Background: an optimization exercise with open tools, aiming at small area, a short achievable clock period and few clock cycles per item. Do not read the settings as production practice.
The RTL was checked by simulation tests, not by an equivalence proof against the original design.
The series may have gaps, and a smaller design here may also do less where the tests do not look.

`design/flow/run.sh`:
```
#!/bin/bash
# synth_recipe.tcl (not shown) runs the flow's synth.tcl, then flattens the netlist and writes it again
# the make line also repeats each setting of config.mk as NAME=value (left out here)
make -C /OpenROAD-flow-scripts/flow DESIGN_CONFIG=/design/flow/config.mk WORK_HOME=/design/flow/orfs CLKGATE_MAP_FILE= SYNTH_SCRIPT=/design/flow/synth_recipe.tcl finish
```
`design/flow/config.mk`:
```
export PLATFORM = sky130hd
export DESIGN_NAME = sin
export DESIGN_NICKNAME = sin
export VERILOG_FILES = /design/flow/design.v
export SDC_FILE = /design/flow/constraint.sdc
export NUM_CORES = 4
export LEC_CHECK = 0
export CAP_MARGIN = 20
export CORE_MARGIN = 2
export CORE_UTILIZATION = 40
export SETUP_SLACK_MARGIN = 3.5
export SLEW_MARGIN = 20
export SYNTH_HIERARCHICAL = 1
export SYNTH_MINIMUM_KEEP_SIZE = 0
```
`design/flow/constraint.sdc`:
```
create_clock -name core_clock -period 9.5 [get_ports {clk}]
set_input_delay 1.9000 -clock core_clock [delete_from_list [all_inputs] [get_ports {clk}]]
set_output_delay 1.9000 -clock core_clock [all_outputs]
set_load 0.01 [all_outputs]
```
`design/flow/design.v`:
```
module sin_coeff_lut (
    input  logic [14:0] x,
    output logic [15:0] m3
);
assign m3 = 16'(x >= 15'h657c) + 16'(x >= 15'h6df4) + 16'(x >= 15'h745c)
          + 16'(x >= 15'h799a) + 16'(x >= 15'h7e1c);
endmodule
module sin_datapath (
    input  logic [14:0] ma,
    input  logic [7:0]  b_one,
    input  logic [7:0]  b_two,
    input  logic [6:0]  b_neg,
    input  logic [15:0] acc,
    output logic [15:0] p,
    input  logic [14:0] a,
    output logic [12:0] t1
);
wire pp1 = ((b_one[0] & ma[0])) ^ b_neg[0];
wire pp2 = ((b_one[0] & ma[1]) | (b_two[0] & ma[0])) ^ b_neg[0];
wire pp3 = ((b_one[0] & ma[2]) | (b_two[0] & ma[1])) ^ b_neg[0];
wire pp4 = ((b_one[0] & ma[3]) | (b_two[0] & ma[2])) ^ b_neg[0];
wire pp5 = ((b_one[0] & ma[4]) | (b_two[0] & ma[3])) ^ b_neg[0];
wire pp6 = ((b_one[0] & ma[5]) | (b_two[0] & ma[4])) ^ b_neg[0];
wire pp7 = ((b_one[0] & ma[6]) | (b_two[0] & ma[5])) ^ b_neg[0];
wire pp8 = ((b_one[0] & ma[7]) | (b_two[0] & ma[6])) ^ b_neg[0];
wire pp9 = ((b_one[0] & ma[8]) | (b_two[0] & ma[7])) ^ b_neg[0];
wire pp10 = ((b_one[0] & ma[9]) | (b_two[0] & ma[8])) ^ b_neg[0];
wire pp11 = ((b_one[0] & ma[10]) | (b_two[0] & ma[9])) ^ b_neg[0];
wire pp12 = ((b_one[0] & ma[11]) | (b_two[0] & ma[10])) ^ b_neg[0];
wire pp13 = ((b_one[0] & ma[12]) | (b_two[0] & ma[11])) ^ b_neg[0];
wire pp14 = ((b_one[0] & ma[13]) | (b_two[0] & ma[12])) ^ b_neg[0];
wire pp15 = ((b_one[0] & ma[14]) | (b_two[0] & ma[13])) ^ b_neg[0];
wire pp16 = ((b_two[0] & ma[14])) ^ b_neg[0];
wire pp17 = ((b_one[1] & ma[0])) ^ b_neg[1];
wire pp18 = ((b_one[1] & ma[1]) | (b_two[1] & ma[0])) ^ b_neg[1];
wire pp19 = ((b_one[1] & ma[2]) | (b_two[1] & ma[1])) ^ b_neg[1];
wire pp20 = ((b_one[1] & ma[3]) | (b_two[1] & ma[2])) ^ b_neg[1];
wire pp21 = ((b_one[1] & ma[4]) | (b_two[1] & ma[3])) ^ b_neg[1];
wire pp22 = ((b_one[1] & ma[5]) | (b_two[1] & ma[4])) ^ b_neg[1];
wire pp23 = ((b_one[1] & ma[6]) | (b_two[1] & ma[5])) ^ b_neg[1];
wire pp24 = ((b_one[1] & ma[7]) | (b_two[1] & ma[6])) ^ b_neg[1];
wire pp25 = ((b_one[1] & ma[8]) | (b_two[1] & ma[7])) ^ b_neg[1];
wire pp26 = ((b_one[1] & ma[9]) | (b_two[1] & ma[8])) ^ b_neg[1];
wire pp27 = ((b_one[1] & ma[10]) | (b_two[1] & ma[9])) ^ b_neg[1];
wire pp28 = ((b_one[1] & ma[11]) | (b_two[1] & ma[10])) ^ b_neg[1];
wire pp29 = ((b_one[1] & ma[12]) | (b_two[1] & ma[11])) ^ b_neg[1];
wire pp30 = ((b_one[1] & ma[13]) | (b_two[1] & ma[12])) ^ b_neg[1];
wire pp31 = ((b_one[1] & ma[14]) | (b_two[1] & ma[13])) ^ b_neg[1];
wire pp32 = ((b_two[1] & ma[14])) ^ b_neg[1];
wire pp33 = ((b_one[2] & ma[0])) ^ b_neg[2];
wire pp34 = ((b_one[2] & ma[1]) | (b_two[2] & ma[0])) ^ b_neg[2];
wire pp35 = ((b_one[2] & ma[2]) | (b_two[2] & ma[1])) ^ b_neg[2];
wire pp36 = ((b_one[2] & ma[3]) | (b_two[2] & ma[2])) ^ b_neg[2];
wire pp37 = ((b_one[2] & ma[4]) | (b_two[2] & ma[3])) ^ b_neg[2];
wire pp38 = ((b_one[2] & ma[5]) | (b_two[2] & ma[4])) ^ b_neg[2];
wire pp39 = ((b_one[2] & ma[6]) | (b_two[2] & ma[5])) ^ b_neg[2];
wire pp40 = ((b_one[2] & ma[7]) | (b_two[2] & ma[6])) ^ b_neg[2];
wire pp41 = ((b_one[2] & ma[8]) | (b_two[2] & ma[7])) ^ b_neg[2];
wire pp42 = ((b_one[2] & ma[9]) | (b_two[2] & ma[8])) ^ b_neg[2];
wire pp43 = ((b_one[2] & ma[10]) | (b_two[2] & ma[9])) ^ b_neg[2];
wire pp44 = ((b_one[2] & ma[11]) | (b_two[2] & ma[10])) ^ b_neg[2];
wire pp45 = ((b_one[2] & ma[12]) | (b_two[2] & ma[11])) ^ b_neg[2];
wire pp46 = ((b_one[2] & ma[13]) | (b_two[2] & ma[12])) ^ b_neg[2];
wire pp47 = ((b_one[2] & ma[14]) | (b_two[2] & ma[13])) ^ b_neg[2];
wire pp48 = ((b_two[2] & ma[14])) ^ b_neg[2];
wire pp49 = ((b_one[3] & ma[0])) ^ b_neg[3];
wire pp50 = ((b_one[3] & ma[1]) | (b_two[3] & ma[0])) ^ b_neg[3];
wire pp51 = ((b_one[3] & ma[2]) | (b_two[3] & ma[1])) ^ b_neg[3];
wire pp52 = ((b_one[3] & ma[3]) | (b_two[3] & ma[2])) ^ b_neg[3];
wire pp53 = ((b_one[3] & ma[4]) | (b_two[3] & ma[3])) ^ b_neg[3];
wire pp54 = ((b_one[3] & ma[5]) | (b_two[3] & ma[4])) ^ b_neg[3];
wire pp55 = ((b_one[3] & ma[6]) | (b_two[3] & ma[5])) ^ b_neg[3];
wire pp56 = ((b_one[3] & ma[7]) | (b_two[3] & ma[6])) ^ b_neg[3];
wire pp57 = ((b_one[3] & ma[8]) | (b_two[3] & ma[7])) ^ b_neg[3];
wire pp58 = ((b_one[3] & ma[9]) | (b_two[3] & ma[8])) ^ b_neg[3];
wire pp59 = ((b_one[3] & ma[10]) | (b_two[3] & ma[9])) ^ b_neg[3];
wire pp60 = ((b_one[3] & ma[11]) | (b_two[3] & ma[10])) ^ b_neg[3];
wire pp61 = ((b_one[3] & ma[12]) | (b_two[3] & ma[11])) ^ b_neg[3];
wire pp62 = ((b_one[3] & ma[13]) | (b_two[3] & ma[12])) ^ b_neg[3];
wire pp63 = ((b_one[3] & ma[14]) | (b_two[3] & ma[13])) ^ b_neg[3];
wire pp64 = ((b_two[3] & ma[14])) ^ b_neg[3];
wire pp65 = ((b_one[4] & ma[0])) ^ b_neg[4];
wire pp66 = ((b_one[4] & ma[1]) | (b_two[4] & ma[0])) ^ b_neg[4];
wire pp67 = ((b_one[4] & ma[2]) | (b_two[4] & ma[1])) ^ b_neg[4];
wire pp68 = ((b_one[4] & ma[3]) | (b_two[4] & ma[2])) ^ b_neg[4];
wire pp69 = ((b_one[4] & ma[4]) | (b_two[4] & ma[3])) ^ b_neg[4];
wire pp70 = ((b_one[4] & ma[5]) | (b_two[4] & ma[4])) ^ b_neg[4];
wire pp71 = ((b_one[4] & ma[6]) | (b_two[4] & ma[5])) ^ b_neg[4];
wire pp72 = ((b_one[4] & ma[7]) | (b_two[4] & ma[6])) ^ b_neg[4];
wire pp73 = ((b_one[4] & ma[8]) | (b_two[4] & ma[7])) ^ b_neg[4];
wire pp74 = ((b_one[4] & ma[9]) | (b_two[4] & ma[8])) ^ b_neg[4];
wire pp75 = ((b_one[4] & ma[10]) | (b_two[4] & ma[9])) ^ b_neg[4];
wire pp76 = ((b_one[4] & ma[11]) | (b_two[4] & ma[10])) ^ b_neg[4];
wire pp77 = ((b_one[4] & ma[12]) | (b_two[4] & ma[11])) ^ b_neg[4];
wire pp78 = ((b_one[4] & ma[13]) | (b_two[4] & ma[12])) ^ b_neg[4];
wire pp79 = ((b_one[4] & ma[14]) | (b_two[4] & ma[13])) ^ b_neg[4];
wire pp80 = ((b_two[4] & ma[14])) ^ b_neg[4];
wire pp81 = ((b_one[5] & ma[0])) ^ b_neg[5];
wire pp82 = ((b_one[5] & ma[1]) | (b_two[5] & ma[0])) ^ b_neg[5];
wire pp83 = ((b_one[5] & ma[2]) | (b_two[5] & ma[1])) ^ b_neg[5];
wire pp84 = ((b_one[5] & ma[3]) | (b_two[5] & ma[2])) ^ b_neg[5];
wire pp85 = ((b_one[5] & ma[4]) | (b_two[5] & ma[3])) ^ b_neg[5];
wire pp86 = ((b_one[5] & ma[5]) | (b_two[5] & ma[4])) ^ b_neg[5];
wire pp87 = ((b_one[5] & ma[6]) | (b_two[5] & ma[5])) ^ b_neg[5];
wire pp88 = ((b_one[5] & ma[7]) | (b_two[5] & ma[6])) ^ b_neg[5];
wire pp89 = ((b_one[5] & ma[8]) | (b_two[5] & ma[7])) ^ b_neg[5];
wire pp90 = ((b_one[5] & ma[9]) | (b_two[5] & ma[8])) ^ b_neg[5];
wire pp91 = ((b_one[5] & ma[10]) | (b_two[5] & ma[9])) ^ b_neg[5];
wire pp92 = ((b_one[5] & ma[11]) | (b_two[5] & ma[10])) ^ b_neg[5];
wire pp93 = ((b_one[5] & ma[12]) | (b_two[5] & ma[11])) ^ b_neg[5];
wire pp94 = ((b_one[5] & ma[13]) | (b_two[5] & ma[12])) ^ b_neg[5];
wire pp95 = ((b_one[5] & ma[14]) | (b_two[5] & ma[13])) ^ b_neg[5];
wire pp96 = ((b_two[5] & ma[14])) ^ b_neg[5];
wire pp97 = ((b_one[6] & ma[0])) ^ b_neg[6];
wire pp98 = ((b_one[6] & ma[1]) | (b_two[6] & ma[0])) ^ b_neg[6];
wire pp99 = ((b_one[6] & ma[2]) | (b_two[6] & ma[1])) ^ b_neg[6];
wire pp100 = ((b_one[6] & ma[3]) | (b_two[6] & ma[2])) ^ b_neg[6];
wire pp101 = ((b_one[6] & ma[4]) | (b_two[6] & ma[3])) ^ b_neg[6];
wire pp102 = ((b_one[6] & ma[5]) | (b_two[6] & ma[4])) ^ b_neg[6];
wire pp103 = ((b_one[6] & ma[6]) | (b_two[6] & ma[5])) ^ b_neg[6];
wire pp104 = ((b_one[6] & ma[7]) | (b_two[6] & ma[6])) ^ b_neg[6];
wire pp105 = ((b_one[6] & ma[8]) | (b_two[6] & ma[7])) ^ b_neg[6];
wire pp106 = ((b_one[6] & ma[9]) | (b_two[6] & ma[8])) ^ b_neg[6];
wire pp107 = ((b_one[6] & ma[10]) | (b_two[6] & ma[9])) ^ b_neg[6];
wire pp108 = ((b_one[6] & ma[11]) | (b_two[6] & ma[10])) ^ b_neg[6];
wire pp109 = ((b_one[6] & ma[12]) | (b_two[6] & ma[11])) ^ b_neg[6];
wire pp110 = ((b_one[6] & ma[13]) | (b_two[6] & ma[12])) ^ b_neg[6];
wire pp111 = ((b_one[6] & ma[14]) | (b_two[6] & ma[13])) ^ b_neg[6];
wire pp112 = ((b_two[6] & ma[14])) ^ b_neg[6];
wire pp113 = (b_one[7] & ma[0]);
wire pp114 = (b_one[7] & ma[1]) | (b_two[7] & ma[0]);
wire pp115 = (b_one[7] & ma[2]) | (b_two[7] & ma[1]);
wire pp116 = (b_one[7] & ma[3]) | (b_two[7] & ma[2]);
wire pp117 = (b_one[7] & ma[4]) | (b_two[7] & ma[3]);
wire pp118 = (b_one[7] & ma[5]) | (b_two[7] & ma[4]);
wire pp119 = (b_one[7] & ma[6]) | (b_two[7] & ma[5]);
wire pp120 = (b_one[7] & ma[7]) | (b_two[7] & ma[6]);
wire pp121 = (b_one[7] & ma[8]) | (b_two[7] & ma[7]);
wire pp122 = (b_one[7] & ma[9]) | (b_two[7] & ma[8]);
wire pp123 = (b_one[7] & ma[10]) | (b_two[7] & ma[9]);
wire pp124 = (b_one[7] & ma[11]) | (b_two[7] & ma[10]);
wire pp125 = (b_one[7] & ma[12]) | (b_two[7] & ma[11]);
wire pp126 = (b_one[7] & ma[13]) | (b_two[7] & ma[12]);
wire pp127 = (b_one[7] & ma[14]) | (b_two[7] & ma[13]);
wire pp128 = (b_two[7] & ma[14]);
wire s129, c129;
sin_ha u129 (.a(pp11), .b(pp25), .s(s129), .co(c129));
wire s130, c130;
sin_ha u130 (.a(pp12), .b(pp26), .s(s130), .co(c130));
wire s131, c131;
sin_fa u131 (.a(pp13), .b(pp27), .c(pp41), .s(s131), .co(c131));
wire s132, c132;
sin_ha u132 (.a(pp55), .b(pp69), .s(s132), .co(c132));
wire s133, c133;
sin_fa u133 (.a(pp14), .b(pp28), .c(pp42), .s(s133), .co(c133));
wire s134, c134;
sin_ha u134 (.a(pp56), .b(pp70), .s(s134), .co(c134));
wire s135, c135;
sin_fa u135 (.a(pp15), .b(pp29), .c(pp43), .s(s135), .co(c135));
wire s136, c136;
sin_fa u136 (.a(pp57), .b(pp71), .c(pp85), .s(s136), .co(c136));
wire s137, c137;
sin_fa u137 (.a(pp16), .b(pp30), .c(pp44), .s(s137), .co(c137));
wire s138, c138;
sin_fa u138 (.a(pp58), .b(pp72), .c(pp86), .s(s138), .co(c138));
wire s139, c139;
sin_ha u139 (.a(pp100), .b(pp114), .s(s139), .co(c139));
wire s140, c140;
sin_fa u140 (.a(b_neg[0]), .b(pp31), .c(pp45), .s(s140), .co(c140));
wire s141, c141;
sin_fa u141 (.a(pp59), .b(pp73), .c(pp87), .s(s141), .co(c141));
wire s142, c142;
sin_fa u142 (.a(pp101), .b(pp115), .c(acc[1]), .s(s142), .co(c142));
wire s143, c143;
sin_fa u143 (.a(b_neg[0]), .b(pp32), .c(pp46), .s(s143), .co(c143));
wire s144, c144;
sin_fa u144 (.a(pp60), .b(pp74), .c(pp88), .s(s144), .co(c144));
wire s145, c145;
sin_fa u145 (.a(pp102), .b(pp116), .c(acc[2]), .s(s145), .co(c145));
wire s146, c146;
sin_fa u146 (.a(~b_neg[0]), .b(~b_neg[1]), .c(pp47), .s(s146), .co(c146));
wire s147, c147;
sin_fa u147 (.a(pp61), .b(pp75), .c(pp89), .s(s147), .co(c147));
wire s148, c148;
sin_fa u148 (.a(pp103), .b(pp117), .c(acc[3]), .s(s148), .co(c148));
wire s149, c149;
sin_fa u149 (.a(pp48), .b(pp62), .c(pp76), .s(s149), .co(c149));
wire s150, c150;
sin_fa u150 (.a(pp90), .b(pp104), .c(pp118), .s(s150), .co(c150));
wire s151 = ~acc[4];
wire s152, c152;
sin_fa u152 (.a(~b_neg[2]), .b(pp63), .c(pp77), .s(s152), .co(c152));
wire s153, c153;
sin_fa u153 (.a(pp91), .b(pp105), .c(pp119), .s(s153), .co(c153));
wire s154, c154;
sin_fa u154 (.a(pp64), .b(pp78), .c(pp92), .s(s154), .co(c154));
wire s155, c155;
sin_ha u155 (.a(pp106), .b(pp120), .s(s155), .co(c155));
wire s156, c156;
sin_fa u156 (.a(~b_neg[3]), .b(pp79), .c(pp93), .s(s156), .co(c156));
wire s157, c157;
sin_ha u157 (.a(pp80), .b(pp94), .s(s157), .co(c157));
wire s158, c158;
sin_ha u158 (.a(pp7), .b(pp21), .s(s158), .co(c158));
wire s159, c159;
sin_ha u159 (.a(pp8), .b(pp22), .s(s159), .co(c159));
wire s160, c160;
sin_fa u160 (.a(pp9), .b(pp23), .c(pp37), .s(s160), .co(c160));
wire s161, c161;
sin_ha u161 (.a(pp51), .b(pp65), .s(s161), .co(c161));
wire s162, c162;
sin_fa u162 (.a(pp10), .b(pp24), .c(pp38), .s(s162), .co(c162));
wire s163, c163;
sin_ha u163 (.a(pp52), .b(pp66), .s(s163), .co(c163));
wire s164, c164;
sin_fa u164 (.a(s129), .b(pp39), .c(pp53), .s(s164), .co(c164));
wire s165, c165;
sin_fa u165 (.a(pp67), .b(pp81), .c(b_neg[5]), .s(s165), .co(c165));
wire s166, c166;
sin_fa u166 (.a(s130), .b(pp40), .c(pp54), .s(s166), .co(c166));
wire s167, c167;
sin_fa u167 (.a(pp68), .b(pp82), .c(c129), .s(s167), .co(c167));
wire s168, c168;
sin_fa u168 (.a(s131), .b(s132), .c(pp83), .s(s168), .co(c168));
wire s169, c169;
sin_fa u169 (.a(pp97), .b(b_neg[6]), .c(c130), .s(s169), .co(c169));
wire s170, c170;
sin_fa u170 (.a(s133), .b(s134), .c(pp84), .s(s170), .co(c170));
wire s171, c171;
sin_fa u171 (.a(pp98), .b(c131), .c(c132), .s(s171), .co(c171));
wire s172, c172;
sin_fa u172 (.a(s135), .b(s136), .c(pp99), .s(s172), .co(c172));
wire s173, c173;
sin_fa u173 (.a(pp113), .b(c133), .c(c134), .s(s173), .co(c173));
wire s174, c174;
sin_fa u174 (.a(s137), .b(s138), .c(s139), .s(s174), .co(c174));
wire s175, c175;
sin_fa u175 (.a(acc[0]), .b(c135), .c(c136), .s(s175), .co(c175));
wire s176, c176;
sin_fa u176 (.a(s140), .b(s141), .c(s142), .s(s176), .co(c176));
wire s177, c177;
sin_fa u177 (.a(c137), .b(c138), .c(c139), .s(s177), .co(c177));
wire s178, c178;
sin_fa u178 (.a(s143), .b(s144), .c(s145), .s(s178), .co(c178));
wire s179, c179;
sin_fa u179 (.a(c140), .b(c141), .c(c142), .s(s179), .co(c179));
wire s180, c180;
sin_fa u180 (.a(s146), .b(s147), .c(s148), .s(s180), .co(c180));
wire s181, c181;
sin_fa u181 (.a(c143), .b(c144), .c(c145), .s(s181), .co(c181));
wire s182, c182;
sin_fa u182 (.a(s149), .b(s150), .c(s151), .s(s182), .co(c182));
wire s183, c183;
sin_fa u183 (.a(c146), .b(c147), .c(c148), .s(s183), .co(c183));
wire s184, c184;
sin_fa u184 (.a(s152), .b(s153), .c(acc[5]), .s(s184), .co(c184));
wire s185, c185;
sin_fa u185 (.a(c149), .b(c150), .c(acc[4]), .s(s185), .co(c185));
wire s186, c186;
sin_fa u186 (.a(s154), .b(s155), .c(acc[6]), .s(s186), .co(c186));
wire s187 = ~(c152 ^ c153);
wire c188 = c152 | c153;
wire s189, c189;
sin_fa u189 (.a(s156), .b(pp107), .c(pp121), .s(s189), .co(c189));
wire s190, c190;
sin_fa u190 (.a(acc[7]), .b(c154), .c(c155), .s(s190), .co(c190));
wire s191, c191;
sin_fa u191 (.a(s157), .b(pp108), .c(pp122), .s(s191), .co(c191));
wire s192 = ~(acc[8] ^ c156);
wire c193 = acc[8] | c156;
wire s194, c194;
sin_fa u194 (.a(~b_neg[4]), .b(pp95), .c(pp109), .s(s194), .co(c194));
wire s195, c195;
sin_fa u195 (.a(pp123), .b(acc[9]), .c(c157), .s(s195), .co(c195));
wire s196, c196;
sin_fa u196 (.a(pp96), .b(pp110), .c(pp124), .s(s196), .co(c196));
wire s197 = ~acc[10];
wire s198, c198;
sin_fa u198 (.a(~b_neg[5]), .b(pp111), .c(pp125), .s(s198), .co(c198));
wire s199, c199;
sin_ha u199 (.a(pp112), .b(pp126), .s(s199), .co(c199));
wire s200, c200;
sin_ha u200 (.a(pp5), .b(pp19), .s(s200), .co(c200));
wire s201, c201;
sin_ha u201 (.a(pp6), .b(pp20), .s(s201), .co(c201));
wire s202, c202;
sin_fa u202 (.a(s158), .b(pp35), .c(pp49), .s(s202), .co(c202));
wire s203, c203;
sin_fa u203 (.a(s159), .b(pp36), .c(pp50), .s(s203), .co(c203));
wire s204, c204;
sin_fa u204 (.a(s160), .b(s161), .c(b_neg[4]), .s(s204), .co(c204));
wire s205, c205;
sin_fa u205 (.a(s162), .b(s163), .c(c160), .s(s205), .co(c205));
wire s206, c206;
sin_fa u206 (.a(s164), .b(s165), .c(c162), .s(s206), .co(c206));
wire s207, c207;
sin_fa u207 (.a(s166), .b(s167), .c(c164), .s(s207), .co(c207));
wire s208, c208;
sin_fa u208 (.a(s168), .b(s169), .c(c166), .s(s208), .co(c208));
wire s209, c209;
sin_fa u209 (.a(s170), .b(s171), .c(c168), .s(s209), .co(c209));
wire s210, c210;
sin_fa u210 (.a(s172), .b(s173), .c(c170), .s(s210), .co(c210));
wire s211, c211;
sin_fa u211 (.a(s174), .b(s175), .c(c172), .s(s211), .co(c211));
wire s212, c212;
sin_fa u212 (.a(s176), .b(s177), .c(c174), .s(s212), .co(c212));
wire s213, c213;
sin_fa u213 (.a(s178), .b(s179), .c(c176), .s(s213), .co(c213));
wire s214, c214;
sin_fa u214 (.a(s180), .b(s181), .c(c178), .s(s214), .co(c214));
wire s215, c215;
sin_fa u215 (.a(s182), .b(s183), .c(c180), .s(s215), .co(c215));
wire s216, c216;
sin_fa u216 (.a(s184), .b(s185), .c(c182), .s(s216), .co(c216));
wire s217, c217;
sin_fa u217 (.a(s186), .b(s187), .c(c184), .s(s217), .co(c217));
wire s218, c218;
sin_fa u218 (.a(s189), .b(s190), .c(c186), .s(s218), .co(c218));
wire s219, c219;
sin_fa u219 (.a(s191), .b(s192), .c(c189), .s(s219), .co(c219));
wire s220, c220;
sin_fa u220 (.a(s194), .b(s195), .c(c191), .s(s220), .co(c220));
wire s221, c221;
sin_fa u221 (.a(s196), .b(s197), .c(c194), .s(s221), .co(c221));
wire s222, c222;
sin_fa u222 (.a(s198), .b(acc[11]), .c(c196), .s(s222), .co(c222));
wire s223 = ~(s199 ^ acc[12]);
wire c224 = s199 | acc[12];
wire s225, c225;
sin_fa u225 (.a(~b_neg[6]), .b(pp127), .c(acc[13]), .s(s225), .co(c225));
wire s226, c226;
sin_ha u226 (.a(pp128), .b(acc[14]), .s(s226), .co(c226));
wire s227, c227;
sin_ha u227 (.a(pp3), .b(pp17), .s(s227), .co(c227));
wire s228, c228;
sin_ha u228 (.a(pp4), .b(pp18), .s(s228), .co(c228));
wire s229, c229;
sin_fa u229 (.a(s200), .b(pp33), .c(b_neg[2]), .s(s229), .co(c229));
wire s230, c230;
sin_fa u230 (.a(s201), .b(pp34), .c(c200), .s(s230), .co(c230));
wire s231, c231;
sin_fa u231 (.a(s202), .b(b_neg[3]), .c(c201), .s(s231), .co(c231));
wire s232, c232;
sin_fa u232 (.a(s203), .b(c158), .c(c202), .s(s232), .co(c232));
wire s233, c233;
sin_fa u233 (.a(s204), .b(c159), .c(c203), .s(s233), .co(c233));
wire s234, c234;
sin_fa u234 (.a(s205), .b(c161), .c(c204), .s(s234), .co(c234));
wire s235, c235;
sin_fa u235 (.a(s206), .b(c163), .c(c205), .s(s235), .co(c235));
wire s236, c236;
sin_fa u236 (.a(s207), .b(c165), .c(c206), .s(s236), .co(c236));
wire s237, c237;
sin_fa u237 (.a(s208), .b(c167), .c(c207), .s(s237), .co(c237));
wire s238, c238;
sin_fa u238 (.a(s209), .b(c169), .c(c208), .s(s238), .co(c238));
wire s239, c239;
sin_fa u239 (.a(s210), .b(c171), .c(c209), .s(s239), .co(c239));
wire s240, c240;
sin_fa u240 (.a(s211), .b(c173), .c(c210), .s(s240), .co(c240));
wire s241, c241;
sin_fa u241 (.a(s212), .b(c175), .c(c211), .s(s241), .co(c241));
wire s242, c242;
sin_fa u242 (.a(s213), .b(c177), .c(c212), .s(s242), .co(c242));
wire s243, c243;
sin_fa u243 (.a(s214), .b(c179), .c(c213), .s(s243), .co(c243));
wire s244, c244;
sin_fa u244 (.a(s215), .b(c181), .c(c214), .s(s244), .co(c244));
wire s245, c245;
sin_fa u245 (.a(s216), .b(c183), .c(c215), .s(s245), .co(c245));
wire s246, c246;
sin_fa u246 (.a(s217), .b(c185), .c(c216), .s(s246), .co(c246));
wire s247, c247;
sin_fa u247 (.a(s218), .b(c188), .c(c217), .s(s247), .co(c247));
wire s248, c248;
sin_fa u248 (.a(s219), .b(c190), .c(c218), .s(s248), .co(c248));
wire s249, c249;
sin_fa u249 (.a(s220), .b(c193), .c(c219), .s(s249), .co(c249));
wire s250, c250;
sin_fa u250 (.a(s221), .b(c195), .c(c220), .s(s250), .co(c250));
wire s251, c251;
sin_fa u251 (.a(s222), .b(acc[10]), .c(c221), .s(s251), .co(c251));
wire s252, c252;
sin_fa u252 (.a(s223), .b(c198), .c(c222), .s(s252), .co(c252));
wire s253, c253;
sin_fa u253 (.a(s225), .b(c199), .c(c224), .s(s253), .co(c253));
wire s254 = ~(s226 ^ c225);
wire c255 = s226 | c225;
wire s256 = ~(acc[15] ^ c226);
wire c257 = acc[15] | c226;
wire [30:0] pa = {s256, s254, s253, s252, s251, s250, s249, s248, s247, s246, s245, s244, s243, s242, s241, s240, s239, s238, s237, s236, s235, s234, s233, s232, s231, s230, s229, s228, s227, pp2, pp1};
wire [30:0] pb = {c255, c253, c252, c251, c250, c249, c248, c247, c246, c245, c244, c243, c242, c241, c240, c239, c238, c237, c236, c235, c234, c233, c232, c231, c230, c229, c228, c227, b_neg[1], 1'b0, b_neg[0]};
wire [30:0] ps = pa + pb;
assign p = ps[30:15];
wire s100001, c100001;
sin_ha u100001 (.a(a[12]), .b(a[10]), .s(s100001), .co(c100001));
wire s100002, c100002;
sin_fa u100002 (.a(a[13]), .b(a[11]), .c(a[9]), .s(s100002), .co(c100002));
wire s100003, c100003;
sin_fa u100003 (.a(a[14]), .b(a[12]), .c(a[10]), .s(s100003), .co(c100003));
wire s100004, c100004;
sin_ha u100004 (.a(a[13]), .b(a[11]), .s(s100004), .co(c100004));
wire s100005, c100005;
sin_ha u100005 (.a(a[14]), .b(a[12]), .s(s100005), .co(c100005));
wire s100006, c100006;
sin_ha u100006 (.a(a[8]), .b(a[6]), .s(s100006), .co(c100006));
wire s100007, c100007;
sin_fa u100007 (.a(a[9]), .b(a[7]), .c(a[5]), .s(s100007), .co(c100007));
wire s100008, c100008;
sin_fa u100008 (.a(a[10]), .b(a[8]), .c(a[6]), .s(s100008), .co(c100008));
wire s100009, c100009;
sin_ha u100009 (.a(a[4]), .b(a[2]), .s(s100009), .co(c100009));
wire s100010, c100010;
sin_fa u100010 (.a(a[11]), .b(a[9]), .c(a[7]), .s(s100010), .co(c100010));
wire s100011, c100011;
sin_fa u100011 (.a(a[5]), .b(a[3]), .c(a[1]), .s(s100011), .co(c100011));
wire s100012, c100012;
sin_fa u100012 (.a(s100001), .b(a[8]), .c(a[6]), .s(s100012), .co(c100012));
wire s100013, c100013;
sin_fa u100013 (.a(a[4]), .b(a[2]), .c(a[0]), .s(s100013), .co(c100013));
wire s100014, c100014;
sin_fa u100014 (.a(s100002), .b(a[7]), .c(a[5]), .s(s100014), .co(c100014));
wire s100015, c100015;
sin_fa u100015 (.a(a[3]), .b(a[1]), .c(c100001), .s(s100015), .co(c100015));
wire s100016, c100016;
sin_fa u100016 (.a(s100003), .b(a[8]), .c(a[6]), .s(s100016), .co(c100016));
wire s100017, c100017;
sin_fa u100017 (.a(a[4]), .b(a[2]), .c(c100002), .s(s100017), .co(c100017));
wire s100018, c100018;
sin_fa u100018 (.a(s100004), .b(a[9]), .c(a[7]), .s(s100018), .co(c100018));
wire s100019, c100019;
sin_fa u100019 (.a(a[5]), .b(a[3]), .c(c100003), .s(s100019), .co(c100019));
wire s100020, c100020;
sin_fa u100020 (.a(s100005), .b(a[10]), .c(a[8]), .s(s100020), .co(c100020));
wire s100021, c100021;
sin_fa u100021 (.a(a[6]), .b(a[4]), .c(c100004), .s(s100021), .co(c100021));
wire s100022, c100022;
sin_fa u100022 (.a(a[13]), .b(a[11]), .c(a[9]), .s(s100022), .co(c100022));
wire s100023, c100023;
sin_fa u100023 (.a(a[7]), .b(a[5]), .c(c100005), .s(s100023), .co(c100023));
wire s100024, c100024;
sin_fa u100024 (.a(a[14]), .b(a[12]), .c(a[10]), .s(s100024), .co(c100024));
wire s100025, c100025;
sin_ha u100025 (.a(a[8]), .b(a[6]), .s(s100025), .co(c100025));
wire s100026, c100026;
sin_fa u100026 (.a(a[13]), .b(a[11]), .c(a[9]), .s(s100026), .co(c100026));
wire s100027, c100027;
sin_ha u100027 (.a(a[14]), .b(a[12]), .s(s100027), .co(c100027));
wire s100028, c100028;
sin_ha u100028 (.a(a[6]), .b(a[4]), .s(s100028), .co(c100028));
wire s100029, c100029;
sin_fa u100029 (.a(a[7]), .b(a[5]), .c(a[3]), .s(s100029), .co(c100029));
wire s100030, c100030;
sin_fa u100030 (.a(s100006), .b(a[4]), .c(a[2]), .s(s100030), .co(c100030));
wire s100031, c100031;
sin_fa u100031 (.a(s100007), .b(a[3]), .c(a[1]), .s(s100031), .co(c100031));
wire s100032, c100032;
sin_fa u100032 (.a(s100008), .b(s100009), .c(a[0]), .s(s100032), .co(c100032));
wire s100033, c100033;
sin_fa u100033 (.a(s100010), .b(s100011), .c(c100008), .s(s100033), .co(c100033));
wire s100034, c100034;
sin_fa u100034 (.a(s100012), .b(s100013), .c(c100010), .s(s100034), .co(c100034));
wire s100035, c100035;
sin_fa u100035 (.a(s100014), .b(s100015), .c(c100012), .s(s100035), .co(c100035));
wire s100036, c100036;
sin_fa u100036 (.a(s100016), .b(s100017), .c(c100014), .s(s100036), .co(c100036));
wire s100037, c100037;
sin_fa u100037 (.a(s100018), .b(s100019), .c(c100016), .s(s100037), .co(c100037));
wire s100038, c100038;
sin_fa u100038 (.a(s100020), .b(s100021), .c(c100018), .s(s100038), .co(c100038));
wire s100039, c100039;
sin_fa u100039 (.a(s100022), .b(s100023), .c(c100020), .s(s100039), .co(c100039));
wire s100040, c100040;
sin_fa u100040 (.a(s100024), .b(s100025), .c(c100022), .s(s100040), .co(c100040));
wire s100041, c100041;
sin_fa u100041 (.a(s100026), .b(a[7]), .c(c100024), .s(s100041), .co(c100041));
wire s100042, c100042;
sin_fa u100042 (.a(s100027), .b(a[10]), .c(a[8]), .s(s100042), .co(c100042));
wire s100043, c100043;
sin_fa u100043 (.a(a[13]), .b(a[11]), .c(a[9]), .s(s100043), .co(c100043));
wire s100044, c100044;
sin_ha u100044 (.a(a[14]), .b(a[12]), .s(s100044), .co(c100044));
wire s100045, c100045;
sin_ha u100045 (.a(a[4]), .b(a[2]), .s(s100045), .co(c100045));
wire s100046, c100046;
sin_fa u100046 (.a(a[5]), .b(a[3]), .c(a[1]), .s(s100046), .co(c100046));
wire s100047, c100047;
sin_fa u100047 (.a(s100028), .b(a[2]), .c(a[0]), .s(s100047), .co(c100047));
wire s100048, c100048;
sin_fa u100048 (.a(s100029), .b(a[1]), .c(c100028), .s(s100048), .co(c100048));
wire s100049, c100049;
sin_fa u100049 (.a(s100030), .b(a[0]), .c(c100029), .s(s100049), .co(c100049));
wire s100050, c100050;
sin_fa u100050 (.a(s100031), .b(c100006), .c(c100030), .s(s100050), .co(c100050));
wire s100051, c100051;
sin_fa u100051 (.a(s100032), .b(c100007), .c(c100031), .s(s100051), .co(c100051));
wire s100052, c100052;
sin_fa u100052 (.a(s100033), .b(c100009), .c(c100032), .s(s100052), .co(c100052));
wire s100053, c100053;
sin_fa u100053 (.a(s100034), .b(c100011), .c(c100033), .s(s100053), .co(c100053));
wire s100054, c100054;
sin_fa u100054 (.a(s100035), .b(c100013), .c(c100034), .s(s100054), .co(c100054));
wire s100055, c100055;
sin_fa u100055 (.a(s100036), .b(c100015), .c(c100035), .s(s100055), .co(c100055));
wire s100056, c100056;
sin_fa u100056 (.a(s100037), .b(c100017), .c(c100036), .s(s100056), .co(c100056));
wire s100057, c100057;
sin_fa u100057 (.a(s100038), .b(c100019), .c(c100037), .s(s100057), .co(c100057));
wire s100058, c100058;
sin_fa u100058 (.a(s100039), .b(c100021), .c(c100038), .s(s100058), .co(c100058));
wire s100059, c100059;
sin_fa u100059 (.a(s100040), .b(c100023), .c(c100039), .s(s100059), .co(c100059));
wire s100060, c100060;
sin_fa u100060 (.a(s100041), .b(c100025), .c(c100040), .s(s100060), .co(c100060));
wire s100061, c100061;
sin_fa u100061 (.a(s100042), .b(c100026), .c(c100041), .s(s100061), .co(c100061));
wire s100062, c100062;
sin_fa u100062 (.a(s100043), .b(c100027), .c(c100042), .s(s100062), .co(c100062));
wire s100063, c100063;
sin_fa u100063 (.a(s100044), .b(a[10]), .c(c100043), .s(s100063), .co(c100063));
wire s100064, c100064;
sin_fa u100064 (.a(a[13]), .b(a[11]), .c(c100044), .s(s100064), .co(c100064));
wire s100065, c100065;
sin_ha u100065 (.a(a[14]), .b(a[12]), .s(s100065), .co(c100065));
wire [27:0] t1w_a = {1'b0, a[14], a[13], s100065, s100064, s100063, s100062, s100061, s100060, s100059, s100058, s100057, s100056, s100055, s100054, s100053, s100052, s100051, s100050, s100049, s100048, s100047, s100046, s100045, a[3], a[2], a[1], a[0]};
wire [27:0] t1w_b = {1'b0, 1'b0, c100065, c100064, c100063, c100062, c100061, c100060, c100059, c100058, c100057, c100056, c100055, c100054, c100053, c100052, c100051, c100050, c100049, c100048, c100047, c100046, c100045, a[0], a[1], a[0], 1'b0, 1'b0};
wire [27:0] t1w_s = t1w_a + t1w_b;
wire [12:0] t1w = t1w_s[27:15];
assign t1 = t1w;
endmodule
module sin_fa (
    input  logic a,
    input  logic b,
    input  logic c,
    output logic s,
    output logic co
);
assign s  = a ^ b ^ c;
assign co = (a & b) | (a & c) | (b & c);
endmodule
module sin_ha (
    input  logic a,
    input  logic b,
    output logic s,
    output logic co
);
assign s  = a ^ b;
assign co = a & b;
endmodule
module sin (
    input  logic        clk,
    input  logic        rst_n,
    input  logic [15:0] x,
    input  logic        start,
    output logic [15:0] result,
    output logic        done
);
logic [4:1]  st;
logic [14:0] ra, rx, bnext;
logic [7:0]  b_one, b_two, n_one, n_two;
logic [6:0]  b_neg, n_neg;
logic [12:0] t1;
logic [15:0] acc, p, m3;
logic [2:0]  m3r;
always_ff @(posedge clk or negedge rst_n) begin
    if (!rst_n) begin
        st <= 4'b0000;
    end else begin
        st <= {st[3:1], done & start};
    end
end
assign done = ~|st;
sin_coeff_lut lut (.x(x[14:0]), .m3(m3));
assign acc = st[4] ? result : 16'h0000;
sin_datapath datapath (.ma(ra), .b_one(b_one), .b_two(b_two), .b_neg(b_neg), .acc(acc), .p(p),
                       .a(ra), .t1(t1));
always_comb begin
    if (st[1])      bnext = {2'b00, t1};
    else if (st[2]) bnext = 15'h0666;
    else if (done)  bnext = x[14:0];
    else            bnext = rx;
end
sin_booth_enc enc (.b(bnext), .one(n_one), .two(n_two), .neg(n_neg));
always_ff @(posedge clk) begin
    if (done) begin
        if (start) begin
            ra     <= x[14:0];
            result <= {1'b0, x[14:0]};
            m3r    <= m3[2:0];
        end
    end
    if ((done & start) | st[1] | st[2] | st[3]) begin
        b_one <= n_one;
        b_two <= n_two;
        b_neg <= n_neg;
    end
    if (st[1]) begin
        ra <= p[14:0];
        rx <= p[14:0];
    end
    if (st[2]) ra <= p[14:0];
    if (st[3]) begin
        ra     <= p[14:0];
        result <= result - {1'b0, ra} - {13'b0, m3r};
    end
    if (st[4]) result <= p;
end
endmodule
module sin_booth_enc (
    input  logic [14:0] b,
    output logic [7:0]  one,
    output logic [7:0]  two,
    output logic [6:0]  neg
);
logic [16:0] e;
assign e = {1'b0, b, 1'b0};
always_comb begin
    for (int i = 0; i < 8; i++) begin
        one[i] = e[2*i+1] ^ e[2*i];
        two[i] = (e[2*i+2] & ~e[2*i+1] & ~e[2*i]) | (~e[2*i+2] & e[2*i+1] & e[2*i]);
    end
    for (int i = 0; i < 7; i++) neg[i] = e[2*i+2];
end
endmodule
```
**Run 1: signal wires on met4**

Drawn at 2 px/micron.
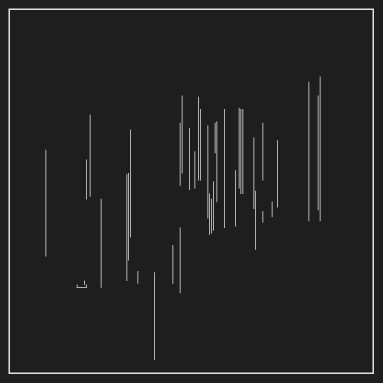
The wires run mostly vertical. The layer holds 3.6% of the routed length.

**Run 1: selected gate families**

Drawn at 4 px/micron.
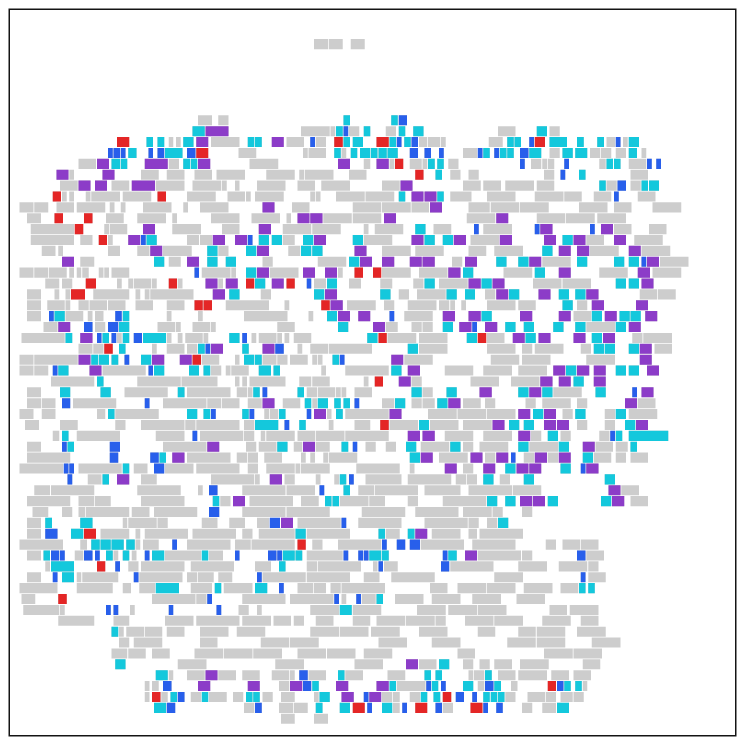
inverting AOI/OAI gates: in cyan, cells 267, most used a22oi_1, where spread over the die. NAND gates: in blue, cells 129, most used nand2_1, where spread over the die. AND and OR gates: in red, cells 39, most used and2_1. XOR/XNOR gates: in purple, cells 157, most used xnor2_1.

==> run summary, run 1 <==
Synthesized Nets=1538; clk slew on worst S/H paths=0.06 ns; RSZ-0062 raised after global routing=true; RePlAce Congestion=0.854; CTS Hold Bufs=0; Critical Path AT=5.89 ns; Worst Max-Slew Pin Slew=1.10 ns; total track usage=0.229; grt ovf=0; outcome=complete, no violations; CP startpoint=ra[7]; DRT iter0 DRCs=1011; register area=2260 sq um; Die X=181 microns; nets=1583; Critical Path Start Type=flop; antenna-violating nets left=0; vias per cell=5.91; initial core utilization=0.409; Ports=36; clock latency on the worst-skew pair=0.35 ns; share of layout cells above drive strength 1=0.104
Testbench counts for the RTL of run 1, summed over its fixed seeds: cycles 1,920, items 384.
**Run 1: clock tree after CTS**

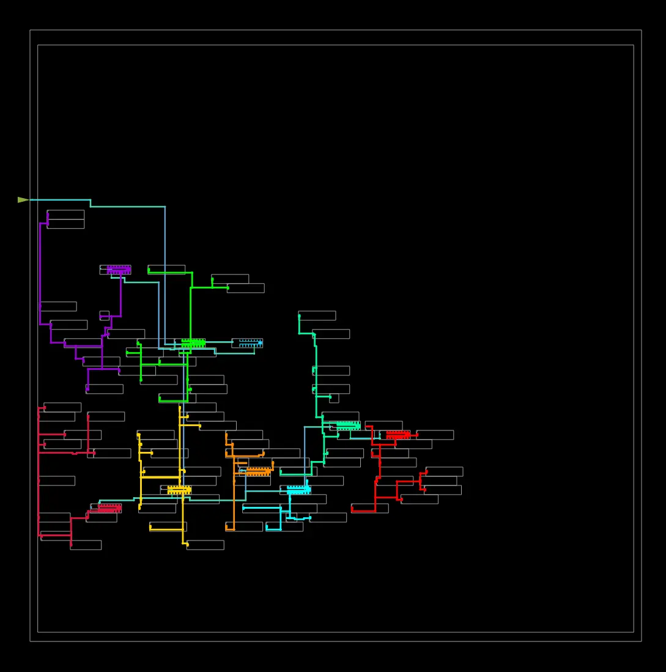
Clock Sinks: 76
H-tree depth: 3
CTS Buf Count: 9
Clock Tree Root: clkbuf_16
sequential cells: 76

-- run 1: per-stage QoR --
stage,area [sq um],std cells,hold slack (ns),util
finish,14200,1692,0.392,0.462
global route,14200,1692,0.403,0.462
CTS,13900,1664,0.392,0.452
detailed placement,13200,1613,0.377,0.430
global placement,13200,1613,0.372,0.430
floorplan,12600,1246,0.367,-
-- run 1: state kept, by name (all words and copies together) (netlist names) --
register and cells:
rx 15, ra 15, b_two 8, st 4
result 16, b_one 8, m3r 3, b_neg 7
-- run 1: routing by layer --
layer	up-vias	track usage	share of wire
li1	4525	-	-
met5	-	0	0
met1	4951	0.295	0.40
met3	82	0.0443	0.081
met4	0	0.0842	0.036
met2	437	0.382	0.48
-- run 1: worst min-delay path by stage --
stage               slack [ns]    end  startpoint  cells after the start
floorplan                 0.37  st[3]       st[2]                      0
detailed placement        0.38  st[3]       st[2]                      0
global placement          0.37  st[3]       st[2]                      0
CTS                       0.39  st[3]       st[2]                      0
global route              0.40  st[3]       st[2]                      0
finish                    0.39  st[3]       st[2]                      0
-- run 1: cells in the final DEF (no fill, tap or decap), drive strengths merged, types with 15 or more instances in the layout --
master,count
clkdlybuf4s50,34
a21oi,60
ha,114
fa,159
o21ai,53
nand2,88
mux2,15
o21a,15
and2,18
a21o,24
inv,89
buf,82
a22oi,100
edfxtp,72
nor2,24
xnor2,138
xor2,19
-- run 1: worst max-delay path, cell delays in order (launching register included) --
cell      delay, ns
edfxtp_1       0.48
buf_4          0.26
a22oi_1        0.22
xnor2_1        0.17
fa_1           0.47
fa_1           0.52
fa_1           0.53
fa_1           0.55
ha_2           0.42
nand3_1        0.15
or3_1          0.44
nor3_1         0.22
o21ai_0        0.16
o21ai_2        0.16
buf_4          0.17
a31oi_1        0.11
xnor2_1        0.15
a221o_1        0.36
-- run 1: repair_timing --
| item | 4_1_cts | 5_1_grt |
|---|---|---|
| pin swaps | 0 | 1 |
| setup buffers | 35 | 28 |
| resized for setup | 3 | 11 |
| setup endpoints to repair | 23 | 19 |
-- run 1: final cells by class --
class / count / share of cell area
clock buffer: 9 / 0.0159
timing repair buffer: 116 / 0.0763
tap: 396 / 0.0349
inverter: 87 / 0.0230
clock inverter: 7 / 0.00687
multi-input combinational: 1001 / 0.684
sequential: 76 / 0.159
**Run 1: layout detail**

Region (25, 25) to (65, 65) microns. Cells in gray, sequential cells in the stronger gray; small squares are vias.
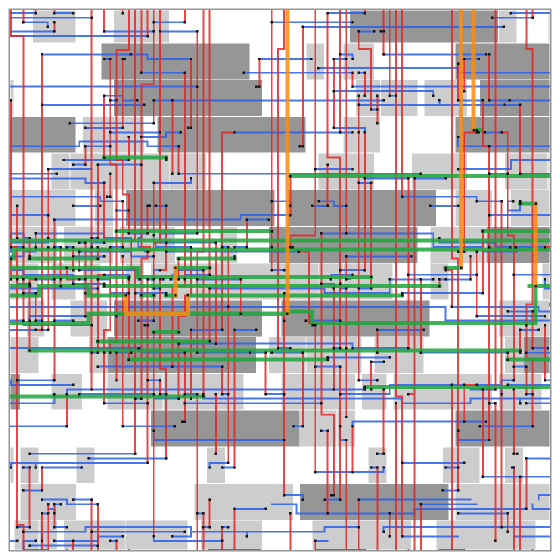

==> run 1 -> run 2 <==
--- a/design/flow/design.v
+++ b/design/flow/design.v
@@ -583,27 +583,18 @@
 end
 sin_booth_enc enc (.b(bnext), .one(n_one), .two(n_two), .neg(n_neg));
 always_ff @(posedge clk) begin
+    ra    <= done ? x[14:0] : p[14:0];
+    b_one <= n_one;
+    b_two <= n_two;
+    b_neg <= n_neg;
+    m3r   <= m3[2:0];
+end
+always_ff @(posedge clk) begin
     if (done) begin
-        if (start) begin
-            ra     <= x[14:0];
-            result <= {1'b0, x[14:0]};
-            m3r    <= m3[2:0];
-        end
-    end
-    if ((done & start) | st[1] | st[2] | st[3]) begin
-        b_one <= n_one;
-        b_two <= n_two;
-        b_neg <= n_neg;
-    end
-    if (st[1]) begin
-        ra <= p[14:0];
-        rx <= p[14:0];
-    end
-    if (st[2]) ra <= p[14:0];
-    if (st[3]) begin
-        ra     <= p[14:0];
-        result <= result - {1'b0, ra} - {13'b0, m3r};
+        if (start) result <= {1'b0, x[14:0]};
     end
+    if (st[1]) rx <= p[14:0];
+    if (st[3]) result <= result - {1'b0, ra} - {13'b0, m3r};
     if (st[4]) result <= p;
 end
 endmodule
**Run 2: layout detail**

Region (25, 25) to (65, 65) microns. Cells in gray, sequential cells in the stronger gray; small squares are vias.
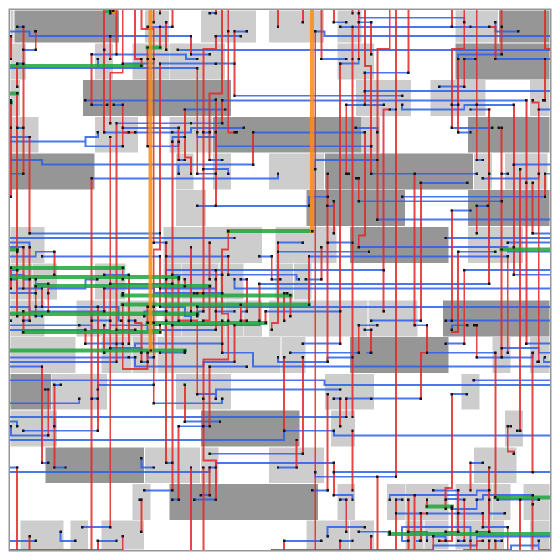
met4: in orange. met3: in green. met2: in red. met1: in blue.
92 logic cells have their middle in the window. Sequential cells in the window: 15. Netlist names of flops here include rx (6), ra (5), m3r (3). Most frequent: nand2_1 (11), mux2_2 (8), inv_1 (7).

**Run 2: selected gate families**

Drawn at 4 px/micron.
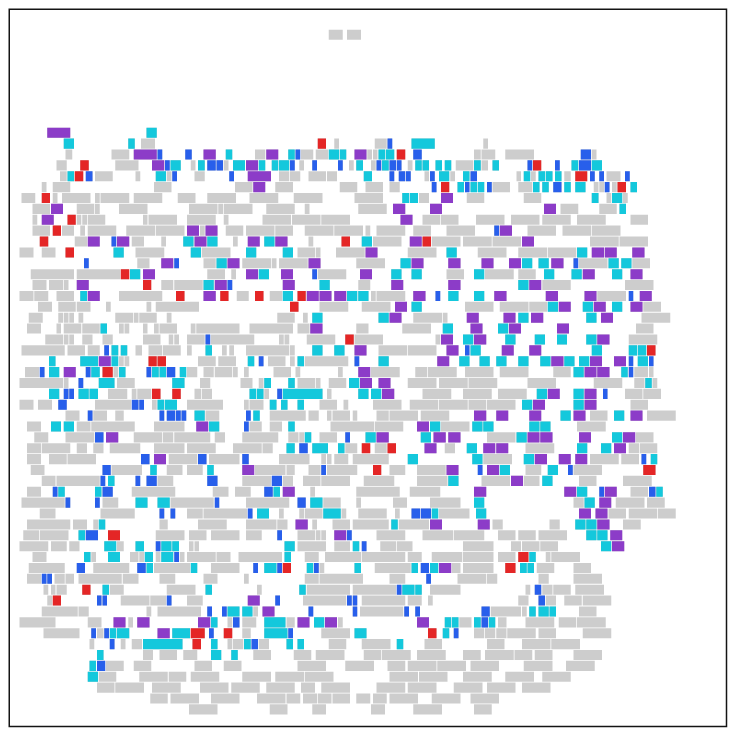
XOR/XNOR gates: in purple, cells 147, most used xnor2_1. inverting AOI/OAI gates: in cyan, cells 263, most used a22oi_1, where spread over the die. NAND gates: in blue, cells 141, most used nand2_1, where spread over the die. AND and OR gates: in red, cells 43, most used and2_1.

==> run summary, run 2 <==
vias per cell=5.85; Ports=36; DRT iter0 DRCs=783; # placed instances=1634; fin area=13300 sq um; grt ovf=0; outcome=complete, no violations; DR DRC count=0; Max-slew headroom=0.339; Placed Area=12900 sq um; TNS Setup=0 ns; clk slew on worst S/H paths=0.07 ns; pin count of the biggest net entering global routing=44; share of layout cells above drive strength 1=0.0813; CTS Buf Count=9; clock latency on the worst-skew pair=0.34 ns; H-tree depth=3; Top reg by flops=result; post-CTS setup buffer count=0; RePlAce Congestion=0.892; most common cell after layout, fill and taps aside=fa_1; Largest register FFs=16; Tmin final=5.82 ns; Critical Path Start Type=flop; Critical Path AT=6.00 ns; Worst Max-Slew Pin Slew=0.991 ns; biggest regs=result: 16 flops, ra: 15 flops, rx: 15 flops; total track usage=0.229; most frequent cells in the layout=fa_1, xnor2_1, ha_1, nand2_1, a22oi_1; Die X=179 microns; first-pass GRT wire length=55900 microns; Clock Tree Root=clkbuf_16; nets=1541; RSZ-0062 raised after global routing=true; Synthesized Nets=1556; Hold Crit Depth=0; Non-Filler Instances=1650; Clock Sinks=76
Testbench counts for the RTL of run 2, summed over its fixed seeds: cycles 1,920, items 384.
[run 2: what timing repair did]
item                                   CTS  global route
endpoints found under the hold margin    0             0
hold buffers                             0             0
resized for setup                        7            30
cloned                                   0             0
setup endpoints to repair               12            13
[run 2: per-layer routing]
layer / wire length [microns] / global-route usage / up-vias / part of all wire
met4: 1020 / 0.0674 / 0 / 0.029
met5: 0 / 0 / - / 0
met2: 16200 / 0.374 / 352 / 0.47
met1: 15000 / 0.314 / 4830 / 0.44
li1: - / - / 4409 / -
met3: 2210 / 0.0348 / 55 / 0.064
[run 2: critical path, cell delays in order (launching register included)]
cell and delay [ns]:
dfxtp_2 0.47, buf_4 0.34, a22oi_1 0.13, xnor2_1 0.20
fa_1 0.48, fa_1 0.54, fa_1 0.53, fa_1 0.49
ha_1 0.39, nand2_1 0.09, a21oi_1 0.26, nand2_1 0.09
o311a_1 0.36, o311ai_2 0.43, a41oi_1 0.28, nor3_4 0.31
a22oi_1 0.15, o211ai_1 0.11
[run 2: through the flow]
| step | util | hold WS, ns |
|---|---|---|
| 6_report | 0.439 | 0.392 |
| 5_1_grt | 0.439 | 0.403 |
| 4_1_cts | 0.436 | 0.395 |
| 3_5_place_dp | 0.425 | 0.381 |
| 3_3_place_gp | 0.425 | 0.382 |
| 2_1_floorplan | - | 0.368 |
[run 2: cell type report]
type | count | area [sq um]
flip-flops and latches | 76 | 1880
multi-input cells | 1015 | 9730
repair buffers | 58 | 547
clock buffers | 13 | 293
inverters | 89 | 334
fillers | 2913 | 17000
well taps | 396 | 495
clock inverters | 3 | 23.8
[run 2: worst paths after layout]
check,slack (ns),end,startpoint
min,0.39,st[3],st[2]
max in group asynchronous,7.59,st[4],rst_n
max reg2reg,3.68,result[13],ra[3]
min in group asynchronous,1.75,st[1],rst_n
min reg2reg,0.39,st[3],st[2]
max,3.68,result[13],ra[3]
**Run 2: nets reached from selected ports**

Drawn at 3 px/micron.
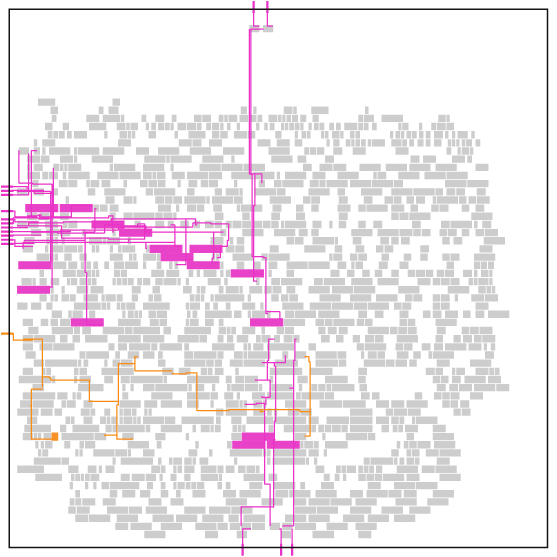

==> run 2 -> run 3 <==
--- a/design/flow/design.v
+++ b/design/flow/design.v
@@ -391,7 +391,9 @@
 wire c257 = acc[15] | c226;
 wire [30:0] pa = {s256, s254, s253, s252, s251, s250, s249, s248, s247, s246, s245, s244, s243, s242, s241, s240, s239, s238, s237, s236, s235, s234, s233, s232, s231, s230, s229, s228, s227, pp2, pp1};
 wire [30:0] pb = {c255, c253, c252, c251, c250, c249, c248, c247, c246, c245, c244, c243, c242, c241, c240, c239, c238, c237, c236, c235, c234, c233, c232, c231, c230, c229, c228, c227, b_neg[1], 1'b0, b_neg[0]};
-wire [30:0] ps = pa + pb;
+wire [30:0] ps;
+assign ps[14:0] = 15'd0;
+sin_add31 add (.a(pa), .b(pb), .s(ps[30:15]));
 assign p = ps[30:15];
 wire s100001, c100001;
 sin_ha u100001 (.a(a[12]), .b(a[10]), .s(s100001), .co(c100001));
@@ -548,6 +550,15 @@
 assign s  = a ^ b;
 assign co = a & b;
 endmodule
+module sin_add31 (
+    input  logic [30:0] a,
+    input  logic [30:0] b,
+    output logic [15:0] s
+);
+logic [30:0] sum;
+assign sum = a + b;
+assign s = sum[30:15];
+endmodule
 module sin (
     input  logic        clk,
     input  logic        rst_n,
**Run 3: nets reached from selected ports**

Drawn at 3 px/micron.
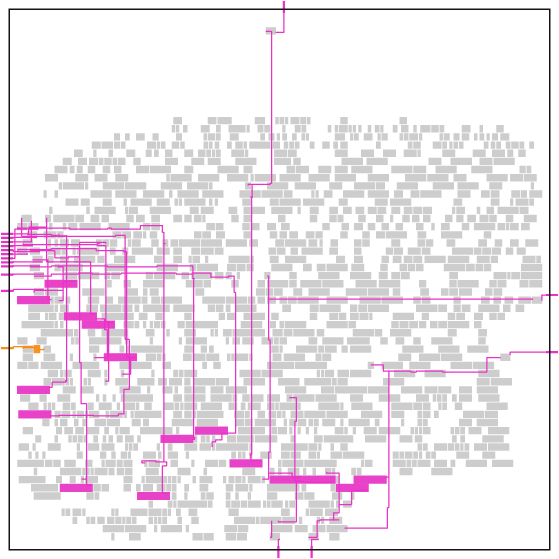
done: in orange, bits 1, direction output, end cells 1, buffers 1, wire 15.0 microns. result: in magenta, bits 16, direction output, end cells 16, buffers 16, wire 1720 microns.

**Run 3: selected gate families**

Drawn at 4 px/micron.
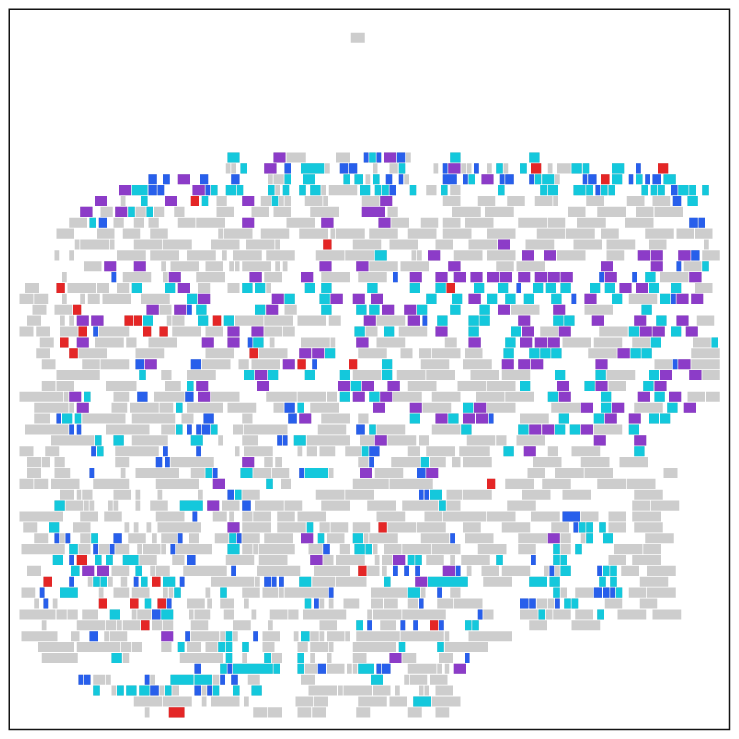
XOR/XNOR gates: in purple, cells 155, most used xnor2_1. inverting AOI/OAI gates: in cyan, cells 271, most used a22oi_1, where spread over the die. AND and OR gates: in red, cells 31, most used and2_1. NAND gates: in blue, cells 147, most used nand2_1, where spread over the die.

==> run summary, run 3 <==
Largest register FFs=16; most common cell after layout, fill and taps aside=fa_1; Tmin final=5.76 ns; Critical Path Max Stage Delay=0.61 ns; CTS Hold Bufs=0; Die X=180 microns; share of layout cells above drive strength 1=0.0759; antenna-violating nets left=0; met3 wire len=2430 microns; Worst Hold Endpoint=st[3]; total track usage=0.221; grt ovf=0; reg2reg setup slack=3.74 ns; Top delay family on crit path=adder cells; Top reg by flops=result; post-CTS setup buffer count=0; DR DRC count=0; H-tree depth=3; Synthesized Nets=1570; first-pass GRT wire length=56100 microns; Critical Path AT=5.86 ns; cell mode on critical path=fa_1; Ports=36; biggest regs=result: 16 flops, ra: 15 flops, rx: 15 flops; pin count of the biggest net entering global routing=32; Hold Crit Depth=0; Hold Path Origin=st[2]; initial core utilization=0.405; nets=1553; clk slew on worst S/H paths=0.07 ns; worst-path cell chain=buf_4 -> a22oi_1 -> xnor2_1 -> fa_1 -> fa_1 -> fa_1 -> fa_1 -> ha_1 -> nand4_1 -> nor2_1 -> o311ai_1 -> nand3_2 -> a21oi_1 -> nor2_1 -> xor2_1 -> a221o_1; outcome=complete, no violations; most frequent cells in the layout=fa_1, xnor2_1, ha_1, a22oi_1, nand2_1; Levels on crit path=16; CTS Buf Count=9
Testbench counts for the RTL of run 3, summed over its fixed seeds: cycles 1,920, items 384.
==> run 3: cell types whose count changed in the layout (fill, tap and decap cells not counted), moves of 4 or more <==
| cell | change |
|---|---|
| xnor2_1 | +5 |
| nand2_1 | -7 |
| and3_1 | -5 |
| xor2_1 | +5 |
| buf_4 | +7 |
| o31ai_1 | +4 |
| dfxtp_2 | -16 |
| buf_6 | -6 |
| nor2_1 | +5 |
| a31oi_1 | -7 |
| dfxtp_1 | +16 |
| a21oi_1 | +10 |
| nand4_1 | +12 |
==> run 3: final cells by class <==
class,instances,area (sq um)
diodes,1,2.50
repair buffers,59,532
multi-input cells,1027,9800
inverters,87,327
well taps,396,495
clock buffers,9,225
fillers,2958,17200
flip-flops and latches,76,1860
clock inverters,7,73.8
==> run 3: how the worst max path moves through the flow <==
stage | start | endpoint | slack [ns]
after floorplan | ra[9] | result[13] | 4.10
after global routing | ra[12] | result[8] | 3.51
after CTS | ra[14] | result[13] | 3.51
after detailed placement | ra[10] | result[8] | 3.45
after global placement | ra[10] | result[8] | 3.48
final | ra[10] | result[11] | 3.74
==> run 3: per-stage QoR <==
step / setup slack (ns) / cell area (sq um) / cells / utilization / hold WS [ns]
final: 3.74 / 13300 / 1662 / 0.437 / 0.407
after global routing: 3.51 / 13300 / 1661 / 0.437 / 0.424
after CTS: 3.51 / 13300 / 1661 / 0.436 / 0.411
after detailed placement: 3.45 / 13000 / 1645 / 0.426 / 0.395
after global placement: 3.48 / 13000 / 1645 / 0.426 / 0.394
after floorplan: 4.10 / 12300 / 1277 / - / 0.368
==> run 3: timing repair <==
item / 4_1_cts / 5_1_grt
pin swaps: 0 / 1
setup endpoints to repair: 3 / 36
gates resized for setup: 2 / 11
gates cloned: 0 / 0
==> run 3: routing by layer <==
metal / vias up / GRT usage
met3: 59 / 0.0310
met2: 433 / 0.358
met4: 0 / 0.0673
li1: 4433 / -
met1: 4797 / 0.306
met5: - / 0
**Run 3: signal wires on met4**

Drawn at 2 px/micron.
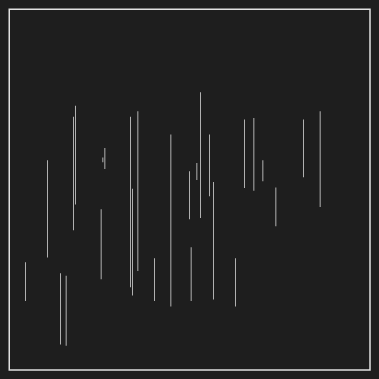

==> run 3 -> run 4 <==
--- a/design/flow/config.mk
+++ b/design/flow/config.mk
@@ -8,6 +8,7 @@
 export CAP_MARGIN = 20
 export CORE_MARGIN = 2
 export CORE_UTILIZATION = 40
+export CTS_BUF_LIST = sky130_fd_sc_hd__clkbuf_4 sky130_fd_sc_hd__clkbuf_8
 export SETUP_SLACK_MARGIN = 3.5
 export SLEW_MARGIN = 20
 export SYNTH_HIERARCHICAL = 1
**Run 4: signal wires on met4**

Drawn at 2 px/micron.
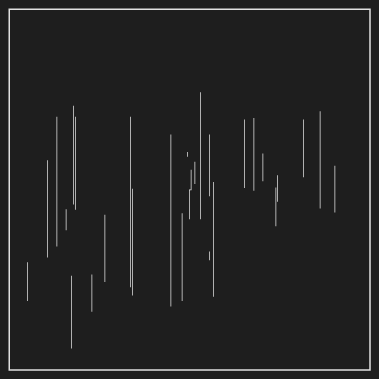
The layer holds 2.8% of the routed length. The longest straight run is 85.7 microns. The layer carries 1000 microns of wire. 24 nets have wire on it. The wires run mostly vertical.

**Run 4: clock tree after CTS**

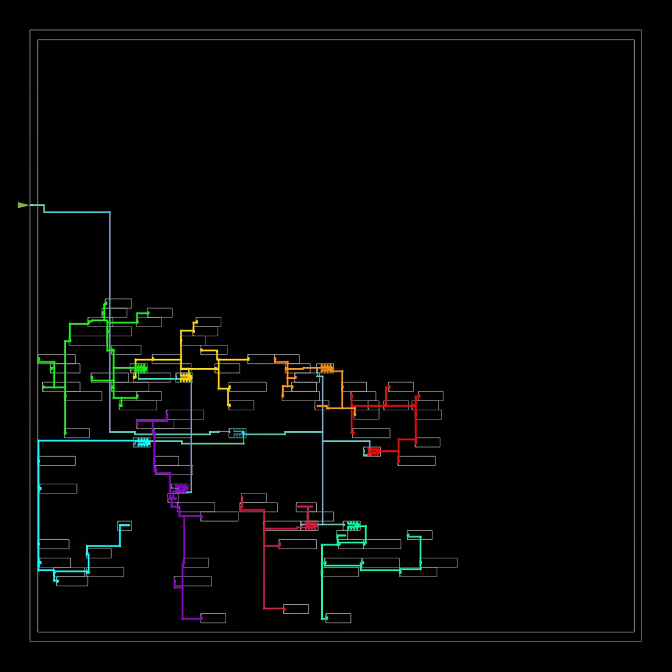
Clock Tree Root: clkbuf_8

==> run summary, run 4 <==
pre-CTS setup slack=3.45 ns; most common cell after layout, fill and taps aside=fa_1; CP startpoint=b_one[3]; Synthesized Nets=1570; reg2reg setup slack=3.72 ns; RePlAce Congestion=0.870; CTS Hold Bufs=0; Top reg by flops=result; pin count of the biggest net entering global routing=32; worst-path cell chain=a22oi_1 -> xnor2_1 -> fa_1 -> fa_1 -> fa_1 -> fa_1 -> ha_1 -> nand4_1 -> nor2_1 -> o311ai_1 -> nand3_1 -> a21oi_1 -> nor2_1 -> xor2_1 -> a221o_1; Worst Max-Slew Pin Slew=0.939 ns; Top delay family on crit path=adder cells; Largest register FFs=16; Critical Path AT=5.92 ns; outcome=complete, no violations; Hold Crit Depth=0; nets=1553; H-tree depth=3; grt ovf=0; Levels on crit path=15; CTS Buf Count=9; worst setup margin=3.72 ns; clk slew on worst S/H paths=0.10 ns; first-pass GRT wire length=56000 microns; biggest regs=result: 16 flops, ra: 15 flops, rx: 15 flops; most frequent cells in the layout=fa_1, xnor2_1, ha_1, a22oi_1, nand2_1; Max-slew headroom=0.372; DR DRC count=0; DRT iter0 DRCs=819; clock latency on the worst-skew pair=0.38 ns; RSZ-0062 raised after global routing=false
==> run 4: changes by cell type in the layout (fill, tap and decap cells not counted) <==
cell       change
nand3_2        -1
clkbuf_16      -9
dfxtp_1        -2
dfxtp_4        +2
diode_2        -1
buf_4          -1
buf_6          +1
clkbuf_8       +9
nand3_1        +1
==> run 4: area by class of cell <==
class | instances | area [sq um]
Clock buffer | 9 | 124
Multi-Input combinational cell | 1027 | 9800
Clock inverter | 7 | 73.8
Inverter | 87 | 327
Timing Repair Buffer | 59 | 536
Tap cell | 396 | 495
Sequential cell | 76 | 1870
Fill cell | 2973 | 17300
==> run 4: per-stage QoR <==
| step | util | instances |
|---|---|---|
| 5_1_grt | 0.433 | 1661 |
| 3_3_place_gp | 0.426 | 1645 |
| 2_1_floorplan | - | 1277 |
| 6_report | 0.433 | 1661 |
| 4_1_cts | 0.432 | 1661 |
| 3_5_place_dp | 0.426 | 1645 |
==> run 4: routing by layer <==
metal	GRT usage	vias up	wire (microns)	part of all wire
met2	0.358	396	16500	0.47
met5	0	-	0	0
met1	0.307	4825	15700	0.44
li1	-	4434	-	-
met4	0.0663	0	1000	0.028
met3	0.0288	61	2020	0.057
==> run 4: how the worst min path moves through the flow <==
stage	start	end	slack [ns]
floorplan	st[2]	st[3]	0.37
global placement	st[2]	st[3]	0.39
detailed placement	st[2]	st[3]	0.40
CTS	st[2]	st[3]	0.42
global route	st[2]	st[3]	0.43
finish	st[2]	st[3]	0.42
==> run 4: repair_timing <==
| item | in CTS | in global routing |
|---|---|---|
| gates resized for setup | 2 | 15 |
| endpoints found under the setup margin | 3 | 37 |
| buffers inserted | 0 | 0 |
**Run 4: nets reached from selected ports**

Drawn at 3 px/micron.
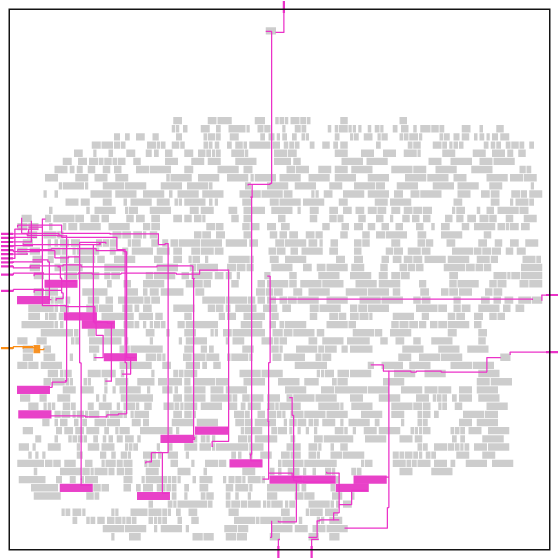

==> run 4 -> run 5 <==
--- a/design/flow/design.v
+++ b/design/flow/design.v
@@ -568,7 +568,7 @@
     output logic        done
 );
 logic [4:1]  st;
-logic [14:0] ra, rx, bnext;
+logic [14:0] ra, bnext;
 logic [7:0]  b_one, b_two, n_one, n_two;
 logic [6:0]  b_neg, n_neg;
 logic [12:0] t1;
@@ -590,7 +590,7 @@
     if (st[1])      bnext = {2'b00, t1};
     else if (st[2]) bnext = 15'h0666;
     else if (done)  bnext = x[14:0];
-    else            bnext = rx;
+    else            bnext = result[14:0];
 end
 sin_booth_enc enc (.b(bnext), .one(n_one), .two(n_two), .neg(n_neg));
 always_ff @(posedge clk) begin
@@ -601,12 +601,8 @@
     m3r   <= m3[2:0];
 end
 always_ff @(posedge clk) begin
-    if (done) begin
-        if (start) result <= {1'b0, x[14:0]};
-    end
-    if (st[1]) rx <= p[14:0];
-    if (st[3]) result <= result - {1'b0, ra} - {13'b0, m3r};
-    if (st[4]) result <= p;
+    if (st[1] | st[4]) result <= p;
+    if (st[3])         result <= {1'b0, x[14:0]} - {1'b0, ra} - {13'b0, m3r};
 end
 endmodule
 module sin_booth_enc (
--- a/design/flow/config.mk
+++ b/design/flow/config.mk
@@ -8,7 +8,6 @@
 export CAP_MARGIN = 20
 export CORE_MARGIN = 2
 export CORE_UTILIZATION = 40
-export CTS_BUF_LIST = sky130_fd_sc_hd__clkbuf_4 sky130_fd_sc_hd__clkbuf_8
 export SETUP_SLACK_MARGIN = 3.5
 export SLEW_MARGIN = 20
 export SYNTH_HIERARCHICAL = 1
**Run 5: nets reached from selected ports**

Drawn at 3 px/micron.
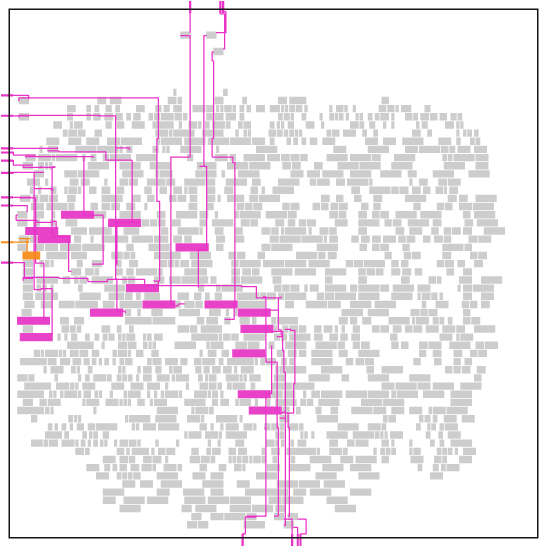
result: in magenta, bits 16, direction output, end cells 16, buffers 16, wire 1410 microns. done: in orange, bits 1, direction output, end cells 1, buffers 1, wire 14.4 microns.

==> run summary, run 5 <==
outcome=complete, no violations; Largest register FFs=16; vias per cell=5.77; worst-path cell chain=xnor2_1 -> fa_1 -> fa_1 -> fa_1 -> fa_1 -> ha_1 -> a21oi_2 -> o21ai_1 -> or4_1 -> nand4_1 -> nand3_1 -> xor2_1 -> a211o_1; RePlAce Congestion=0.860; most common cell after layout, fill and taps aside=fa_1; reg2reg setup slack=3.81 ns; post-CTS setup buffer count=0; RSZ-0062 raised after global routing=false; CTS Buf Count=9; RR Startpoint=b_neg[1]; Critical Path Sink=result[14]; share of layout cells above drive strength 1=0.0756; first-pass GRT wire length=52900 microns; TNS Setup=0 ns; CP bufs+invs=0; hold_ws=0.379 ns; clk slew on worst S/H paths=0.05 ns; biggest regs=result: 16 flops, ra: 15 flops; DR DRC count=0; Die X=176 microns; pin count of the biggest net entering global routing=25; Placed Area=12400 sq um; Clock Sinks=61; most frequent cells in the layout=fa_1, xnor2_1, ha_1, a22oi_1, inv_1; nets=1505; clock latency on the worst-skew pair=0.33 ns
Testbench counts for the RTL of run 5, summed over its fixed seeds: cycles 1,920, items 384.
**Run 5: layout detail**

Region (24, 24) to (64, 64) microns. Cells in gray, sequential cells in the stronger gray; small squares are vias.
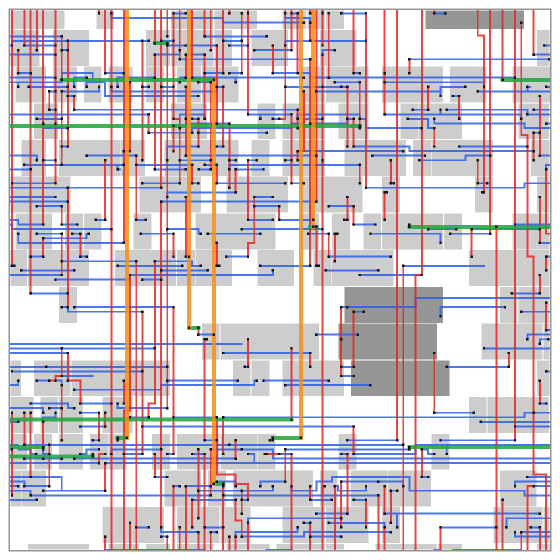
met1: in blue. met2: in red. met4: in orange. met3: in green.
Most frequent: inv_1 (26), ha_1 (19), nand2_1 (11). Sequential cells in the window: 4. 122 logic cells have their middle in the window. Netlist names of flops here include m3r (3), ra (1).

run 5: what timing repair did:
action | CTS | global route
hold buffers | 0 | 0
setup endpoints to repair | 0 | 26
gates resized for setup | 0 | 7
run 5: how the worst min path moves through the flow:
stage	start	end	slack (ns)
global route	st[2]	st[3]	0.39
detailed placement	st[2]	st[3]	0.37
global placement	st[2]	st[3]	0.36
floorplan	st[2]	st[3]	0.35
CTS	st[2]	st[3]	0.38
finish	st[2]	st[3]	0.38
run 5: layer usage:
metal / vias up / share of wire
met5: - / 0
met1: 4579 / 0.42
met2: 361 / 0.47
li1: 4243 / -
met3: 62 / 0.063
met4: 0 / 0.038
run 5: cell type report:
type / count / area (sq um)
inverters: 88 / 330
fillers: 2860 / 16200
clock buffers: 12 / 246
repair buffers: 56 / 505
well taps: 384 / 480
multi-input cells: 996 / 9670
flip-flops and latches: 61 / 1410
clock inverters: 4 / 25.0
run 5: worst reg2reg max path, delay by kind of cell (launching register included):
kind                     cells  cell delay [ns]
AO/OA/AOI/OAI                3             0.63
XOR/XNOR                     2             0.45
adder cells (fa/ha/maj)      5             2.43
flip-flops                   1             1.01
AND/OR/NAND/NOR              3             0.94
run 5: stage by stage:
| stage | util | cells | setup slack (ns) |
|---|---|---|---|
| after global routing | 0.439 | 1601 | 3.52 |
| after CTS | 0.439 | 1601 | 3.57 |
| after detailed placement | 0.429 | 1585 | 3.60 |
| after global placement | 0.429 | 1585 | 3.65 |
| final | 0.439 | 1601 | 3.81 |
| after floorplan | - | 1231 | 4.05 |
**Run 5: clock tree after CTS**

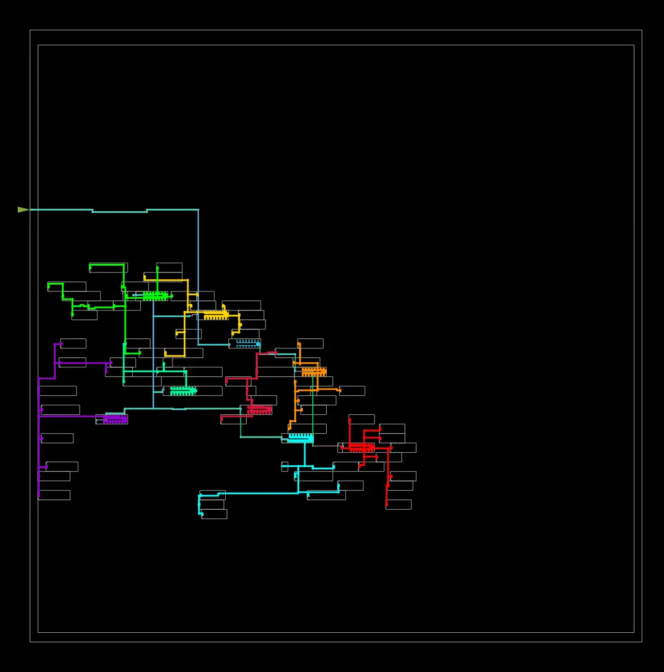

==> run 5 -> run 6 <==
--- a/design/flow/config.mk
+++ b/design/flow/config.mk
@@ -8,7 +8,7 @@
 export CAP_MARGIN = 20
 export CORE_MARGIN = 2
 export CORE_UTILIZATION = 40
-export SETUP_SLACK_MARGIN = 3.5
+export SETUP_SLACK_MARGIN = 4.0
 export SLEW_MARGIN = 20
 export SYNTH_HIERARCHICAL = 1
 export SYNTH_MINIMUM_KEEP_SIZE = 0
**Run 6: clock tree after CTS**

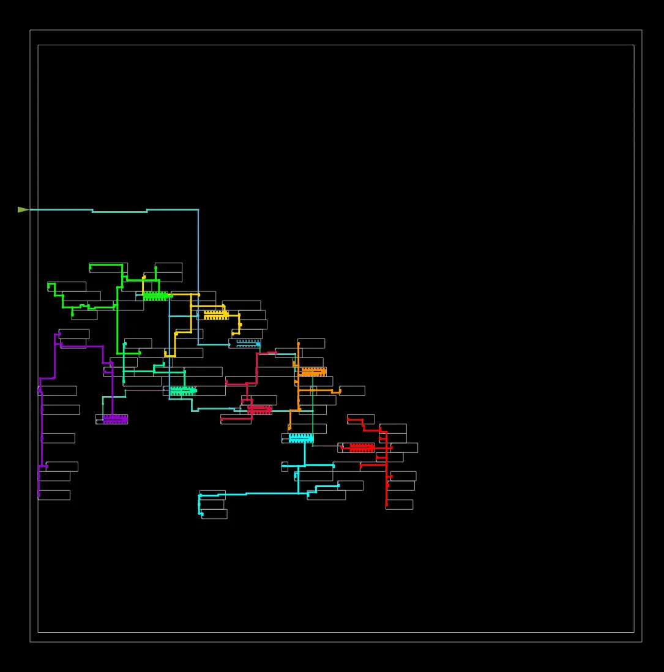
sequential cells: 61
Clock Tree Root: clkbuf_16

==> run summary, run 6 <==
DR DRC count=0; Placed Area=12400 sq um; share of layout cells above drive strength 1=0.108; Clock Sinks=61; Synthesized Nets=1524; nets=1511; TNS Setup=0 ns; hold_ws=0.380 ns; Hold Path Origin=st[2]; antenna-violating nets left=0; Tmin final=5.32 ns; Largest register FFs=16; biggest regs=result: 16 flops, ra: 15 flops; Die X=176 microns; most frequent cells in the layout=fa_1, xnor2_1, ha_1, a22oi_1, inv_1; CP startpoint=ra[10]; Hold Crit Depth=0; Top reg by flops=result; Non-Filler Instances=1607; RePlAce Congestion=0.860; H-tree depth=3; Critical Path AT=5.40 ns; Critical Path Start Type=flop; Ports=36; outcome=complete, no violations; pin count of the biggest net entering global routing=25; fin area=12900 sq um; RR Startpoint=ra[10]; first-pass GRT wire length=53100 microns; # diodes=0; Worst Max-Slew Pin Slew=0.911 ns; Max-slew headroom=0.390
**Run 6: layout detail**

Region (24, 24) to (64, 64) microns. Cells in gray, sequential cells in the stronger gray; small squares are vias.
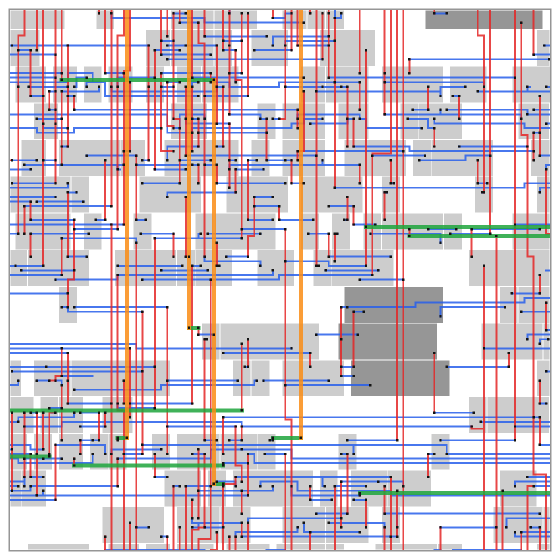
met2: in red. met1: in blue. met3: in green. met4: in orange.
Netlist names of flops here include m3r (3), ra (1). Sequential cells in the window: 4. 121 logic cells have their middle in the window. Most frequent: inv_1 (26), ha_1 (19), nand2_1 (11).

==> run 6: routing by layer <==
metal / wire [microns] / global-route usage
met4: 1270 / 0.0761
met2: 15700 / 0.370
met5: 0 / 0
met3: 2180 / 0.0312
met1: 13900 / 0.294
==> run 6: worst max-delay path, stage by stage, from the launching register on <==
cell	delay [ns]
dfxtp_2	0.40
buf_12	0.21
a22oi_1	0.12
xnor2_1	0.22
fa_1	0.48
fa_1	0.52
fa_1	0.52
fa_1	0.48
ha_1	0.37
a21oi_2	0.20
o21ai_1	0.12
or4_4	0.54
nand4_1	0.19
nand3_1	0.15
xor2_1	0.22
a211o_1	0.32
==> run 6: final timing paths <==
| path | end | slack [ns] |
|---|---|---|
| setup / recovery | result[14] | 4.18 |
| hold reg to reg | st[3] | 0.38 |
| setup reg to reg | result[14] | 4.18 |
| max in group asynchronous | st[4] | 7.56 |
| min in group asynchronous | st[3] | 1.76 |
| hold / removal | st[3] | 0.38 |
==> run 6: repair_timing <==
item / 4_1_cts / 5_1_grt
pin swaps: 0 / 6
endpoints found under the setup margin: 39 / 37
resized for setup: 30 / 41
endpoints found under the hold margin: 0 / 0
hold buffers: 0 / 0
cloned: 0 / 0
setup buffers: 0 / 6
==> run 6: cell type report <==
type,instances,area [sq um]
Fill cell,2854,16000
Multi-Input combinational cell,996,9730
Sequential cell,61,1460
Timing Repair Buffer,62,627
Tap cell,384,480
Inverter,88,330
Clock buffer,12,246
Clock inverter,4,25.0
==> run 6: stage by stage <==
| step | utilization | worst slack [ns] |
|---|---|---|
| after floorplan | - | 4.05 |
| after global placement | 0.429 | 3.65 |
| after detailed placement | 0.429 | 3.60 |
| after CTS | 0.441 | 4.01 |
| after global routing | 0.447 | 4.00 |
| final | 0.447 | 4.18 |
**Run 6: signal wires on met4**

Drawn at 2 px/micron.
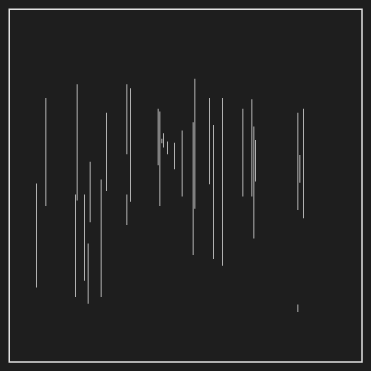

==> run 6 -> run 7 <==
--- a/design/flow/config.mk
+++ b/design/flow/config.mk
@@ -8,7 +8,7 @@
 export CAP_MARGIN = 20
 export CORE_MARGIN = 2
 export CORE_UTILIZATION = 40
-export SETUP_SLACK_MARGIN = 4.0
+export SETUP_SLACK_MARGIN = 4.5
 export SLEW_MARGIN = 20
 export SYNTH_HIERARCHICAL = 1
 export SYNTH_MINIMUM_KEEP_SIZE = 0
**Run 7: signal wires on met4**

Drawn at 2 px/micron.
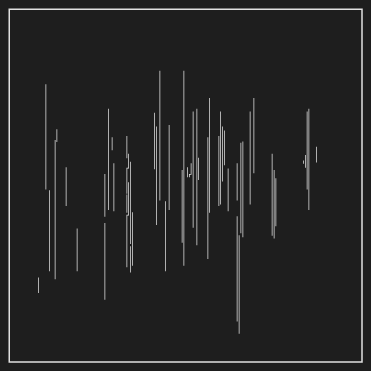
The wires run mostly vertical. The layer carries 1780 microns of wire. 45 nets have wire on it. The longest straight run is 97.2 microns. The layer holds 4.9% of the routed length.

**Run 7: clock tree after CTS**

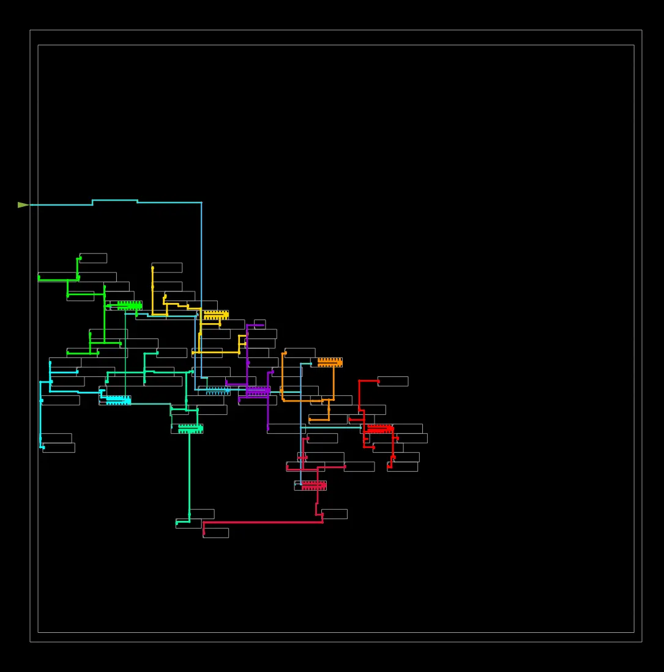
Clock Sinks: 61

==> run summary, run 7 <==
biggest regs=result: 16 flops, ra: 15 flops; Non-Filler Instances=1664; first-pass GRT wire length=57200 microns; # diodes=0; outcome=complete, no violations; clk slew on worst S/H paths=0.06 ns; CP bufs+invs=3; antenna-violating nets left=0; Clock Tree Root=clkbuf_16; share of layout cells above drive strength 1=0.220; Via Count=9693; cell mode on critical path=fa_1; Top delay family on crit path=adder cells; vias per cell=5.83; CTS Hold Bufs=0; most common cell after layout, fill and taps aside=fa_1; Tmin final=5.00 ns; Max-slew headroom=0.480; Top reg by flops=result; grt ovf=0; DR WL/cell=22.0 microns; Critical Path AT=5.09 ns; H-tree depth=3; Synthesized Nets=1524; Worst Max-Slew Pin Slew=0.780 ns; Critical Path Max Stage Delay=0.63 ns; RePlAce Congestion=0.855; TNS Setup=0 ns; clock latency on the worst-skew pair=0.33 ns; RSZ-0062 raised after global routing=true; Largest register FFs=16; nets=1568; DRT iter0 DRCs=810; pin count of the biggest net entering global routing=25; CTS Buf Count=9; total track usage=0.241; # placed instances=1574; Die X=176 microns; FILL cells=2674; Ports=36; Hold Crit Class=flop to flop
[run 7: changes by cell type in the layout (fill, tap and decap cells not counted), sizes merged]
cell,before,now
buf,28,85
clkinvlp,2,0
inv,88,90
clkbuf,12,11
clkinv,2,3
[run 7: cell type report]
cell class                 instances  area (sq um)  share of cell area
timing repair buffer             119          1250              0.0878
inverter                          88           330              0.0232
sequential                        61          1520               0.107
clock inverter                     5          35.0             0.00246
clock buffer                      11           243              0.0170
multi-input combinational        996         10400               0.729
tap                              384           480              0.0337
[run 7: metal layers]
metal,share of wire,vias up,global-route usage
met1,0.42,4824,0.315
li1,-,4370,-
met2,0.47,386,0.396
met5,0,-,0
met4,0.049,0,0.101
met3,0.062,113,0.0377
[run 7: timing repair]
item / 4_1_cts / 5_1_grt
pin swaps: 30 / 70
gates cloned: 0 / 0
resized for setup: 102 / 88
setup buffers: 57 / 17
setup endpoints to repair: 47 / 40
[run 7: stage by stage]
stage          setup WS (ns)  utilization  hold slack [ns]
6_report                4.50        0.494            0.378
4_1_cts                 4.50        0.472            0.378
2_1_floorplan           4.47            -            0.347
3_3_place_gp            3.80        0.427            0.362
3_5_place_dp            3.78        0.427            0.359
5_1_grt                 4.36        0.494            0.393
[run 7: final timing paths]
kind	start	to	slack, ns	cells past startpoint
max	ra[11]	result[9]	4.50	17
min	st[2]	st[3]	0.38	0
max reg2reg	ra[11]	result[9]	4.50	17
min reg2reg	st[2]	st[3]	0.38	0
max in group asynchronous	rst_n	st[4]	7.54	1
min in group asynchronous	rst_n	st[1]	1.77	1
**Run 7: selected gate families**

Drawn at 4 px/micron.
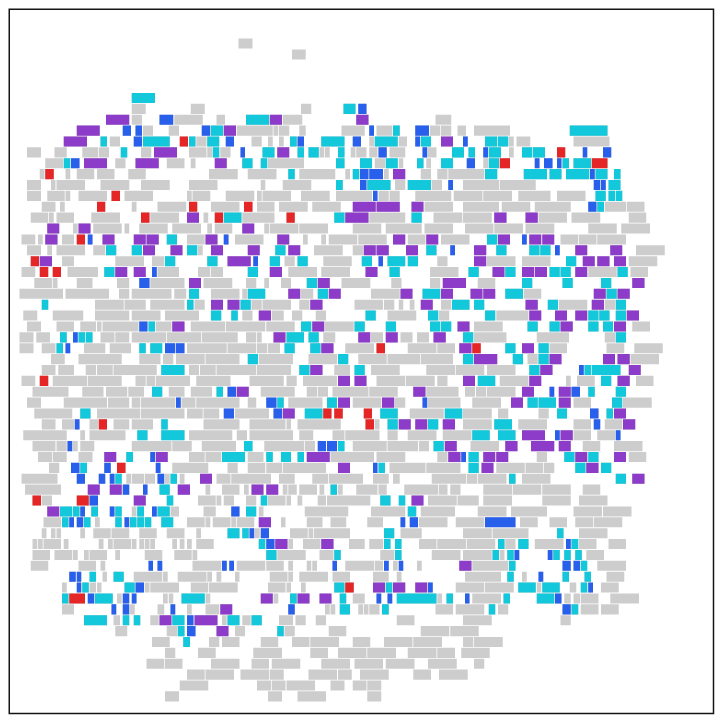

==> run 7 -> run 8 <==
--- a/design/flow/config.mk
+++ b/design/flow/config.mk
@@ -8,7 +8,7 @@
 export CAP_MARGIN = 20
 export CORE_MARGIN = 2
 export CORE_UTILIZATION = 40
-export SETUP_SLACK_MARGIN = 4.5
+export SETUP_SLACK_MARGIN = 5.0
 export SLEW_MARGIN = 20
 export SYNTH_HIERARCHICAL = 1
 export SYNTH_MINIMUM_KEEP_SIZE = 0
**Run 8: selected gate families**

Drawn at 4 px/micron.
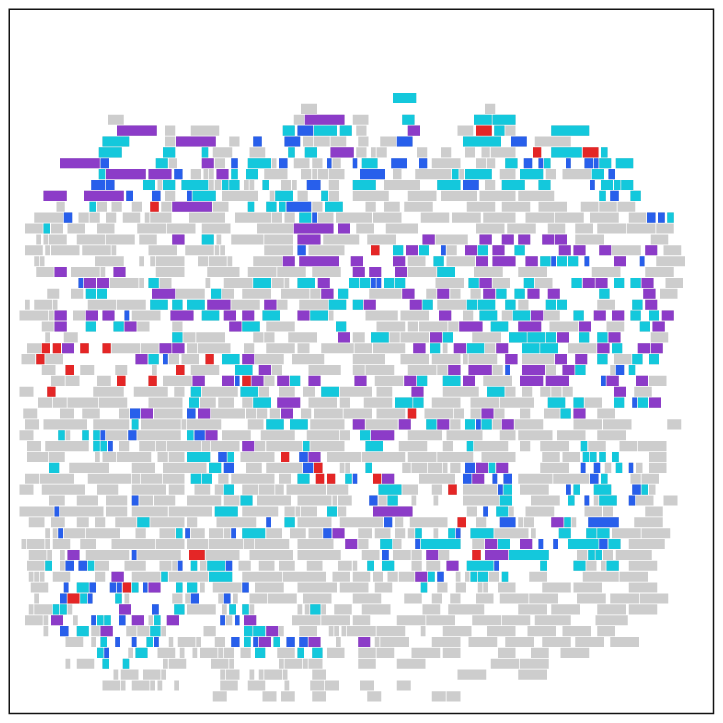
AND and OR gates: in red, cells 29, most used and2_1. inverting AOI/OAI gates: in cyan, cells 263, most used a22oi_1. NAND gates: in blue, cells 123, most used nand2_1, where spread over the die. XOR/XNOR gates: in purple, cells 161, most used xnor2_1.

==> run summary, run 8 <==
most frequent cells in the layout=fa_1, xnor2_1, ha_1, buf_4, inv_1; outcome=complete, no violations; most common cell after layout, fill and taps aside=fa_1; Die X=176 microns; grt ovf=0; Tmin final=5.00 ns; DR WL/cell=22.4 microns; DRT iter0 DRCs=841; pre-CTS setup slack=3.86 ns; TNS Setup=0 ns; RSZ-0062 raised after global routing=true; Critical Path Start Type=flop; Non-Filler Instances=1722; FILL cells=2566; Placed Area=12600 sq um; Ports=36; RePlAce Congestion=0.872; worst setup margin=4.50 ns; Largest register FFs=16; share of layout cells above drive strength 1=0.313; biggest regs=result: 16 flops, ra: 15 flops; hold_ws=0.376 ns; Slowest cell on crit path=fa_2; vias per cell=5.83; antenna-violating nets left=0; initial core utilization=0.409; # placed instances=1570; Critical Path AT=5.08 ns; DR DRC count=0; first-pass GRT wire length=59900 microns; nets=1626; CTS Buf Count=9; clock latency on the worst-skew pair=0.33 ns; cell mode on critical path=fa_2; Critical Path Max Stage Delay=0.58 ns; Final Util=0.537
**Run 8: signal wires on met4**

Drawn at 2 px/micron.
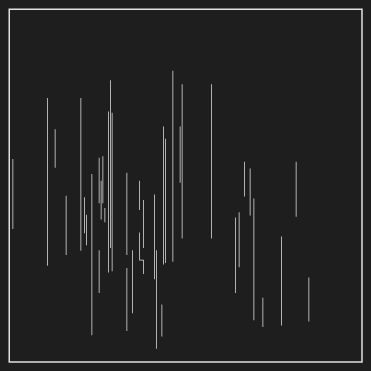
34 nets have wire on it. The longest straight run is 95.2 microns. The layer carries 1640 microns of wire.

==> run 8: worst max-delay path: cells and delay by family, from the launching register on <==
family	cells	cell delay, ns
fa+ha+maj	5	2.37
compound gates	4	0.65
simple gates	3	0.58
flops	1	0.39
xor+xnor	2	0.33
mux	1	0.28
buf+inv	1	0.15
==> run 8: path summary, 6_finish.rpt <==
check | startpoint | to | slack [ns] | cells after the start
min in group asynchronous | rst_n | st[3] | 1.82 | 1
max in group asynchronous | rst_n | st[4] | 7.44 | 1
setup reg to reg | ra[12] | result[5] | 4.50 | 16
setup / recovery | ra[12] | result[5] | 4.50 | 16
hold reg to reg | st[2] | st[3] | 0.38 | 0
hold / removal | st[2] | st[3] | 0.38 | 0
==> run 8: metal layers <==
metal	vias up	global-route usage	part of all wire
li1	4479	-	-
met3	87	0.0429	0.070
met1	5089	0.336	0.41
met4	0	0.101	0.043
met5	-	0	0
met2	380	0.409	0.47
==> run 8: cell type report <==
type	count	area (sq um)	share of cell area
Sequential cell	61	1520	0.0982
Timing Repair Buffer	177	1840	0.119
Inverter	88	334	0.0216
Clock buffer	10	229	0.0148
Tap cell	384	480	0.0310
Clock inverter	6	62.6	0.00404
Multi-Input combinational cell	996	11000	0.712
==> run 8: repair_timing <==
action                     4_1_cts  5_1_grt
hold buffers                     0        0
gates resized for setup        176      100
pin swaps                       85       99
setup endpoints to repair       50       51
setup buffers                  104       32
**Run 8: nets reached from selected ports**

Drawn at 3 px/micron.
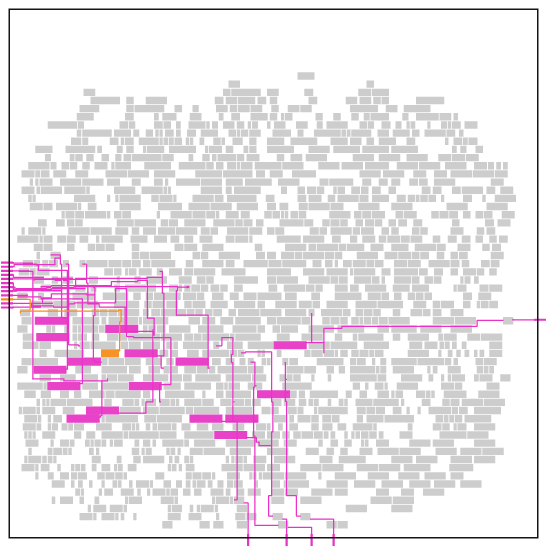

==> run 8 -> run 9 <==
--- a/design/flow/design.v
+++ b/design/flow/design.v
@@ -555,9 +555,130 @@
     input  logic [30:0] b,
     output logic [15:0] s
 );
-logic [30:0] sum;
-assign sum = a + b;
-assign s = sum[30:15];
+logic [30:0] p, g;
+assign p = a ^ b;
+assign g = a & b;
+wire gg1 = g[1] | (p[1] & g[0]);
+wire gg2 = g[3] | (p[3] & g[2]);
+wire pp2 = p[3] & p[2];
+wire gg3 = g[5] | (p[5] & g[4]);
+wire pp3 = p[5] & p[4];
+wire gg4 = g[7] | (p[7] & g[6]);
+wire pp4 = p[7] & p[6];
+wire gg5 = g[9] | (p[9] & g[8]);
+wire pp5 = p[9] & p[8];
+wire gg6 = g[11] | (p[11] & g[10]);
+wire pp6 = p[11] & p[10];
+wire gg7 = g[13] | (p[13] & g[12]);
+wire pp7 = p[13] & p[12];
+wire gg8 = g[15] | (p[15] & g[14]);
+wire pp8 = p[15] & p[14];
+wire gg9 = g[17] | (p[17] & g[16]);
+wire pp9 = p[17] & p[16];
+wire gg10 = g[19] | (p[19] & g[18]);
+wire pp10 = p[19] & p[18];
+wire gg11 = g[21] | (p[21] & g[20]);
+wire pp11 = p[21] & p[20];
+wire gg12 = g[23] | (p[23] & g[22]);
+wire pp12 = p[23] & p[22];
+wire gg13 = g[25] | (p[25] & g[24]);
+wire pp13 = p[25] & p[24];
+wire gg14 = g[27] | (p[27] & g[26]);
+wire pp14 = p[27] & p[26];
+wire gg15 = g[29] | (p[29] & g[28]);
+wire pp15 = p[29] & p[28];
+wire gg16 = g[2] | (p[2] & gg1);
+wire gg17 = gg2 | (pp2 & gg1);
+wire gg18 = g[6] | (p[6] & gg3);
+wire pp18 = p[6] & pp3;
+wire gg19 = gg4 | (pp4 & gg3);
+wire pp19 = pp4 & pp3;
+wire gg20 = g[10] | (p[10] & gg5);
+wire pp20 = p[10] & pp5;
+wire gg21 = gg6 | (pp6 & gg5);
+wire pp21 = pp6 & pp5;
+wire gg22 = g[14] | (p[14] & gg7);
+wire pp22 = p[14] & pp7;
+wire gg23 = gg8 | (pp8 & gg7);
+wire pp23 = pp8 & pp7;
+wire gg24 = g[18] | (p[18] & gg9);
+wire pp24 = p[18] & pp9;
+wire gg25 = gg10 | (pp10 & gg9);
+wire pp25 = pp10 & pp9;
+wire gg26 = g[22] | (p[22] & gg11);
+wire pp26 = p[22] & pp11;
+wire gg27 = gg12 | (pp12 & gg11);
+wire pp27 = pp12 & pp11;
+wire gg28 = g[26] | (p[26] & gg13);
+wire pp28 = p[26] & pp13;
+wire gg29 = gg14 | (pp14 & gg13);
+wire pp29 = pp14 & pp13;
+wire gg30 = g[30] | (p[30] & gg15);
+wire pp30 = p[30] & pp15;
+wire gg31 = g[4] | (p[4] & gg17);
+wire gg32 = gg3 | (pp3 & gg17);
+wire gg33 = gg18 | (pp18 & gg17);
+wire gg34 = gg19 | (pp19 & gg17);
+wire gg35 = g[12] | (p[12] & gg21);
+wire pp35 = p[12] & pp21;
+wire gg36 = gg7 | (pp7 & gg21);
+wire pp36 = pp7 & pp21;
+wire gg37 = gg22 | (pp22 & gg21);
+wire pp37 = pp22 & pp21;
+wire gg38 = gg23 | (pp23 & gg21);
+wire pp38 = pp23 & pp21;
+wire gg39 = g[20] | (p[20] & gg25);
+wire pp39 = p[20] & pp25;
+wire gg40 = gg11 | (pp11 & gg25);
+wire pp40 = pp11 & pp25;
+wire gg41 = gg26 | (pp26 & gg25);
+wire pp41 = pp26 & pp25;
+wire gg42 = gg27 | (pp27 & gg25);
+wire pp42 = pp27 & pp25;
+wire gg43 = g[28] | (p[28] & gg29);
+wire pp43 = p[28] & pp29;
+wire gg44 = gg15 | (pp15 & gg29);
+wire pp44 = pp15 & pp29;
+wire gg45 = gg30 | (pp30 & gg29);
+wire pp45 = pp30 & pp29;
+wire gg46 = g[8] | (p[8] & gg34);
+wire gg47 = gg5 | (pp5 & gg34);
+wire gg48 = gg20 | (pp20 & gg34);
+wire gg49 = gg21 | (pp21 & gg34);
+wire gg50 = gg35 | (pp35 & gg34);
+wire gg51 = gg36 | (pp36 & gg34);
+wire gg52 = gg37 | (pp37 & gg34);
+wire gg53 = gg38 | (pp38 & gg34);
+wire gg54 = g[24] | (p[24] & gg42);
+wire pp54 = p[24] & pp42;
+wire gg55 = gg13 | (pp13 & gg42);
+wire pp55 = pp13 & pp42;
+wire gg56 = gg28 | (pp28 & gg42);
+wire pp56 = pp28 & pp42;
+wire gg57 = gg29 | (pp29 & gg42);
+wire pp57 = pp29 & pp42;
+wire gg58 = gg43 | (pp43 & gg42);
+wire pp58 = pp43 & pp42;
+wire gg59 = gg44 | (pp44 & gg42);
+wire pp59 = pp44 & pp42;
+wire gg60 = gg45 | (pp45 & gg42);
+wire pp60 = pp45 & pp42;
+wire gg61 = g[16] | (p[16] & gg53);
+wire gg62 = gg9 | (pp9 & gg53);
+wire gg63 = gg24 | (pp24 & gg53);
+wire gg64 = gg25 | (pp25 & gg53);
+wire gg65 = gg39 | (pp39 & gg53);
+wire gg66 = gg40 | (pp40 & gg53);
+wire gg67 = gg41 | (pp41 & gg53);
+wire gg68 = gg42 | (pp42 & gg53);
+wire gg69 = gg54 | (pp54 & gg53);
+wire gg70 = gg55 | (pp55 & gg53);
+wire gg71 = gg56 | (pp56 & gg53);
+wire gg72 = gg57 | (pp57 & gg53);
+wire gg73 = gg58 | (pp58 & gg53);
+wire gg74 = gg59 | (pp59 & gg53);
+wire gg75 = gg60 | (pp60 & gg53);
+assign s = {p[30] ^ gg74, p[29] ^ gg73, p[28] ^ gg72, p[27] ^ gg71, p[26] ^ gg70, p[25] ^ gg69, p[24] ^ gg68, p[23] ^ gg67, p[22] ^ gg66, p[21] ^ gg65, p[20] ^ gg64, p[19] ^ gg63, p[18] ^ gg62, p[17] ^ gg61, p[16] ^ gg53, p[15] ^ gg52};
 endmodule
 module sin (
     input  logic        clk,
--- a/design/flow/config.mk
+++ b/design/flow/config.mk
@@ -8,7 +8,7 @@
 export CAP_MARGIN = 20
 export CORE_MARGIN = 2
 export CORE_UTILIZATION = 40
-export SETUP_SLACK_MARGIN = 5.0
+export SETUP_SLACK_MARGIN = 4.0
 export SLEW_MARGIN = 20
 export SYNTH_HIERARCHICAL = 1
 export SYNTH_MINIMUM_KEEP_SIZE = 0
**Run 9: nets reached from selected ports**

Drawn at 3 px/micron.
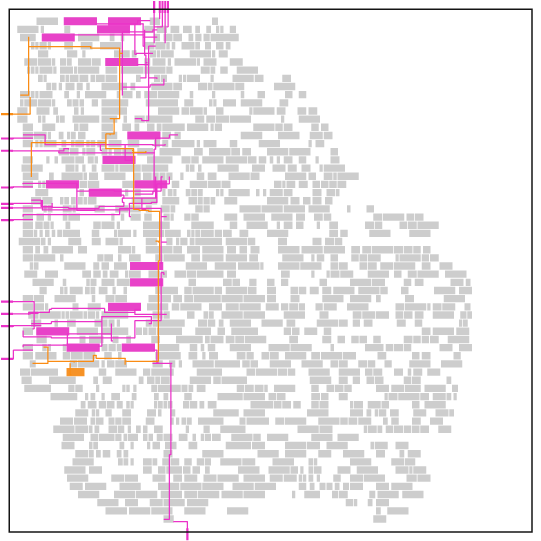
done: in orange, bits 1, direction output, end cells 1, buffers 2, wire 297 microns. result: in magenta, bits 16, direction output, end cells 16, buffers 16, wire 1020 microns.

**Run 9: signal wires on met4**

Drawn at 2 px/micron.
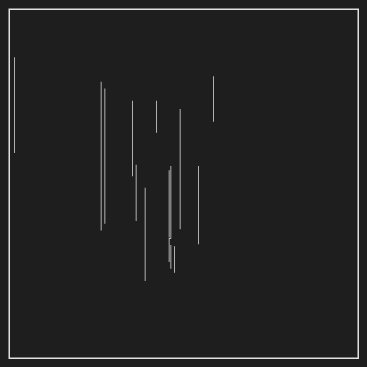
The layer carries 544 microns of wire. The layer holds 1.7% of the routed length.

==> run summary, run 9 <==
grt ovf=0; Placed Area=12100 sq um; TNS Setup=0 ns; DR DRC count=0; cell mode on critical path=fa_1; Top delay family on crit path=adder cells; vias per cell=5.72; Critical Path AT=5.36 ns; fin area=12800 sq um; nets=1463; Max-slew headroom=0.442; hold_ws=0.376 ns; # diodes=0; RePlAce Congestion=0.862; clock latency on the worst-skew pair=0.33 ns; most frequent cells in the layout=fa_1, xnor2_1, ha_1, a22oi_1, inv_1; antenna-violating nets left=0; Clock Sinks=61; Synthesized Nets=1473; Worst Max-Slew Pin Slew=0.837 ns; # placed instances=1537; H-tree depth=3; final WL=32300 microns; pin count of the biggest net entering global routing=27; Hold Crit Class=flop to flop; outcome=complete, no violations; RSZ-0062 raised after global routing=true; Synth-to-Final Area Change=11.4%; total core area=28500 sq um; Final Util=0.450; Clock Tree Root=clkbuf_16; DRT iter0 DRCs=664; CP bufs+invs=0; CTS Buf Count=9; Tmin final=5.28 ns; first-pass GRT wire length=51000 microns; most common cell after layout, fill and taps aside=fa_1; Slowest cell on crit path=dfrtp_1; Critical Path Max Stage Delay=0.76 ns; reg2reg setup slack=4.22 ns; clk slew on worst S/H paths=0.06 ns; biggest regs=result: 16 flops, ra: 15 flops; initial core utilization=0.404; Via Count=8912; Critical Path Start Type=flop; share of layout cells above drive strength 1=0.104; Die X=174 microns; Top reg by flops=result; Largest register FFs=16; Non-Filler Instances=1558; total track usage=0.213; worst-path cell chain=and2_1 -> fa_1 -> fa_1 -> fa_1 -> fa_1 -> ha_1 -> a21o_1 -> a21oi_1 -> o221ai_1 -> nand2_1 -> o21a_1 -> a21oi_1 -> xor2_1 -> mux2_2; Ports=36
Testbench counts for the RTL of run 9, summed over its fixed seeds: cycles 1,920, items 384.
## run 9: final cells by class
cell class | instances | area, sq um
repair buffers | 62 | 744
inverters | 91 | 342
clock inverters | 6 | 92.6
clock buffers | 10 | 239
multi-input cells | 944 | 9470
flip-flops and latches | 61 | 1460
well taps | 384 | 480
fillers | 2785 | 15700
## run 9: path summary, 6_finish.rpt
kind,start,end,cells past startpoint
worst max-delay path,st[4],result[11],14
worst min register to register,st[2],st[3],0
min in group asynchronous,rst_n,st[2],1
max in group asynchronous,rst_n,st[3],1
worst min-delay path,st[2],st[3],0
worst max register to register,st[4],result[11],14
## run 9: routing by layer
metal,wire length (microns),track usage,vias up,part of all wire
li1,-,-,4063,-
met1,14000,0.294,4505,0.43
met2,15600,0.363,311,0.48
met3,2120,0.0219,33,0.066
met4,543,0.0441,0,0.017
met5,0,0,-,0
## run 9: repair_timing
item / CTS / global route
pin swaps: 0 / 8
setup buffers: 0 / 1
hold buffers: 0 / 0
setup endpoints to repair: 25 / 31
resized for setup: 25 / 59
gates cloned: 0 / 4
## run 9: through the flow
stage                     setup WS [ns]
after detailed placement           3.53
after global routing               3.98
final                              4.22
after floorplan                    4.08
after global placement             3.58
after CTS                          4.00
**Run 9: clock tree after CTS**

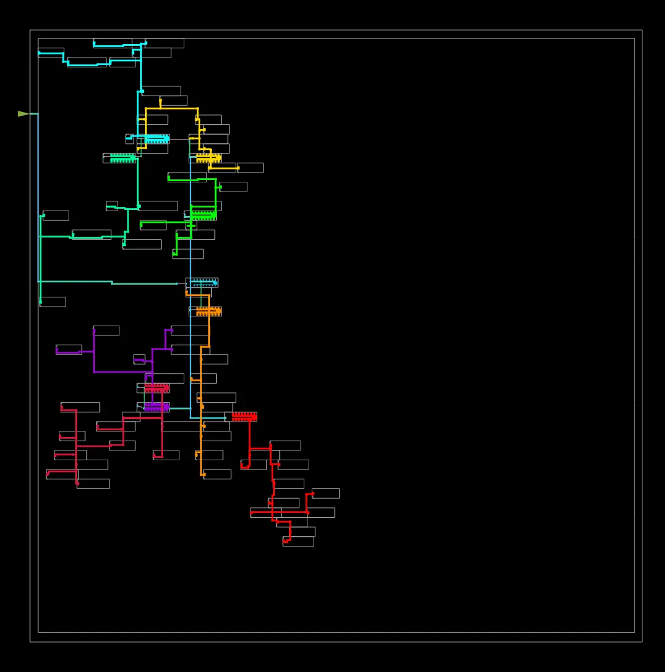

==> run 9 -> run 10 <==
--- a/design/flow/design.v
+++ b/design/flow/design.v
@@ -695,11 +695,14 @@
 logic [12:0] t1;
 logic [15:0] acc, p, m3;
 logic [2:0]  m3r;
+logic        zero, lng;
+assign zero = x[14:0] < 15'h0748;     
+assign lng  = x[14:0] >= 15'h2a96;    
 always_ff @(posedge clk or negedge rst_n) begin
     if (!rst_n) begin
         st <= 4'b0000;
     end else begin
-        st <= {st[3:1], done & start};
+        st <= {st[3] & lng, st[2:1], done & start & ~zero};
     end
 end
 assign done = ~|st;
@@ -722,6 +725,7 @@
     m3r   <= m3[2:0];
 end
 always_ff @(posedge clk) begin
+    if (done & start & zero) result <= {1'b0, x[14:0]};
     if (st[1] | st[4]) result <= p;
     if (st[3])         result <= {1'b0, x[14:0]} - {1'b0, ra} - {13'b0, m3r};
 end
**Run 10: clock tree after CTS**

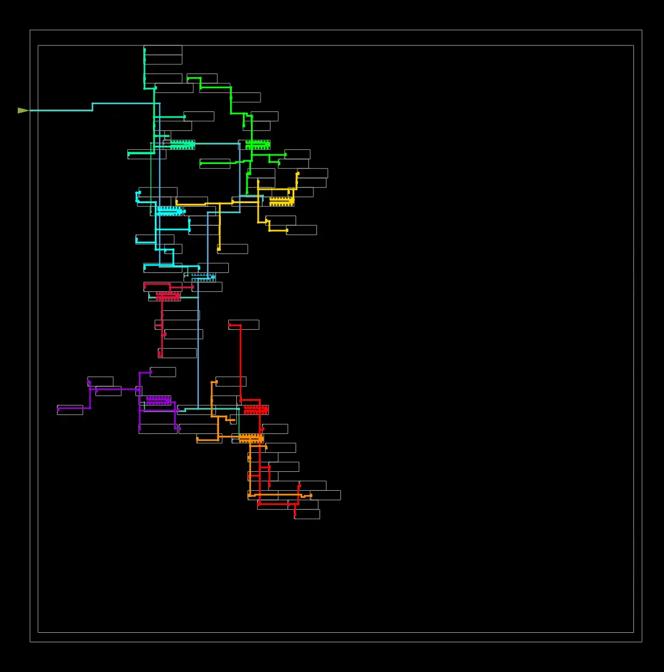

**Run 10: signal wires on met4**

Drawn at 2 px/micron.
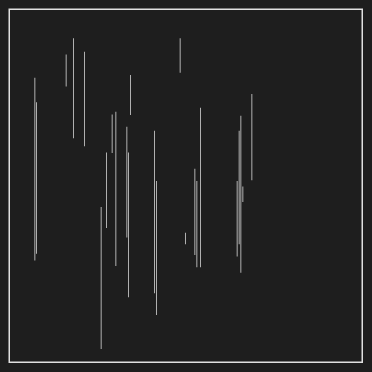
22 nets have wire on it. The layer holds 3.5% of the routed length. The layer carries 1190 microns of wire.

==> run summary, run 10 <==
outcome=complete, no violations; Critical Path AT=5.41 ns; biggest regs=result: 16 flops, ra: 15 flops; vias per cell=5.81; most frequent cells in the layout=fa_1, xnor2_1, ha_1, a22oi_1, inv_1; crit path max fanout=13; DR WL/cell=20.9 microns; worst setup margin=4.15 ns; Largest register FFs=16; Clock Sinks=61; share of layout cells above drive strength 1=0.136; Final Hold Vio Count=0; nets=1535; RSZ-0062 raised after global routing=false; Clock Tree Root=clkbuf_16; RePlAce Congestion=0.878; grt ovf=0; Synth-to-Final Area Change=14.3%; hold_ws=0.485 ns; final WL=34100 microns; total track usage=0.222; Worst Max-Slew Pin Slew=1.01 ns; Top reg by flops=result; Ports=36; FILL cells=2762; DR DRC count=0; max-slew violation count=0; WP data required=9.57 ns; first-pass GRT wire length=53700 microns; Tmin final=5.35 ns; pin count of the biggest net entering global routing=43; Max-slew headroom=0.327; clk slew on worst S/H paths=0.05 ns; total core area=28900 sq um; # diodes=0; pre-CTS setup slack=3.18 ns; Critical Path Start Type=flop; H-tree depth=3; antenna-violating nets left=0; CTS Hold Bufs=0; Final Util=0.467; Via Count=9465; most common cell after layout, fill and taps aside=fa_1; CTS Buf Count=9; Hold Crit Class=flop to flop; clock latency on the worst-skew pair=0.33 ns
Testbench counts for the RTL of run 10, summed over its fixed seeds: cycles 1,704, items 384.
-- run 10: worst paths after layout --
check | startpoint | to | slack (ns) | depth (start not counted)
hold / removal | st[2] | st[3] | 0.48 | 0
setup reg to reg | ra[13] | result[12] | 4.15 | 19
hold reg to reg | st[2] | st[3] | 0.48 | 0
min in group asynchronous | rst_n | st[2] | 1.78 | 1
max in group asynchronous | rst_n | st[4] | 7.51 | 1
setup / recovery | ra[13] | result[12] | 4.15 | 19
-- run 10: metrics by stage --
step	cell area, sq um	instances
after floorplan	11800	1230
after global placement	12400	1580
after detailed placement	12400	1580
after CTS	13000	1605
after global routing	13500	1630
final	13500	1630
-- run 10: timing repair --
item,in CTS,in global routing
pin swaps,0,38
resized for setup,49,68
gates cloned,0,0
endpoints found under the setup margin,43,20
buffers inserted,9,25
-- run 10: layout make-up --
| class | count | area (sq um) | share of cell area |
|---|---|---|---|
| tap | 384 | 480 | 0.0356 |
| clock inverter | 4 | 21.3 | 0.00158 |
| clock buffer | 12 | 256 | 0.0190 |
| inverter | 93 | 349 | 0.0259 |
| timing repair buffer | 84 | 927 | 0.0687 |
| sequential | 61 | 1510 | 0.112 |
| multi-input combinational | 992 | 9950 | 0.738 |
-- run 10: routing by layer --
metal  vias up  GRT usage  share of wire
met2       318      0.366           0.46
met4         0     0.0658          0.035
li1       4332          -              -
met3        52     0.0214          0.061
met1      4763      0.311           0.44
met5         -          0              0
-- run 10: critical path: stages (launching register included) --
cell and delay (ns):
dfxtp_4 0.37, buf_12 0.16, a22oi_1 0.19, xnor2_1 0.16, fa_1 0.48, fa_1 0.52, fa_1 0.56, fa_1 0.47
ha_4 0.31, nand3_2 0.09, nor2_1 0.12, o211ai_1 0.19, o211a_4 0.35, o21ai_4 0.20, a21oi_2 0.10, xnor2_2 0.16
nor2b_1 0.14, a211o_1 0.29, o311ai_0 0.10, nor3_1 0.09
**Run 10: selected gate families**

Drawn at 4 px/micron.
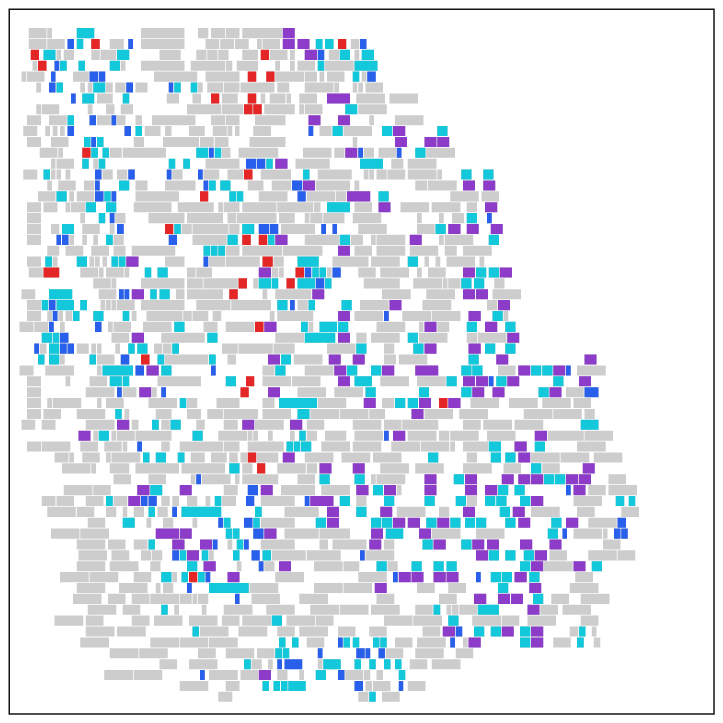

## Run 11: files that changed since run 10, shown whole
==> design/flow/design.v <==
module sin_coeff_lut (
    input  logic [14:0] x,
    output logic [15:0] m3
);
assign m3 = 16'(x >= 15'h657c) + 16'(x >= 15'h6df4) + 16'(x >= 15'h745c)
          + 16'(x >= 15'h799a) + 16'(x >= 15'h7e1c);
endmodule
module sin_datapath (
    input  logic [14:0] ma,
    input  logic [7:0]  b_one,
    input  logic [7:0]  b_two,
    input  logic [6:0]  b_neg,
    input  logic [15:0] acc,
    input  logic        cadd,
    output logic [15:0] p,
    input  logic [14:0] a,
    output logic [12:0] t1
);
wire pp1 = ((b_one[0] & ma[0])) ^ b_neg[0];
wire pp2 = ((b_one[0] & ma[1]) | (b_two[0] & ma[0])) ^ b_neg[0];
wire pp3 = ((b_one[0] & ma[2]) | (b_two[0] & ma[1])) ^ b_neg[0];
wire pp4 = ((b_one[0] & ma[3]) | (b_two[0] & ma[2])) ^ b_neg[0];
wire pp5 = ((b_one[0] & ma[4]) | (b_two[0] & ma[3])) ^ b_neg[0];
wire pp6 = ((b_one[0] & ma[5]) | (b_two[0] & ma[4])) ^ b_neg[0];
wire pp7 = ((b_one[0] & ma[6]) | (b_two[0] & ma[5])) ^ b_neg[0];
wire pp8 = ((b_one[0] & ma[7]) | (b_two[0] & ma[6])) ^ b_neg[0];
wire pp9 = ((b_one[0] & ma[8]) | (b_two[0] & ma[7])) ^ b_neg[0];
wire pp10 = ((b_one[0] & ma[9]) | (b_two[0] & ma[8])) ^ b_neg[0];
wire pp11 = ((b_one[0] & ma[10]) | (b_two[0] & ma[9])) ^ b_neg[0];
wire pp12 = ((b_one[0] & ma[11]) | (b_two[0] & ma[10])) ^ b_neg[0];
wire pp13 = ((b_one[0] & ma[12]) | (b_two[0] & ma[11])) ^ b_neg[0];
wire pp14 = ((b_one[0] & ma[13]) | (b_two[0] & ma[12])) ^ b_neg[0];
wire pp15 = ((b_one[0] & ma[14]) | (b_two[0] & ma[13])) ^ b_neg[0];
wire pp16 = ((b_two[0] & ma[14])) ^ b_neg[0];
wire pp17 = ((b_one[1] & ma[0])) ^ b_neg[1];
wire pp18 = ((b_one[1] & ma[1]) | (b_two[1] & ma[0])) ^ b_neg[1];
wire pp19 = ((b_one[1] & ma[2]) | (b_two[1] & ma[1])) ^ b_neg[1];
wire pp20 = ((b_one[1] & ma[3]) | (b_two[1] & ma[2])) ^ b_neg[1];
wire pp21 = ((b_one[1] & ma[4]) | (b_two[1] & ma[3])) ^ b_neg[1];
wire pp22 = ((b_one[1] & ma[5]) | (b_two[1] & ma[4])) ^ b_neg[1];
wire pp23 = ((b_one[1] & ma[6]) | (b_two[1] & ma[5])) ^ b_neg[1];
wire pp24 = ((b_one[1] & ma[7]) | (b_two[1] & ma[6])) ^ b_neg[1];
wire pp25 = ((b_one[1] & ma[8]) | (b_two[1] & ma[7])) ^ b_neg[1];
wire pp26 = ((b_one[1] & ma[9]) | (b_two[1] & ma[8])) ^ b_neg[1];
wire pp27 = ((b_one[1] & ma[10]) | (b_two[1] & ma[9])) ^ b_neg[1];
wire pp28 = ((b_one[1] & ma[11]) | (b_two[1] & ma[10])) ^ b_neg[1];
wire pp29 = ((b_one[1] & ma[12]) | (b_two[1] & ma[11])) ^ b_neg[1];
wire pp30 = ((b_one[1] & ma[13]) | (b_two[1] & ma[12])) ^ b_neg[1];
wire pp31 = ((b_one[1] & ma[14]) | (b_two[1] & ma[13])) ^ b_neg[1];
wire pp32 = ((b_two[1] & ma[14])) ^ b_neg[1];
wire pp33 = ((b_one[2] & ma[0])) ^ b_neg[2];
wire pp34 = ((b_one[2] & ma[1]) | (b_two[2] & ma[0])) ^ b_neg[2];
wire pp35 = ((b_one[2] & ma[2]) | (b_two[2] & ma[1])) ^ b_neg[2];
wire pp36 = ((b_one[2] & ma[3]) | (b_two[2] & ma[2])) ^ b_neg[2];
wire pp37 = ((b_one[2] & ma[4]) | (b_two[2] & ma[3])) ^ b_neg[2];
wire pp38 = ((b_one[2] & ma[5]) | (b_two[2] & ma[4])) ^ b_neg[2];
wire pp39 = ((b_one[2] & ma[6]) | (b_two[2] & ma[5])) ^ b_neg[2];
wire pp40 = ((b_one[2] & ma[7]) | (b_two[2] & ma[6])) ^ b_neg[2];
wire pp41 = ((b_one[2] & ma[8]) | (b_two[2] & ma[7])) ^ b_neg[2];
wire pp42 = ((b_one[2] & ma[9]) | (b_two[2] & ma[8])) ^ b_neg[2];
wire pp43 = ((b_one[2] & ma[10]) | (b_two[2] & ma[9])) ^ b_neg[2];
wire pp44 = ((b_one[2] & ma[11]) | (b_two[2] & ma[10])) ^ b_neg[2];
wire pp45 = ((b_one[2] & ma[12]) | (b_two[2] & ma[11])) ^ b_neg[2];
wire pp46 = ((b_one[2] & ma[13]) | (b_two[2] & ma[12])) ^ b_neg[2];
wire pp47 = ((b_one[2] & ma[14]) | (b_two[2] & ma[13])) ^ b_neg[2];
wire pp48 = ((b_two[2] & ma[14])) ^ b_neg[2];
wire pp49 = ((b_one[3] & ma[0])) ^ b_neg[3];
wire pp50 = ((b_one[3] & ma[1]) | (b_two[3] & ma[0])) ^ b_neg[3];
wire pp51 = ((b_one[3] & ma[2]) | (b_two[3] & ma[1])) ^ b_neg[3];
wire pp52 = ((b_one[3] & ma[3]) | (b_two[3] & ma[2])) ^ b_neg[3];
wire pp53 = ((b_one[3] & ma[4]) | (b_two[3] & ma[3])) ^ b_neg[3];
wire pp54 = ((b_one[3] & ma[5]) | (b_two[3] & ma[4])) ^ b_neg[3];
wire pp55 = ((b_one[3] & ma[6]) | (b_two[3] & ma[5])) ^ b_neg[3];
wire pp56 = ((b_one[3] & ma[7]) | (b_two[3] & ma[6])) ^ b_neg[3];
wire pp57 = ((b_one[3] & ma[8]) | (b_two[3] & ma[7])) ^ b_neg[3];
wire pp58 = ((b_one[3] & ma[9]) | (b_two[3] & ma[8])) ^ b_neg[3];
wire pp59 = ((b_one[3] & ma[10]) | (b_two[3] & ma[9])) ^ b_neg[3];
wire pp60 = ((b_one[3] & ma[11]) | (b_two[3] & ma[10])) ^ b_neg[3];
wire pp61 = ((b_one[3] & ma[12]) | (b_two[3] & ma[11])) ^ b_neg[3];
wire pp62 = ((b_one[3] & ma[13]) | (b_two[3] & ma[12])) ^ b_neg[3];
wire pp63 = ((b_one[3] & ma[14]) | (b_two[3] & ma[13])) ^ b_neg[3];
wire pp64 = ((b_two[3] & ma[14])) ^ b_neg[3];
wire pp65 = ((b_one[4] & ma[0])) ^ b_neg[4];
wire pp66 = ((b_one[4] & ma[1]) | (b_two[4] & ma[0])) ^ b_neg[4];
wire pp67 = ((b_one[4] & ma[2]) | (b_two[4] & ma[1])) ^ b_neg[4];
wire pp68 = ((b_one[4] & ma[3]) | (b_two[4] & ma[2])) ^ b_neg[4];
wire pp69 = ((b_one[4] & ma[4]) | (b_two[4] & ma[3])) ^ b_neg[4];
wire pp70 = ((b_one[4] & ma[5]) | (b_two[4] & ma[4])) ^ b_neg[4];
wire pp71 = ((b_one[4] & ma[6]) | (b_two[4] & ma[5])) ^ b_neg[4];
wire pp72 = ((b_one[4] & ma[7]) | (b_two[4] & ma[6])) ^ b_neg[4];
wire pp73 = ((b_one[4] & ma[8]) | (b_two[4] & ma[7])) ^ b_neg[4];
wire pp74 = ((b_one[4] & ma[9]) | (b_two[4] & ma[8])) ^ b_neg[4];
wire pp75 = ((b_one[4] & ma[10]) | (b_two[4] & ma[9])) ^ b_neg[4];
wire pp76 = ((b_one[4] & ma[11]) | (b_two[4] & ma[10])) ^ b_neg[4];
wire pp77 = ((b_one[4] & ma[12]) | (b_two[4] & ma[11])) ^ b_neg[4];
wire pp78 = ((b_one[4] & ma[13]) | (b_two[4] & ma[12])) ^ b_neg[4];
wire pp79 = ((b_one[4] & ma[14]) | (b_two[4] & ma[13])) ^ b_neg[4];
wire pp80 = ((b_two[4] & ma[14])) ^ b_neg[4];
wire pp81 = ((b_one[5] & ma[0])) ^ b_neg[5];
wire pp82 = ((b_one[5] & ma[1]) | (b_two[5] & ma[0])) ^ b_neg[5];
wire pp83 = ((b_one[5] & ma[2]) | (b_two[5] & ma[1])) ^ b_neg[5];
wire pp84 = ((b_one[5] & ma[3]) | (b_two[5] & ma[2])) ^ b_neg[5];
wire pp85 = ((b_one[5] & ma[4]) | (b_two[5] & ma[3])) ^ b_neg[5];
wire pp86 = ((b_one[5] & ma[5]) | (b_two[5] & ma[4])) ^ b_neg[5];
wire pp87 = ((b_one[5] & ma[6]) | (b_two[5] & ma[5])) ^ b_neg[5];
wire pp88 = ((b_one[5] & ma[7]) | (b_two[5] & ma[6])) ^ b_neg[5];
wire pp89 = ((b_one[5] & ma[8]) | (b_two[5] & ma[7])) ^ b_neg[5];
wire pp90 = ((b_one[5] & ma[9]) | (b_two[5] & ma[8])) ^ b_neg[5];
wire pp91 = ((b_one[5] & ma[10]) | (b_two[5] & ma[9])) ^ b_neg[5];
wire pp92 = ((b_one[5] & ma[11]) | (b_two[5] & ma[10])) ^ b_neg[5];
wire pp93 = ((b_one[5] & ma[12]) | (b_two[5] & ma[11])) ^ b_neg[5];
wire pp94 = ((b_one[5] & ma[13]) | (b_two[5] & ma[12])) ^ b_neg[5];
wire pp95 = ((b_one[5] & ma[14]) | (b_two[5] & ma[13])) ^ b_neg[5];
wire pp96 = ((b_two[5] & ma[14])) ^ b_neg[5];
wire pp97 = ((b_one[6] & ma[0])) ^ b_neg[6];
wire pp98 = ((b_one[6] & ma[1]) | (b_two[6] & ma[0])) ^ b_neg[6];
wire pp99 = ((b_one[6] & ma[2]) | (b_two[6] & ma[1])) ^ b_neg[6];
wire pp100 = ((b_one[6] & ma[3]) | (b_two[6] & ma[2])) ^ b_neg[6];
wire pp101 = ((b_one[6] & ma[4]) | (b_two[6] & ma[3])) ^ b_neg[6];
wire pp102 = ((b_one[6] & ma[5]) | (b_two[6] & ma[4])) ^ b_neg[6];
wire pp103 = ((b_one[6] & ma[6]) | (b_two[6] & ma[5])) ^ b_neg[6];
wire pp104 = ((b_one[6] & ma[7]) | (b_two[6] & ma[6])) ^ b_neg[6];
wire pp105 = ((b_one[6] & ma[8]) | (b_two[6] & ma[7])) ^ b_neg[6];
wire pp106 = ((b_one[6] & ma[9]) | (b_two[6] & ma[8])) ^ b_neg[6];
wire pp107 = ((b_one[6] & ma[10]) | (b_two[6] & ma[9])) ^ b_neg[6];
wire pp108 = ((b_one[6] & ma[11]) | (b_two[6] & ma[10])) ^ b_neg[6];
wire pp109 = ((b_one[6] & ma[12]) | (b_two[6] & ma[11])) ^ b_neg[6];
wire pp110 = ((b_one[6] & ma[13]) | (b_two[6] & ma[12])) ^ b_neg[6];
wire pp111 = ((b_one[6] & ma[14]) | (b_two[6] & ma[13])) ^ b_neg[6];
wire pp112 = ((b_two[6] & ma[14])) ^ b_neg[6];
wire pp113 = (b_one[7] & ma[0]);
wire pp114 = (b_one[7] & ma[1]) | (b_two[7] & ma[0]);
wire pp115 = (b_one[7] & ma[2]) | (b_two[7] & ma[1]);
wire pp116 = (b_one[7] & ma[3]) | (b_two[7] & ma[2]);
wire pp117 = (b_one[7] & ma[4]) | (b_two[7] & ma[3]);
wire pp118 = (b_one[7] & ma[5]) | (b_two[7] & ma[4]);
wire pp119 = (b_one[7] & ma[6]) | (b_two[7] & ma[5]);
wire pp120 = (b_one[7] & ma[7]) | (b_two[7] & ma[6]);
wire pp121 = (b_one[7] & ma[8]) | (b_two[7] & ma[7]);
wire pp122 = (b_one[7] & ma[9]) | (b_two[7] & ma[8]);
wire pp123 = (b_one[7] & ma[10]) | (b_two[7] & ma[9]);
wire pp124 = (b_one[7] & ma[11]) | (b_two[7] & ma[10]);
wire pp125 = (b_one[7] & ma[12]) | (b_two[7] & ma[11]);
wire pp126 = (b_one[7] & ma[13]) | (b_two[7] & ma[12]);
wire pp127 = (b_one[7] & ma[14]) | (b_two[7] & ma[13]);
wire pp128 = (b_two[7] & ma[14]);
wire s129, c129;
sin_ha u129 (.a(pp9), .b(pp23), .s(s129), .co(c129));
wire s130, c130;
sin_ha u130 (.a(pp10), .b(pp24), .s(s130), .co(c130));
wire s131, c131;
sin_fa u131 (.a(pp11), .b(pp25), .c(pp39), .s(s131), .co(c131));
wire s132, c132;
sin_ha u132 (.a(pp53), .b(pp67), .s(s132), .co(c132));
wire s133, c133;
sin_fa u133 (.a(pp12), .b(pp26), .c(pp40), .s(s133), .co(c133));
wire s134, c134;
sin_ha u134 (.a(pp54), .b(pp68), .s(s134), .co(c134));
wire s135, c135;
sin_fa u135 (.a(pp13), .b(pp27), .c(pp41), .s(s135), .co(c135));
wire s136, c136;
sin_fa u136 (.a(pp55), .b(pp69), .c(pp83), .s(s136), .co(c136));
wire s137, c137;
sin_ha u137 (.a(pp97), .b(b_neg[6]), .s(s137), .co(c137));
wire s138, c138;
sin_fa u138 (.a(pp14), .b(pp28), .c(pp42), .s(s138), .co(c138));
wire s139, c139;
sin_fa u139 (.a(pp56), .b(pp70), .c(pp84), .s(s139), .co(c139));
wire s140, c140;
sin_ha u140 (.a(pp98), .b(cadd), .s(s140), .co(c140));
wire s141, c141;
sin_fa u141 (.a(pp15), .b(pp29), .c(pp43), .s(s141), .co(c141));
wire s142, c142;
sin_fa u142 (.a(pp57), .b(pp71), .c(pp85), .s(s142), .co(c142));
wire s143, c143;
sin_fa u143 (.a(pp99), .b(pp113), .c(cadd), .s(s143), .co(c143));
wire s144, c144;
sin_fa u144 (.a(pp16), .b(pp30), .c(pp44), .s(s144), .co(c144));
wire s145, c145;
sin_fa u145 (.a(pp58), .b(pp72), .c(pp86), .s(s145), .co(c145));
wire s146, c146;
sin_fa u146 (.a(pp100), .b(pp114), .c(acc[0]), .s(s146), .co(c146));
wire s147, c147;
sin_fa u147 (.a(b_neg[0]), .b(pp31), .c(pp45), .s(s147), .co(c147));
wire s148, c148;
sin_fa u148 (.a(pp59), .b(pp73), .c(pp87), .s(s148), .co(c148));
wire s149, c149;
sin_fa u149 (.a(pp101), .b(pp115), .c(acc[1]), .s(s149), .co(c149));
wire s150, c150;
sin_fa u150 (.a(b_neg[0]), .b(pp32), .c(pp46), .s(s150), .co(c150));
wire s151, c151;
sin_fa u151 (.a(pp60), .b(pp74), .c(pp88), .s(s151), .co(c151));
wire s152, c152;
sin_fa u152 (.a(pp102), .b(pp116), .c(acc[2]), .s(s152), .co(c152));
wire s153, c153;
sin_fa u153 (.a(~b_neg[0]), .b(~b_neg[1]), .c(pp47), .s(s153), .co(c153));
wire s154, c154;
sin_fa u154 (.a(pp61), .b(pp75), .c(pp89), .s(s154), .co(c154));
wire s155, c155;
sin_fa u155 (.a(pp103), .b(pp117), .c(acc[3]), .s(s155), .co(c155));
wire s156, c156;
sin_fa u156 (.a(pp48), .b(pp62), .c(pp76), .s(s156), .co(c156));
wire s157, c157;
sin_fa u157 (.a(pp90), .b(pp104), .c(pp118), .s(s157), .co(c157));
wire s158 = ~acc[4];
wire s159, c159;
sin_fa u159 (.a(~b_neg[2]), .b(pp63), .c(pp77), .s(s159), .co(c159));
wire s160, c160;
sin_fa u160 (.a(pp91), .b(pp105), .c(pp119), .s(s160), .co(c160));
wire s161, c161;
sin_fa u161 (.a(pp64), .b(pp78), .c(pp92), .s(s161), .co(c161));
wire s162, c162;
sin_ha u162 (.a(pp106), .b(pp120), .s(s162), .co(c162));
wire s163, c163;
sin_fa u163 (.a(~b_neg[3]), .b(pp79), .c(pp93), .s(s163), .co(c163));
wire s164, c164;
sin_ha u164 (.a(pp80), .b(pp94), .s(s164), .co(c164));
wire s165, c165;
sin_ha u165 (.a(pp5), .b(pp19), .s(s165), .co(c165));
wire s166, c166;
sin_ha u166 (.a(pp6), .b(pp20), .s(s166), .co(c166));
wire s167, c167;
sin_fa u167 (.a(pp7), .b(pp21), .c(pp35), .s(s167), .co(c167));
wire s168, c168;
sin_ha u168 (.a(pp49), .b(b_neg[3]), .s(s168), .co(c168));
wire s169, c169;
sin_fa u169 (.a(pp8), .b(pp22), .c(pp36), .s(s169), .co(c169));
wire s170, c170;
sin_ha u170 (.a(pp50), .b(cadd), .s(s170), .co(c170));
wire s171, c171;
sin_fa u171 (.a(s129), .b(pp37), .c(pp51), .s(s171), .co(c171));
wire s172, c172;
sin_fa u172 (.a(pp65), .b(b_neg[4]), .c(cadd), .s(s172), .co(c172));
wire s173, c173;
sin_fa u173 (.a(s130), .b(pp38), .c(pp52), .s(s173), .co(c173));
wire s174, c174;
sin_fa u174 (.a(pp66), .b(cadd), .c(c129), .s(s174), .co(c174));
wire s175, c175;
sin_fa u175 (.a(s131), .b(s132), .c(pp81), .s(s175), .co(c175));
wire s176, c176;
sin_fa u176 (.a(b_neg[5]), .b(cadd), .c(c130), .s(s176), .co(c176));
wire s177, c177;
sin_fa u177 (.a(s133), .b(s134), .c(pp82), .s(s177), .co(c177));
wire s178, c178;
sin_fa u178 (.a(cadd), .b(c131), .c(c132), .s(s178), .co(c178));
wire s179, c179;
sin_fa u179 (.a(s135), .b(s136), .c(s137), .s(s179), .co(c179));
wire s180, c180;
sin_fa u180 (.a(cadd), .b(c133), .c(c134), .s(s180), .co(c180));
wire s181, c181;
sin_fa u181 (.a(s138), .b(s139), .c(s140), .s(s181), .co(c181));
wire s182, c182;
sin_fa u182 (.a(c135), .b(c136), .c(c137), .s(s182), .co(c182));
wire s183, c183;
sin_fa u183 (.a(s141), .b(s142), .c(s143), .s(s183), .co(c183));
wire s184, c184;
sin_fa u184 (.a(c138), .b(c139), .c(c140), .s(s184), .co(c184));
wire s185, c185;
sin_fa u185 (.a(s144), .b(s145), .c(s146), .s(s185), .co(c185));
wire s186, c186;
sin_fa u186 (.a(c141), .b(c142), .c(c143), .s(s186), .co(c186));
wire s187, c187;
sin_fa u187 (.a(s147), .b(s148), .c(s149), .s(s187), .co(c187));
wire s188, c188;
sin_fa u188 (.a(c144), .b(c145), .c(c146), .s(s188), .co(c188));
wire s189, c189;
sin_fa u189 (.a(s150), .b(s151), .c(s152), .s(s189), .co(c189));
wire s190, c190;
sin_fa u190 (.a(c147), .b(c148), .c(c149), .s(s190), .co(c190));
wire s191, c191;
sin_fa u191 (.a(s153), .b(s154), .c(s155), .s(s191), .co(c191));
wire s192, c192;
sin_fa u192 (.a(c150), .b(c151), .c(c152), .s(s192), .co(c192));
wire s193, c193;
sin_fa u193 (.a(s156), .b(s157), .c(s158), .s(s193), .co(c193));
wire s194, c194;
sin_fa u194 (.a(c153), .b(c154), .c(c155), .s(s194), .co(c194));
wire s195, c195;
sin_fa u195 (.a(s159), .b(s160), .c(acc[5]), .s(s195), .co(c195));
wire s196, c196;
sin_fa u196 (.a(c156), .b(c157), .c(acc[4]), .s(s196), .co(c196));
wire s197, c197;
sin_fa u197 (.a(s161), .b(s162), .c(acc[6]), .s(s197), .co(c197));
wire s198 = ~(c159 ^ c160);
wire c199 = c159 | c160;
wire s200, c200;
sin_fa u200 (.a(s163), .b(pp107), .c(pp121), .s(s200), .co(c200));
wire s201, c201;
sin_fa u201 (.a(acc[7]), .b(c161), .c(c162), .s(s201), .co(c201));
wire s202, c202;
sin_fa u202 (.a(s164), .b(pp108), .c(pp122), .s(s202), .co(c202));
wire s203 = ~(acc[8] ^ c163);
wire c204 = acc[8] | c163;
wire s205, c205;
sin_fa u205 (.a(~b_neg[4]), .b(pp95), .c(pp109), .s(s205), .co(c205));
wire s206, c206;
sin_fa u206 (.a(pp123), .b(acc[9]), .c(c164), .s(s206), .co(c206));
wire s207, c207;
sin_fa u207 (.a(pp96), .b(pp110), .c(pp124), .s(s207), .co(c207));
wire s208 = ~acc[10];
wire s209, c209;
sin_fa u209 (.a(~b_neg[5]), .b(pp111), .c(pp125), .s(s209), .co(c209));
wire s210, c210;
sin_ha u210 (.a(pp112), .b(pp126), .s(s210), .co(c210));
wire s211, c211;
sin_ha u211 (.a(pp3), .b(pp17), .s(s211), .co(c211));
wire s212, c212;
sin_ha u212 (.a(pp4), .b(pp18), .s(s212), .co(c212));
wire s213, c213;
sin_fa u213 (.a(s165), .b(pp33), .c(b_neg[2]), .s(s213), .co(c213));
wire s214, c214;
sin_fa u214 (.a(s166), .b(pp34), .c(cadd), .s(s214), .co(c214));
wire s215, c215;
sin_fa u215 (.a(s167), .b(s168), .c(cadd), .s(s215), .co(c215));
wire s216, c216;
sin_fa u216 (.a(s169), .b(s170), .c(c167), .s(s216), .co(c216));
wire s217, c217;
sin_fa u217 (.a(s171), .b(s172), .c(c169), .s(s217), .co(c217));
wire s218, c218;
sin_fa u218 (.a(s173), .b(s174), .c(c171), .s(s218), .co(c218));
wire s219, c219;
sin_fa u219 (.a(s175), .b(s176), .c(c173), .s(s219), .co(c219));
wire s220, c220;
sin_fa u220 (.a(s177), .b(s178), .c(c175), .s(s220), .co(c220));
wire s221, c221;
sin_fa u221 (.a(s179), .b(s180), .c(c177), .s(s221), .co(c221));
wire s222, c222;
sin_fa u222 (.a(s181), .b(s182), .c(c179), .s(s222), .co(c222));
wire s223, c223;
sin_fa u223 (.a(s183), .b(s184), .c(c181), .s(s223), .co(c223));
wire s224, c224;
sin_fa u224 (.a(s185), .b(s186), .c(c183), .s(s224), .co(c224));
wire s225, c225;
sin_fa u225 (.a(s187), .b(s188), .c(c185), .s(s225), .co(c225));
wire s226, c226;
sin_fa u226 (.a(s189), .b(s190), .c(c187), .s(s226), .co(c226));
wire s227, c227;
sin_fa u227 (.a(s191), .b(s192), .c(c189), .s(s227), .co(c227));
wire s228, c228;
sin_fa u228 (.a(s193), .b(s194), .c(c191), .s(s228), .co(c228));
wire s229, c229;
sin_fa u229 (.a(s195), .b(s196), .c(c193), .s(s229), .co(c229));
wire s230, c230;
sin_fa u230 (.a(s197), .b(s198), .c(c195), .s(s230), .co(c230));
wire s231, c231;
sin_fa u231 (.a(s200), .b(s201), .c(c197), .s(s231), .co(c231));
wire s232, c232;
sin_fa u232 (.a(s202), .b(s203), .c(c200), .s(s232), .co(c232));
wire s233, c233;
sin_fa u233 (.a(s205), .b(s206), .c(c202), .s(s233), .co(c233));
wire s234, c234;
sin_fa u234 (.a(s207), .b(s208), .c(c205), .s(s234), .co(c234));
wire s235, c235;
sin_fa u235 (.a(s209), .b(acc[11]), .c(c207), .s(s235), .co(c235));
wire s236 = ~(s210 ^ acc[12]);
wire c237 = s210 | acc[12];
wire s238, c238;
sin_fa u238 (.a(~b_neg[6]), .b(pp127), .c(acc[13]), .s(s238), .co(c238));
wire s239, c239;
sin_ha u239 (.a(pp128), .b(acc[14]), .s(s239), .co(c239));
wire s240, c240;
sin_ha u240 (.a(pp1), .b(b_neg[0]), .s(s240), .co(c240));
wire s241, c241;
sin_ha u241 (.a(pp2), .b(cadd), .s(s241), .co(c241));
wire s242, c242;
sin_fa u242 (.a(s211), .b(b_neg[1]), .c(cadd), .s(s242), .co(c242));
wire s243, c243;
sin_fa u243 (.a(s212), .b(cadd), .c(c211), .s(s243), .co(c243));
wire s244, c244;
sin_fa u244 (.a(s213), .b(cadd), .c(c212), .s(s244), .co(c244));
wire s245, c245;
sin_fa u245 (.a(s214), .b(c165), .c(c213), .s(s245), .co(c245));
wire s246, c246;
sin_fa u246 (.a(s215), .b(c166), .c(c214), .s(s246), .co(c246));
wire s247, c247;
sin_fa u247 (.a(s216), .b(c168), .c(c215), .s(s247), .co(c247));
wire s248, c248;
sin_fa u248 (.a(s217), .b(c170), .c(c216), .s(s248), .co(c248));
wire s249, c249;
sin_fa u249 (.a(s218), .b(c172), .c(c217), .s(s249), .co(c249));
wire s250, c250;
sin_fa u250 (.a(s219), .b(c174), .c(c218), .s(s250), .co(c250));
wire s251, c251;
sin_fa u251 (.a(s220), .b(c176), .c(c219), .s(s251), .co(c251));
wire s252, c252;
sin_fa u252 (.a(s221), .b(c178), .c(c220), .s(s252), .co(c252));
wire s253, c253;
sin_fa u253 (.a(s222), .b(c180), .c(c221), .s(s253), .co(c253));
wire s254, c254;
sin_fa u254 (.a(s223), .b(c182), .c(c222), .s(s254), .co(c254));
wire s255, c255;
sin_fa u255 (.a(s224), .b(c184), .c(c223), .s(s255), .co(c255));
wire s256, c256;
sin_fa u256 (.a(s225), .b(c186), .c(c224), .s(s256), .co(c256));
wire s257, c257;
sin_fa u257 (.a(s226), .b(c188), .c(c225), .s(s257), .co(c257));
wire s258, c258;
sin_fa u258 (.a(s227), .b(c190), .c(c226), .s(s258), .co(c258));
wire s259, c259;
sin_fa u259 (.a(s228), .b(c192), .c(c227), .s(s259), .co(c259));
wire s260, c260;
sin_fa u260 (.a(s229), .b(c194), .c(c228), .s(s260), .co(c260));
wire s261, c261;
sin_fa u261 (.a(s230), .b(c196), .c(c229), .s(s261), .co(c261));
wire s262, c262;
sin_fa u262 (.a(s231), .b(c199), .c(c230), .s(s262), .co(c262));
wire s263, c263;
sin_fa u263 (.a(s232), .b(c201), .c(c231), .s(s263), .co(c263));
wire s264, c264;
sin_fa u264 (.a(s233), .b(c204), .c(c232), .s(s264), .co(c264));
wire s265, c265;
sin_fa u265 (.a(s234), .b(c206), .c(c233), .s(s265), .co(c265));
wire s266, c266;
sin_fa u266 (.a(s235), .b(acc[10]), .c(c234), .s(s266), .co(c266));
wire s267, c267;
sin_fa u267 (.a(s236), .b(c209), .c(c235), .s(s267), .co(c267));
wire s268, c268;
sin_fa u268 (.a(s238), .b(c210), .c(c237), .s(s268), .co(c268));
wire s269 = ~(s239 ^ c238);
wire c270 = s239 | c238;
wire s271 = ~(acc[15] ^ c239);
wire c272 = acc[15] | c239;
wire [30:0] pa = {s271, s269, s268, s267, s266, s265, s264, s263, s262, s261, s260, s259, s258, s257, s256, s255, s254, s253, s252, s251, s250, s249, s248, s247, s246, s245, s244, s243, s242, s241, s240};
wire [30:0] pb = {c270, c268, c267, c266, c265, c264, c263, c262, c261, c260, c259, c258, c257, c256, c255, c254, c253, c252, c251, c250, c249, c248, c247, c246, c245, c244, c243, c242, c241, c240, cadd};
wire [30:0] ps;
assign ps[14:0] = 15'd0;
sin_add31 add (.a(pa), .b(pb), .s(ps[30:15]));
assign p = ps[30:15];
wire s100001, c100001;
sin_ha u100001 (.a(a[12]), .b(a[10]), .s(s100001), .co(c100001));
wire s100002, c100002;
sin_fa u100002 (.a(a[13]), .b(a[11]), .c(a[9]), .s(s100002), .co(c100002));
wire s100003, c100003;
sin_fa u100003 (.a(a[14]), .b(a[12]), .c(a[10]), .s(s100003), .co(c100003));
wire s100004, c100004;
sin_ha u100004 (.a(a[13]), .b(a[11]), .s(s100004), .co(c100004));
wire s100005, c100005;
sin_ha u100005 (.a(a[14]), .b(a[12]), .s(s100005), .co(c100005));
wire s100006, c100006;
sin_ha u100006 (.a(a[8]), .b(a[6]), .s(s100006), .co(c100006));
wire s100007, c100007;
sin_fa u100007 (.a(a[9]), .b(a[7]), .c(a[5]), .s(s100007), .co(c100007));
wire s100008, c100008;
sin_fa u100008 (.a(a[10]), .b(a[8]), .c(a[6]), .s(s100008), .co(c100008));
wire s100009, c100009;
sin_ha u100009 (.a(a[4]), .b(a[2]), .s(s100009), .co(c100009));
wire s100010, c100010;
sin_fa u100010 (.a(a[11]), .b(a[9]), .c(a[7]), .s(s100010), .co(c100010));
wire s100011, c100011;
sin_fa u100011 (.a(a[5]), .b(a[3]), .c(a[1]), .s(s100011), .co(c100011));
wire s100012, c100012;
sin_fa u100012 (.a(s100001), .b(a[8]), .c(a[6]), .s(s100012), .co(c100012));
wire s100013, c100013;
sin_fa u100013 (.a(a[4]), .b(a[2]), .c(a[0]), .s(s100013), .co(c100013));
wire s100014, c100014;
sin_fa u100014 (.a(s100002), .b(a[7]), .c(a[5]), .s(s100014), .co(c100014));
wire s100015, c100015;
sin_fa u100015 (.a(a[3]), .b(a[1]), .c(c100001), .s(s100015), .co(c100015));
wire s100016, c100016;
sin_fa u100016 (.a(s100003), .b(a[8]), .c(a[6]), .s(s100016), .co(c100016));
wire s100017, c100017;
sin_fa u100017 (.a(a[4]), .b(a[2]), .c(c100002), .s(s100017), .co(c100017));
wire s100018, c100018;
sin_fa u100018 (.a(s100004), .b(a[9]), .c(a[7]), .s(s100018), .co(c100018));
wire s100019, c100019;
sin_fa u100019 (.a(a[5]), .b(a[3]), .c(c100003), .s(s100019), .co(c100019));
wire s100020, c100020;
sin_fa u100020 (.a(s100005), .b(a[10]), .c(a[8]), .s(s100020), .co(c100020));
wire s100021, c100021;
sin_fa u100021 (.a(a[6]), .b(a[4]), .c(c100004), .s(s100021), .co(c100021));
wire s100022, c100022;
sin_fa u100022 (.a(a[13]), .b(a[11]), .c(a[9]), .s(s100022), .co(c100022));
wire s100023, c100023;
sin_fa u100023 (.a(a[7]), .b(a[5]), .c(c100005), .s(s100023), .co(c100023));
wire s100024, c100024;
sin_fa u100024 (.a(a[14]), .b(a[12]), .c(a[10]), .s(s100024), .co(c100024));
wire s100025, c100025;
sin_ha u100025 (.a(a[8]), .b(a[6]), .s(s100025), .co(c100025));
wire s100026, c100026;
sin_fa u100026 (.a(a[13]), .b(a[11]), .c(a[9]), .s(s100026), .co(c100026));
wire s100027, c100027;
sin_ha u100027 (.a(a[14]), .b(a[12]), .s(s100027), .co(c100027));
wire s100028, c100028;
sin_ha u100028 (.a(a[6]), .b(a[4]), .s(s100028), .co(c100028));
wire s100029, c100029;
sin_fa u100029 (.a(a[7]), .b(a[5]), .c(a[3]), .s(s100029), .co(c100029));
wire s100030, c100030;
sin_fa u100030 (.a(s100006), .b(a[4]), .c(a[2]), .s(s100030), .co(c100030));
wire s100031, c100031;
sin_fa u100031 (.a(s100007), .b(a[3]), .c(a[1]), .s(s100031), .co(c100031));
wire s100032, c100032;
sin_fa u100032 (.a(s100008), .b(s100009), .c(a[0]), .s(s100032), .co(c100032));
wire s100033, c100033;
sin_fa u100033 (.a(s100010), .b(s100011), .c(c100008), .s(s100033), .co(c100033));
wire s100034, c100034;
sin_fa u100034 (.a(s100012), .b(s100013), .c(c100010), .s(s100034), .co(c100034));
wire s100035, c100035;
sin_fa u100035 (.a(s100014), .b(s100015), .c(c100012), .s(s100035), .co(c100035));
wire s100036, c100036;
sin_fa u100036 (.a(s100016), .b(s100017), .c(c100014), .s(s100036), .co(c100036));
wire s100037, c100037;
sin_fa u100037 (.a(s100018), .b(s100019), .c(c100016), .s(s100037), .co(c100037));
wire s100038, c100038;
sin_fa u100038 (.a(s100020), .b(s100021), .c(c100018), .s(s100038), .co(c100038));
wire s100039, c100039;
sin_fa u100039 (.a(s100022), .b(s100023), .c(c100020), .s(s100039), .co(c100039));
wire s100040, c100040;
sin_fa u100040 (.a(s100024), .b(s100025), .c(c100022), .s(s100040), .co(c100040));
wire s100041, c100041;
sin_fa u100041 (.a(s100026), .b(a[7]), .c(c100024), .s(s100041), .co(c100041));
wire s100042, c100042;
sin_fa u100042 (.a(s100027), .b(a[10]), .c(a[8]), .s(s100042), .co(c100042));
wire s100043, c100043;
sin_fa u100043 (.a(a[13]), .b(a[11]), .c(a[9]), .s(s100043), .co(c100043));
wire s100044, c100044;
sin_ha u100044 (.a(a[14]), .b(a[12]), .s(s100044), .co(c100044));
wire s100045, c100045;
sin_ha u100045 (.a(a[4]), .b(a[2]), .s(s100045), .co(c100045));
wire s100046, c100046;
sin_fa u100046 (.a(a[5]), .b(a[3]), .c(a[1]), .s(s100046), .co(c100046));
wire s100047, c100047;
sin_fa u100047 (.a(s100028), .b(a[2]), .c(a[0]), .s(s100047), .co(c100047));
wire s100048, c100048;
sin_fa u100048 (.a(s100029), .b(a[1]), .c(c100028), .s(s100048), .co(c100048));
wire s100049, c100049;
sin_fa u100049 (.a(s100030), .b(a[0]), .c(c100029), .s(s100049), .co(c100049));
wire s100050, c100050;
sin_fa u100050 (.a(s100031), .b(c100006), .c(c100030), .s(s100050), .co(c100050));
wire s100051, c100051;
sin_fa u100051 (.a(s100032), .b(c100007), .c(c100031), .s(s100051), .co(c100051));
wire s100052, c100052;
sin_fa u100052 (.a(s100033), .b(c100009), .c(c100032), .s(s100052), .co(c100052));
wire s100053, c100053;
sin_fa u100053 (.a(s100034), .b(c100011), .c(c100033), .s(s100053), .co(c100053));
wire s100054, c100054;
sin_fa u100054 (.a(s100035), .b(c100013), .c(c100034), .s(s100054), .co(c100054));
wire s100055, c100055;
sin_fa u100055 (.a(s100036), .b(c100015), .c(c100035), .s(s100055), .co(c100055));
wire s100056, c100056;
sin_fa u100056 (.a(s100037), .b(c100017), .c(c100036), .s(s100056), .co(c100056));
wire s100057, c100057;
sin_fa u100057 (.a(s100038), .b(c100019), .c(c100037), .s(s100057), .co(c100057));
wire s100058, c100058;
sin_fa u100058 (.a(s100039), .b(c100021), .c(c100038), .s(s100058), .co(c100058));
wire s100059, c100059;
sin_fa u100059 (.a(s100040), .b(c100023), .c(c100039), .s(s100059), .co(c100059));
wire s100060, c100060;
sin_fa u100060 (.a(s100041), .b(c100025), .c(c100040), .s(s100060), .co(c100060));
wire s100061, c100061;
sin_fa u100061 (.a(s100042), .b(c100026), .c(c100041), .s(s100061), .co(c100061));
wire s100062, c100062;
sin_fa u100062 (.a(s100043), .b(c100027), .c(c100042), .s(s100062), .co(c100062));
wire s100063, c100063;
sin_fa u100063 (.a(s100044), .b(a[10]), .c(c100043), .s(s100063), .co(c100063));
wire s100064, c100064;
sin_fa u100064 (.a(a[13]), .b(a[11]), .c(c100044), .s(s100064), .co(c100064));
wire s100065, c100065;
sin_ha u100065 (.a(a[14]), .b(a[12]), .s(s100065), .co(c100065));
wire [27:0] t1w_a = {1'b0, a[14], a[13], s100065, s100064, s100063, s100062, s100061, s100060, s100059, s100058, s100057, s100056, s100055, s100054, s100053, s100052, s100051, s100050, s100049, s100048, s100047, s100046, s100045, a[3], a[2], a[1], a[0]};
wire [27:0] t1w_b = {1'b0, 1'b0, c100065, c100064, c100063, c100062, c100061, c100060, c100059, c100058, c100057, c100056, c100055, c100054, c100053, c100052, c100051, c100050, c100049, c100048, c100047, c100046, c100045, a[0], a[1], a[0], 1'b0, 1'b0};
wire [27:0] t1w_s = t1w_a + t1w_b;
wire [12:0] t1w = t1w_s[27:15];
assign t1 = t1w;
endmodule
module sin_fa (
    input  logic a,
    input  logic b,
    input  logic c,
    output logic s,
    output logic co
);
assign s  = a ^ b ^ c;
assign co = (a & b) | (a & c) | (b & c);
endmodule
module sin_ha (
    input  logic a,
    input  logic b,
    output logic s,
    output logic co
);
assign s  = a ^ b;
assign co = a & b;
endmodule
module sin_add31 (
    input  logic [30:0] a,
    input  logic [30:0] b,
    output logic [15:0] s
);
logic [30:0] p, g;
assign p = a ^ b;
assign g = a & b;
wire gg1 = g[1] | (p[1] & g[0]);
wire gg2 = g[3] | (p[3] & g[2]);
wire pp2 = p[3] & p[2];
wire gg3 = g[5] | (p[5] & g[4]);
wire pp3 = p[5] & p[4];
wire gg4 = g[7] | (p[7] & g[6]);
wire pp4 = p[7] & p[6];
wire gg5 = g[9] | (p[9] & g[8]);
wire pp5 = p[9] & p[8];
wire gg6 = g[11] | (p[11] & g[10]);
wire pp6 = p[11] & p[10];
wire gg7 = g[13] | (p[13] & g[12]);
wire pp7 = p[13] & p[12];
wire gg8 = g[15] | (p[15] & g[14]);
wire pp8 = p[15] & p[14];
wire gg9 = g[17] | (p[17] & g[16]);
wire pp9 = p[17] & p[16];
wire gg10 = g[19] | (p[19] & g[18]);
wire pp10 = p[19] & p[18];
wire gg11 = g[21] | (p[21] & g[20]);
wire pp11 = p[21] & p[20];
wire gg12 = g[23] | (p[23] & g[22]);
wire pp12 = p[23] & p[22];
wire gg13 = g[25] | (p[25] & g[24]);
wire pp13 = p[25] & p[24];
wire gg14 = g[27] | (p[27] & g[26]);
wire pp14 = p[27] & p[26];
wire gg15 = g[29] | (p[29] & g[28]);
wire pp15 = p[29] & p[28];
wire gg16 = g[2] | (p[2] & gg1);
wire gg17 = gg2 | (pp2 & gg1);
wire gg18 = g[6] | (p[6] & gg3);
wire pp18 = p[6] & pp3;
wire gg19 = gg4 | (pp4 & gg3);
wire pp19 = pp4 & pp3;
wire gg20 = g[10] | (p[10] & gg5);
wire pp20 = p[10] & pp5;
wire gg21 = gg6 | (pp6 & gg5);
wire pp21 = pp6 & pp5;
wire gg22 = g[14] | (p[14] & gg7);
wire pp22 = p[14] & pp7;
wire gg23 = gg8 | (pp8 & gg7);
wire pp23 = pp8 & pp7;
wire gg24 = g[18] | (p[18] & gg9);
wire pp24 = p[18] & pp9;
wire gg25 = gg10 | (pp10 & gg9);
wire pp25 = pp10 & pp9;
wire gg26 = g[22] | (p[22] & gg11);
wire pp26 = p[22] & pp11;
wire gg27 = gg12 | (pp12 & gg11);
wire pp27 = pp12 & pp11;
wire gg28 = g[26] | (p[26] & gg13);
wire pp28 = p[26] & pp13;
wire gg29 = gg14 | (pp14 & gg13);
wire pp29 = pp14 & pp13;
wire gg30 = g[30] | (p[30] & gg15);
wire pp30 = p[30] & pp15;
wire gg31 = g[4] | (p[4] & gg17);
wire gg32 = gg3 | (pp3 & gg17);
wire gg33 = gg18 | (pp18 & gg17);
wire gg34 = gg19 | (pp19 & gg17);
wire gg35 = g[12] | (p[12] & gg21);
wire pp35 = p[12] & pp21;
wire gg36 = gg7 | (pp7 & gg21);
wire pp36 = pp7 & pp21;
wire gg37 = gg22 | (pp22 & gg21);
wire pp37 = pp22 & pp21;
wire gg38 = gg23 | (pp23 & gg21);
wire pp38 = pp23 & pp21;
wire gg39 = g[20] | (p[20] & gg25);
wire pp39 = p[20] & pp25;
wire gg40 = gg11 | (pp11 & gg25);
wire pp40 = pp11 & pp25;
wire gg41 = gg26 | (pp26 & gg25);
wire pp41 = pp26 & pp25;
wire gg42 = gg27 | (pp27 & gg25);
wire pp42 = pp27 & pp25;
wire gg43 = g[28] | (p[28] & gg29);
wire pp43 = p[28] & pp29;
wire gg44 = gg15 | (pp15 & gg29);
wire pp44 = pp15 & pp29;
wire gg45 = gg30 | (pp30 & gg29);
wire pp45 = pp30 & pp29;
wire gg46 = g[8] | (p[8] & gg34);
wire gg47 = gg5 | (pp5 & gg34);
wire gg48 = gg20 | (pp20 & gg34);
wire gg49 = gg21 | (pp21 & gg34);
wire gg50 = gg35 | (pp35 & gg34);
wire gg51 = gg36 | (pp36 & gg34);
wire gg52 = gg37 | (pp37 & gg34);
wire gg53 = gg38 | (pp38 & gg34);
wire gg54 = g[24] | (p[24] & gg42);
wire pp54 = p[24] & pp42;
wire gg55 = gg13 | (pp13 & gg42);
wire pp55 = pp13 & pp42;
wire gg56 = gg28 | (pp28 & gg42);
wire pp56 = pp28 & pp42;
wire gg57 = gg29 | (pp29 & gg42);
wire pp57 = pp29 & pp42;
wire gg58 = gg43 | (pp43 & gg42);
wire pp58 = pp43 & pp42;
wire gg59 = gg44 | (pp44 & gg42);
wire pp59 = pp44 & pp42;
wire gg60 = gg45 | (pp45 & gg42);
wire pp60 = pp45 & pp42;
wire gg61 = g[16] | (p[16] & gg53);
wire gg62 = gg9 | (pp9 & gg53);
wire gg63 = gg24 | (pp24 & gg53);
wire gg64 = gg25 | (pp25 & gg53);
wire gg65 = gg39 | (pp39 & gg53);
wire gg66 = gg40 | (pp40 & gg53);
wire gg67 = gg41 | (pp41 & gg53);
wire gg68 = gg42 | (pp42 & gg53);
wire gg69 = gg54 | (pp54 & gg53);
wire gg70 = gg55 | (pp55 & gg53);
wire gg71 = gg56 | (pp56 & gg53);
wire gg72 = gg57 | (pp57 & gg53);
wire gg73 = gg58 | (pp58 & gg53);
wire gg74 = gg59 | (pp59 & gg53);
wire gg75 = gg60 | (pp60 & gg53);
assign s = {p[30] ^ gg74, p[29] ^ gg73, p[28] ^ gg72, p[27] ^ gg71, p[26] ^ gg70, p[25] ^ gg69, p[24] ^ gg68, p[23] ^ gg67, p[22] ^ gg66, p[21] ^ gg65, p[20] ^ gg64, p[19] ^ gg63, p[18] ^ gg62, p[17] ^ gg61, p[16] ^ gg53, p[15] ^ gg52};
endmodule
module sin (
    input  logic        clk,
    input  logic        rst_n,
    input  logic [15:0] x,
    input  logic        start,
    output logic [15:0] result,
    output logic        done
);
logic [4:1]  st;
logic [14:0] ra, bnext;
logic [7:0]  b_one, b_two, n_one, n_two;
logic [6:0]  b_neg, n_neg;
logic [12:0] t1;
logic [15:0] acc, p, m3;
logic [2:0]  m3r;
logic        zero, lng, med, lngr, medr;
assign zero = x[14:0] < 15'h0748;     
assign lng  = x[14:0] >= 15'h2a96;    
assign med  = ~zero & ~lng;           
always_ff @(posedge clk) begin
    lngr <= lng;
    medr <= med;
end
always_ff @(posedge clk or negedge rst_n) begin
    if (!rst_n) begin
        st <= 4'b0000;
    end else begin
        st <= {st[3], st[2] & lngr, st[1], done & start & ~zero};
    end
end
assign done = ~|st;
sin_coeff_lut lut (.x(x[14:0]), .m3(m3));
assign acc = (st[4] | (st[2] & medr)) ? result : 16'h0000;
sin_datapath datapath (.ma(ra), .b_one(b_one), .b_two(b_two), .b_neg(b_neg), .acc(acc), .cadd(st[2] & medr), .p(p),
                       .a(ra), .t1(t1));
always_comb begin
    if (st[1])      bnext = {2'b00, t1};
    else if (st[2]) bnext = 15'h0666;
    else if (done)  bnext = x[14:0];
    else            bnext = result[14:0];
end
sin_booth_enc enc (.b(bnext), .one(n_one), .two(n_two), .neg(n_neg));
always_ff @(posedge clk) begin
    ra    <= done ? x[14:0] : p[14:0];
    b_one <= n_one;
    b_two <= n_two;
    b_neg <= n_neg ^ {7{st[1] & medr}};    
    m3r   <= m3[2:0];
end
always_ff @(posedge clk) begin
    if (done & start) result <= {1'b0, x[14:0]};
    if ((st[1] & lngr) | (st[2] & medr) | st[4]) result <= p;
    if (st[3])         result <= {1'b0, x[14:0]} - {1'b0, ra} - {13'b0, m3r};
end
endmodule
module sin_booth_enc (
    input  logic [14:0] b,
    output logic [7:0]  one,
    output logic [7:0]  two,
    output logic [6:0]  neg
);
logic [16:0] e;
assign e = {1'b0, b, 1'b0};
always_comb begin
    for (int i = 0; i < 8; i++) begin
        one[i] = e[2*i+1] ^ e[2*i];
        two[i] = (e[2*i+2] & ~e[2*i+1] & ~e[2*i]) | (~e[2*i+2] & e[2*i+1] & e[2*i]);
    end
    for (int i = 0; i < 7; i++) neg[i] = e[2*i+2];
end
endmodule
**Run 11: selected gate families**

Drawn at 4 px/micron.
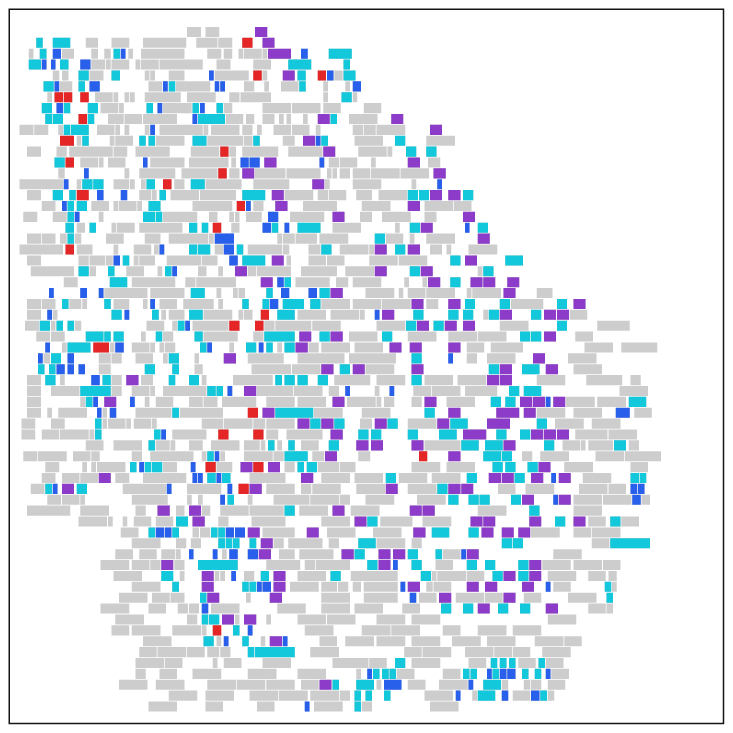
AND and OR gates: in red, cells 28. inverting AOI/OAI gates: in cyan, cells 282, most used a22oi_1, where spread over the die. XOR/XNOR gates: in purple, cells 153, most used xnor2_1. NAND gates: in blue, cells 121, most used nand2_1, where spread over the die.

**Run 11: signal wires on met4**

Drawn at 2 px/micron.
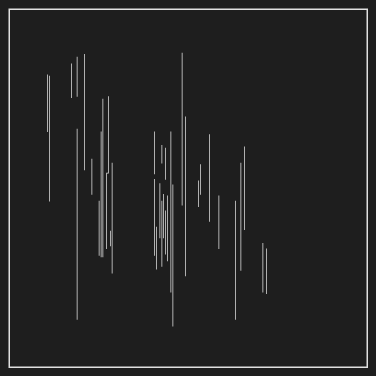
The longest straight run is 95.2 microns. The layer holds 3.9% of the routed length. The wires run mostly vertical. 32 nets have wire on it. The layer carries 1450 microns of wire.

==> run summary, run 11 <==
most common cell after layout, fill and taps aside=fa_1; WP data required=9.66 ns; Ports=36; hold_ws=0.540 ns; Max-slew headroom=0.353; clk slew on worst S/H paths=0.06 ns; antenna-violating nets left=0; Final Hold Vio Count=0; DR DRC count=0; # diodes=0; total track usage=0.237; Worst Max-Slew Pin Slew=0.967 ns; outcome=complete, no violations; first-pass GRT wire length=57400 microns; crit path max fanout=9; nets=1585; RSZ-0062 raised after global routing=true; share of layout cells above drive strength 1=0.144; Top reg by flops=result; Critical Path AT=5.55 ns; clock latency on the worst-skew pair=0.34 ns; worst-path cell chain=buf_4 -> a22oi_1 -> xnor2_1 -> fa_1 -> fa_1 -> fa_1 -> fa_1 -> ha_2 -> a21o_1 -> a21oi_4 -> nor2_1 -> a21oi_1 -> o31ai_4 -> or4_1 -> o311ai_2 -> mux2_2 -> nand2_1 -> o31ai_1; H-tree depth=3; cell mode on critical path=fa_1; grt ovf=0; RePlAce Congestion=0.845; Slowest cell on crit path=fa_1; Critical Path Start Type=flop; FILL cells=2823; Top delay family on crit path=adder cells; total core area=29800 sq um; Non-Filler Instances=1671; Clock Tree Root=clkbuf_16; Tmin final=5.39 ns; DRT iter0 DRCs=756; pin count of the biggest net entering global routing=38; # placed instances=1614; most frequent cells in the layout=fa_1, xnor2_1, ha_1, inv_1, a22oi_1; Synthesized Nets=1569; Clock Sinks=63; CTS Hold Bufs=0; vias per cell=5.92; CTS Buf Count=9
Testbench counts for the RTL of run 11, summed over its fixed seeds: cycles 1,600, items 384.
==> run 11: worst paths after layout <==
kind	slack (ns)	startpoint	cells after the start	to
hold / removal	0.54	lngr	1	st[3]
setup / recovery	4.11	ra[13]	18	result[7]
setup reg to reg	4.11	ra[13]	18	result[7]
max in group asynchronous	7.54	rst_n	1	st[2]
min in group asynchronous	1.77	rst_n	1	st[1]
hold reg to reg	0.54	lngr	1	st[3]
==> run 11: cell type report <==
cell class              instances  area (sq um)  area share
multi-input cells            1013         10300       0.731
flip-flops and latches         63          1550       0.110
repair buffers                 91          1100      0.0782
well taps                     390           488      0.0346
inverters                      98           368      0.0261
clock buffers                   9           225      0.0159
clock inverters                 7          71.3     0.00505
==> run 11: per-stage QoR <==
stage	worst slack (ns)	instance area [sq um]
after floorplan	4.00	12200
after global placement	3.24	12700
after detailed placement	3.23	12700
after CTS	3.98	13500
after global routing	3.93	14100
final	4.11	14100
==> run 11: repair_timing <==
item                                    in CTS  in global routing
resized for setup                           65                 71
cloned                                       3                  1
buffers inserted                            14                 23
pin swaps                                   11                 43
endpoints found under the setup margin      36                 21
==> run 11: routing by layer <==
metal | global-route usage | share of wire
met1 | 0.329 | 0.43
met2 | 0.385 | 0.47
met3 | 0.0258 | 0.061
met4 | 0.0854 | 0.039
met5 | 0 | 0
**Run 11: clock tree after CTS**

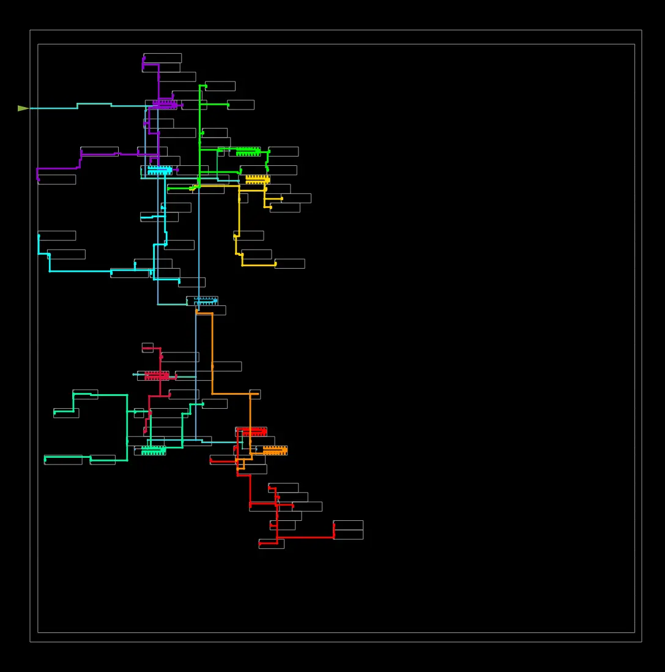

==> run 11 -> run 12 <==
--- a/design/flow/design.v
+++ b/design/flow/design.v
@@ -1,9 +1,32 @@
 module sin_coeff_lut (
     input  logic [14:0] x,
-    output logic [15:0] m3
+    output logic [15:0] m3,
+    output logic [3:0]  m2,
+    output logic        m2ok
 );
 assign m3 = 16'(x >= 15'h657c) + 16'(x >= 15'h6df4) + 16'(x >= 15'h745c)
           + 16'(x >= 15'h799a) + 16'(x >= 15'h7e1c);
+logic [15:1] t;
+assign t[1] = x >= 15'h2a96;
+assign t[2] = x >= 15'h3063;
+assign t[3] = x >= 15'h3443;
+assign t[4] = x >= 15'h3756;
+assign t[5] = x >= 15'h39bc;
+assign t[6] = x >= 15'h3bf5;
+assign t[7] = x >= 15'h3dd5;
+assign t[8] = x >= 15'h3f54;
+assign t[9] = x >= 15'h40ea;
+assign t[10] = x >= 15'h425e;
+assign t[11] = x >= 15'h4382;
+assign t[12] = x >= 15'h449e;
+assign t[13] = x >= 15'h45b0;
+assign t[14] = x >= 15'h46ba;
+assign t[15] = x >= 15'h47bc;
+assign m2[0] = (t[1] & ~t[2]) | (t[3] & ~t[4]) | (t[5] & ~t[6]) | (t[7] & ~t[8]) | (t[9] & ~t[10]) | (t[11] & ~t[12]) | (t[13] & ~t[14]) | t[15];
+assign m2[1] = (t[2] & ~t[4]) | (t[6] & ~t[8]) | (t[10] & ~t[12]) | t[14];
+assign m2[2] = (t[4] & ~t[8]) | t[12];
+assign m2[3] = t[8];
+assign m2ok = x < 15'h48b8;
 endmodule
 module sin_datapath (
     input  logic [14:0] ma,
@@ -726,9 +749,11 @@
 logic [12:0] t1;
 logic [15:0] acc, p, m3;
 logic [2:0]  m3r;
+logic [3:0]  m2s, m2r;
+logic        m2ok;
 logic        zero, lng, med, lngr, medr;
 assign zero = x[14:0] < 15'h0748;     
-assign lng  = x[14:0] >= 15'h2a96;    
+assign lng  = ~m2ok;                  
 assign med  = ~zero & ~lng;           
 always_ff @(posedge clk) begin
     lngr <= lng;
@@ -742,7 +767,7 @@
     end
 end
 assign done = ~|st;
-sin_coeff_lut lut (.x(x[14:0]), .m3(m3));
+sin_coeff_lut lut (.x(x[14:0]), .m3(m3), .m2(m2s), .m2ok(m2ok));
 assign acc = (st[4] | (st[2] & medr)) ? result : 16'h0000;
 sin_datapath datapath (.ma(ra), .b_one(b_one), .b_two(b_two), .b_neg(b_neg), .acc(acc), .cadd(st[2] & medr), .p(p),
                        .a(ra), .t1(t1));
@@ -759,9 +784,11 @@
     b_two <= n_two;
     b_neg <= n_neg ^ {7{st[1] & medr}};    
     m3r   <= m3[2:0];
+    m2r   <= m2s;
 end
 always_ff @(posedge clk) begin
     if (done & start) result <= {1'b0, x[14:0]};
+    if (st[1] & medr) result <= result + {12'b0, m2r};
     if ((st[1] & lngr) | (st[2] & medr) | st[4]) result <= p;
     if (st[3])         result <= {1'b0, x[14:0]} - {1'b0, ra} - {13'b0, m3r};
 end
--- a/design/flow/config.mk
+++ b/design/flow/config.mk
@@ -8,7 +8,4 @@
 export CAP_MARGIN = 20
 export CORE_MARGIN = 2
 export CORE_UTILIZATION = 40
-export SETUP_SLACK_MARGIN = 4.0
 export SLEW_MARGIN = 20
-export SYNTH_HIERARCHICAL = 1
-export SYNTH_MINIMUM_KEEP_SIZE = 0
**Run 12: clock tree after CTS**

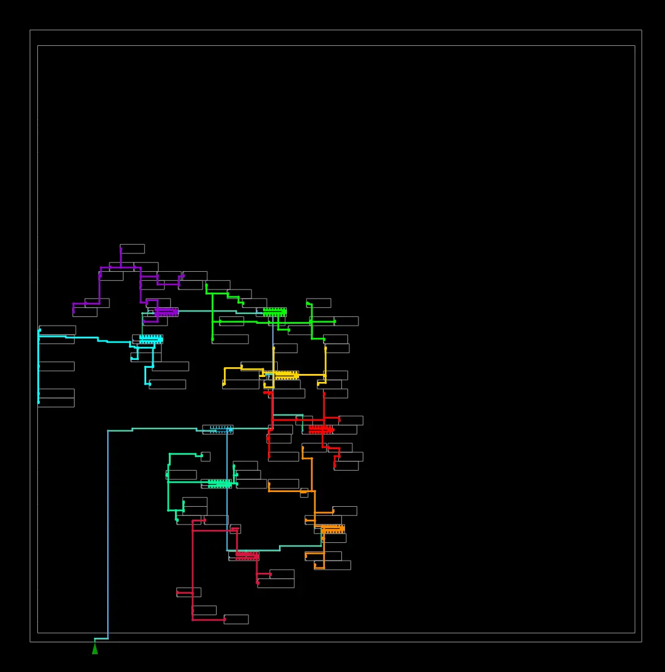
sequential cells: 67
Clock Sinks: 67

**Run 12: selected gate families**

Drawn at 4 px/micron.
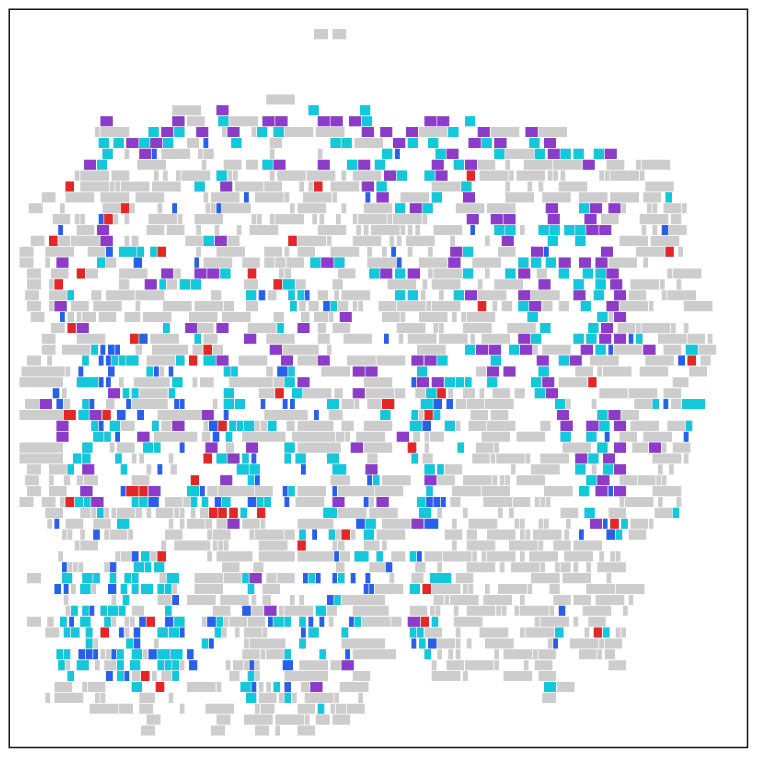
XOR/XNOR gates: in purple, cells 159, most used xnor2_1. NAND gates: in blue, cells 141, most used nand2_1. inverting AOI/OAI gates: in cyan, cells 309, most used a22oi_1, where spread over the die. AND and OR gates: in red, cells 48, most used and2_1.

==> run summary, run 12 <==
hold_ws=0.494 ns; most common cell after layout, fill and taps aside=inv_1; share of layout cells above drive strength 1=0.0427; antenna-violating nets left=0; Critical Path AT=7.15 ns; Final Hold Vio Count=0; Via Count=11000; vias per cell=5.69; worst setup margin=2.52 ns; most frequent cells in the layout=inv_1, fa_1, xnor2_1, ha_1, a22oi_1; register area=1520 sq um; pin count of the biggest net entering global routing=29; first-pass GRT wire length=61700 microns; Final Util=0.440; post-synthesis xor/xnor area fraction=0.107; Hold Crit Class=flop to flop; FILL cells=3204; Synthesized Nets=1817; Max-slew headroom=0.284; post-CTS sizing=0; RSZ-0062 raised after global routing=false; Tmin final=6.98 ns; clock latency on the worst-skew pair=0.34 ns; Critical Path Start Type=flop; DRT Pass-1 Iters=7; biggest regs=result: 16 flops, ra: 15 flops; CTS Buf Count=9; grt ovf=0; Synth-to-Final Area Change=7.75%; Largest register FFs=16; RePlAce Congestion=0.927; multiplexer share of the synthesized area=0.00578; Worst Max-Slew Pin Slew=1.07 ns; H-tree depth=3; pre-CTS setup slack=2.58 ns; total core area=31800 sq um; nets=1792; post-CTS setup buffer count=0; multi-input gate area in the final layout=10100 sq um; outcome=complete, no violations; Non-Filler Instances=1933; initial core utilization=0.408; max-slew violation count=0; final WL=39100 microns; DR DRC count=0; WP data required=9.67 ns; Top reg by flops=result; DRT iter0 DRCs=868; # diodes=0; total track usage=0.237; clk slew on worst S/H paths=0.06 ns; crit path max fanout=15; WS Path Type=flop to flop; DR WL/cell=20.2 microns; Clock Tree Root=clkbuf_16; TNS Setup=0 ns; Die X=184 microns; CTS Hold Bufs=0
Testbench counts for the RTL of run 12, summed over its fixed seeds: cycles 1,428, items 384.
-- run 12: cell families after synthesis --
logic type,after synthesis
flip-flops,67
multiplexers,7
XOR/XNOR,159
AND/OR/NAND/NOR,279
adder cells (fa/ha/maj),280
buffers and inverters,361
AO/OA/AOI/OAI,365
-- run 12: area by class of cell --
type / count / area share
multi-input cells: 1090 / 0.722
flip-flops and latches: 67 / 0.109
inverters: 268 / 0.0719
well taps: 435 / 0.0389
repair buffers: 57 / 0.0367
clock buffers: 12 / 0.0198
clock inverters: 4 / 0.00206
-- run 12: final timing paths --
path                        from        end  slack (ns)  depth (start not counted)
setup reg to reg           ra[5]  result[7]        2.52                         20
setup / recovery           ra[5]  result[7]        2.52                         20
hold reg to reg             lngr      st[3]        0.49                          1
max in group asynchronous  rst_n      st[2]        7.48                          1
hold / removal              lngr      st[3]        0.49                          1
min in group asynchronous  rst_n      st[3]        1.80                          1
-- run 12: metal layers --
| layer | global-route usage | up-vias | wire, microns |
|---|---|---|---|
| met5 | 0 | - | 0 |
| met4 | 0.0586 | 0 | 875 |
| met3 | 0.0288 | 60 | 2720 |
| met2 | 0.410 | 451 | 18900 |
| met1 | 0.314 | 5464 | 16600 |
| li1 | - | 5028 | - |
-- run 12: stage by stage --
| step | area [sq um] |
|---|---|
| 6_report | 14000 |
| 5_1_grt | 14000 |
| 4_1_cts | 14000 |
| 3_5_place_dp | 13700 |
| 3_3_place_gp | 13700 |
| 2_1_floorplan | 13000 |
-- run 12: worst max-delay path, stage by stage, from the launching register on --
cell and delay (ns):
dfxtp_1 0.95, buf_4 0.36, a22oi_1 0.11, xnor2_1 0.26
fa_1 0.47, fa_1 0.52, inv_1 0.06, fa_1 0.53
inv_1 0.06, fa_1 0.47, ha_1 0.34, a21o_1 0.19
a21oi_1 0.22, o221a_2 0.23, o41ai_2 0.12, a21o_1 0.25
a21oi_1 0.26, o21ai_0 0.24, o41ai_1 0.59, mux2_2 0.41
a211oi_1 0.16
**Run 12: layout detail**

Region (26, 26) to (66, 66) microns. Cells in gray, sequential cells in the stronger gray; small squares are vias.
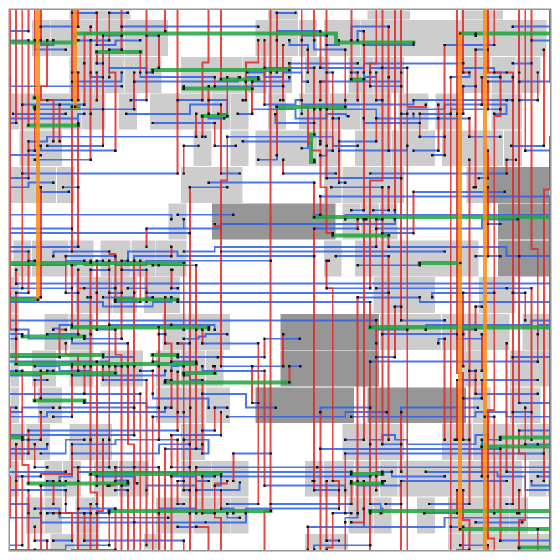

==> run 12 -> run 13 <==
--- a/design/flow/config.mk
+++ b/design/flow/config.mk
@@ -8,4 +8,7 @@
 export CAP_MARGIN = 20
 export CORE_MARGIN = 2
 export CORE_UTILIZATION = 40
+export SETUP_SLACK_MARGIN = 4.0
 export SLEW_MARGIN = 20
+export SYNTH_HIERARCHICAL = 1
+export SYNTH_MINIMUM_KEEP_SIZE = 0
**Run 13: layout detail**

Region (26, 26) to (66, 66) microns. Cells in gray, sequential cells in the stronger gray; small squares are vias.
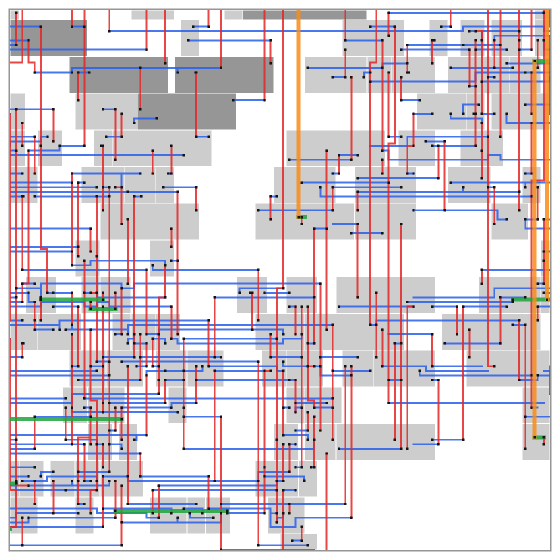
met4: in orange. met2: in red. met3: in green. met1: in blue.
Sequential cells in the window: 4. Netlist names of flops here include m3r (3), medr (1). Most frequent: ha_1 (9), fa_1 (9), nand2_1 (7). 86 logic cells have their middle in the window.

**Run 13: nets reached from selected ports**

Drawn at 3 px/micron.
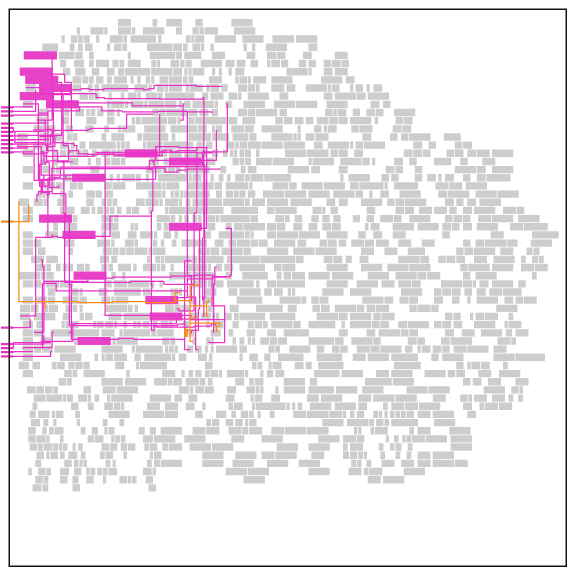
result: in magenta, bits 16, direction output, end cells 16, buffers 16, wire 2440 microns. done: in orange, bits 1, direction output, end cells 1, buffers 1, wire 163 microns.

==> run summary, run 13 <==
outcome=complete, no violations; Synth-to-Final Area Change=15.2%; reg2reg setup slack=4.17 ns; Largest register FFs=16; register area=1630 sq um; clock latency on the worst-skew pair=0.34 ns; Levels on crit path=18; CTS Buf Count=9; Top delay family on crit path=adder cells; Hold Path Origin=lngr; most frequent cells in the layout=fa_1, xnor2_1, ha_1, inv_1, nand2_1; WS Path Type=flop to flop; Worst Max-Slew Pin Slew=1.14 ns; Critical Path Max Stage Delay=0.59 ns; multi-input gate area in the final layout=11000 sq um; FILL cells=3058; vias per cell=5.94; Slowest cell on crit path=fa_1; RR Startpoint=ra[2]; Worst Hold Endpoint=st[3]; Die X=185 microns; Ports=36; RSZ-0062 raised after global routing=false; Critical Path AT=5.54 ns; Final Util=0.466; DRT Pass-1 Iters=6; cell mode on critical path=fa_1; critical register-to-register path endpoint=result[11]; H-tree depth=3; Hold Crit Class=flop to flop; final WL=42000 microns; Tmin final=5.33 ns; DRT iter0 DRCs=1010; WP data required=9.71 ns; Clock Tree Root=clkbuf_16; # diodes=0; nets=1741; Top reg by flops=result; Synthesized Nets=1736; grt ovf=0; first-pass GRT wire length=64300 microns; Critical Path Start Type=flop; Via Count=11100; Clock Sinks=67; initial core utilization=0.404; max-slew violation count=0; Max-slew headroom=0.237; total track usage=0.245; antenna-violating nets left=0; DR DRC count=0; biggest regs=result: 16 flops, ra: 15 flops; worst-path cell chain=buf_12 -> a22oi_2 -> xnor2_1 -> fa_1 -> fa_1 -> fa_1 -> fa_1 -> ha_1 -> nand3_2 -> nor2_2 -> o211ai_1 -> o211a_4 -> o21a_4 -> a21oi_2 -> xor2_1 -> nor2_1 -> a311oi_2 -> a22o_1; Final Hold Vio Count=0
[run 13: worst reg2reg max path, stage by stage, from the launching register on]
cell and delay, ns:
dfxtp_2 0.44, buf_12 0.18, a22oi_2 0.09, xnor2_1 0.16, fa_1 0.59, fa_1 0.46, fa_1 0.54, fa_1 0.46
ha_1 0.35, nand3_2 0.10, nor2_2 0.12, o211ai_1 0.14, o211a_4 0.33, o21a_4 0.25, a21oi_2 0.13, xor2_1 0.29
nor2_1 0.11, a311oi_2 0.27, a22o_1 0.19
[run 13: layout make-up]
type,instances,area share
multi-input combinational,1147,0.730
sequential,67,0.108
clock buffer,10,0.0151
timing repair buffer,100,0.0804
clock inverter,6,0.00488
inverter,102,0.0253
tap,442,0.0366
[run 13: per-layer routing]
layer  track usage  vias to the layer above  part of all wire
li1              -                     5042                 -
met1         0.328                     5511              0.43
met2         0.398                      478              0.45
met3        0.0433                      105             0.081
met4        0.0867                        0             0.038
met5             0                        -                 0
[run 13: worst max path at each step]
stage	startpoint	end	slack, ns
2_1_floorplan	ra[11]	result[13]	4.01
3_3_place_gp	ra[9]	result[13]	3.30
3_5_place_dp	ra[8]	result[13]	3.22
4_1_cts	ra[4]	result[11]	4.01
5_1_grt	ra[2]	result[7]	3.95
6_report	ra[2]	result[11]	4.17
[run 13: stage by stage]
stage	hold WS (ns)	area [sq um]	instances	setup slack (ns)
2_1_floorplan	0.349	13100	1422	4.01
3_3_place_gp	0.458	13700	1818	3.30
3_5_place_dp	0.468	13700	1818	3.22
4_1_cts	0.485	14500	1846	4.01
5_1_grt	0.506	15100	1874	3.95
6_report	0.489	15100	1874	4.17
[run 13: what timing repair did]
action | CTS | global route
pin swaps | 4 | 43
hold buffers | 0 | 0
gates resized for setup | 60 | 77
setup buffers | 11 | 22
cloned | 1 | 5
setup endpoints to repair | 42 | 33
**Run 13: clock tree after CTS**

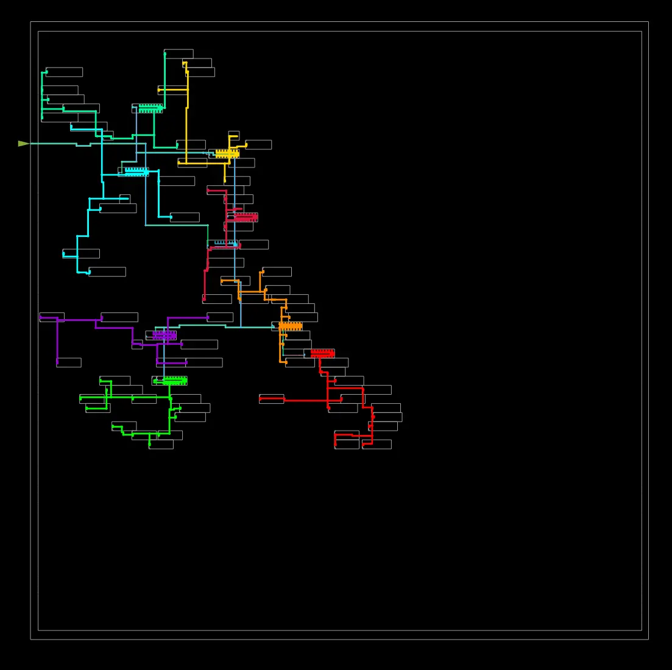

==> run 13 -> run 14 <==
--- a/design/flow/config.mk
+++ b/design/flow/config.mk
@@ -8,7 +8,7 @@
 export CAP_MARGIN = 20
 export CORE_MARGIN = 2
 export CORE_UTILIZATION = 40
-export SETUP_SLACK_MARGIN = 4.0
+export SETUP_SLACK_MARGIN = 4.25
 export SLEW_MARGIN = 20
 export SYNTH_HIERARCHICAL = 1
 export SYNTH_MINIMUM_KEEP_SIZE = 0
**Run 14: clock tree after CTS**

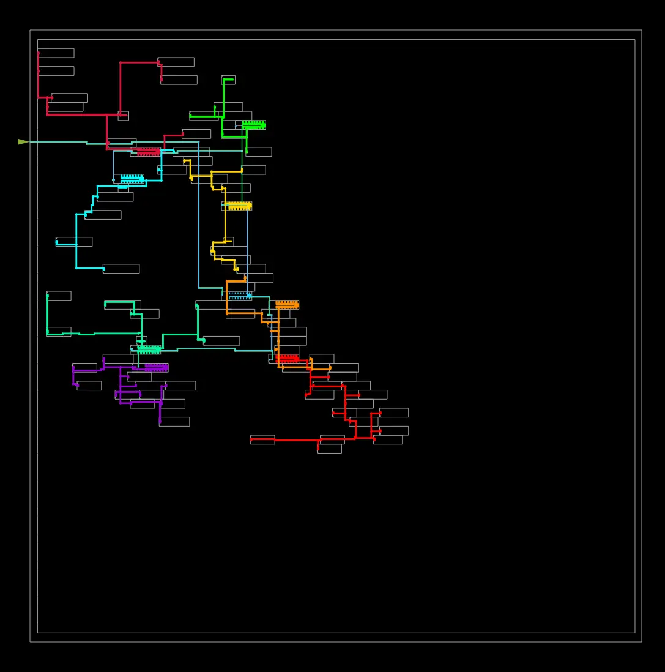

==> run summary, run 14 <==
Worst Max-Slew Pin Slew=1.10 ns; Critical Path Max Stage Delay=0.52 ns; Clock Sinks=67; Placed Area=13700 sq um; Critical Path AT=5.41 ns; Largest register FFs=16; DR WL/cell=22.7 microns; WS Path Type=flop to flop; Slowest cell on crit path=fa_1; RR Startpoint=ra[8]; first-pass GRT wire length=65700 microns; # diodes=0; RePlAce Congestion=0.873; CTS Buf Count=9; crit path max fanout=12; grt ovf=0; pre-CTS setup slack=3.39 ns; initial core utilization=0.404; CP bufs+invs=3; antenna-violating nets left=0; most frequent cells in the layout=fa_1, xnor2_1, ha_1, inv_1, buf_4; Non-Filler Instances=1934; Tmin final=5.24 ns; RSZ-0062 raised after global routing=true; DRT Pass-1 Iters=7; worst-path cell chain=buf_12 -> buf_16 -> a22oi_2 -> xnor2_1 -> ha_1 -> fa_1 -> fa_1 -> fa_1 -> ha_1 -> nand4_1 -> a31oi_2 -> a211oi_2 -> o211a_4 -> buf_6 -> o21a_4 -> nor2_4 -> o311ai_4 -> a21oi_2 -> o21a_1 -> a221oi_2; outcome=complete, no violations; Via Count=11600; vias per cell=5.97; final WL=43900 microns; WP data required=9.67 ns; Hold Path Origin=lngr; CTS Hold Bufs=0; max-slew violation count=0; clock latency on the worst-skew pair=0.34 ns; share of layout cells above drive strength 1=0.186; Critical Path Start Type=flop; Hold Crit Class=flop to flop; reg2reg setup slack=4.26 ns; total track usage=0.250; cell mode on critical path=fa_1; critical register-to-register path endpoint=result[13]; fin area=15900 sq um; Clock Tree Root=clkbuf_16; Synthesized Nets=1736; Max-slew headroom=0.263; Levels on crit path=20; Synth-to-Final Area Change=21.2%; # placed instances=1810; clk slew on worst S/H paths=0.06 ns
**Run 14: signal wires on met4**

Drawn at 2 px/micron.
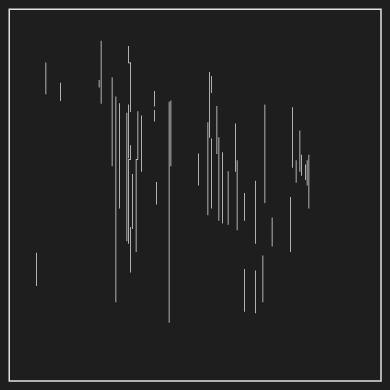
The layer holds 3.2% of the routed length. The wires run mostly vertical. The layer carries 1400 microns of wire. 33 nets have wire on it.

## run 14: cell type report
cell class | instances | area (sq um) | share of cell area
multi-input combinational | 1147 | 11300 | 0.713
timing repair buffer | 160 | 1680 | 0.106
sequential | 67 | 1630 | 0.103
tap | 442 | 553 | 0.0348
inverter | 102 | 383 | 0.0241
clock buffer | 9 | 225 | 0.0142
clock inverter | 7 | 81.3 | 0.00511
## run 14: worst max-delay path by stage
stage / startpoint / endpoint
final: ra[8] / result[13]
after global routing: ra[10] / result[13]
after CTS: ra[7] / result[13]
after detailed placement: ra[11] / result[13]
after global placement: ra[11] / result[13]
after floorplan: ra[3] / result[12]
## run 14: per-layer routing
metal / wire length, microns / vias up / GRT usage
li1: - / 5157 / -
met1: 18300 / 5709 / 0.341
met2: 20600 / 590 / 0.408
met3: 3600 / 98 / 0.0413
met4: 1400 / 0 / 0.0740
met5: 0 / - / 0
## run 14: worst register-to-register path, cell delays in order (launching register included)
cell,delay [ns]
dfxtp_4,0.46
buf_12,0.18
buf_16,0.18
a22oi_2,0.11
xnor2_1,0.13
ha_1,0.32
fa_1,0.51
fa_1,0.52
fa_1,0.45
ha_1,0.31
nand4_1,0.12
a31oi_2,0.11
a211oi_2,0.22
o211a_4,0.28
buf_6,0.12
o21a_4,0.17
nor2_4,0.05
o311ai_4,0.34
a21oi_2,0.12
o21a_1,0.17
a221oi_2,0.23
## run 14: what timing repair did
item	4_1_cts	5_1_grt
resized for setup	62	111
pin swaps	16	102
setup endpoints to repair	46	34
hold endpoints to repair	0	0
setup buffers	38	70
gates cloned	0	0
**Run 14: selected gate families**

Drawn at 4 px/micron.
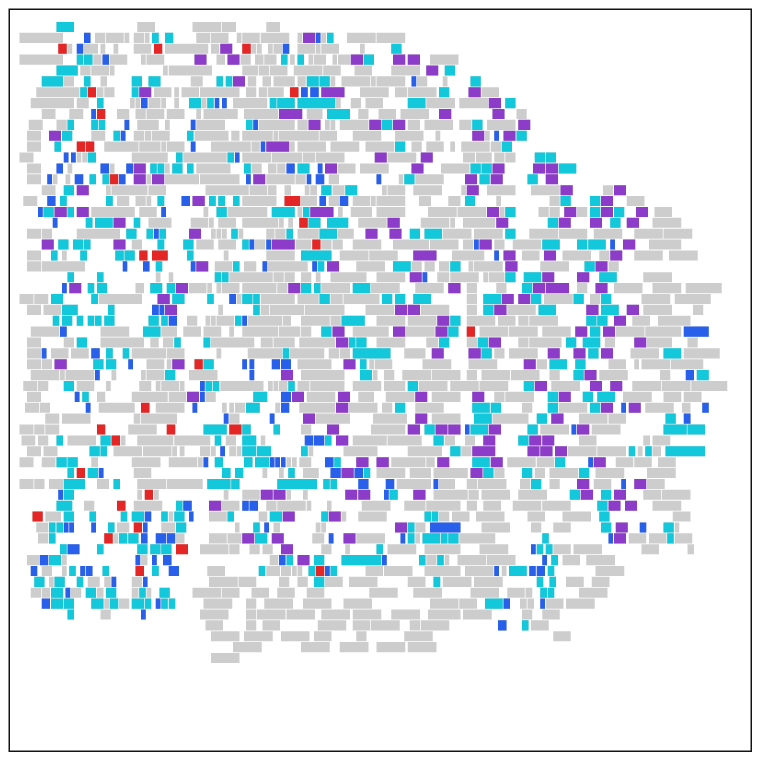

==> run 14 -> run 15 <==
--- a/design/flow/config.mk
+++ b/design/flow/config.mk
@@ -7,8 +7,8 @@
 export LEC_CHECK = 0
 export CAP_MARGIN = 20
 export CORE_MARGIN = 2
-export CORE_UTILIZATION = 40
-export SETUP_SLACK_MARGIN = 4.25
+export CORE_UTILIZATION = 50
+export SETUP_SLACK_MARGIN = 4.0
 export SLEW_MARGIN = 20
 export SYNTH_HIERARCHICAL = 1
 export SYNTH_MINIMUM_KEEP_SIZE = 0
**Run 15: selected gate families**

Drawn at 4 px/micron.
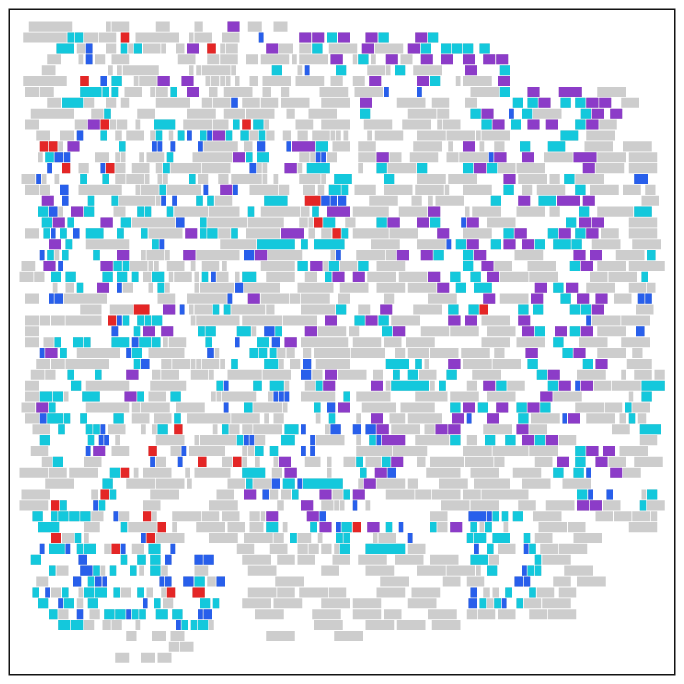
inverting AOI/OAI gates: in cyan, cells 354, most used a22oi_1, where spread over the die. XOR/XNOR gates: in purple, cells 171, most used xnor2_1. NAND gates: in blue, cells 147, most used nand2_1, where spread over the die. AND and OR gates: in red, cells 30, most used and2_1.

==> run summary, run 15 <==
outcome=complete, no violations; Clock Sinks=67; clock latency on the worst-skew pair=0.34 ns; nets=1739; Critical Path Start Type=flop; max-slew violation count=0; Synthesized Nets=1736; RSZ-0062 raised after global routing=true; Final Util=0.575; Via Count=11100; share of layout cells above drive strength 1=0.120; antenna-violating nets left=0; grt ovf=0; Critical Path AT=5.53 ns; Placed Area=13600 sq um; H-tree depth=3; total track usage=0.296; final WL=40800 microns; first-pass GRT wire length=64000 microns; fin area=14900 sq um; Cells after Synth=1422; Worst Max-Slew Pin Slew=0.897 ns; pin count of the biggest net entering global routing=39; vias per cell=6.28; Hold Crit Class=flop to flop; Final Hold Vio Count=0; WP data required=9.67 ns; Ports=36; DR DRC count=0; RePlAce Congestion=0.904; worst setup margin=4.14 ns; Max-slew headroom=0.400; crit path max fanout=6; Tmin final=5.36 ns; Die X=166 microns; Largest register FFs=16; WS Path Type=flop to flop; biggest regs=result: 16 flops, ra: 15 flops; initial core utilization=0.506; TNS Setup=0 ns; most frequent cells in the layout=fa_1, xnor2_1, ha_1, inv_1, a22oi_1; # diodes=0; most common cell after layout, fill and taps aside=fa_1; vias in the first global route=11200; DRT Pass-1 Iters=5; Clock Tree Root=clkbuf_16; DRT iter0 DRCs=913; Top reg by flops=result; DR WL/cell=23.1 microns
**Run 15: nets reached from selected ports**

Drawn at 3 px/micron.
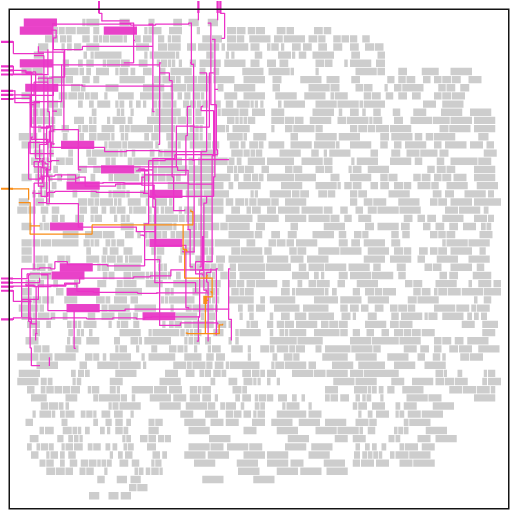
result: in magenta, bits 16, direction output, end cells 16, buffers 16, wire 2550 microns. done: in orange, bits 1, direction output, end cells 1, buffers 1, wire 159 microns.

## run 15: layout make-up
class,count,area (sq um),share of cell area
clock buffer,10,229,0.0154
sequential,67,1620,0.109
clock inverter,6,46.3,0.00311
tap,335,419,0.0281
multi-input combinational,1147,11100,0.742
timing repair buffer,98,1140,0.0768
inverter,102,383,0.0257
## run 15: worst max-delay path: stages, from the launching register on
cell,delay (ns)
dfxtp_4,0.40
buf_4,0.19
a22oi_2,0.20
xnor2_2,0.14
fa_1,0.46
fa_1,0.51
fa_1,0.58
fa_1,0.46
ha_4,0.28
a21oi_1,0.15
a31oi_1,0.12
a211oi_2,0.31
o211a_4,0.28
o21a_4,0.18
nor2_1,0.06
o311ai_2,0.32
a21oi_1,0.15
o21a_1,0.15
a221oi_2,0.27
## run 15: repair_timing
| action | CTS | global route |
|---|---|---|
| buffers inserted | 11 | 17 |
| resized for setup | 57 | 69 |
| pin swaps | 5 | 38 |
| hold buffers | 0 | 0 |
| setup endpoints to repair | 40 | 28 |
| gates cloned | 2 | 3 |
## run 15: metrics by stage
step	hold WS, ns	std cells
finish	0.475	1765
global placement	0.454	1715
detailed placement	0.463	1715
floorplan	0.349	1422
global route	0.518	1765
CTS	0.481	1744
## run 15: path summary, 6_finish.rpt
check | slack (ns) | from | depth (start not counted) | end
max in group asynchronous | 7.51 | rst_n | 1 | st[1]
hold / removal | 0.48 | lngr | 1 | st[3]
setup / recovery | 4.14 | ra[10] | 18 | result[13]
min in group asynchronous | 1.79 | rst_n | 1 | st[2]
setup reg to reg | 4.14 | ra[10] | 18 | result[13]
hold reg to reg | 0.48 | lngr | 1 | st[3]
## run 15: per-layer routing
| layer | up-vias | wire length (microns) | track usage |
|---|---|---|---|
| li1 | 5027 | - | - |
| met1 | 5499 | 17600 | 0.403 |
| met2 | 463 | 19300 | 0.489 |
| met3 | 89 | 2720 | 0.0396 |
| met4 | 0 | 1260 | 0.0968 |
| met5 | - | 0 | 0 |
**Run 15: layout detail**

Region (22, 22) to (62, 62) microns. Cells in gray, sequential cells in the stronger gray; small squares are vias.
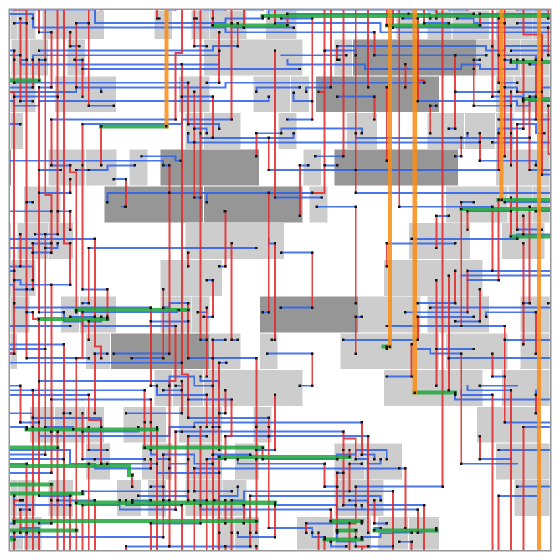

==> run 15 -> run 16 <==
--- a/design/flow/design.v
+++ b/design/flow/design.v
@@ -747,7 +747,7 @@
 logic [7:0]  b_one, b_two, n_one, n_two;
 logic [6:0]  b_neg, n_neg;
 logic [12:0] t1;
-logic [15:0] acc, p, m3;
+logic [15:0] acc, p, m3, xsum, koff;
 logic [2:0]  m3r;
 logic [3:0]  m2s, m2r;
 logic        m2ok;
@@ -778,19 +778,20 @@
     else            bnext = result[14:0];
 end
 sin_booth_enc enc (.b(bnext), .one(n_one), .two(n_two), .neg(n_neg));
+sin_offset offset (.m2(m2r), .m1({1'b0, ra} & {16{st[3]}}), .m3(m3r), .k(koff));
+assign xsum = {1'b0, x[14:0]} + koff;
 always_ff @(posedge clk) begin
     ra    <= done ? x[14:0] : p[14:0];
     b_one <= n_one;
     b_two <= n_two;
     b_neg <= n_neg ^ {7{st[1] & medr}};    
     m3r   <= m3[2:0];
-    m2r   <= m2s;
+    m2r   <= m2ok ? m2s : 4'd0;
 end
 always_ff @(posedge clk) begin
     if (done & start) result <= {1'b0, x[14:0]};
-    if (st[1] & medr) result <= result + {12'b0, m2r};
+    if ((st[1] & medr) | st[3]) result <= xsum;
     if ((st[1] & lngr) | (st[2] & medr) | st[4]) result <= p;
-    if (st[3])         result <= {1'b0, x[14:0]} - {1'b0, ra} - {13'b0, m3r};
 end
 endmodule
 module sin_booth_enc (
@@ -809,3 +810,11 @@
     for (int i = 0; i < 7; i++) neg[i] = e[2*i+2];
 end
 endmodule
+module sin_offset (
+    input  logic [3:0]  m2,
+    input  logic [15:0] m1,
+    input  logic [2:0]  m3,
+    output logic [15:0] k
+);
+assign k = {12'b0, m2} - m1 - {13'b0, m3};
+endmodule
--- a/design/flow/config.mk
+++ b/design/flow/config.mk
@@ -7,7 +7,7 @@
 export LEC_CHECK = 0
 export CAP_MARGIN = 20
 export CORE_MARGIN = 2
-export CORE_UTILIZATION = 50
+export CORE_UTILIZATION = 40
 export SETUP_SLACK_MARGIN = 4.0
 export SLEW_MARGIN = 20
 export SYNTH_HIERARCHICAL = 1
**Run 16: layout detail**

Region (27, 27) to (67, 67) microns. Cells in gray, sequential cells in the stronger gray; small squares are vias.
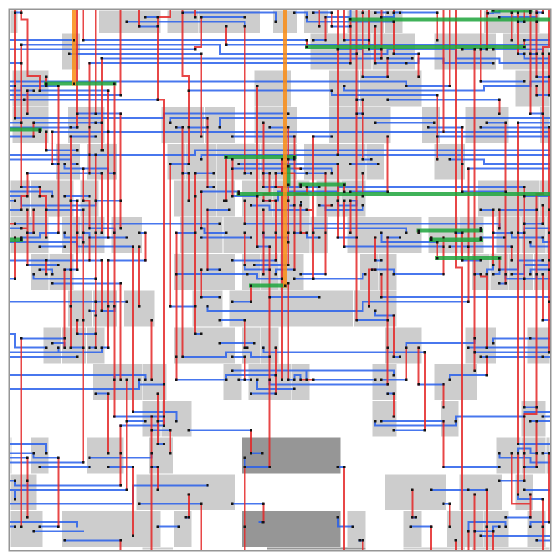
met4: in orange. met2: in red. met1: in blue. met3: in green.
Netlist names of flops here include m2r (1), m3r (1). Most frequent: a21oi_1 (12), ha_1 (11), nand2_1 (11). Sequential cells in the window: 2. 118 logic cells have their middle in the window.

==> run summary, run 16 <==
Max-slew headroom=0.389; Critical Path Start Type=flop; Critical Path Max Stage Delay=0.59 ns; CTS Buf Count=9; antenna-violating nets left=0; period utilization=0.563; Slowest cell on crit path=fa_1; Cells after Synth=1473; Die X=188 microns; WP data required=9.59 ns; Worst Max-Slew Pin Slew=0.914 ns; CTS Hold Bufs=0; vias in the first global route=11400; FILL cells=3273; final WL=40800 microns; biggest regs=result: 16 flops, ra: 15 flops; f_max=187 MHz; DRT Pass-1 Iters=6; H-tree depth=3; Synthesized Nets=1787; clock latency on the worst-skew pair=0.35 ns; RSZ-0062 raised after global routing=true; Clock Sinks=67; Tmin final=5.35 ns; total track usage=0.229; most frequent cells in the layout=fa_1, xnor2_1, nand2_1, ha_1, a22oi_1; TNS Setup=0 ns; Final Hold Vio Count=0; max-slew violation count=0; DRT iter0 DRCs=993; Largest register FFs=16; WS Path Type=flop to flop; outcome=complete, no violations; Ports=36; Synth-to-Final Area Change=12.8%; CP bufs+invs=2; Clock Tree Root=clkbuf_16; vias per cell=5.91; cell mode on critical path=fa_1; nets=1788; crit path max fanout=7; Top reg by flops=result; DR WL/cell=21.2 microns; DR DRC count=0; first-pass GRT wire length=63400 microns; Placed Area=14100 sq um; pin count of the biggest net entering global routing=29; Critical Path AT=5.44 ns; grt ovf=0; initial core utilization=0.404; RePlAce Congestion=0.880; fin area=15200 sq um; Hold Crit Class=flop to flop
Testbench counts for the RTL of run 16, summed over its fixed seeds: cycles 1,428, items 384.
**Run 16: nets reached from selected ports**

Drawn at 3 px/micron.
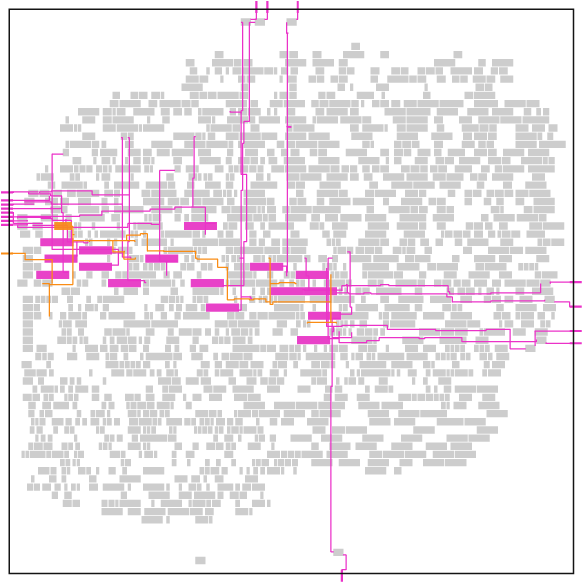
result: in magenta, bits 16, direction output, end cells 16, buffers 16, wire 1470 microns. done: in orange, bits 1, direction output, end cells 1, buffers 1, wire 249 microns.

run 16: worst paths after layout:
kind,from,to,slack (ns),depth (start not counted)
max reg2reg,ra[9],result[15],4.15,20
min reg2reg,lngr,st[3],0.48,1
max,ra[9],result[15],4.15,20
min in group asynchronous,rst_n,st[3],1.79,1
max in group asynchronous,rst_n,st[2],7.49,1
min,lngr,st[3],0.48,1
run 16: layout make-up:
class | instances | area (sq um) | area share
Clock inverter | 6 | 40.0 | 0.00263
Clock buffer | 10 | 229 | 0.0151
Inverter | 79 | 309 | 0.0203
Multi-Input combinational cell | 1220 | 11400 | 0.748
Tap cell | 448 | 561 | 0.0369
Sequential cell | 67 | 1620 | 0.107
Timing Repair Buffer | 97 | 1070 | 0.0707
run 16: metal layers:
layer  part of all wire  vias to the layer above  global-route usage
met4              0.024                        0              0.0678
met5                  0                        -                   0
li1                   -                     5205                   -
met3              0.071                       77              0.0301
met1               0.44                     5633               0.322
met2               0.46                      479               0.367
run 16: through the flow:
| step | worst slack (ns) | std cells | util | hold slack, ns |
|---|---|---|---|---|
| 2_1_floorplan | 4.03 | 1473 | - | 0.349 |
| 3_3_place_gp | 3.46 | 1876 | 0.422 | 0.456 |
| 3_5_place_dp | 3.40 | 1876 | 0.422 | 0.466 |
| 4_1_cts | 4.00 | 1894 | 0.435 | 0.480 |
| 5_1_grt | 3.94 | 1927 | 0.456 | 0.505 |
| 6_report | 4.15 | 1927 | 0.456 | 0.477 |
run 16: what timing repair did:
item / in CTS / in global routing
gates cloned: 0 / 5
pin swaps: 2 / 42
endpoints found under the hold margin: 0 / 0
buffers inserted: 2 / 28
resized for setup: 52 / 78
endpoints found under the setup margin: 40 / 24
**Run 16: selected gate families**

Drawn at 4 px/micron.
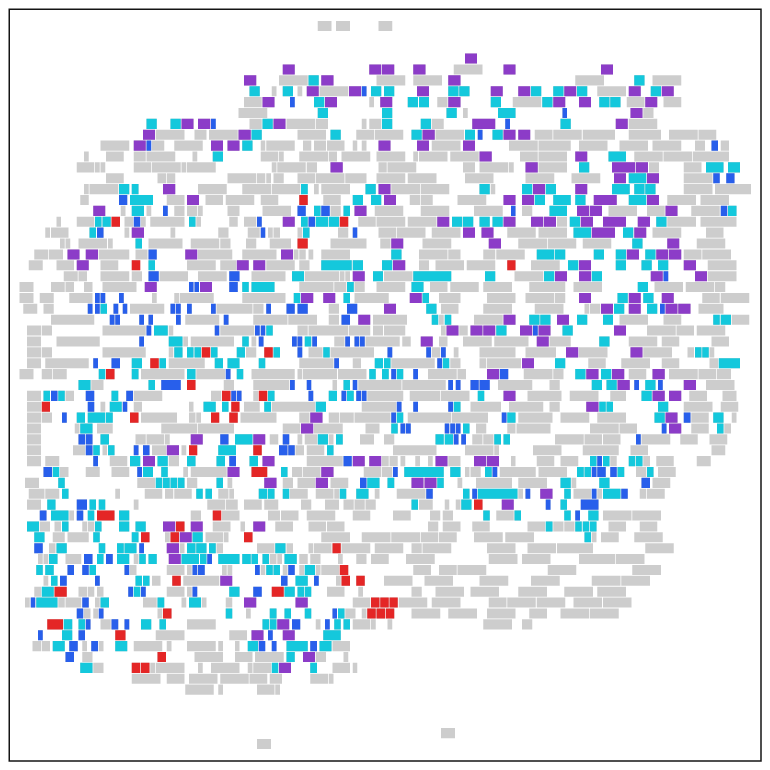

==> run 16 -> run 17 <==
--- a/design/flow/design.v
+++ b/design/flow/design.v
@@ -747,7 +747,8 @@
 logic [7:0]  b_one, b_two, n_one, n_two;
 logic [6:0]  b_neg, n_neg;
 logic [12:0] t1;
-logic [15:0] acc, p, m3, xsum, koff;
+logic [15:0] acc, p, m3, rslow;
+logic        selp;
 logic [2:0]  m3r;
 logic [3:0]  m2s, m2r;
 logic        m2ok;
@@ -778,20 +779,19 @@
     else            bnext = result[14:0];
 end
 sin_booth_enc enc (.b(bnext), .one(n_one), .two(n_two), .neg(n_neg));
-sin_offset offset (.m2(m2r), .m1({1'b0, ra} & {16{st[3]}}), .m3(m3r), .k(koff));
-assign xsum = {1'b0, x[14:0]} + koff;
+assign selp = (st[1] & lngr) | (st[2] & medr) | st[4];
+sin_rsel rsel (.start(done & start), .med(st[1] & medr), .x(x[14:0]), .result(result), .ra(ra),
+               .m2(m2r), .m3(m3r), .r(rslow));
 always_ff @(posedge clk) begin
     ra    <= done ? x[14:0] : p[14:0];
     b_one <= n_one;
     b_two <= n_two;
     b_neg <= n_neg ^ {7{st[1] & medr}};    
     m3r   <= m3[2:0];
-    m2r   <= m2ok ? m2s : 4'd0;
+    m2r   <= m2s;
 end
 always_ff @(posedge clk) begin
-    if (done & start) result <= {1'b0, x[14:0]};
-    if ((st[1] & medr) | st[3]) result <= xsum;
-    if ((st[1] & lngr) | (st[2] & medr) | st[4]) result <= p;
+    if ((done & start) | (st[1] & medr) | st[3] | selp) result <= selp ? p : rslow;
 end
 endmodule
 module sin_booth_enc (
@@ -810,11 +810,19 @@
     for (int i = 0; i < 7; i++) neg[i] = e[2*i+2];
 end
 endmodule
-module sin_offset (
+module sin_rsel (
+    input  logic        start,
+    input  logic        med,
+    input  logic [14:0] x,
+    input  logic [15:0] result,
+    input  logic [14:0] ra,
     input  logic [3:0]  m2,
-    input  logic [15:0] m1,
     input  logic [2:0]  m3,
-    output logic [15:0] k
+    output logic [15:0] r
 );
-assign k = {12'b0, m2} - m1 - {13'b0, m3};
+always_comb begin
+    if (start)    r = {1'b0, x};
+    else if (med) r = result + {12'b0, m2};
+    else          r = {1'b0, x} - {1'b0, ra} - {13'b0, m3};
+end
 endmodule
**Run 17: selected gate families**

Drawn at 4 px/micron.
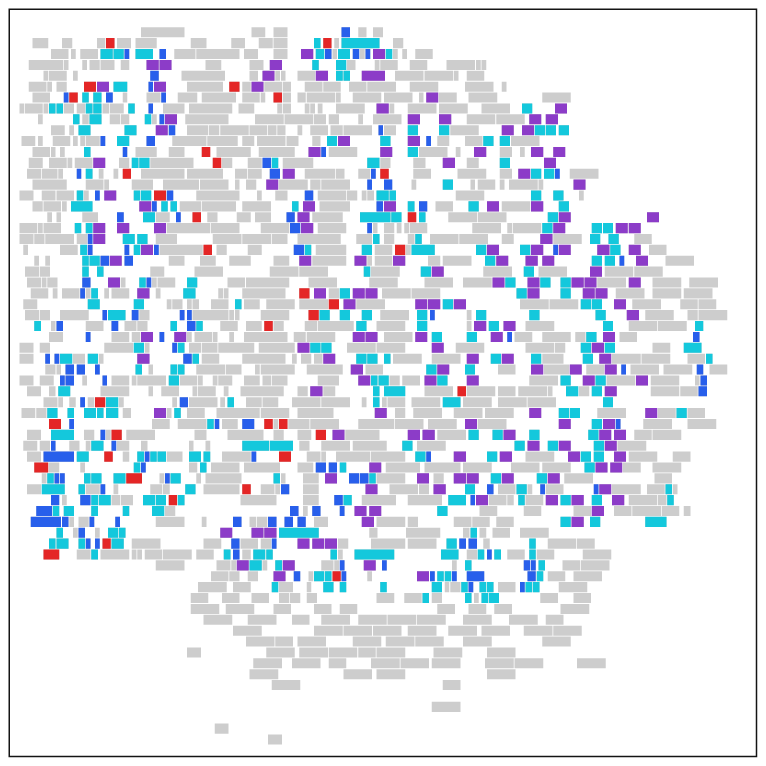
inverting AOI/OAI gates: in cyan, cells 284, most used a22oi_1. NAND gates: in blue, cells 139, most used nand2_1. AND and OR gates: in red, cells 35, most used and2_1. XOR/XNOR gates: in purple, cells 170, most used xnor2_1.

**Run 17: nets reached from selected ports**

Drawn at 3 px/micron.
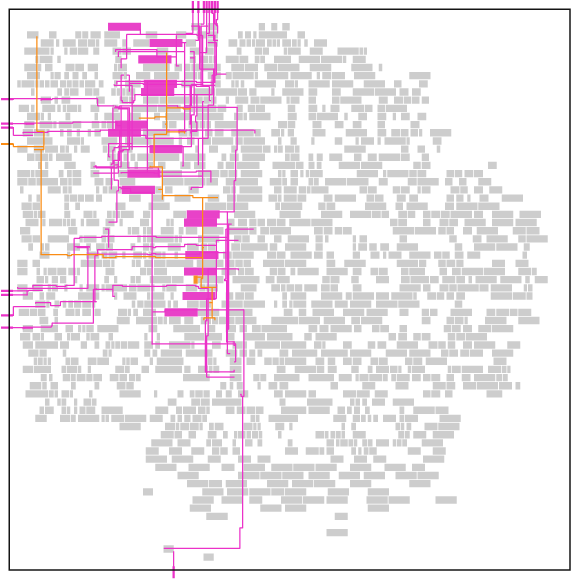
result: in magenta, bits 16, direction output, end cells 16, buffers 16, wire 2080 microns. done: in orange, bits 1, direction output, end cells 1, buffers 1, wire 304 microns.

==> run summary, run 17 <==
outcome=complete, no violations; WP data required=9.59 ns; antenna-violating nets left=0; grt ovf=0; total core area=32600 sq um; WS Path Type=flop to flop; Cells after Synth=1383; Clock Tree Root=clkbuf_16; DR WL/cell=21.1 microns; multi-input gate area in the final layout=11100 sq um; DR DRC count=0; worst-path cell chain=a22o_1 -> fa_1 -> fa_1 -> fa_1 -> fa_1 -> ha_1 -> a21o_1 -> a21oi_1 -> o221ai_1 -> nand2_1 -> o21a_1 -> a21oi_1 -> xor2_1 -> mux2_4; Largest register FFs=16; DRT Pass-1 Iters=5; Die X=186 microns; reg2reg setup slack=4.11 ns; vias in the first global route=10900; Synth-to-Final Area Change=11.2%; biggest regs=result: 16 flops, ra: 15 flops; critical register-to-register path endpoint=result[11]; register area=1590 sq um; Hold Crit Depth=0; share of layout cells above drive strength 1=0.113; Max-slew headroom=0.364; Worst Hold Endpoint=st[4]; clk slew on worst S/H paths=0.06 ns; Slowest cell on crit path=dfxtp_1; pin count of the biggest net entering global routing=25; cell mode on critical path=fa_1; Critical Path AT=5.47 ns; FILL cells=3105; vias per cell=5.76; most common cell after layout, fill and taps aside=fa_1; Via Count=10500; period utilization=0.567; max-slew violation count=0; CTS Buf Count=9; Final Util=0.454; Critical Path Max Stage Delay=0.76 ns; Ports=36; Register-to-Register Path Depth=14; f_max=186 MHz; nets=1693; clock latency on the worst-skew pair=0.33 ns
Testbench counts for the RTL of run 17, summed over its fixed seeds: cycles 1,428, items 384.
[run 17: cell count changes in the layout (fill, tap and decap cells not counted), sizes merged, moves of 12 or more]
cell    previous run  this run
nand2            118        76
a31oi             17         5
buf               57        41
and2              28        13
nand2b            12        25
mux2               0        26
a21oi             90        66
inv               80        98
nand3             37        21
[run 17: layout make-up]
cell class | count | share of cell area
clock buffers | 12 | 0.0181
clock inverters | 4 | 0.00363
inverters | 96 | 0.0243
multi-input cells | 1127 | 0.748
flip-flops and latches | 67 | 0.108
well taps | 442 | 0.0374
repair buffers | 78 | 0.0610
[run 17: repair_timing]
action | in CTS | in global routing
setup buffers | 0 | 11
cloned | 0 | 3
resized for setup | 40 | 61
pin swaps | 0 | 10
endpoints found under the setup margin | 46 | 41
[run 17: worst max path at each step]
stage,from,endpoint,cells past startpoint
final,b_two[7],result[11],14
after global routing,ra[10],result[5],16
after CTS,ra[9],result[13],16
after detailed placement,ra[10],result[13],15
after global placement,ra[10],result[13],16
after floorplan,ra[5],result[8],17
[run 17: stage by stage]
stage               hold WS [ns]  cells  worst slack [ns]  cell area, sq um
finish                     0.434   1826              4.11             14800
global route               0.446   1826              3.94             14800
CTS                        0.433   1812              3.99             14400
detailed placement         0.417   1796              3.29             14000
global placement           0.410   1796              3.27             14000
floorplan                  0.349   1383              4.09             13300
[run 17: critical path, delay by kind of cell, from the launching register on]
family                     cells  cell delay (ns)
adders and majority gates      5             2.43
xor gates and xnor gates       1             0.21
AOI/OAI and AO/OA              6             1.32
DFF                            1             0.76
and+or+nand+nor                1             0.13
muxes                          1             0.29
[run 17: routing by layer]
layer,part of all wire,global-route usage,up-vias
li1,-,-,4888
met1,0.45,0.305,5192
met2,0.47,0.358,385
met3,0.062,0.0222,61
met4,0.025,0.0733,0
met5,0,0,-
**Run 17: layout detail**

Region (27, 27) to (67, 67) microns. Cells in gray, sequential cells in the stronger gray; small squares are vias.
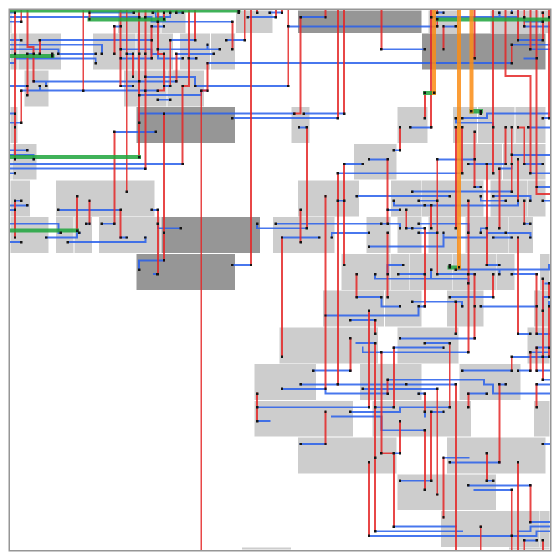

==> run 17 -> run 18 <==
--- a/design/flow/config.mk
+++ b/design/flow/config.mk
@@ -5,6 +5,7 @@
 export SDC_FILE = /design/flow/constraint.sdc
 export NUM_CORES = 4
 export LEC_CHECK = 0
+export ABC_AREA = 1
 export CAP_MARGIN = 20
 export CORE_MARGIN = 2
 export CORE_UTILIZATION = 40
**Run 18: layout detail**

Region (29, 29) to (69, 69) microns. Cells in gray, sequential cells in the stronger gray; small squares are vias.
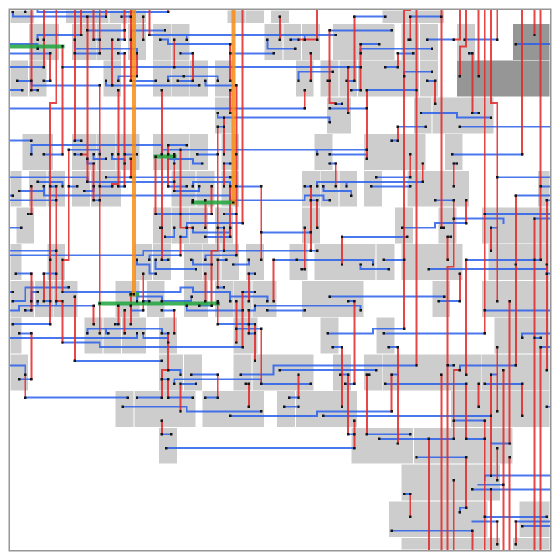
met1: in blue. met2: in red. met3: in green. met4: in orange.
114 logic cells have their middle in the window. Sequential cells in the window: 1. Netlist names of flops here include st (1). Most frequent: inv_1 (36), nand2_1 (29), ha_1 (15).

==> run summary, run 18 <==
Top delay family on crit path=adder cells; initial core utilization=0.405; DRT Pass-1 Iters=6; vias in the first global route=13600; Register-to-Register Path Depth=18; Final Util=0.443; Hold Crit Depth=0; total core area=36600 sq um; biggest regs=result: 16 flops, ra: 15 flops; Max-slew headroom=0.378; most frequent cells in the layout=nand2_1, inv_1, fa_1, nor2_1, xor2_1; CP bufs+invs=4; most common cell after layout, fill and taps aside=nand2_1; outcome=complete, no violations; cell mode on critical path=fa_1; clock latency on the worst-skew pair=0.34 ns; Hold Crit Class=flop to flop; Synth-to-Final Area Change=9.26%; Critical Path AT=5.48 ns; WS Path Type=flop to flop; Top reg by flops=result; Ports=36; # diodes=0; CTS Buf Count=9
**Run 18: clock tree after CTS**

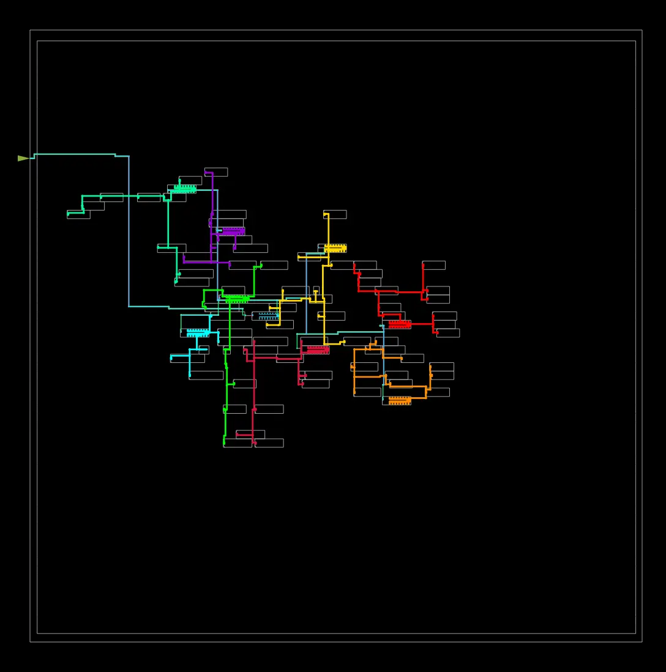

-- run 18: worst paths after layout --
| path | end | slack, ns | from |
|---|---|---|---|
| hold / removal | st[4] | 0.38 | st[3] |
| hold reg to reg | st[4] | 0.38 | st[3] |
| setup reg to reg | result[2] | 4.21 | ra[14] |
| min in group asynchronous | st[1] | 1.79 | rst_n |
| setup / recovery | result[2] | 4.21 | ra[14] |
| max in group asynchronous | st[2] | 7.51 | rst_n |
-- run 18: area by class of cell --
cell class                 instances  area [sq um]
multi-input combinational       1559         11600
clock inverter                     5          31.3
inverter                         354          1390
timing repair buffer              91           779
fill                            3735         20400
sequential                        67          1570
tap                              468           586
clock buffer                      11           264
-- run 18: what timing repair did --
action,in CTS,in global routing
resized for setup,42,6
buffers inserted,31,18
pin swaps,1,1
setup endpoints to repair,27,20
hold buffers,0,0
-- run 18: per-layer routing --
| metal | vias to the layer above | track usage |
|---|---|---|
| met1 | 6488 | 0.326 |
| met2 | 494 | 0.416 |
| met4 | 0 | 0.0808 |
| met5 | - | 0 |
| met3 | 84 | 0.0245 |
| li1 | 6554 | - |
-- run 18: stage by stage --
| step | std cells | worst slack, ns | hold WS (ns) |
|---|---|---|---|
| 2_1_floorplan | 2052 | 4.34 | 0.354 |
| 3_3_place_gp | 2490 | 3.40 | 0.361 |
| 3_5_place_dp | 2490 | 3.35 | 0.363 |
| 4_1_cts | 2537 | 4.00 | 0.375 |
| 5_1_grt | 2555 | 3.98 | 0.392 |
| 6_report | 2555 | 4.21 | 0.378 |
-- run 18: worst register-to-register path: cells and delay by family, from the launching register on --
kind | cells | cell delay [ns]
adders and majority gates | 6 | 2.73
and+or+nand+nor | 4 | 0.49
AOI/OAI and AO/OA | 2 | 0.42
xor gates and xnor gates | 2 | 0.50
DFF | 1 | 0.34
buffers and inverters | 4 | 0.64
**Run 18: selected gate families**

Drawn at 3 px/micron.
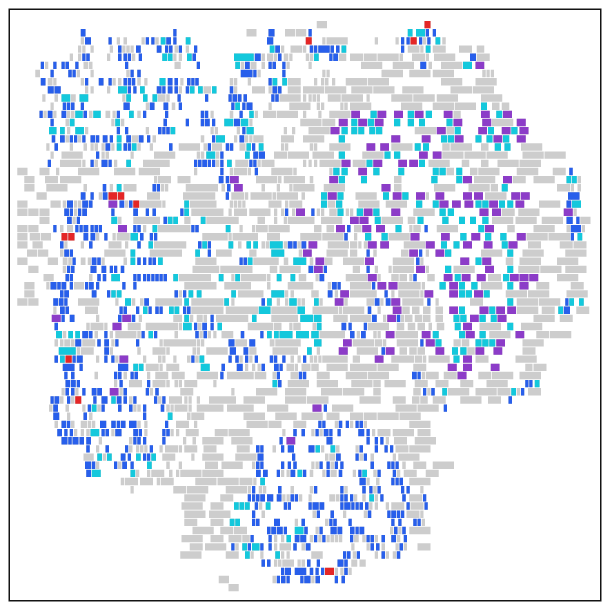

==> run 18 -> run 19 <==
--- a/design/flow/config.mk
+++ b/design/flow/config.mk
@@ -5,10 +5,10 @@
 export SDC_FILE = /design/flow/constraint.sdc
 export NUM_CORES = 4
 export LEC_CHECK = 0
-export ABC_AREA = 1
 export CAP_MARGIN = 20
 export CORE_MARGIN = 2
 export CORE_UTILIZATION = 40
+export CTS_BUF_LIST = sky130_fd_sc_hd__clkbuf_4 sky130_fd_sc_hd__clkbuf_8
 export SETUP_SLACK_MARGIN = 4.0
 export SLEW_MARGIN = 20
 export SYNTH_HIERARCHICAL = 1
**Run 19: selected gate families**

Drawn at 4 px/micron.
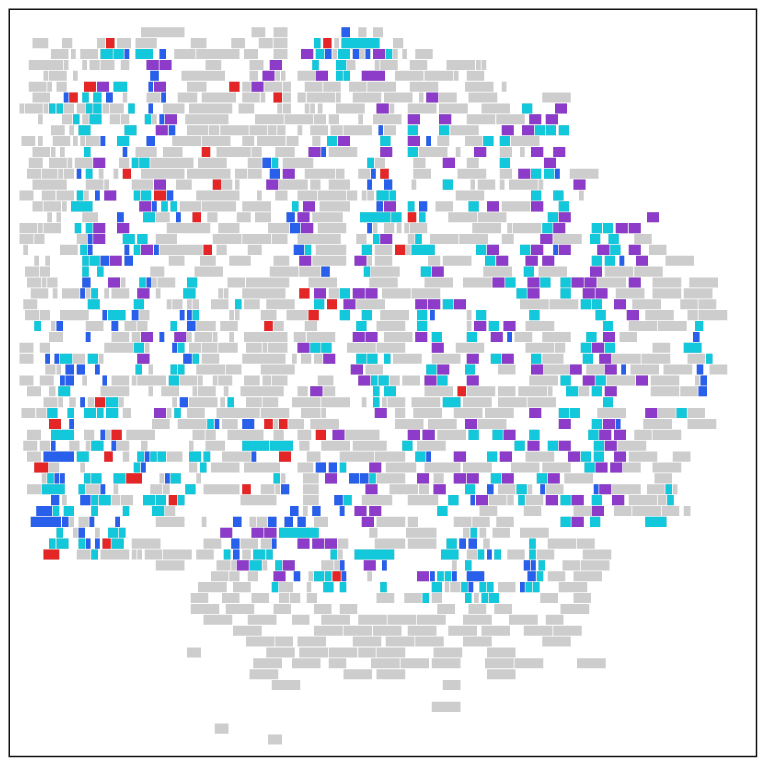
XOR/XNOR gates: in purple, cells 170, most used xnor2_1. AND and OR gates: in red, cells 35, most used and2_1. inverting AOI/OAI gates: in cyan, cells 284, most used a22oi_1. NAND gates: in blue, cells 139, most used nand2_1.

==> run summary, run 19 <==
outcome=complete, no violations; vias per cell=5.78; Synth-to-Final Area Change=9.35%; crit path max fanout=23; vias in the first global route=10900; CP bufs+invs=1; cell mode on critical path=fa_1; H-tree depth=3; Worst Max-Slew Pin Slew=0.945 ns; Critical Path Max Stage Delay=0.53 ns; pin count of the biggest net entering global routing=25; TNS Setup=0 ns; Clock Tree Root=clkbuf_8; met3 wire len=2450 microns; RePlAce Congestion=0.879; Top reg by flops=result; clk slew on worst S/H paths=0.08 ns; Final Hold Vio Count=0; Synthesized Nets=1697; total track usage=0.219; Top Layer Used=met4; hold_ws=0.437 ns; Levels on crit path=16; WP data required=9.61 ns; Ports=36; DRT Pass-1 Iters=5; Cells after Synth=1383; first-pass GRT wire length=60800 microns; Register-to-Register Path Depth=16; # diodes=0; CTS Buf Count=9; share of layout cells above drive strength 1=0.109; biggest regs=result: 16 flops, ra: 15 flops; reg2reg setup slack=4.11 ns; worst setup margin=4.11 ns; Die X=186 microns; initial core utilization=0.408; Critical Path Start Type=flop; Slowest cell on crit path=fa_1; DRT iter0 DRCs=830; Clock Sinks=67; DR WL/cell=20.9 microns; Largest register FFs=16; DR DRC count=0; Via Count=10500; antenna-violating nets left=0; worst-path cell chain=buf_8 -> a22oi_1 -> xnor2_1 -> fa_1 -> fa_1 -> fa_1 -> fa_1 -> ha_1 -> nand3_1 -> nor2_1 -> o211ai_1 -> o211a_4 -> o31ai_4 -> o21ai_0 -> xnor2_1 -> mux2_4; Top delay family on crit path=adder cells; pre-CTS setup slack=3.29 ns; total core area=32600 sq um
**Run 19: layout detail**

Region (27, 27) to (67, 67) microns. Cells in gray, sequential cells in the stronger gray; small squares are vias.
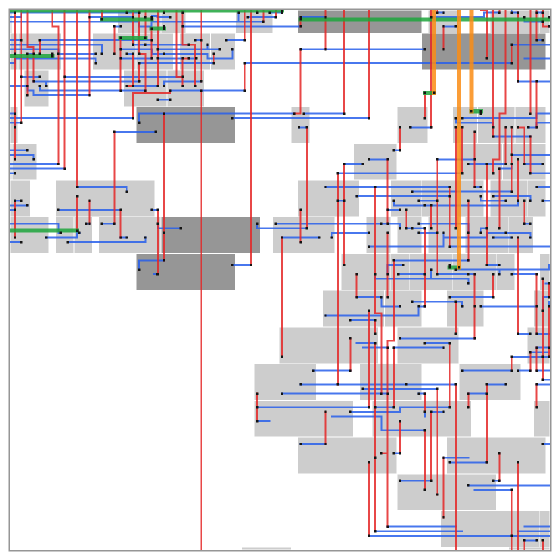
met4: in orange. met3: in green. met2: in red. met1: in blue.
63 logic cells have their middle in the window. Netlist names of flops here include m3r (3), st (2). Most frequent: ha_1 (9), fa_1 (8). Sequential cells in the window: 5.

run 19: changes by cell type in the layout (fill, tap and decap cells not counted), moves of 17 or more:
cell      before  now
nand2_1      483   75
a21o_1         3   26
nand2_2       29    1
inv_1        321   95
xnor2_1       12  150
nor2b_1        0   20
nand2b_1       0   25
buf_4         55   25
xor2_1       126   19
nor2_1       156   45
a22oi_1        0  103
o22ai_1      112    1
mux2_2         0   17
nand3_1      105   21
run 19: final cells by class:
class	count	area (sq um)
Sequential cell	67	1570
Multi-Input combinational cell	1127	11100
Timing Repair Buffer	75	788
Fill cell	3148	18100
Clock inverter	5	83.8
Clock buffer	11	145
Inverter	96	360
Tap cell	442	553
run 19: metrics by stage:
step | cell area, sq um | std cells | util
3_5_place_dp | 14000 | 1796 | 0.429
5_1_grt | 14600 | 1823 | 0.446
4_1_cts | 14300 | 1814 | 0.440
6_report | 14600 | 1823 | 0.446
3_3_place_gp | 14000 | 1796 | 0.429
2_1_floorplan | 13300 | 1383 | -
run 19: per-layer routing:
metal / vias up / global-route usage
li1: 4883 / -
met1: 5203 / 0.303
met2: 395 / 0.358
met3: 62 / 0.0275
met4: 0 / 0.0705
met5: - / 0
run 19: repair_timing:
| action | CTS | global route |
|---|---|---|
| gates resized for setup | 41 | 37 |
| gates cloned | 0 | 1 |
| pin swaps | 0 | 5 |
| hold buffers | 0 | 0 |
| setup buffers | 2 | 8 |
| setup endpoints to repair | 46 | 35 |
run 19: path summary, 6_finish.rpt:
| path | startpoint | to |
|---|---|---|
| min in group asynchronous | rst_n | st[3] |
| worst max register to register | ra[4] | result[8] |
| worst max-delay path | ra[4] | result[8] |
| worst min register to register | st[3] | st[4] |
| max in group asynchronous | rst_n | st[2] |
| worst min-delay path | st[3] | st[4] |
**Run 19: clock tree after CTS**

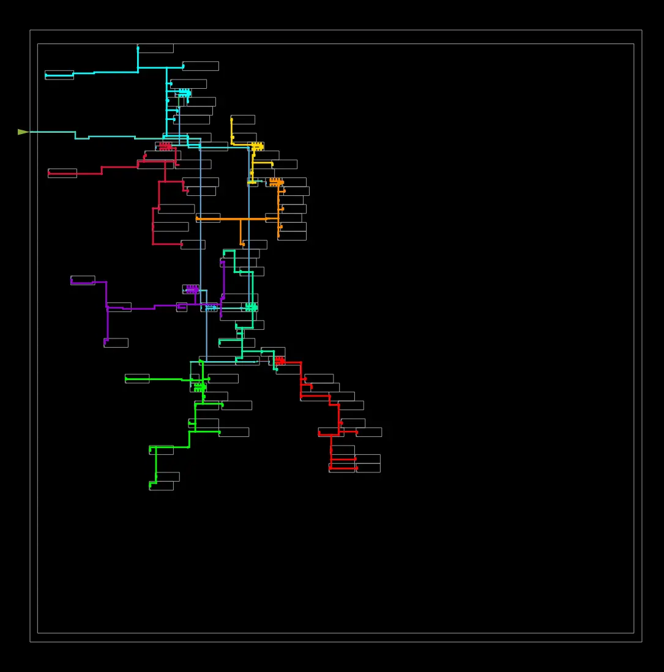

==> run 19 -> run 20 <==
--- a/design/flow/config.mk
+++ b/design/flow/config.mk
@@ -7,7 +7,7 @@
 export LEC_CHECK = 0
 export CAP_MARGIN = 20
 export CORE_MARGIN = 2
-export CORE_UTILIZATION = 40
+export CORE_UTILIZATION = 50
 export CTS_BUF_LIST = sky130_fd_sc_hd__clkbuf_4 sky130_fd_sc_hd__clkbuf_8
 export SETUP_SLACK_MARGIN = 4.0
 export SLEW_MARGIN = 20
**Run 20: clock tree after CTS**

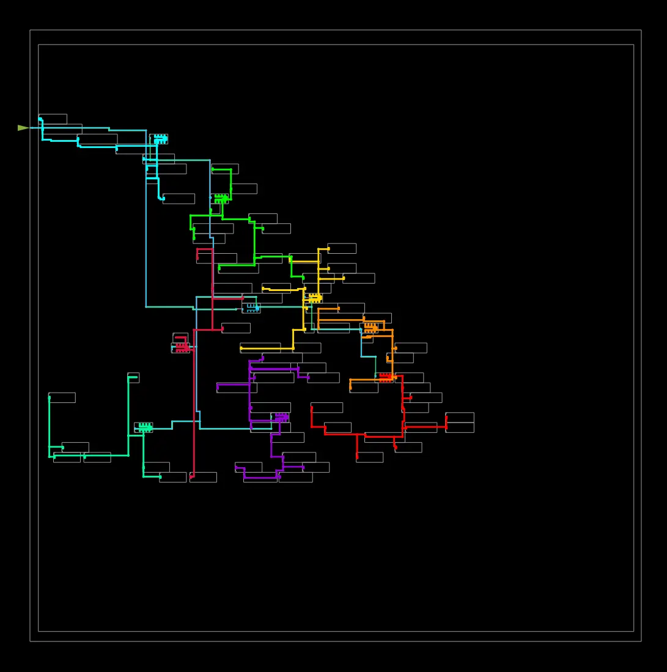
Clock Tree Root: clkbuf_8

**Run 20: nets reached from selected ports**

Drawn at 3 px/micron.
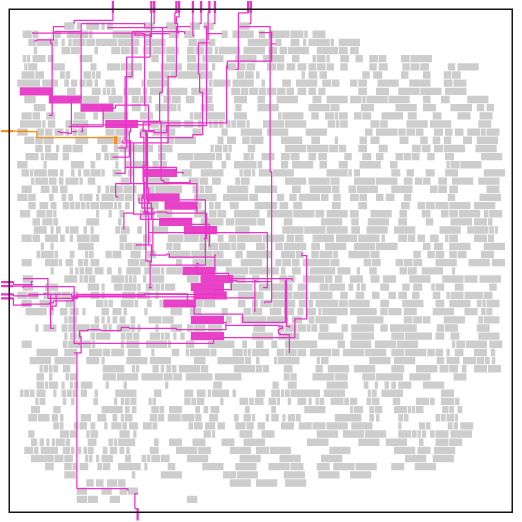
result: in magenta, bits 16, direction output, end cells 16, buffers 16, wire 2200 microns. done: in orange, bits 1, direction output, end cells 1, buffers 1, wire 40.2 microns.

==> run summary, run 20 <==
RePlAce Congestion=0.895; Cells after Synth=1383; total core area=26100 sq um; Placed Area=13900 sq um; WP data required=9.63 ns; DRT iter0 DRCs=1048; Worst Max-Slew Pin Slew=0.923 ns; Top reg by flops=result; Synth-to-Final Area Change=9.99%; vias in the first global route=10900; Non-Filler Instances=1724; Critical Path AT=5.47 ns; CP bufs+invs=1; clk slew on worst S/H paths=0.09 ns; Slowest cell on crit path=fa_1; H-tree depth=3; CTS Buf Count=9; FILL cells=2395; share of layout cells above drive strength 1=0.122; outcome=complete, no violations; most frequent cells in the layout=fa_1, xnor2_1, ha_1, a22oi_1, inv_1; f_max=187 MHz; CTS Hold Bufs=0; TNS Setup=0 ns; Max-slew headroom=0.382; DR DRC count=0; biggest regs=result: 16 flops, ra: 15 flops; initial core utilization=0.510; Ports=36; grt ovf=0; Via Count=10800; Largest register FFs=16; total track usage=0.282; hold_ws=0.436 ns
[run 20: final cells by class]
cell class | count | area (sq um) | area share
timing repair buffer | 83 | 1010 | 0.0689
tap | 335 | 419 | 0.0286
clock inverter | 7 | 82.6 | 0.00564
clock buffer | 9 | 124 | 0.00846
sequential | 67 | 1590 | 0.109
multi-input combinational | 1127 | 11100 | 0.755
inverter | 96 | 360 | 0.0246
[run 20: what timing repair did]
item | in CTS | in global routing
gates cloned | 0 | 8
resized for setup | 44 | 54
setup buffers | 2 | 3
pin swaps | 2 | 7
endpoints found under the setup margin | 46 | 40
[run 20: per-stage QoR]
step | setup WS, ns
floorplan | 4.09
global placement | 3.47
detailed placement | 3.39
CTS | 4.00
global route | 3.92
finish | 4.16
[run 20: metal layers]
layer  up-vias  track usage  part of all wire
li1       4890            -                 -
met1      5365        0.397              0.43
met2       475        0.458              0.47
met3        54       0.0428             0.074
met4         0       0.0673             0.019
met5         -            0                 0
[run 20: final timing paths]
check                           start   endpoint  slack, ns  cells after the start
max in group asynchronous       rst_n      st[3]       7.57                      1
min in group asynchronous       rst_n      st[1]       1.74                      1
worst max register to register  ra[1]  result[8]       4.16                     16
worst min-delay path            st[3]      st[4]       0.44                      0
worst min register to register  st[3]      st[4]       0.44                      0
worst max-delay path            ra[1]  result[8]       4.16                     16
[run 20: worst register-to-register path, cell delays in order, from the launching register on]
cell      delay [ns]
dfxtp_1         0.44
buf_12          0.23
a22oi_1         0.12
xnor2_1         0.18
fa_1            0.57
fa_1            0.46
fa_1            0.52
fa_1            0.51
ha_1            0.33
nand3_1         0.14
nor2_1          0.15
o211ai_1        0.15
o211a_4         0.34
o31ai_4         0.26
o21ai_0         0.18
xnor2_1         0.22
mux2_4          0.29
**Run 20: signal wires on met4**

Drawn at 2 px/micron.
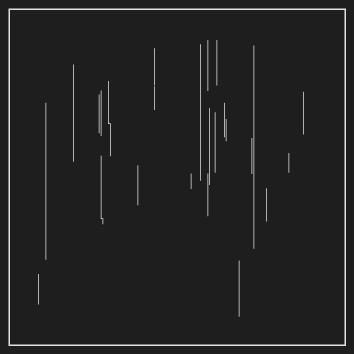

==> run 20 -> run 21 <==
--- a/design/flow/design.v
+++ b/design/flow/design.v
@@ -749,22 +749,19 @@
 logic [12:0] t1;
 logic [15:0] acc, p, m3, rslow;
 logic        selp;
-logic [2:0]  m3r;
-logic [3:0]  m2s, m2r;
+logic [3:0]  m2s, mr;
 logic        m2ok;
-logic        zero, lng, med, lngr, medr;
+logic        zero, med, medr;
 assign zero = x[14:0] < 15'h0748;     
-assign lng  = ~m2ok;                  
-assign med  = ~zero & ~lng;           
+assign med  = ~zero & m2ok;           
 always_ff @(posedge clk) begin
-    lngr <= lng;
     medr <= med;
 end
 always_ff @(posedge clk or negedge rst_n) begin
     if (!rst_n) begin
         st <= 4'b0000;
     end else begin
-        st <= {st[3], st[2] & lngr, st[1], done & start & ~zero};
+        st <= {st[3], st[2] & ~medr, st[1], done & start & ~zero};
     end
 end
 assign done = ~|st;
@@ -779,16 +776,14 @@
     else            bnext = result[14:0];
 end
 sin_booth_enc enc (.b(bnext), .one(n_one), .two(n_two), .neg(n_neg));
-assign selp = (st[1] & lngr) | (st[2] & medr) | st[4];
-sin_rsel rsel (.start(done & start), .med(st[1] & medr), .x(x[14:0]), .result(result), .ra(ra),
-               .m2(m2r), .m3(m3r), .r(rslow));
+assign selp = (st[1] & ~medr) | (st[2] & medr) | st[4];
+sin_rsel rsel (.med(st[1] & medr), .sub(st[3]), .x(x[14:0]), .ra(ra), .mr(mr), .r(rslow));
 always_ff @(posedge clk) begin
     ra    <= done ? x[14:0] : p[14:0];
     b_one <= n_one;
     b_two <= n_two;
     b_neg <= n_neg ^ {7{st[1] & medr}};    
-    m3r   <= m3[2:0];
-    m2r   <= m2s;
+    mr    <= med ? m2s : {1'b0, m3[2:0]};
 end
 always_ff @(posedge clk) begin
     if ((done & start) | (st[1] & medr) | st[3] | selp) result <= selp ? p : rslow;
@@ -811,18 +806,19 @@
 end
 endmodule
 module sin_rsel (
-    input  logic        start,
     input  logic        med,
+    input  logic        sub,
     input  logic [14:0] x,
-    input  logic [15:0] result,
     input  logic [14:0] ra,
-    input  logic [3:0]  m2,
-    input  logic [2:0]  m3,
+    input  logic [3:0]  mr,
     output logic [15:0] r
 );
+logic [15:0] am, z;
+assign am = {1'b0, ra} + {12'b0, mr};      
 always_comb begin
-    if (start)    r = {1'b0, x};
-    else if (med) r = result + {12'b0, m2};
-    else          r = {1'b0, x} - {1'b0, ra} - {13'b0, m3};
+    if (med)      z = {12'b0, mr};         
+    else if (sub) z = ~am;                 
+    else          z = 16'h0000;
 end
+assign r = {1'b0, x} + z + {15'b0, sub & ~med};
 endmodule
--- a/design/flow/config.mk
+++ b/design/flow/config.mk
@@ -7,7 +7,7 @@
 export LEC_CHECK = 0
 export CAP_MARGIN = 20
 export CORE_MARGIN = 2
-export CORE_UTILIZATION = 50
+export CORE_UTILIZATION = 40
 export CTS_BUF_LIST = sky130_fd_sc_hd__clkbuf_4 sky130_fd_sc_hd__clkbuf_8
 export SETUP_SLACK_MARGIN = 4.0
 export SLEW_MARGIN = 20
**Run 21: signal wires on met4**

Drawn at 2 px/micron.
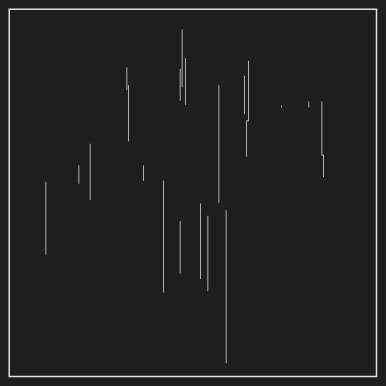
The layer holds 1.6% of the routed length. The layer carries 587 microns of wire. 15 nets have wire on it.

**Run 21: layout detail**

Region (26, 26) to (66, 66) microns. Cells in gray, sequential cells in the stronger gray; small squares are vias.
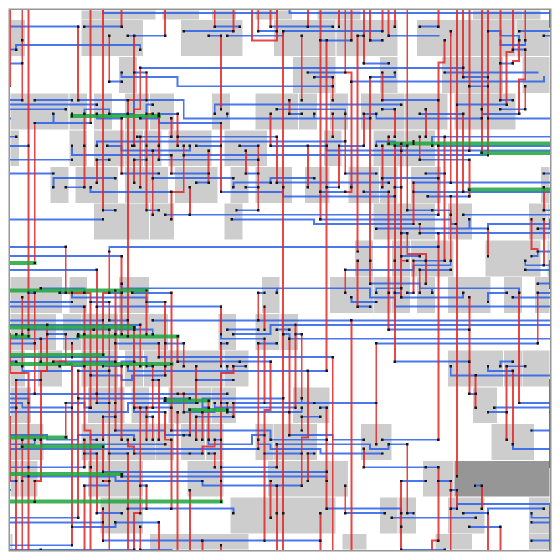
met1: in blue. met3: in green. met2: in red.
Most frequent: nor2_1 (20), nand2_1 (12), xnor2_1 (10). Netlist names of flops here include mr (1). 104 logic cells have their middle in the window. Sequential cells in the window: 1.

==> run summary, run 21 <==
clk slew on worst S/H paths=0.07 ns; grt ovf=0; H-tree depth=3; Critical Path Start Type=flop; multi-input gate area in the final layout=10700 sq um; worst-path cell chain=buf_12 -> a22oi_1 -> xnor2_1 -> fa_1 -> fa_1 -> fa_1 -> fa_1 -> ha_1 -> nand3_1 -> nor2_2 -> o211ai_1 -> o211a_4 -> o31ai_4 -> o21ai_0 -> xnor2_1 -> mux2_2; Ports=36; Largest register FFs=16; first-pass GRT wire length=59200 microns; Slowest cell on crit path=fa_1; CP bufs+invs=1; vias per cell=5.91; DR WL/cell=21.0 microns; Final Hold Vio Count=0; Placed Area=13400 sq um; total track usage=0.226; # diodes=0; fin area=14100 sq um; outcome=complete, no violations; Cells after Synth=1356; Max-slew headroom=0.377; Hold Crit Depth=0; biggest regs=result: 16 flops, ra: 15 flops; Via Count=10400; DRT Pass-1 Iters=5; Top reg by flops=result; RR Startpoint=ra[3]
Testbench counts for the RTL of run 21, summed over its fixed seeds: cycles 1,428, items 384.
## run 21: worst max path at each step
stage	to	startpoint	depth (start not counted)	slack, ns
after floorplan	result[2]	ra[5]	17	4.03
after global placement	result[1]	ra[7]	16	3.32
after detailed placement	result[1]	ra[8]	16	3.25
after CTS	result[1]	ra[4]	16	4.02
after global routing	result[8]	ra[10]	16	3.96
final	result[8]	ra[3]	16	4.18
## run 21: cell type report
type,count,share of cell area
multi-input combinational,1140,0.762
timing repair buffer,83,0.0626
tap,402,0.0358
clock buffer,12,0.0113
sequential,63,0.108
clock inverter,4,0.00489
inverter,59,0.0163
## run 21: timing repair
item	4_1_cts	5_1_grt
hold buffers	0	0
setup buffers	5	5
hold endpoints to repair	0	0
cloned	0	3
gates resized for setup	47	38
pin swaps	0	8
endpoints found under the setup margin	46	21
## run 21: metal layers
layer	track usage	part of all wire
met2	0.364	0.46
met3	0.0351	0.066
met4	0.0506	0.016
met1	0.320	0.45
met5	0	0.00035
## run 21: per-stage QoR
step	util	worst slack, ns	std cells
final	0.446	4.18	1763
after global routing	0.446	3.96	1763
after CTS	0.438	4.02	1755
after detailed placement	0.426	3.25	1734
after global placement	0.426	3.32	1734
after floorplan	-	4.03	1356

==> notes/layouts.md <==
Pictures saved along the way, in no particular order.

Selected gate families.
Drawn at 4 px/micron.
(a)
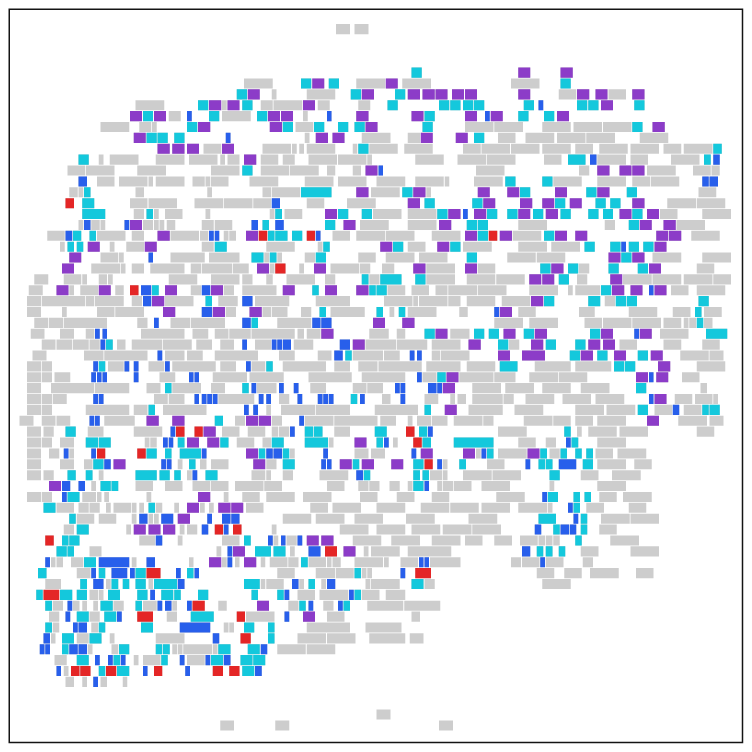
(b)
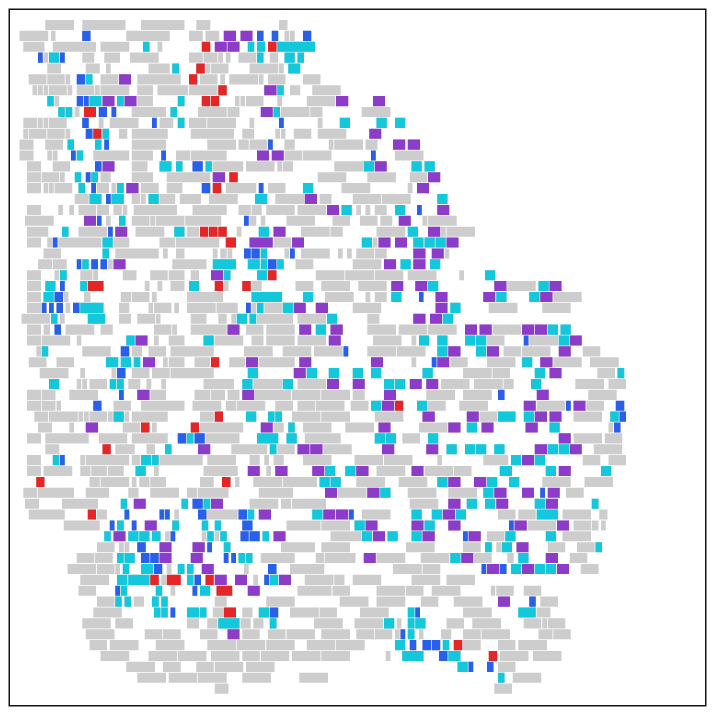
(c)
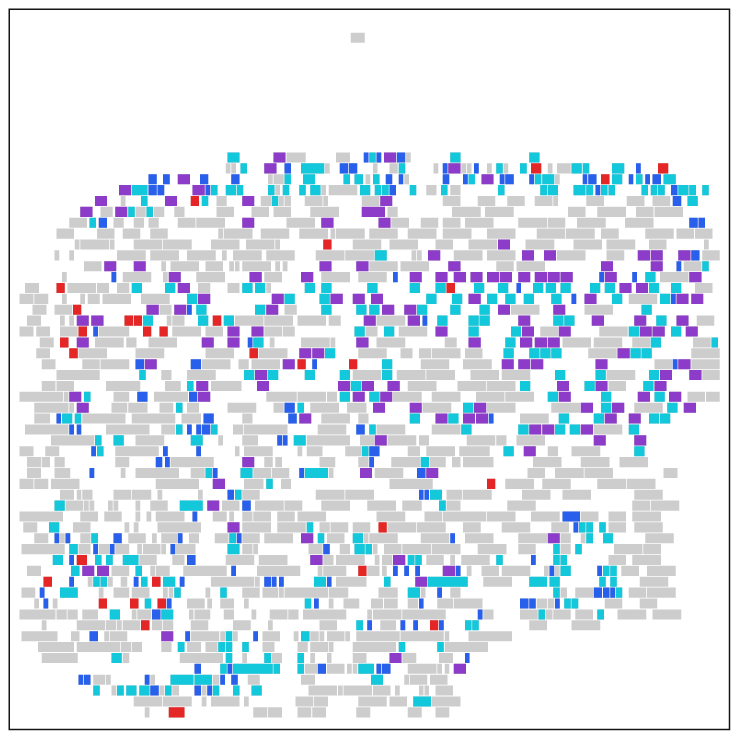
(d)
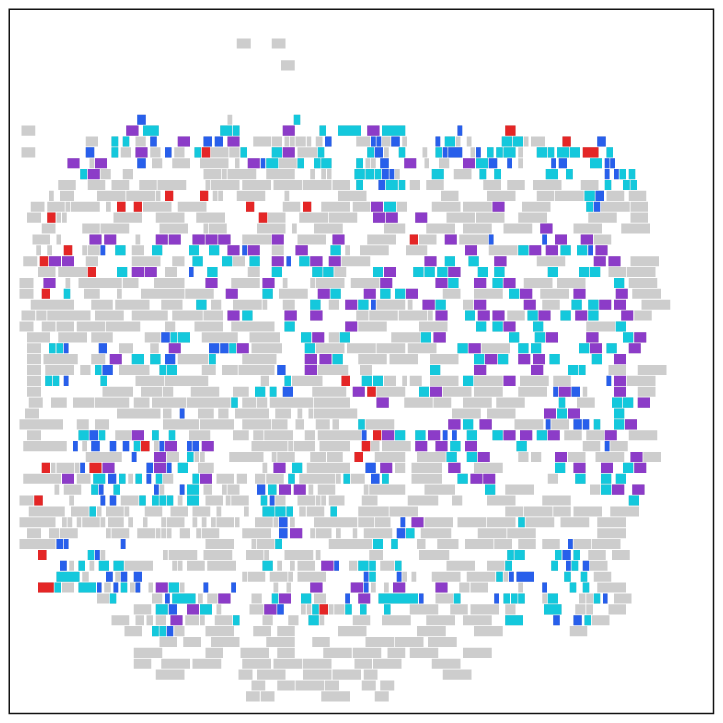
(e)
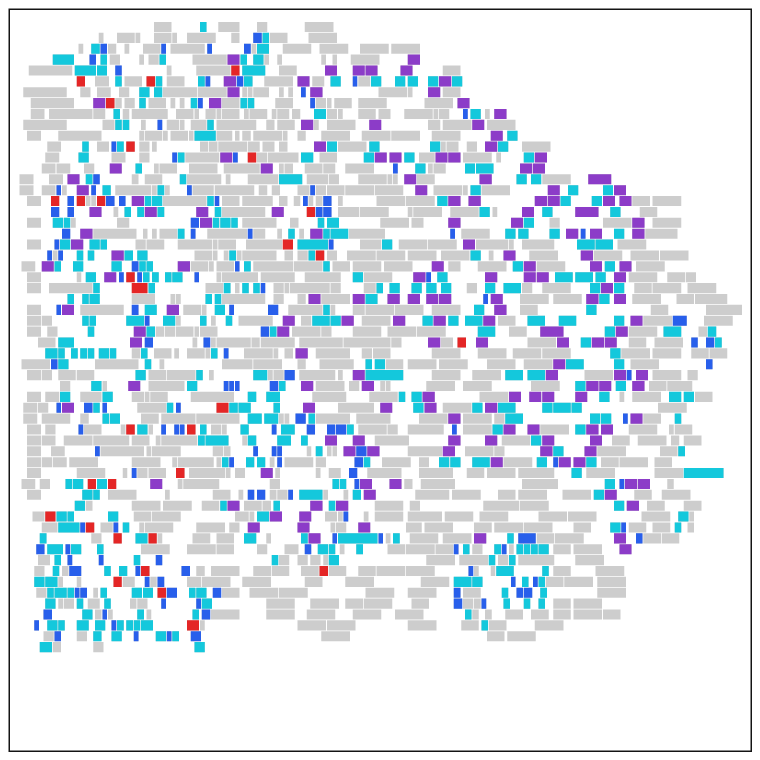
For run 4, see (c).
For run 6, see (d).
For run 13, see (e).
For run 9, see (b).
For run 21, see (a).


==> notes/layouts.md <==
Pictures saved along the way, in no particular order.

Signal wires on met4.
Drawn at 2 px/micron.
shot_01.png
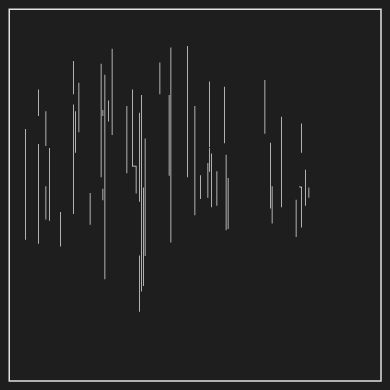
shot_02.png
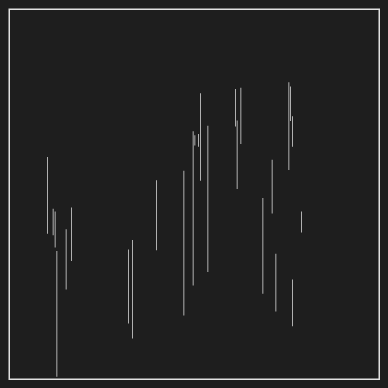
shot_03.png
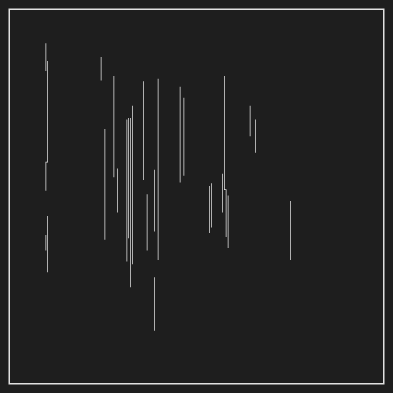
shot_04.png
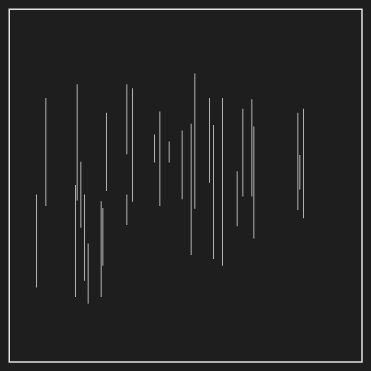
shot_02.png comes from run 12.
shot_04.png comes from run 5.
shot_03.png comes from run 19.
shot_01.png comes from run 13.

Key to shot_03.png:
The layer carries 1090 microns of wire. The longest straight run is 90.4 microns.

-- what the ideal ports hide --
The flow's constraints put no driver on any port. The routed layouts listed below were extracted and timed again, unchanged, in two steps. Step 1 (the two cells are an assumption about what drives the block):
set clk [get_ports {clk}]
set_driving_cell -lib_cell sky130_fd_sc_hd__clkbuf_16 $clk
set_driving_cell -lib_cell sky130_fd_sc_hd__buf_2 [delete_from_list [all_inputs] $clk]
Step 2 moves the port delays by t, midway between the first and last clock arrival at a register: inputs arrive t later, outputs are due t later. That takes back most of the time a late clock gives input paths. a / b / c = ideal ports / drivers / drivers and shift; a / b = the first two.
run	shift t [ns]	slack for setup (ns)	worst setup path after step 2
run 1	0.387	3.713 / 3.713 / 3.713	register to register
run 2	0.377	3.680 / 3.680 / 3.680	register to register
run 3	0.390	3.741 / 3.741 / 3.741	register to register
run 4	0.413	3.720 / 3.720 / 3.720	register to register
run 5	0.366	3.807 / 3.807 / 3.807	register to register
run 6	0.367	4.183 / 4.183 / 4.183	register to register
run 7	0.371	4.495 / 4.495 / 4.495	register to register
run 8	0.369	4.500 / 4.500 / 4.500	register to register
run 9	0.362	4.220 / 4.220 / 4.220	register to register
run 10	0.366	4.155 / 4.155 / 4.155	register to register
run 11	0.381	4.111 / 4.111 / 4.111	register to register
run 12	0.376	2.521 / 2.521 / 2.521	register to register
run 13	0.374	4.166 / 4.166 / 4.148	input to register
run 14	0.379	4.264 / 4.264 / 4.123	input to register
run 15	0.382	4.137 / 4.137 / 4.072	input to register
run 16	0.395	4.151 / 4.151 / 4.151	register to register
run 17	0.370	4.111 / 4.111 / 4.015	input to register
run 18	0.381	4.207 / 4.207 / 4.207	register to register
run 19	0.383	4.113 / 4.113 / 4.035	input to register
run 20	0.406	4.164 / 4.164 / 3.973	input to register
run 21	0.394	4.177 / 4.177 / 3.985	input to register
After both steps every run listed still meets setup and hold. For run 21, which loses most, drivers alone change the setup slack by 0.000 ns; drivers and shift together by -0.192 ns.
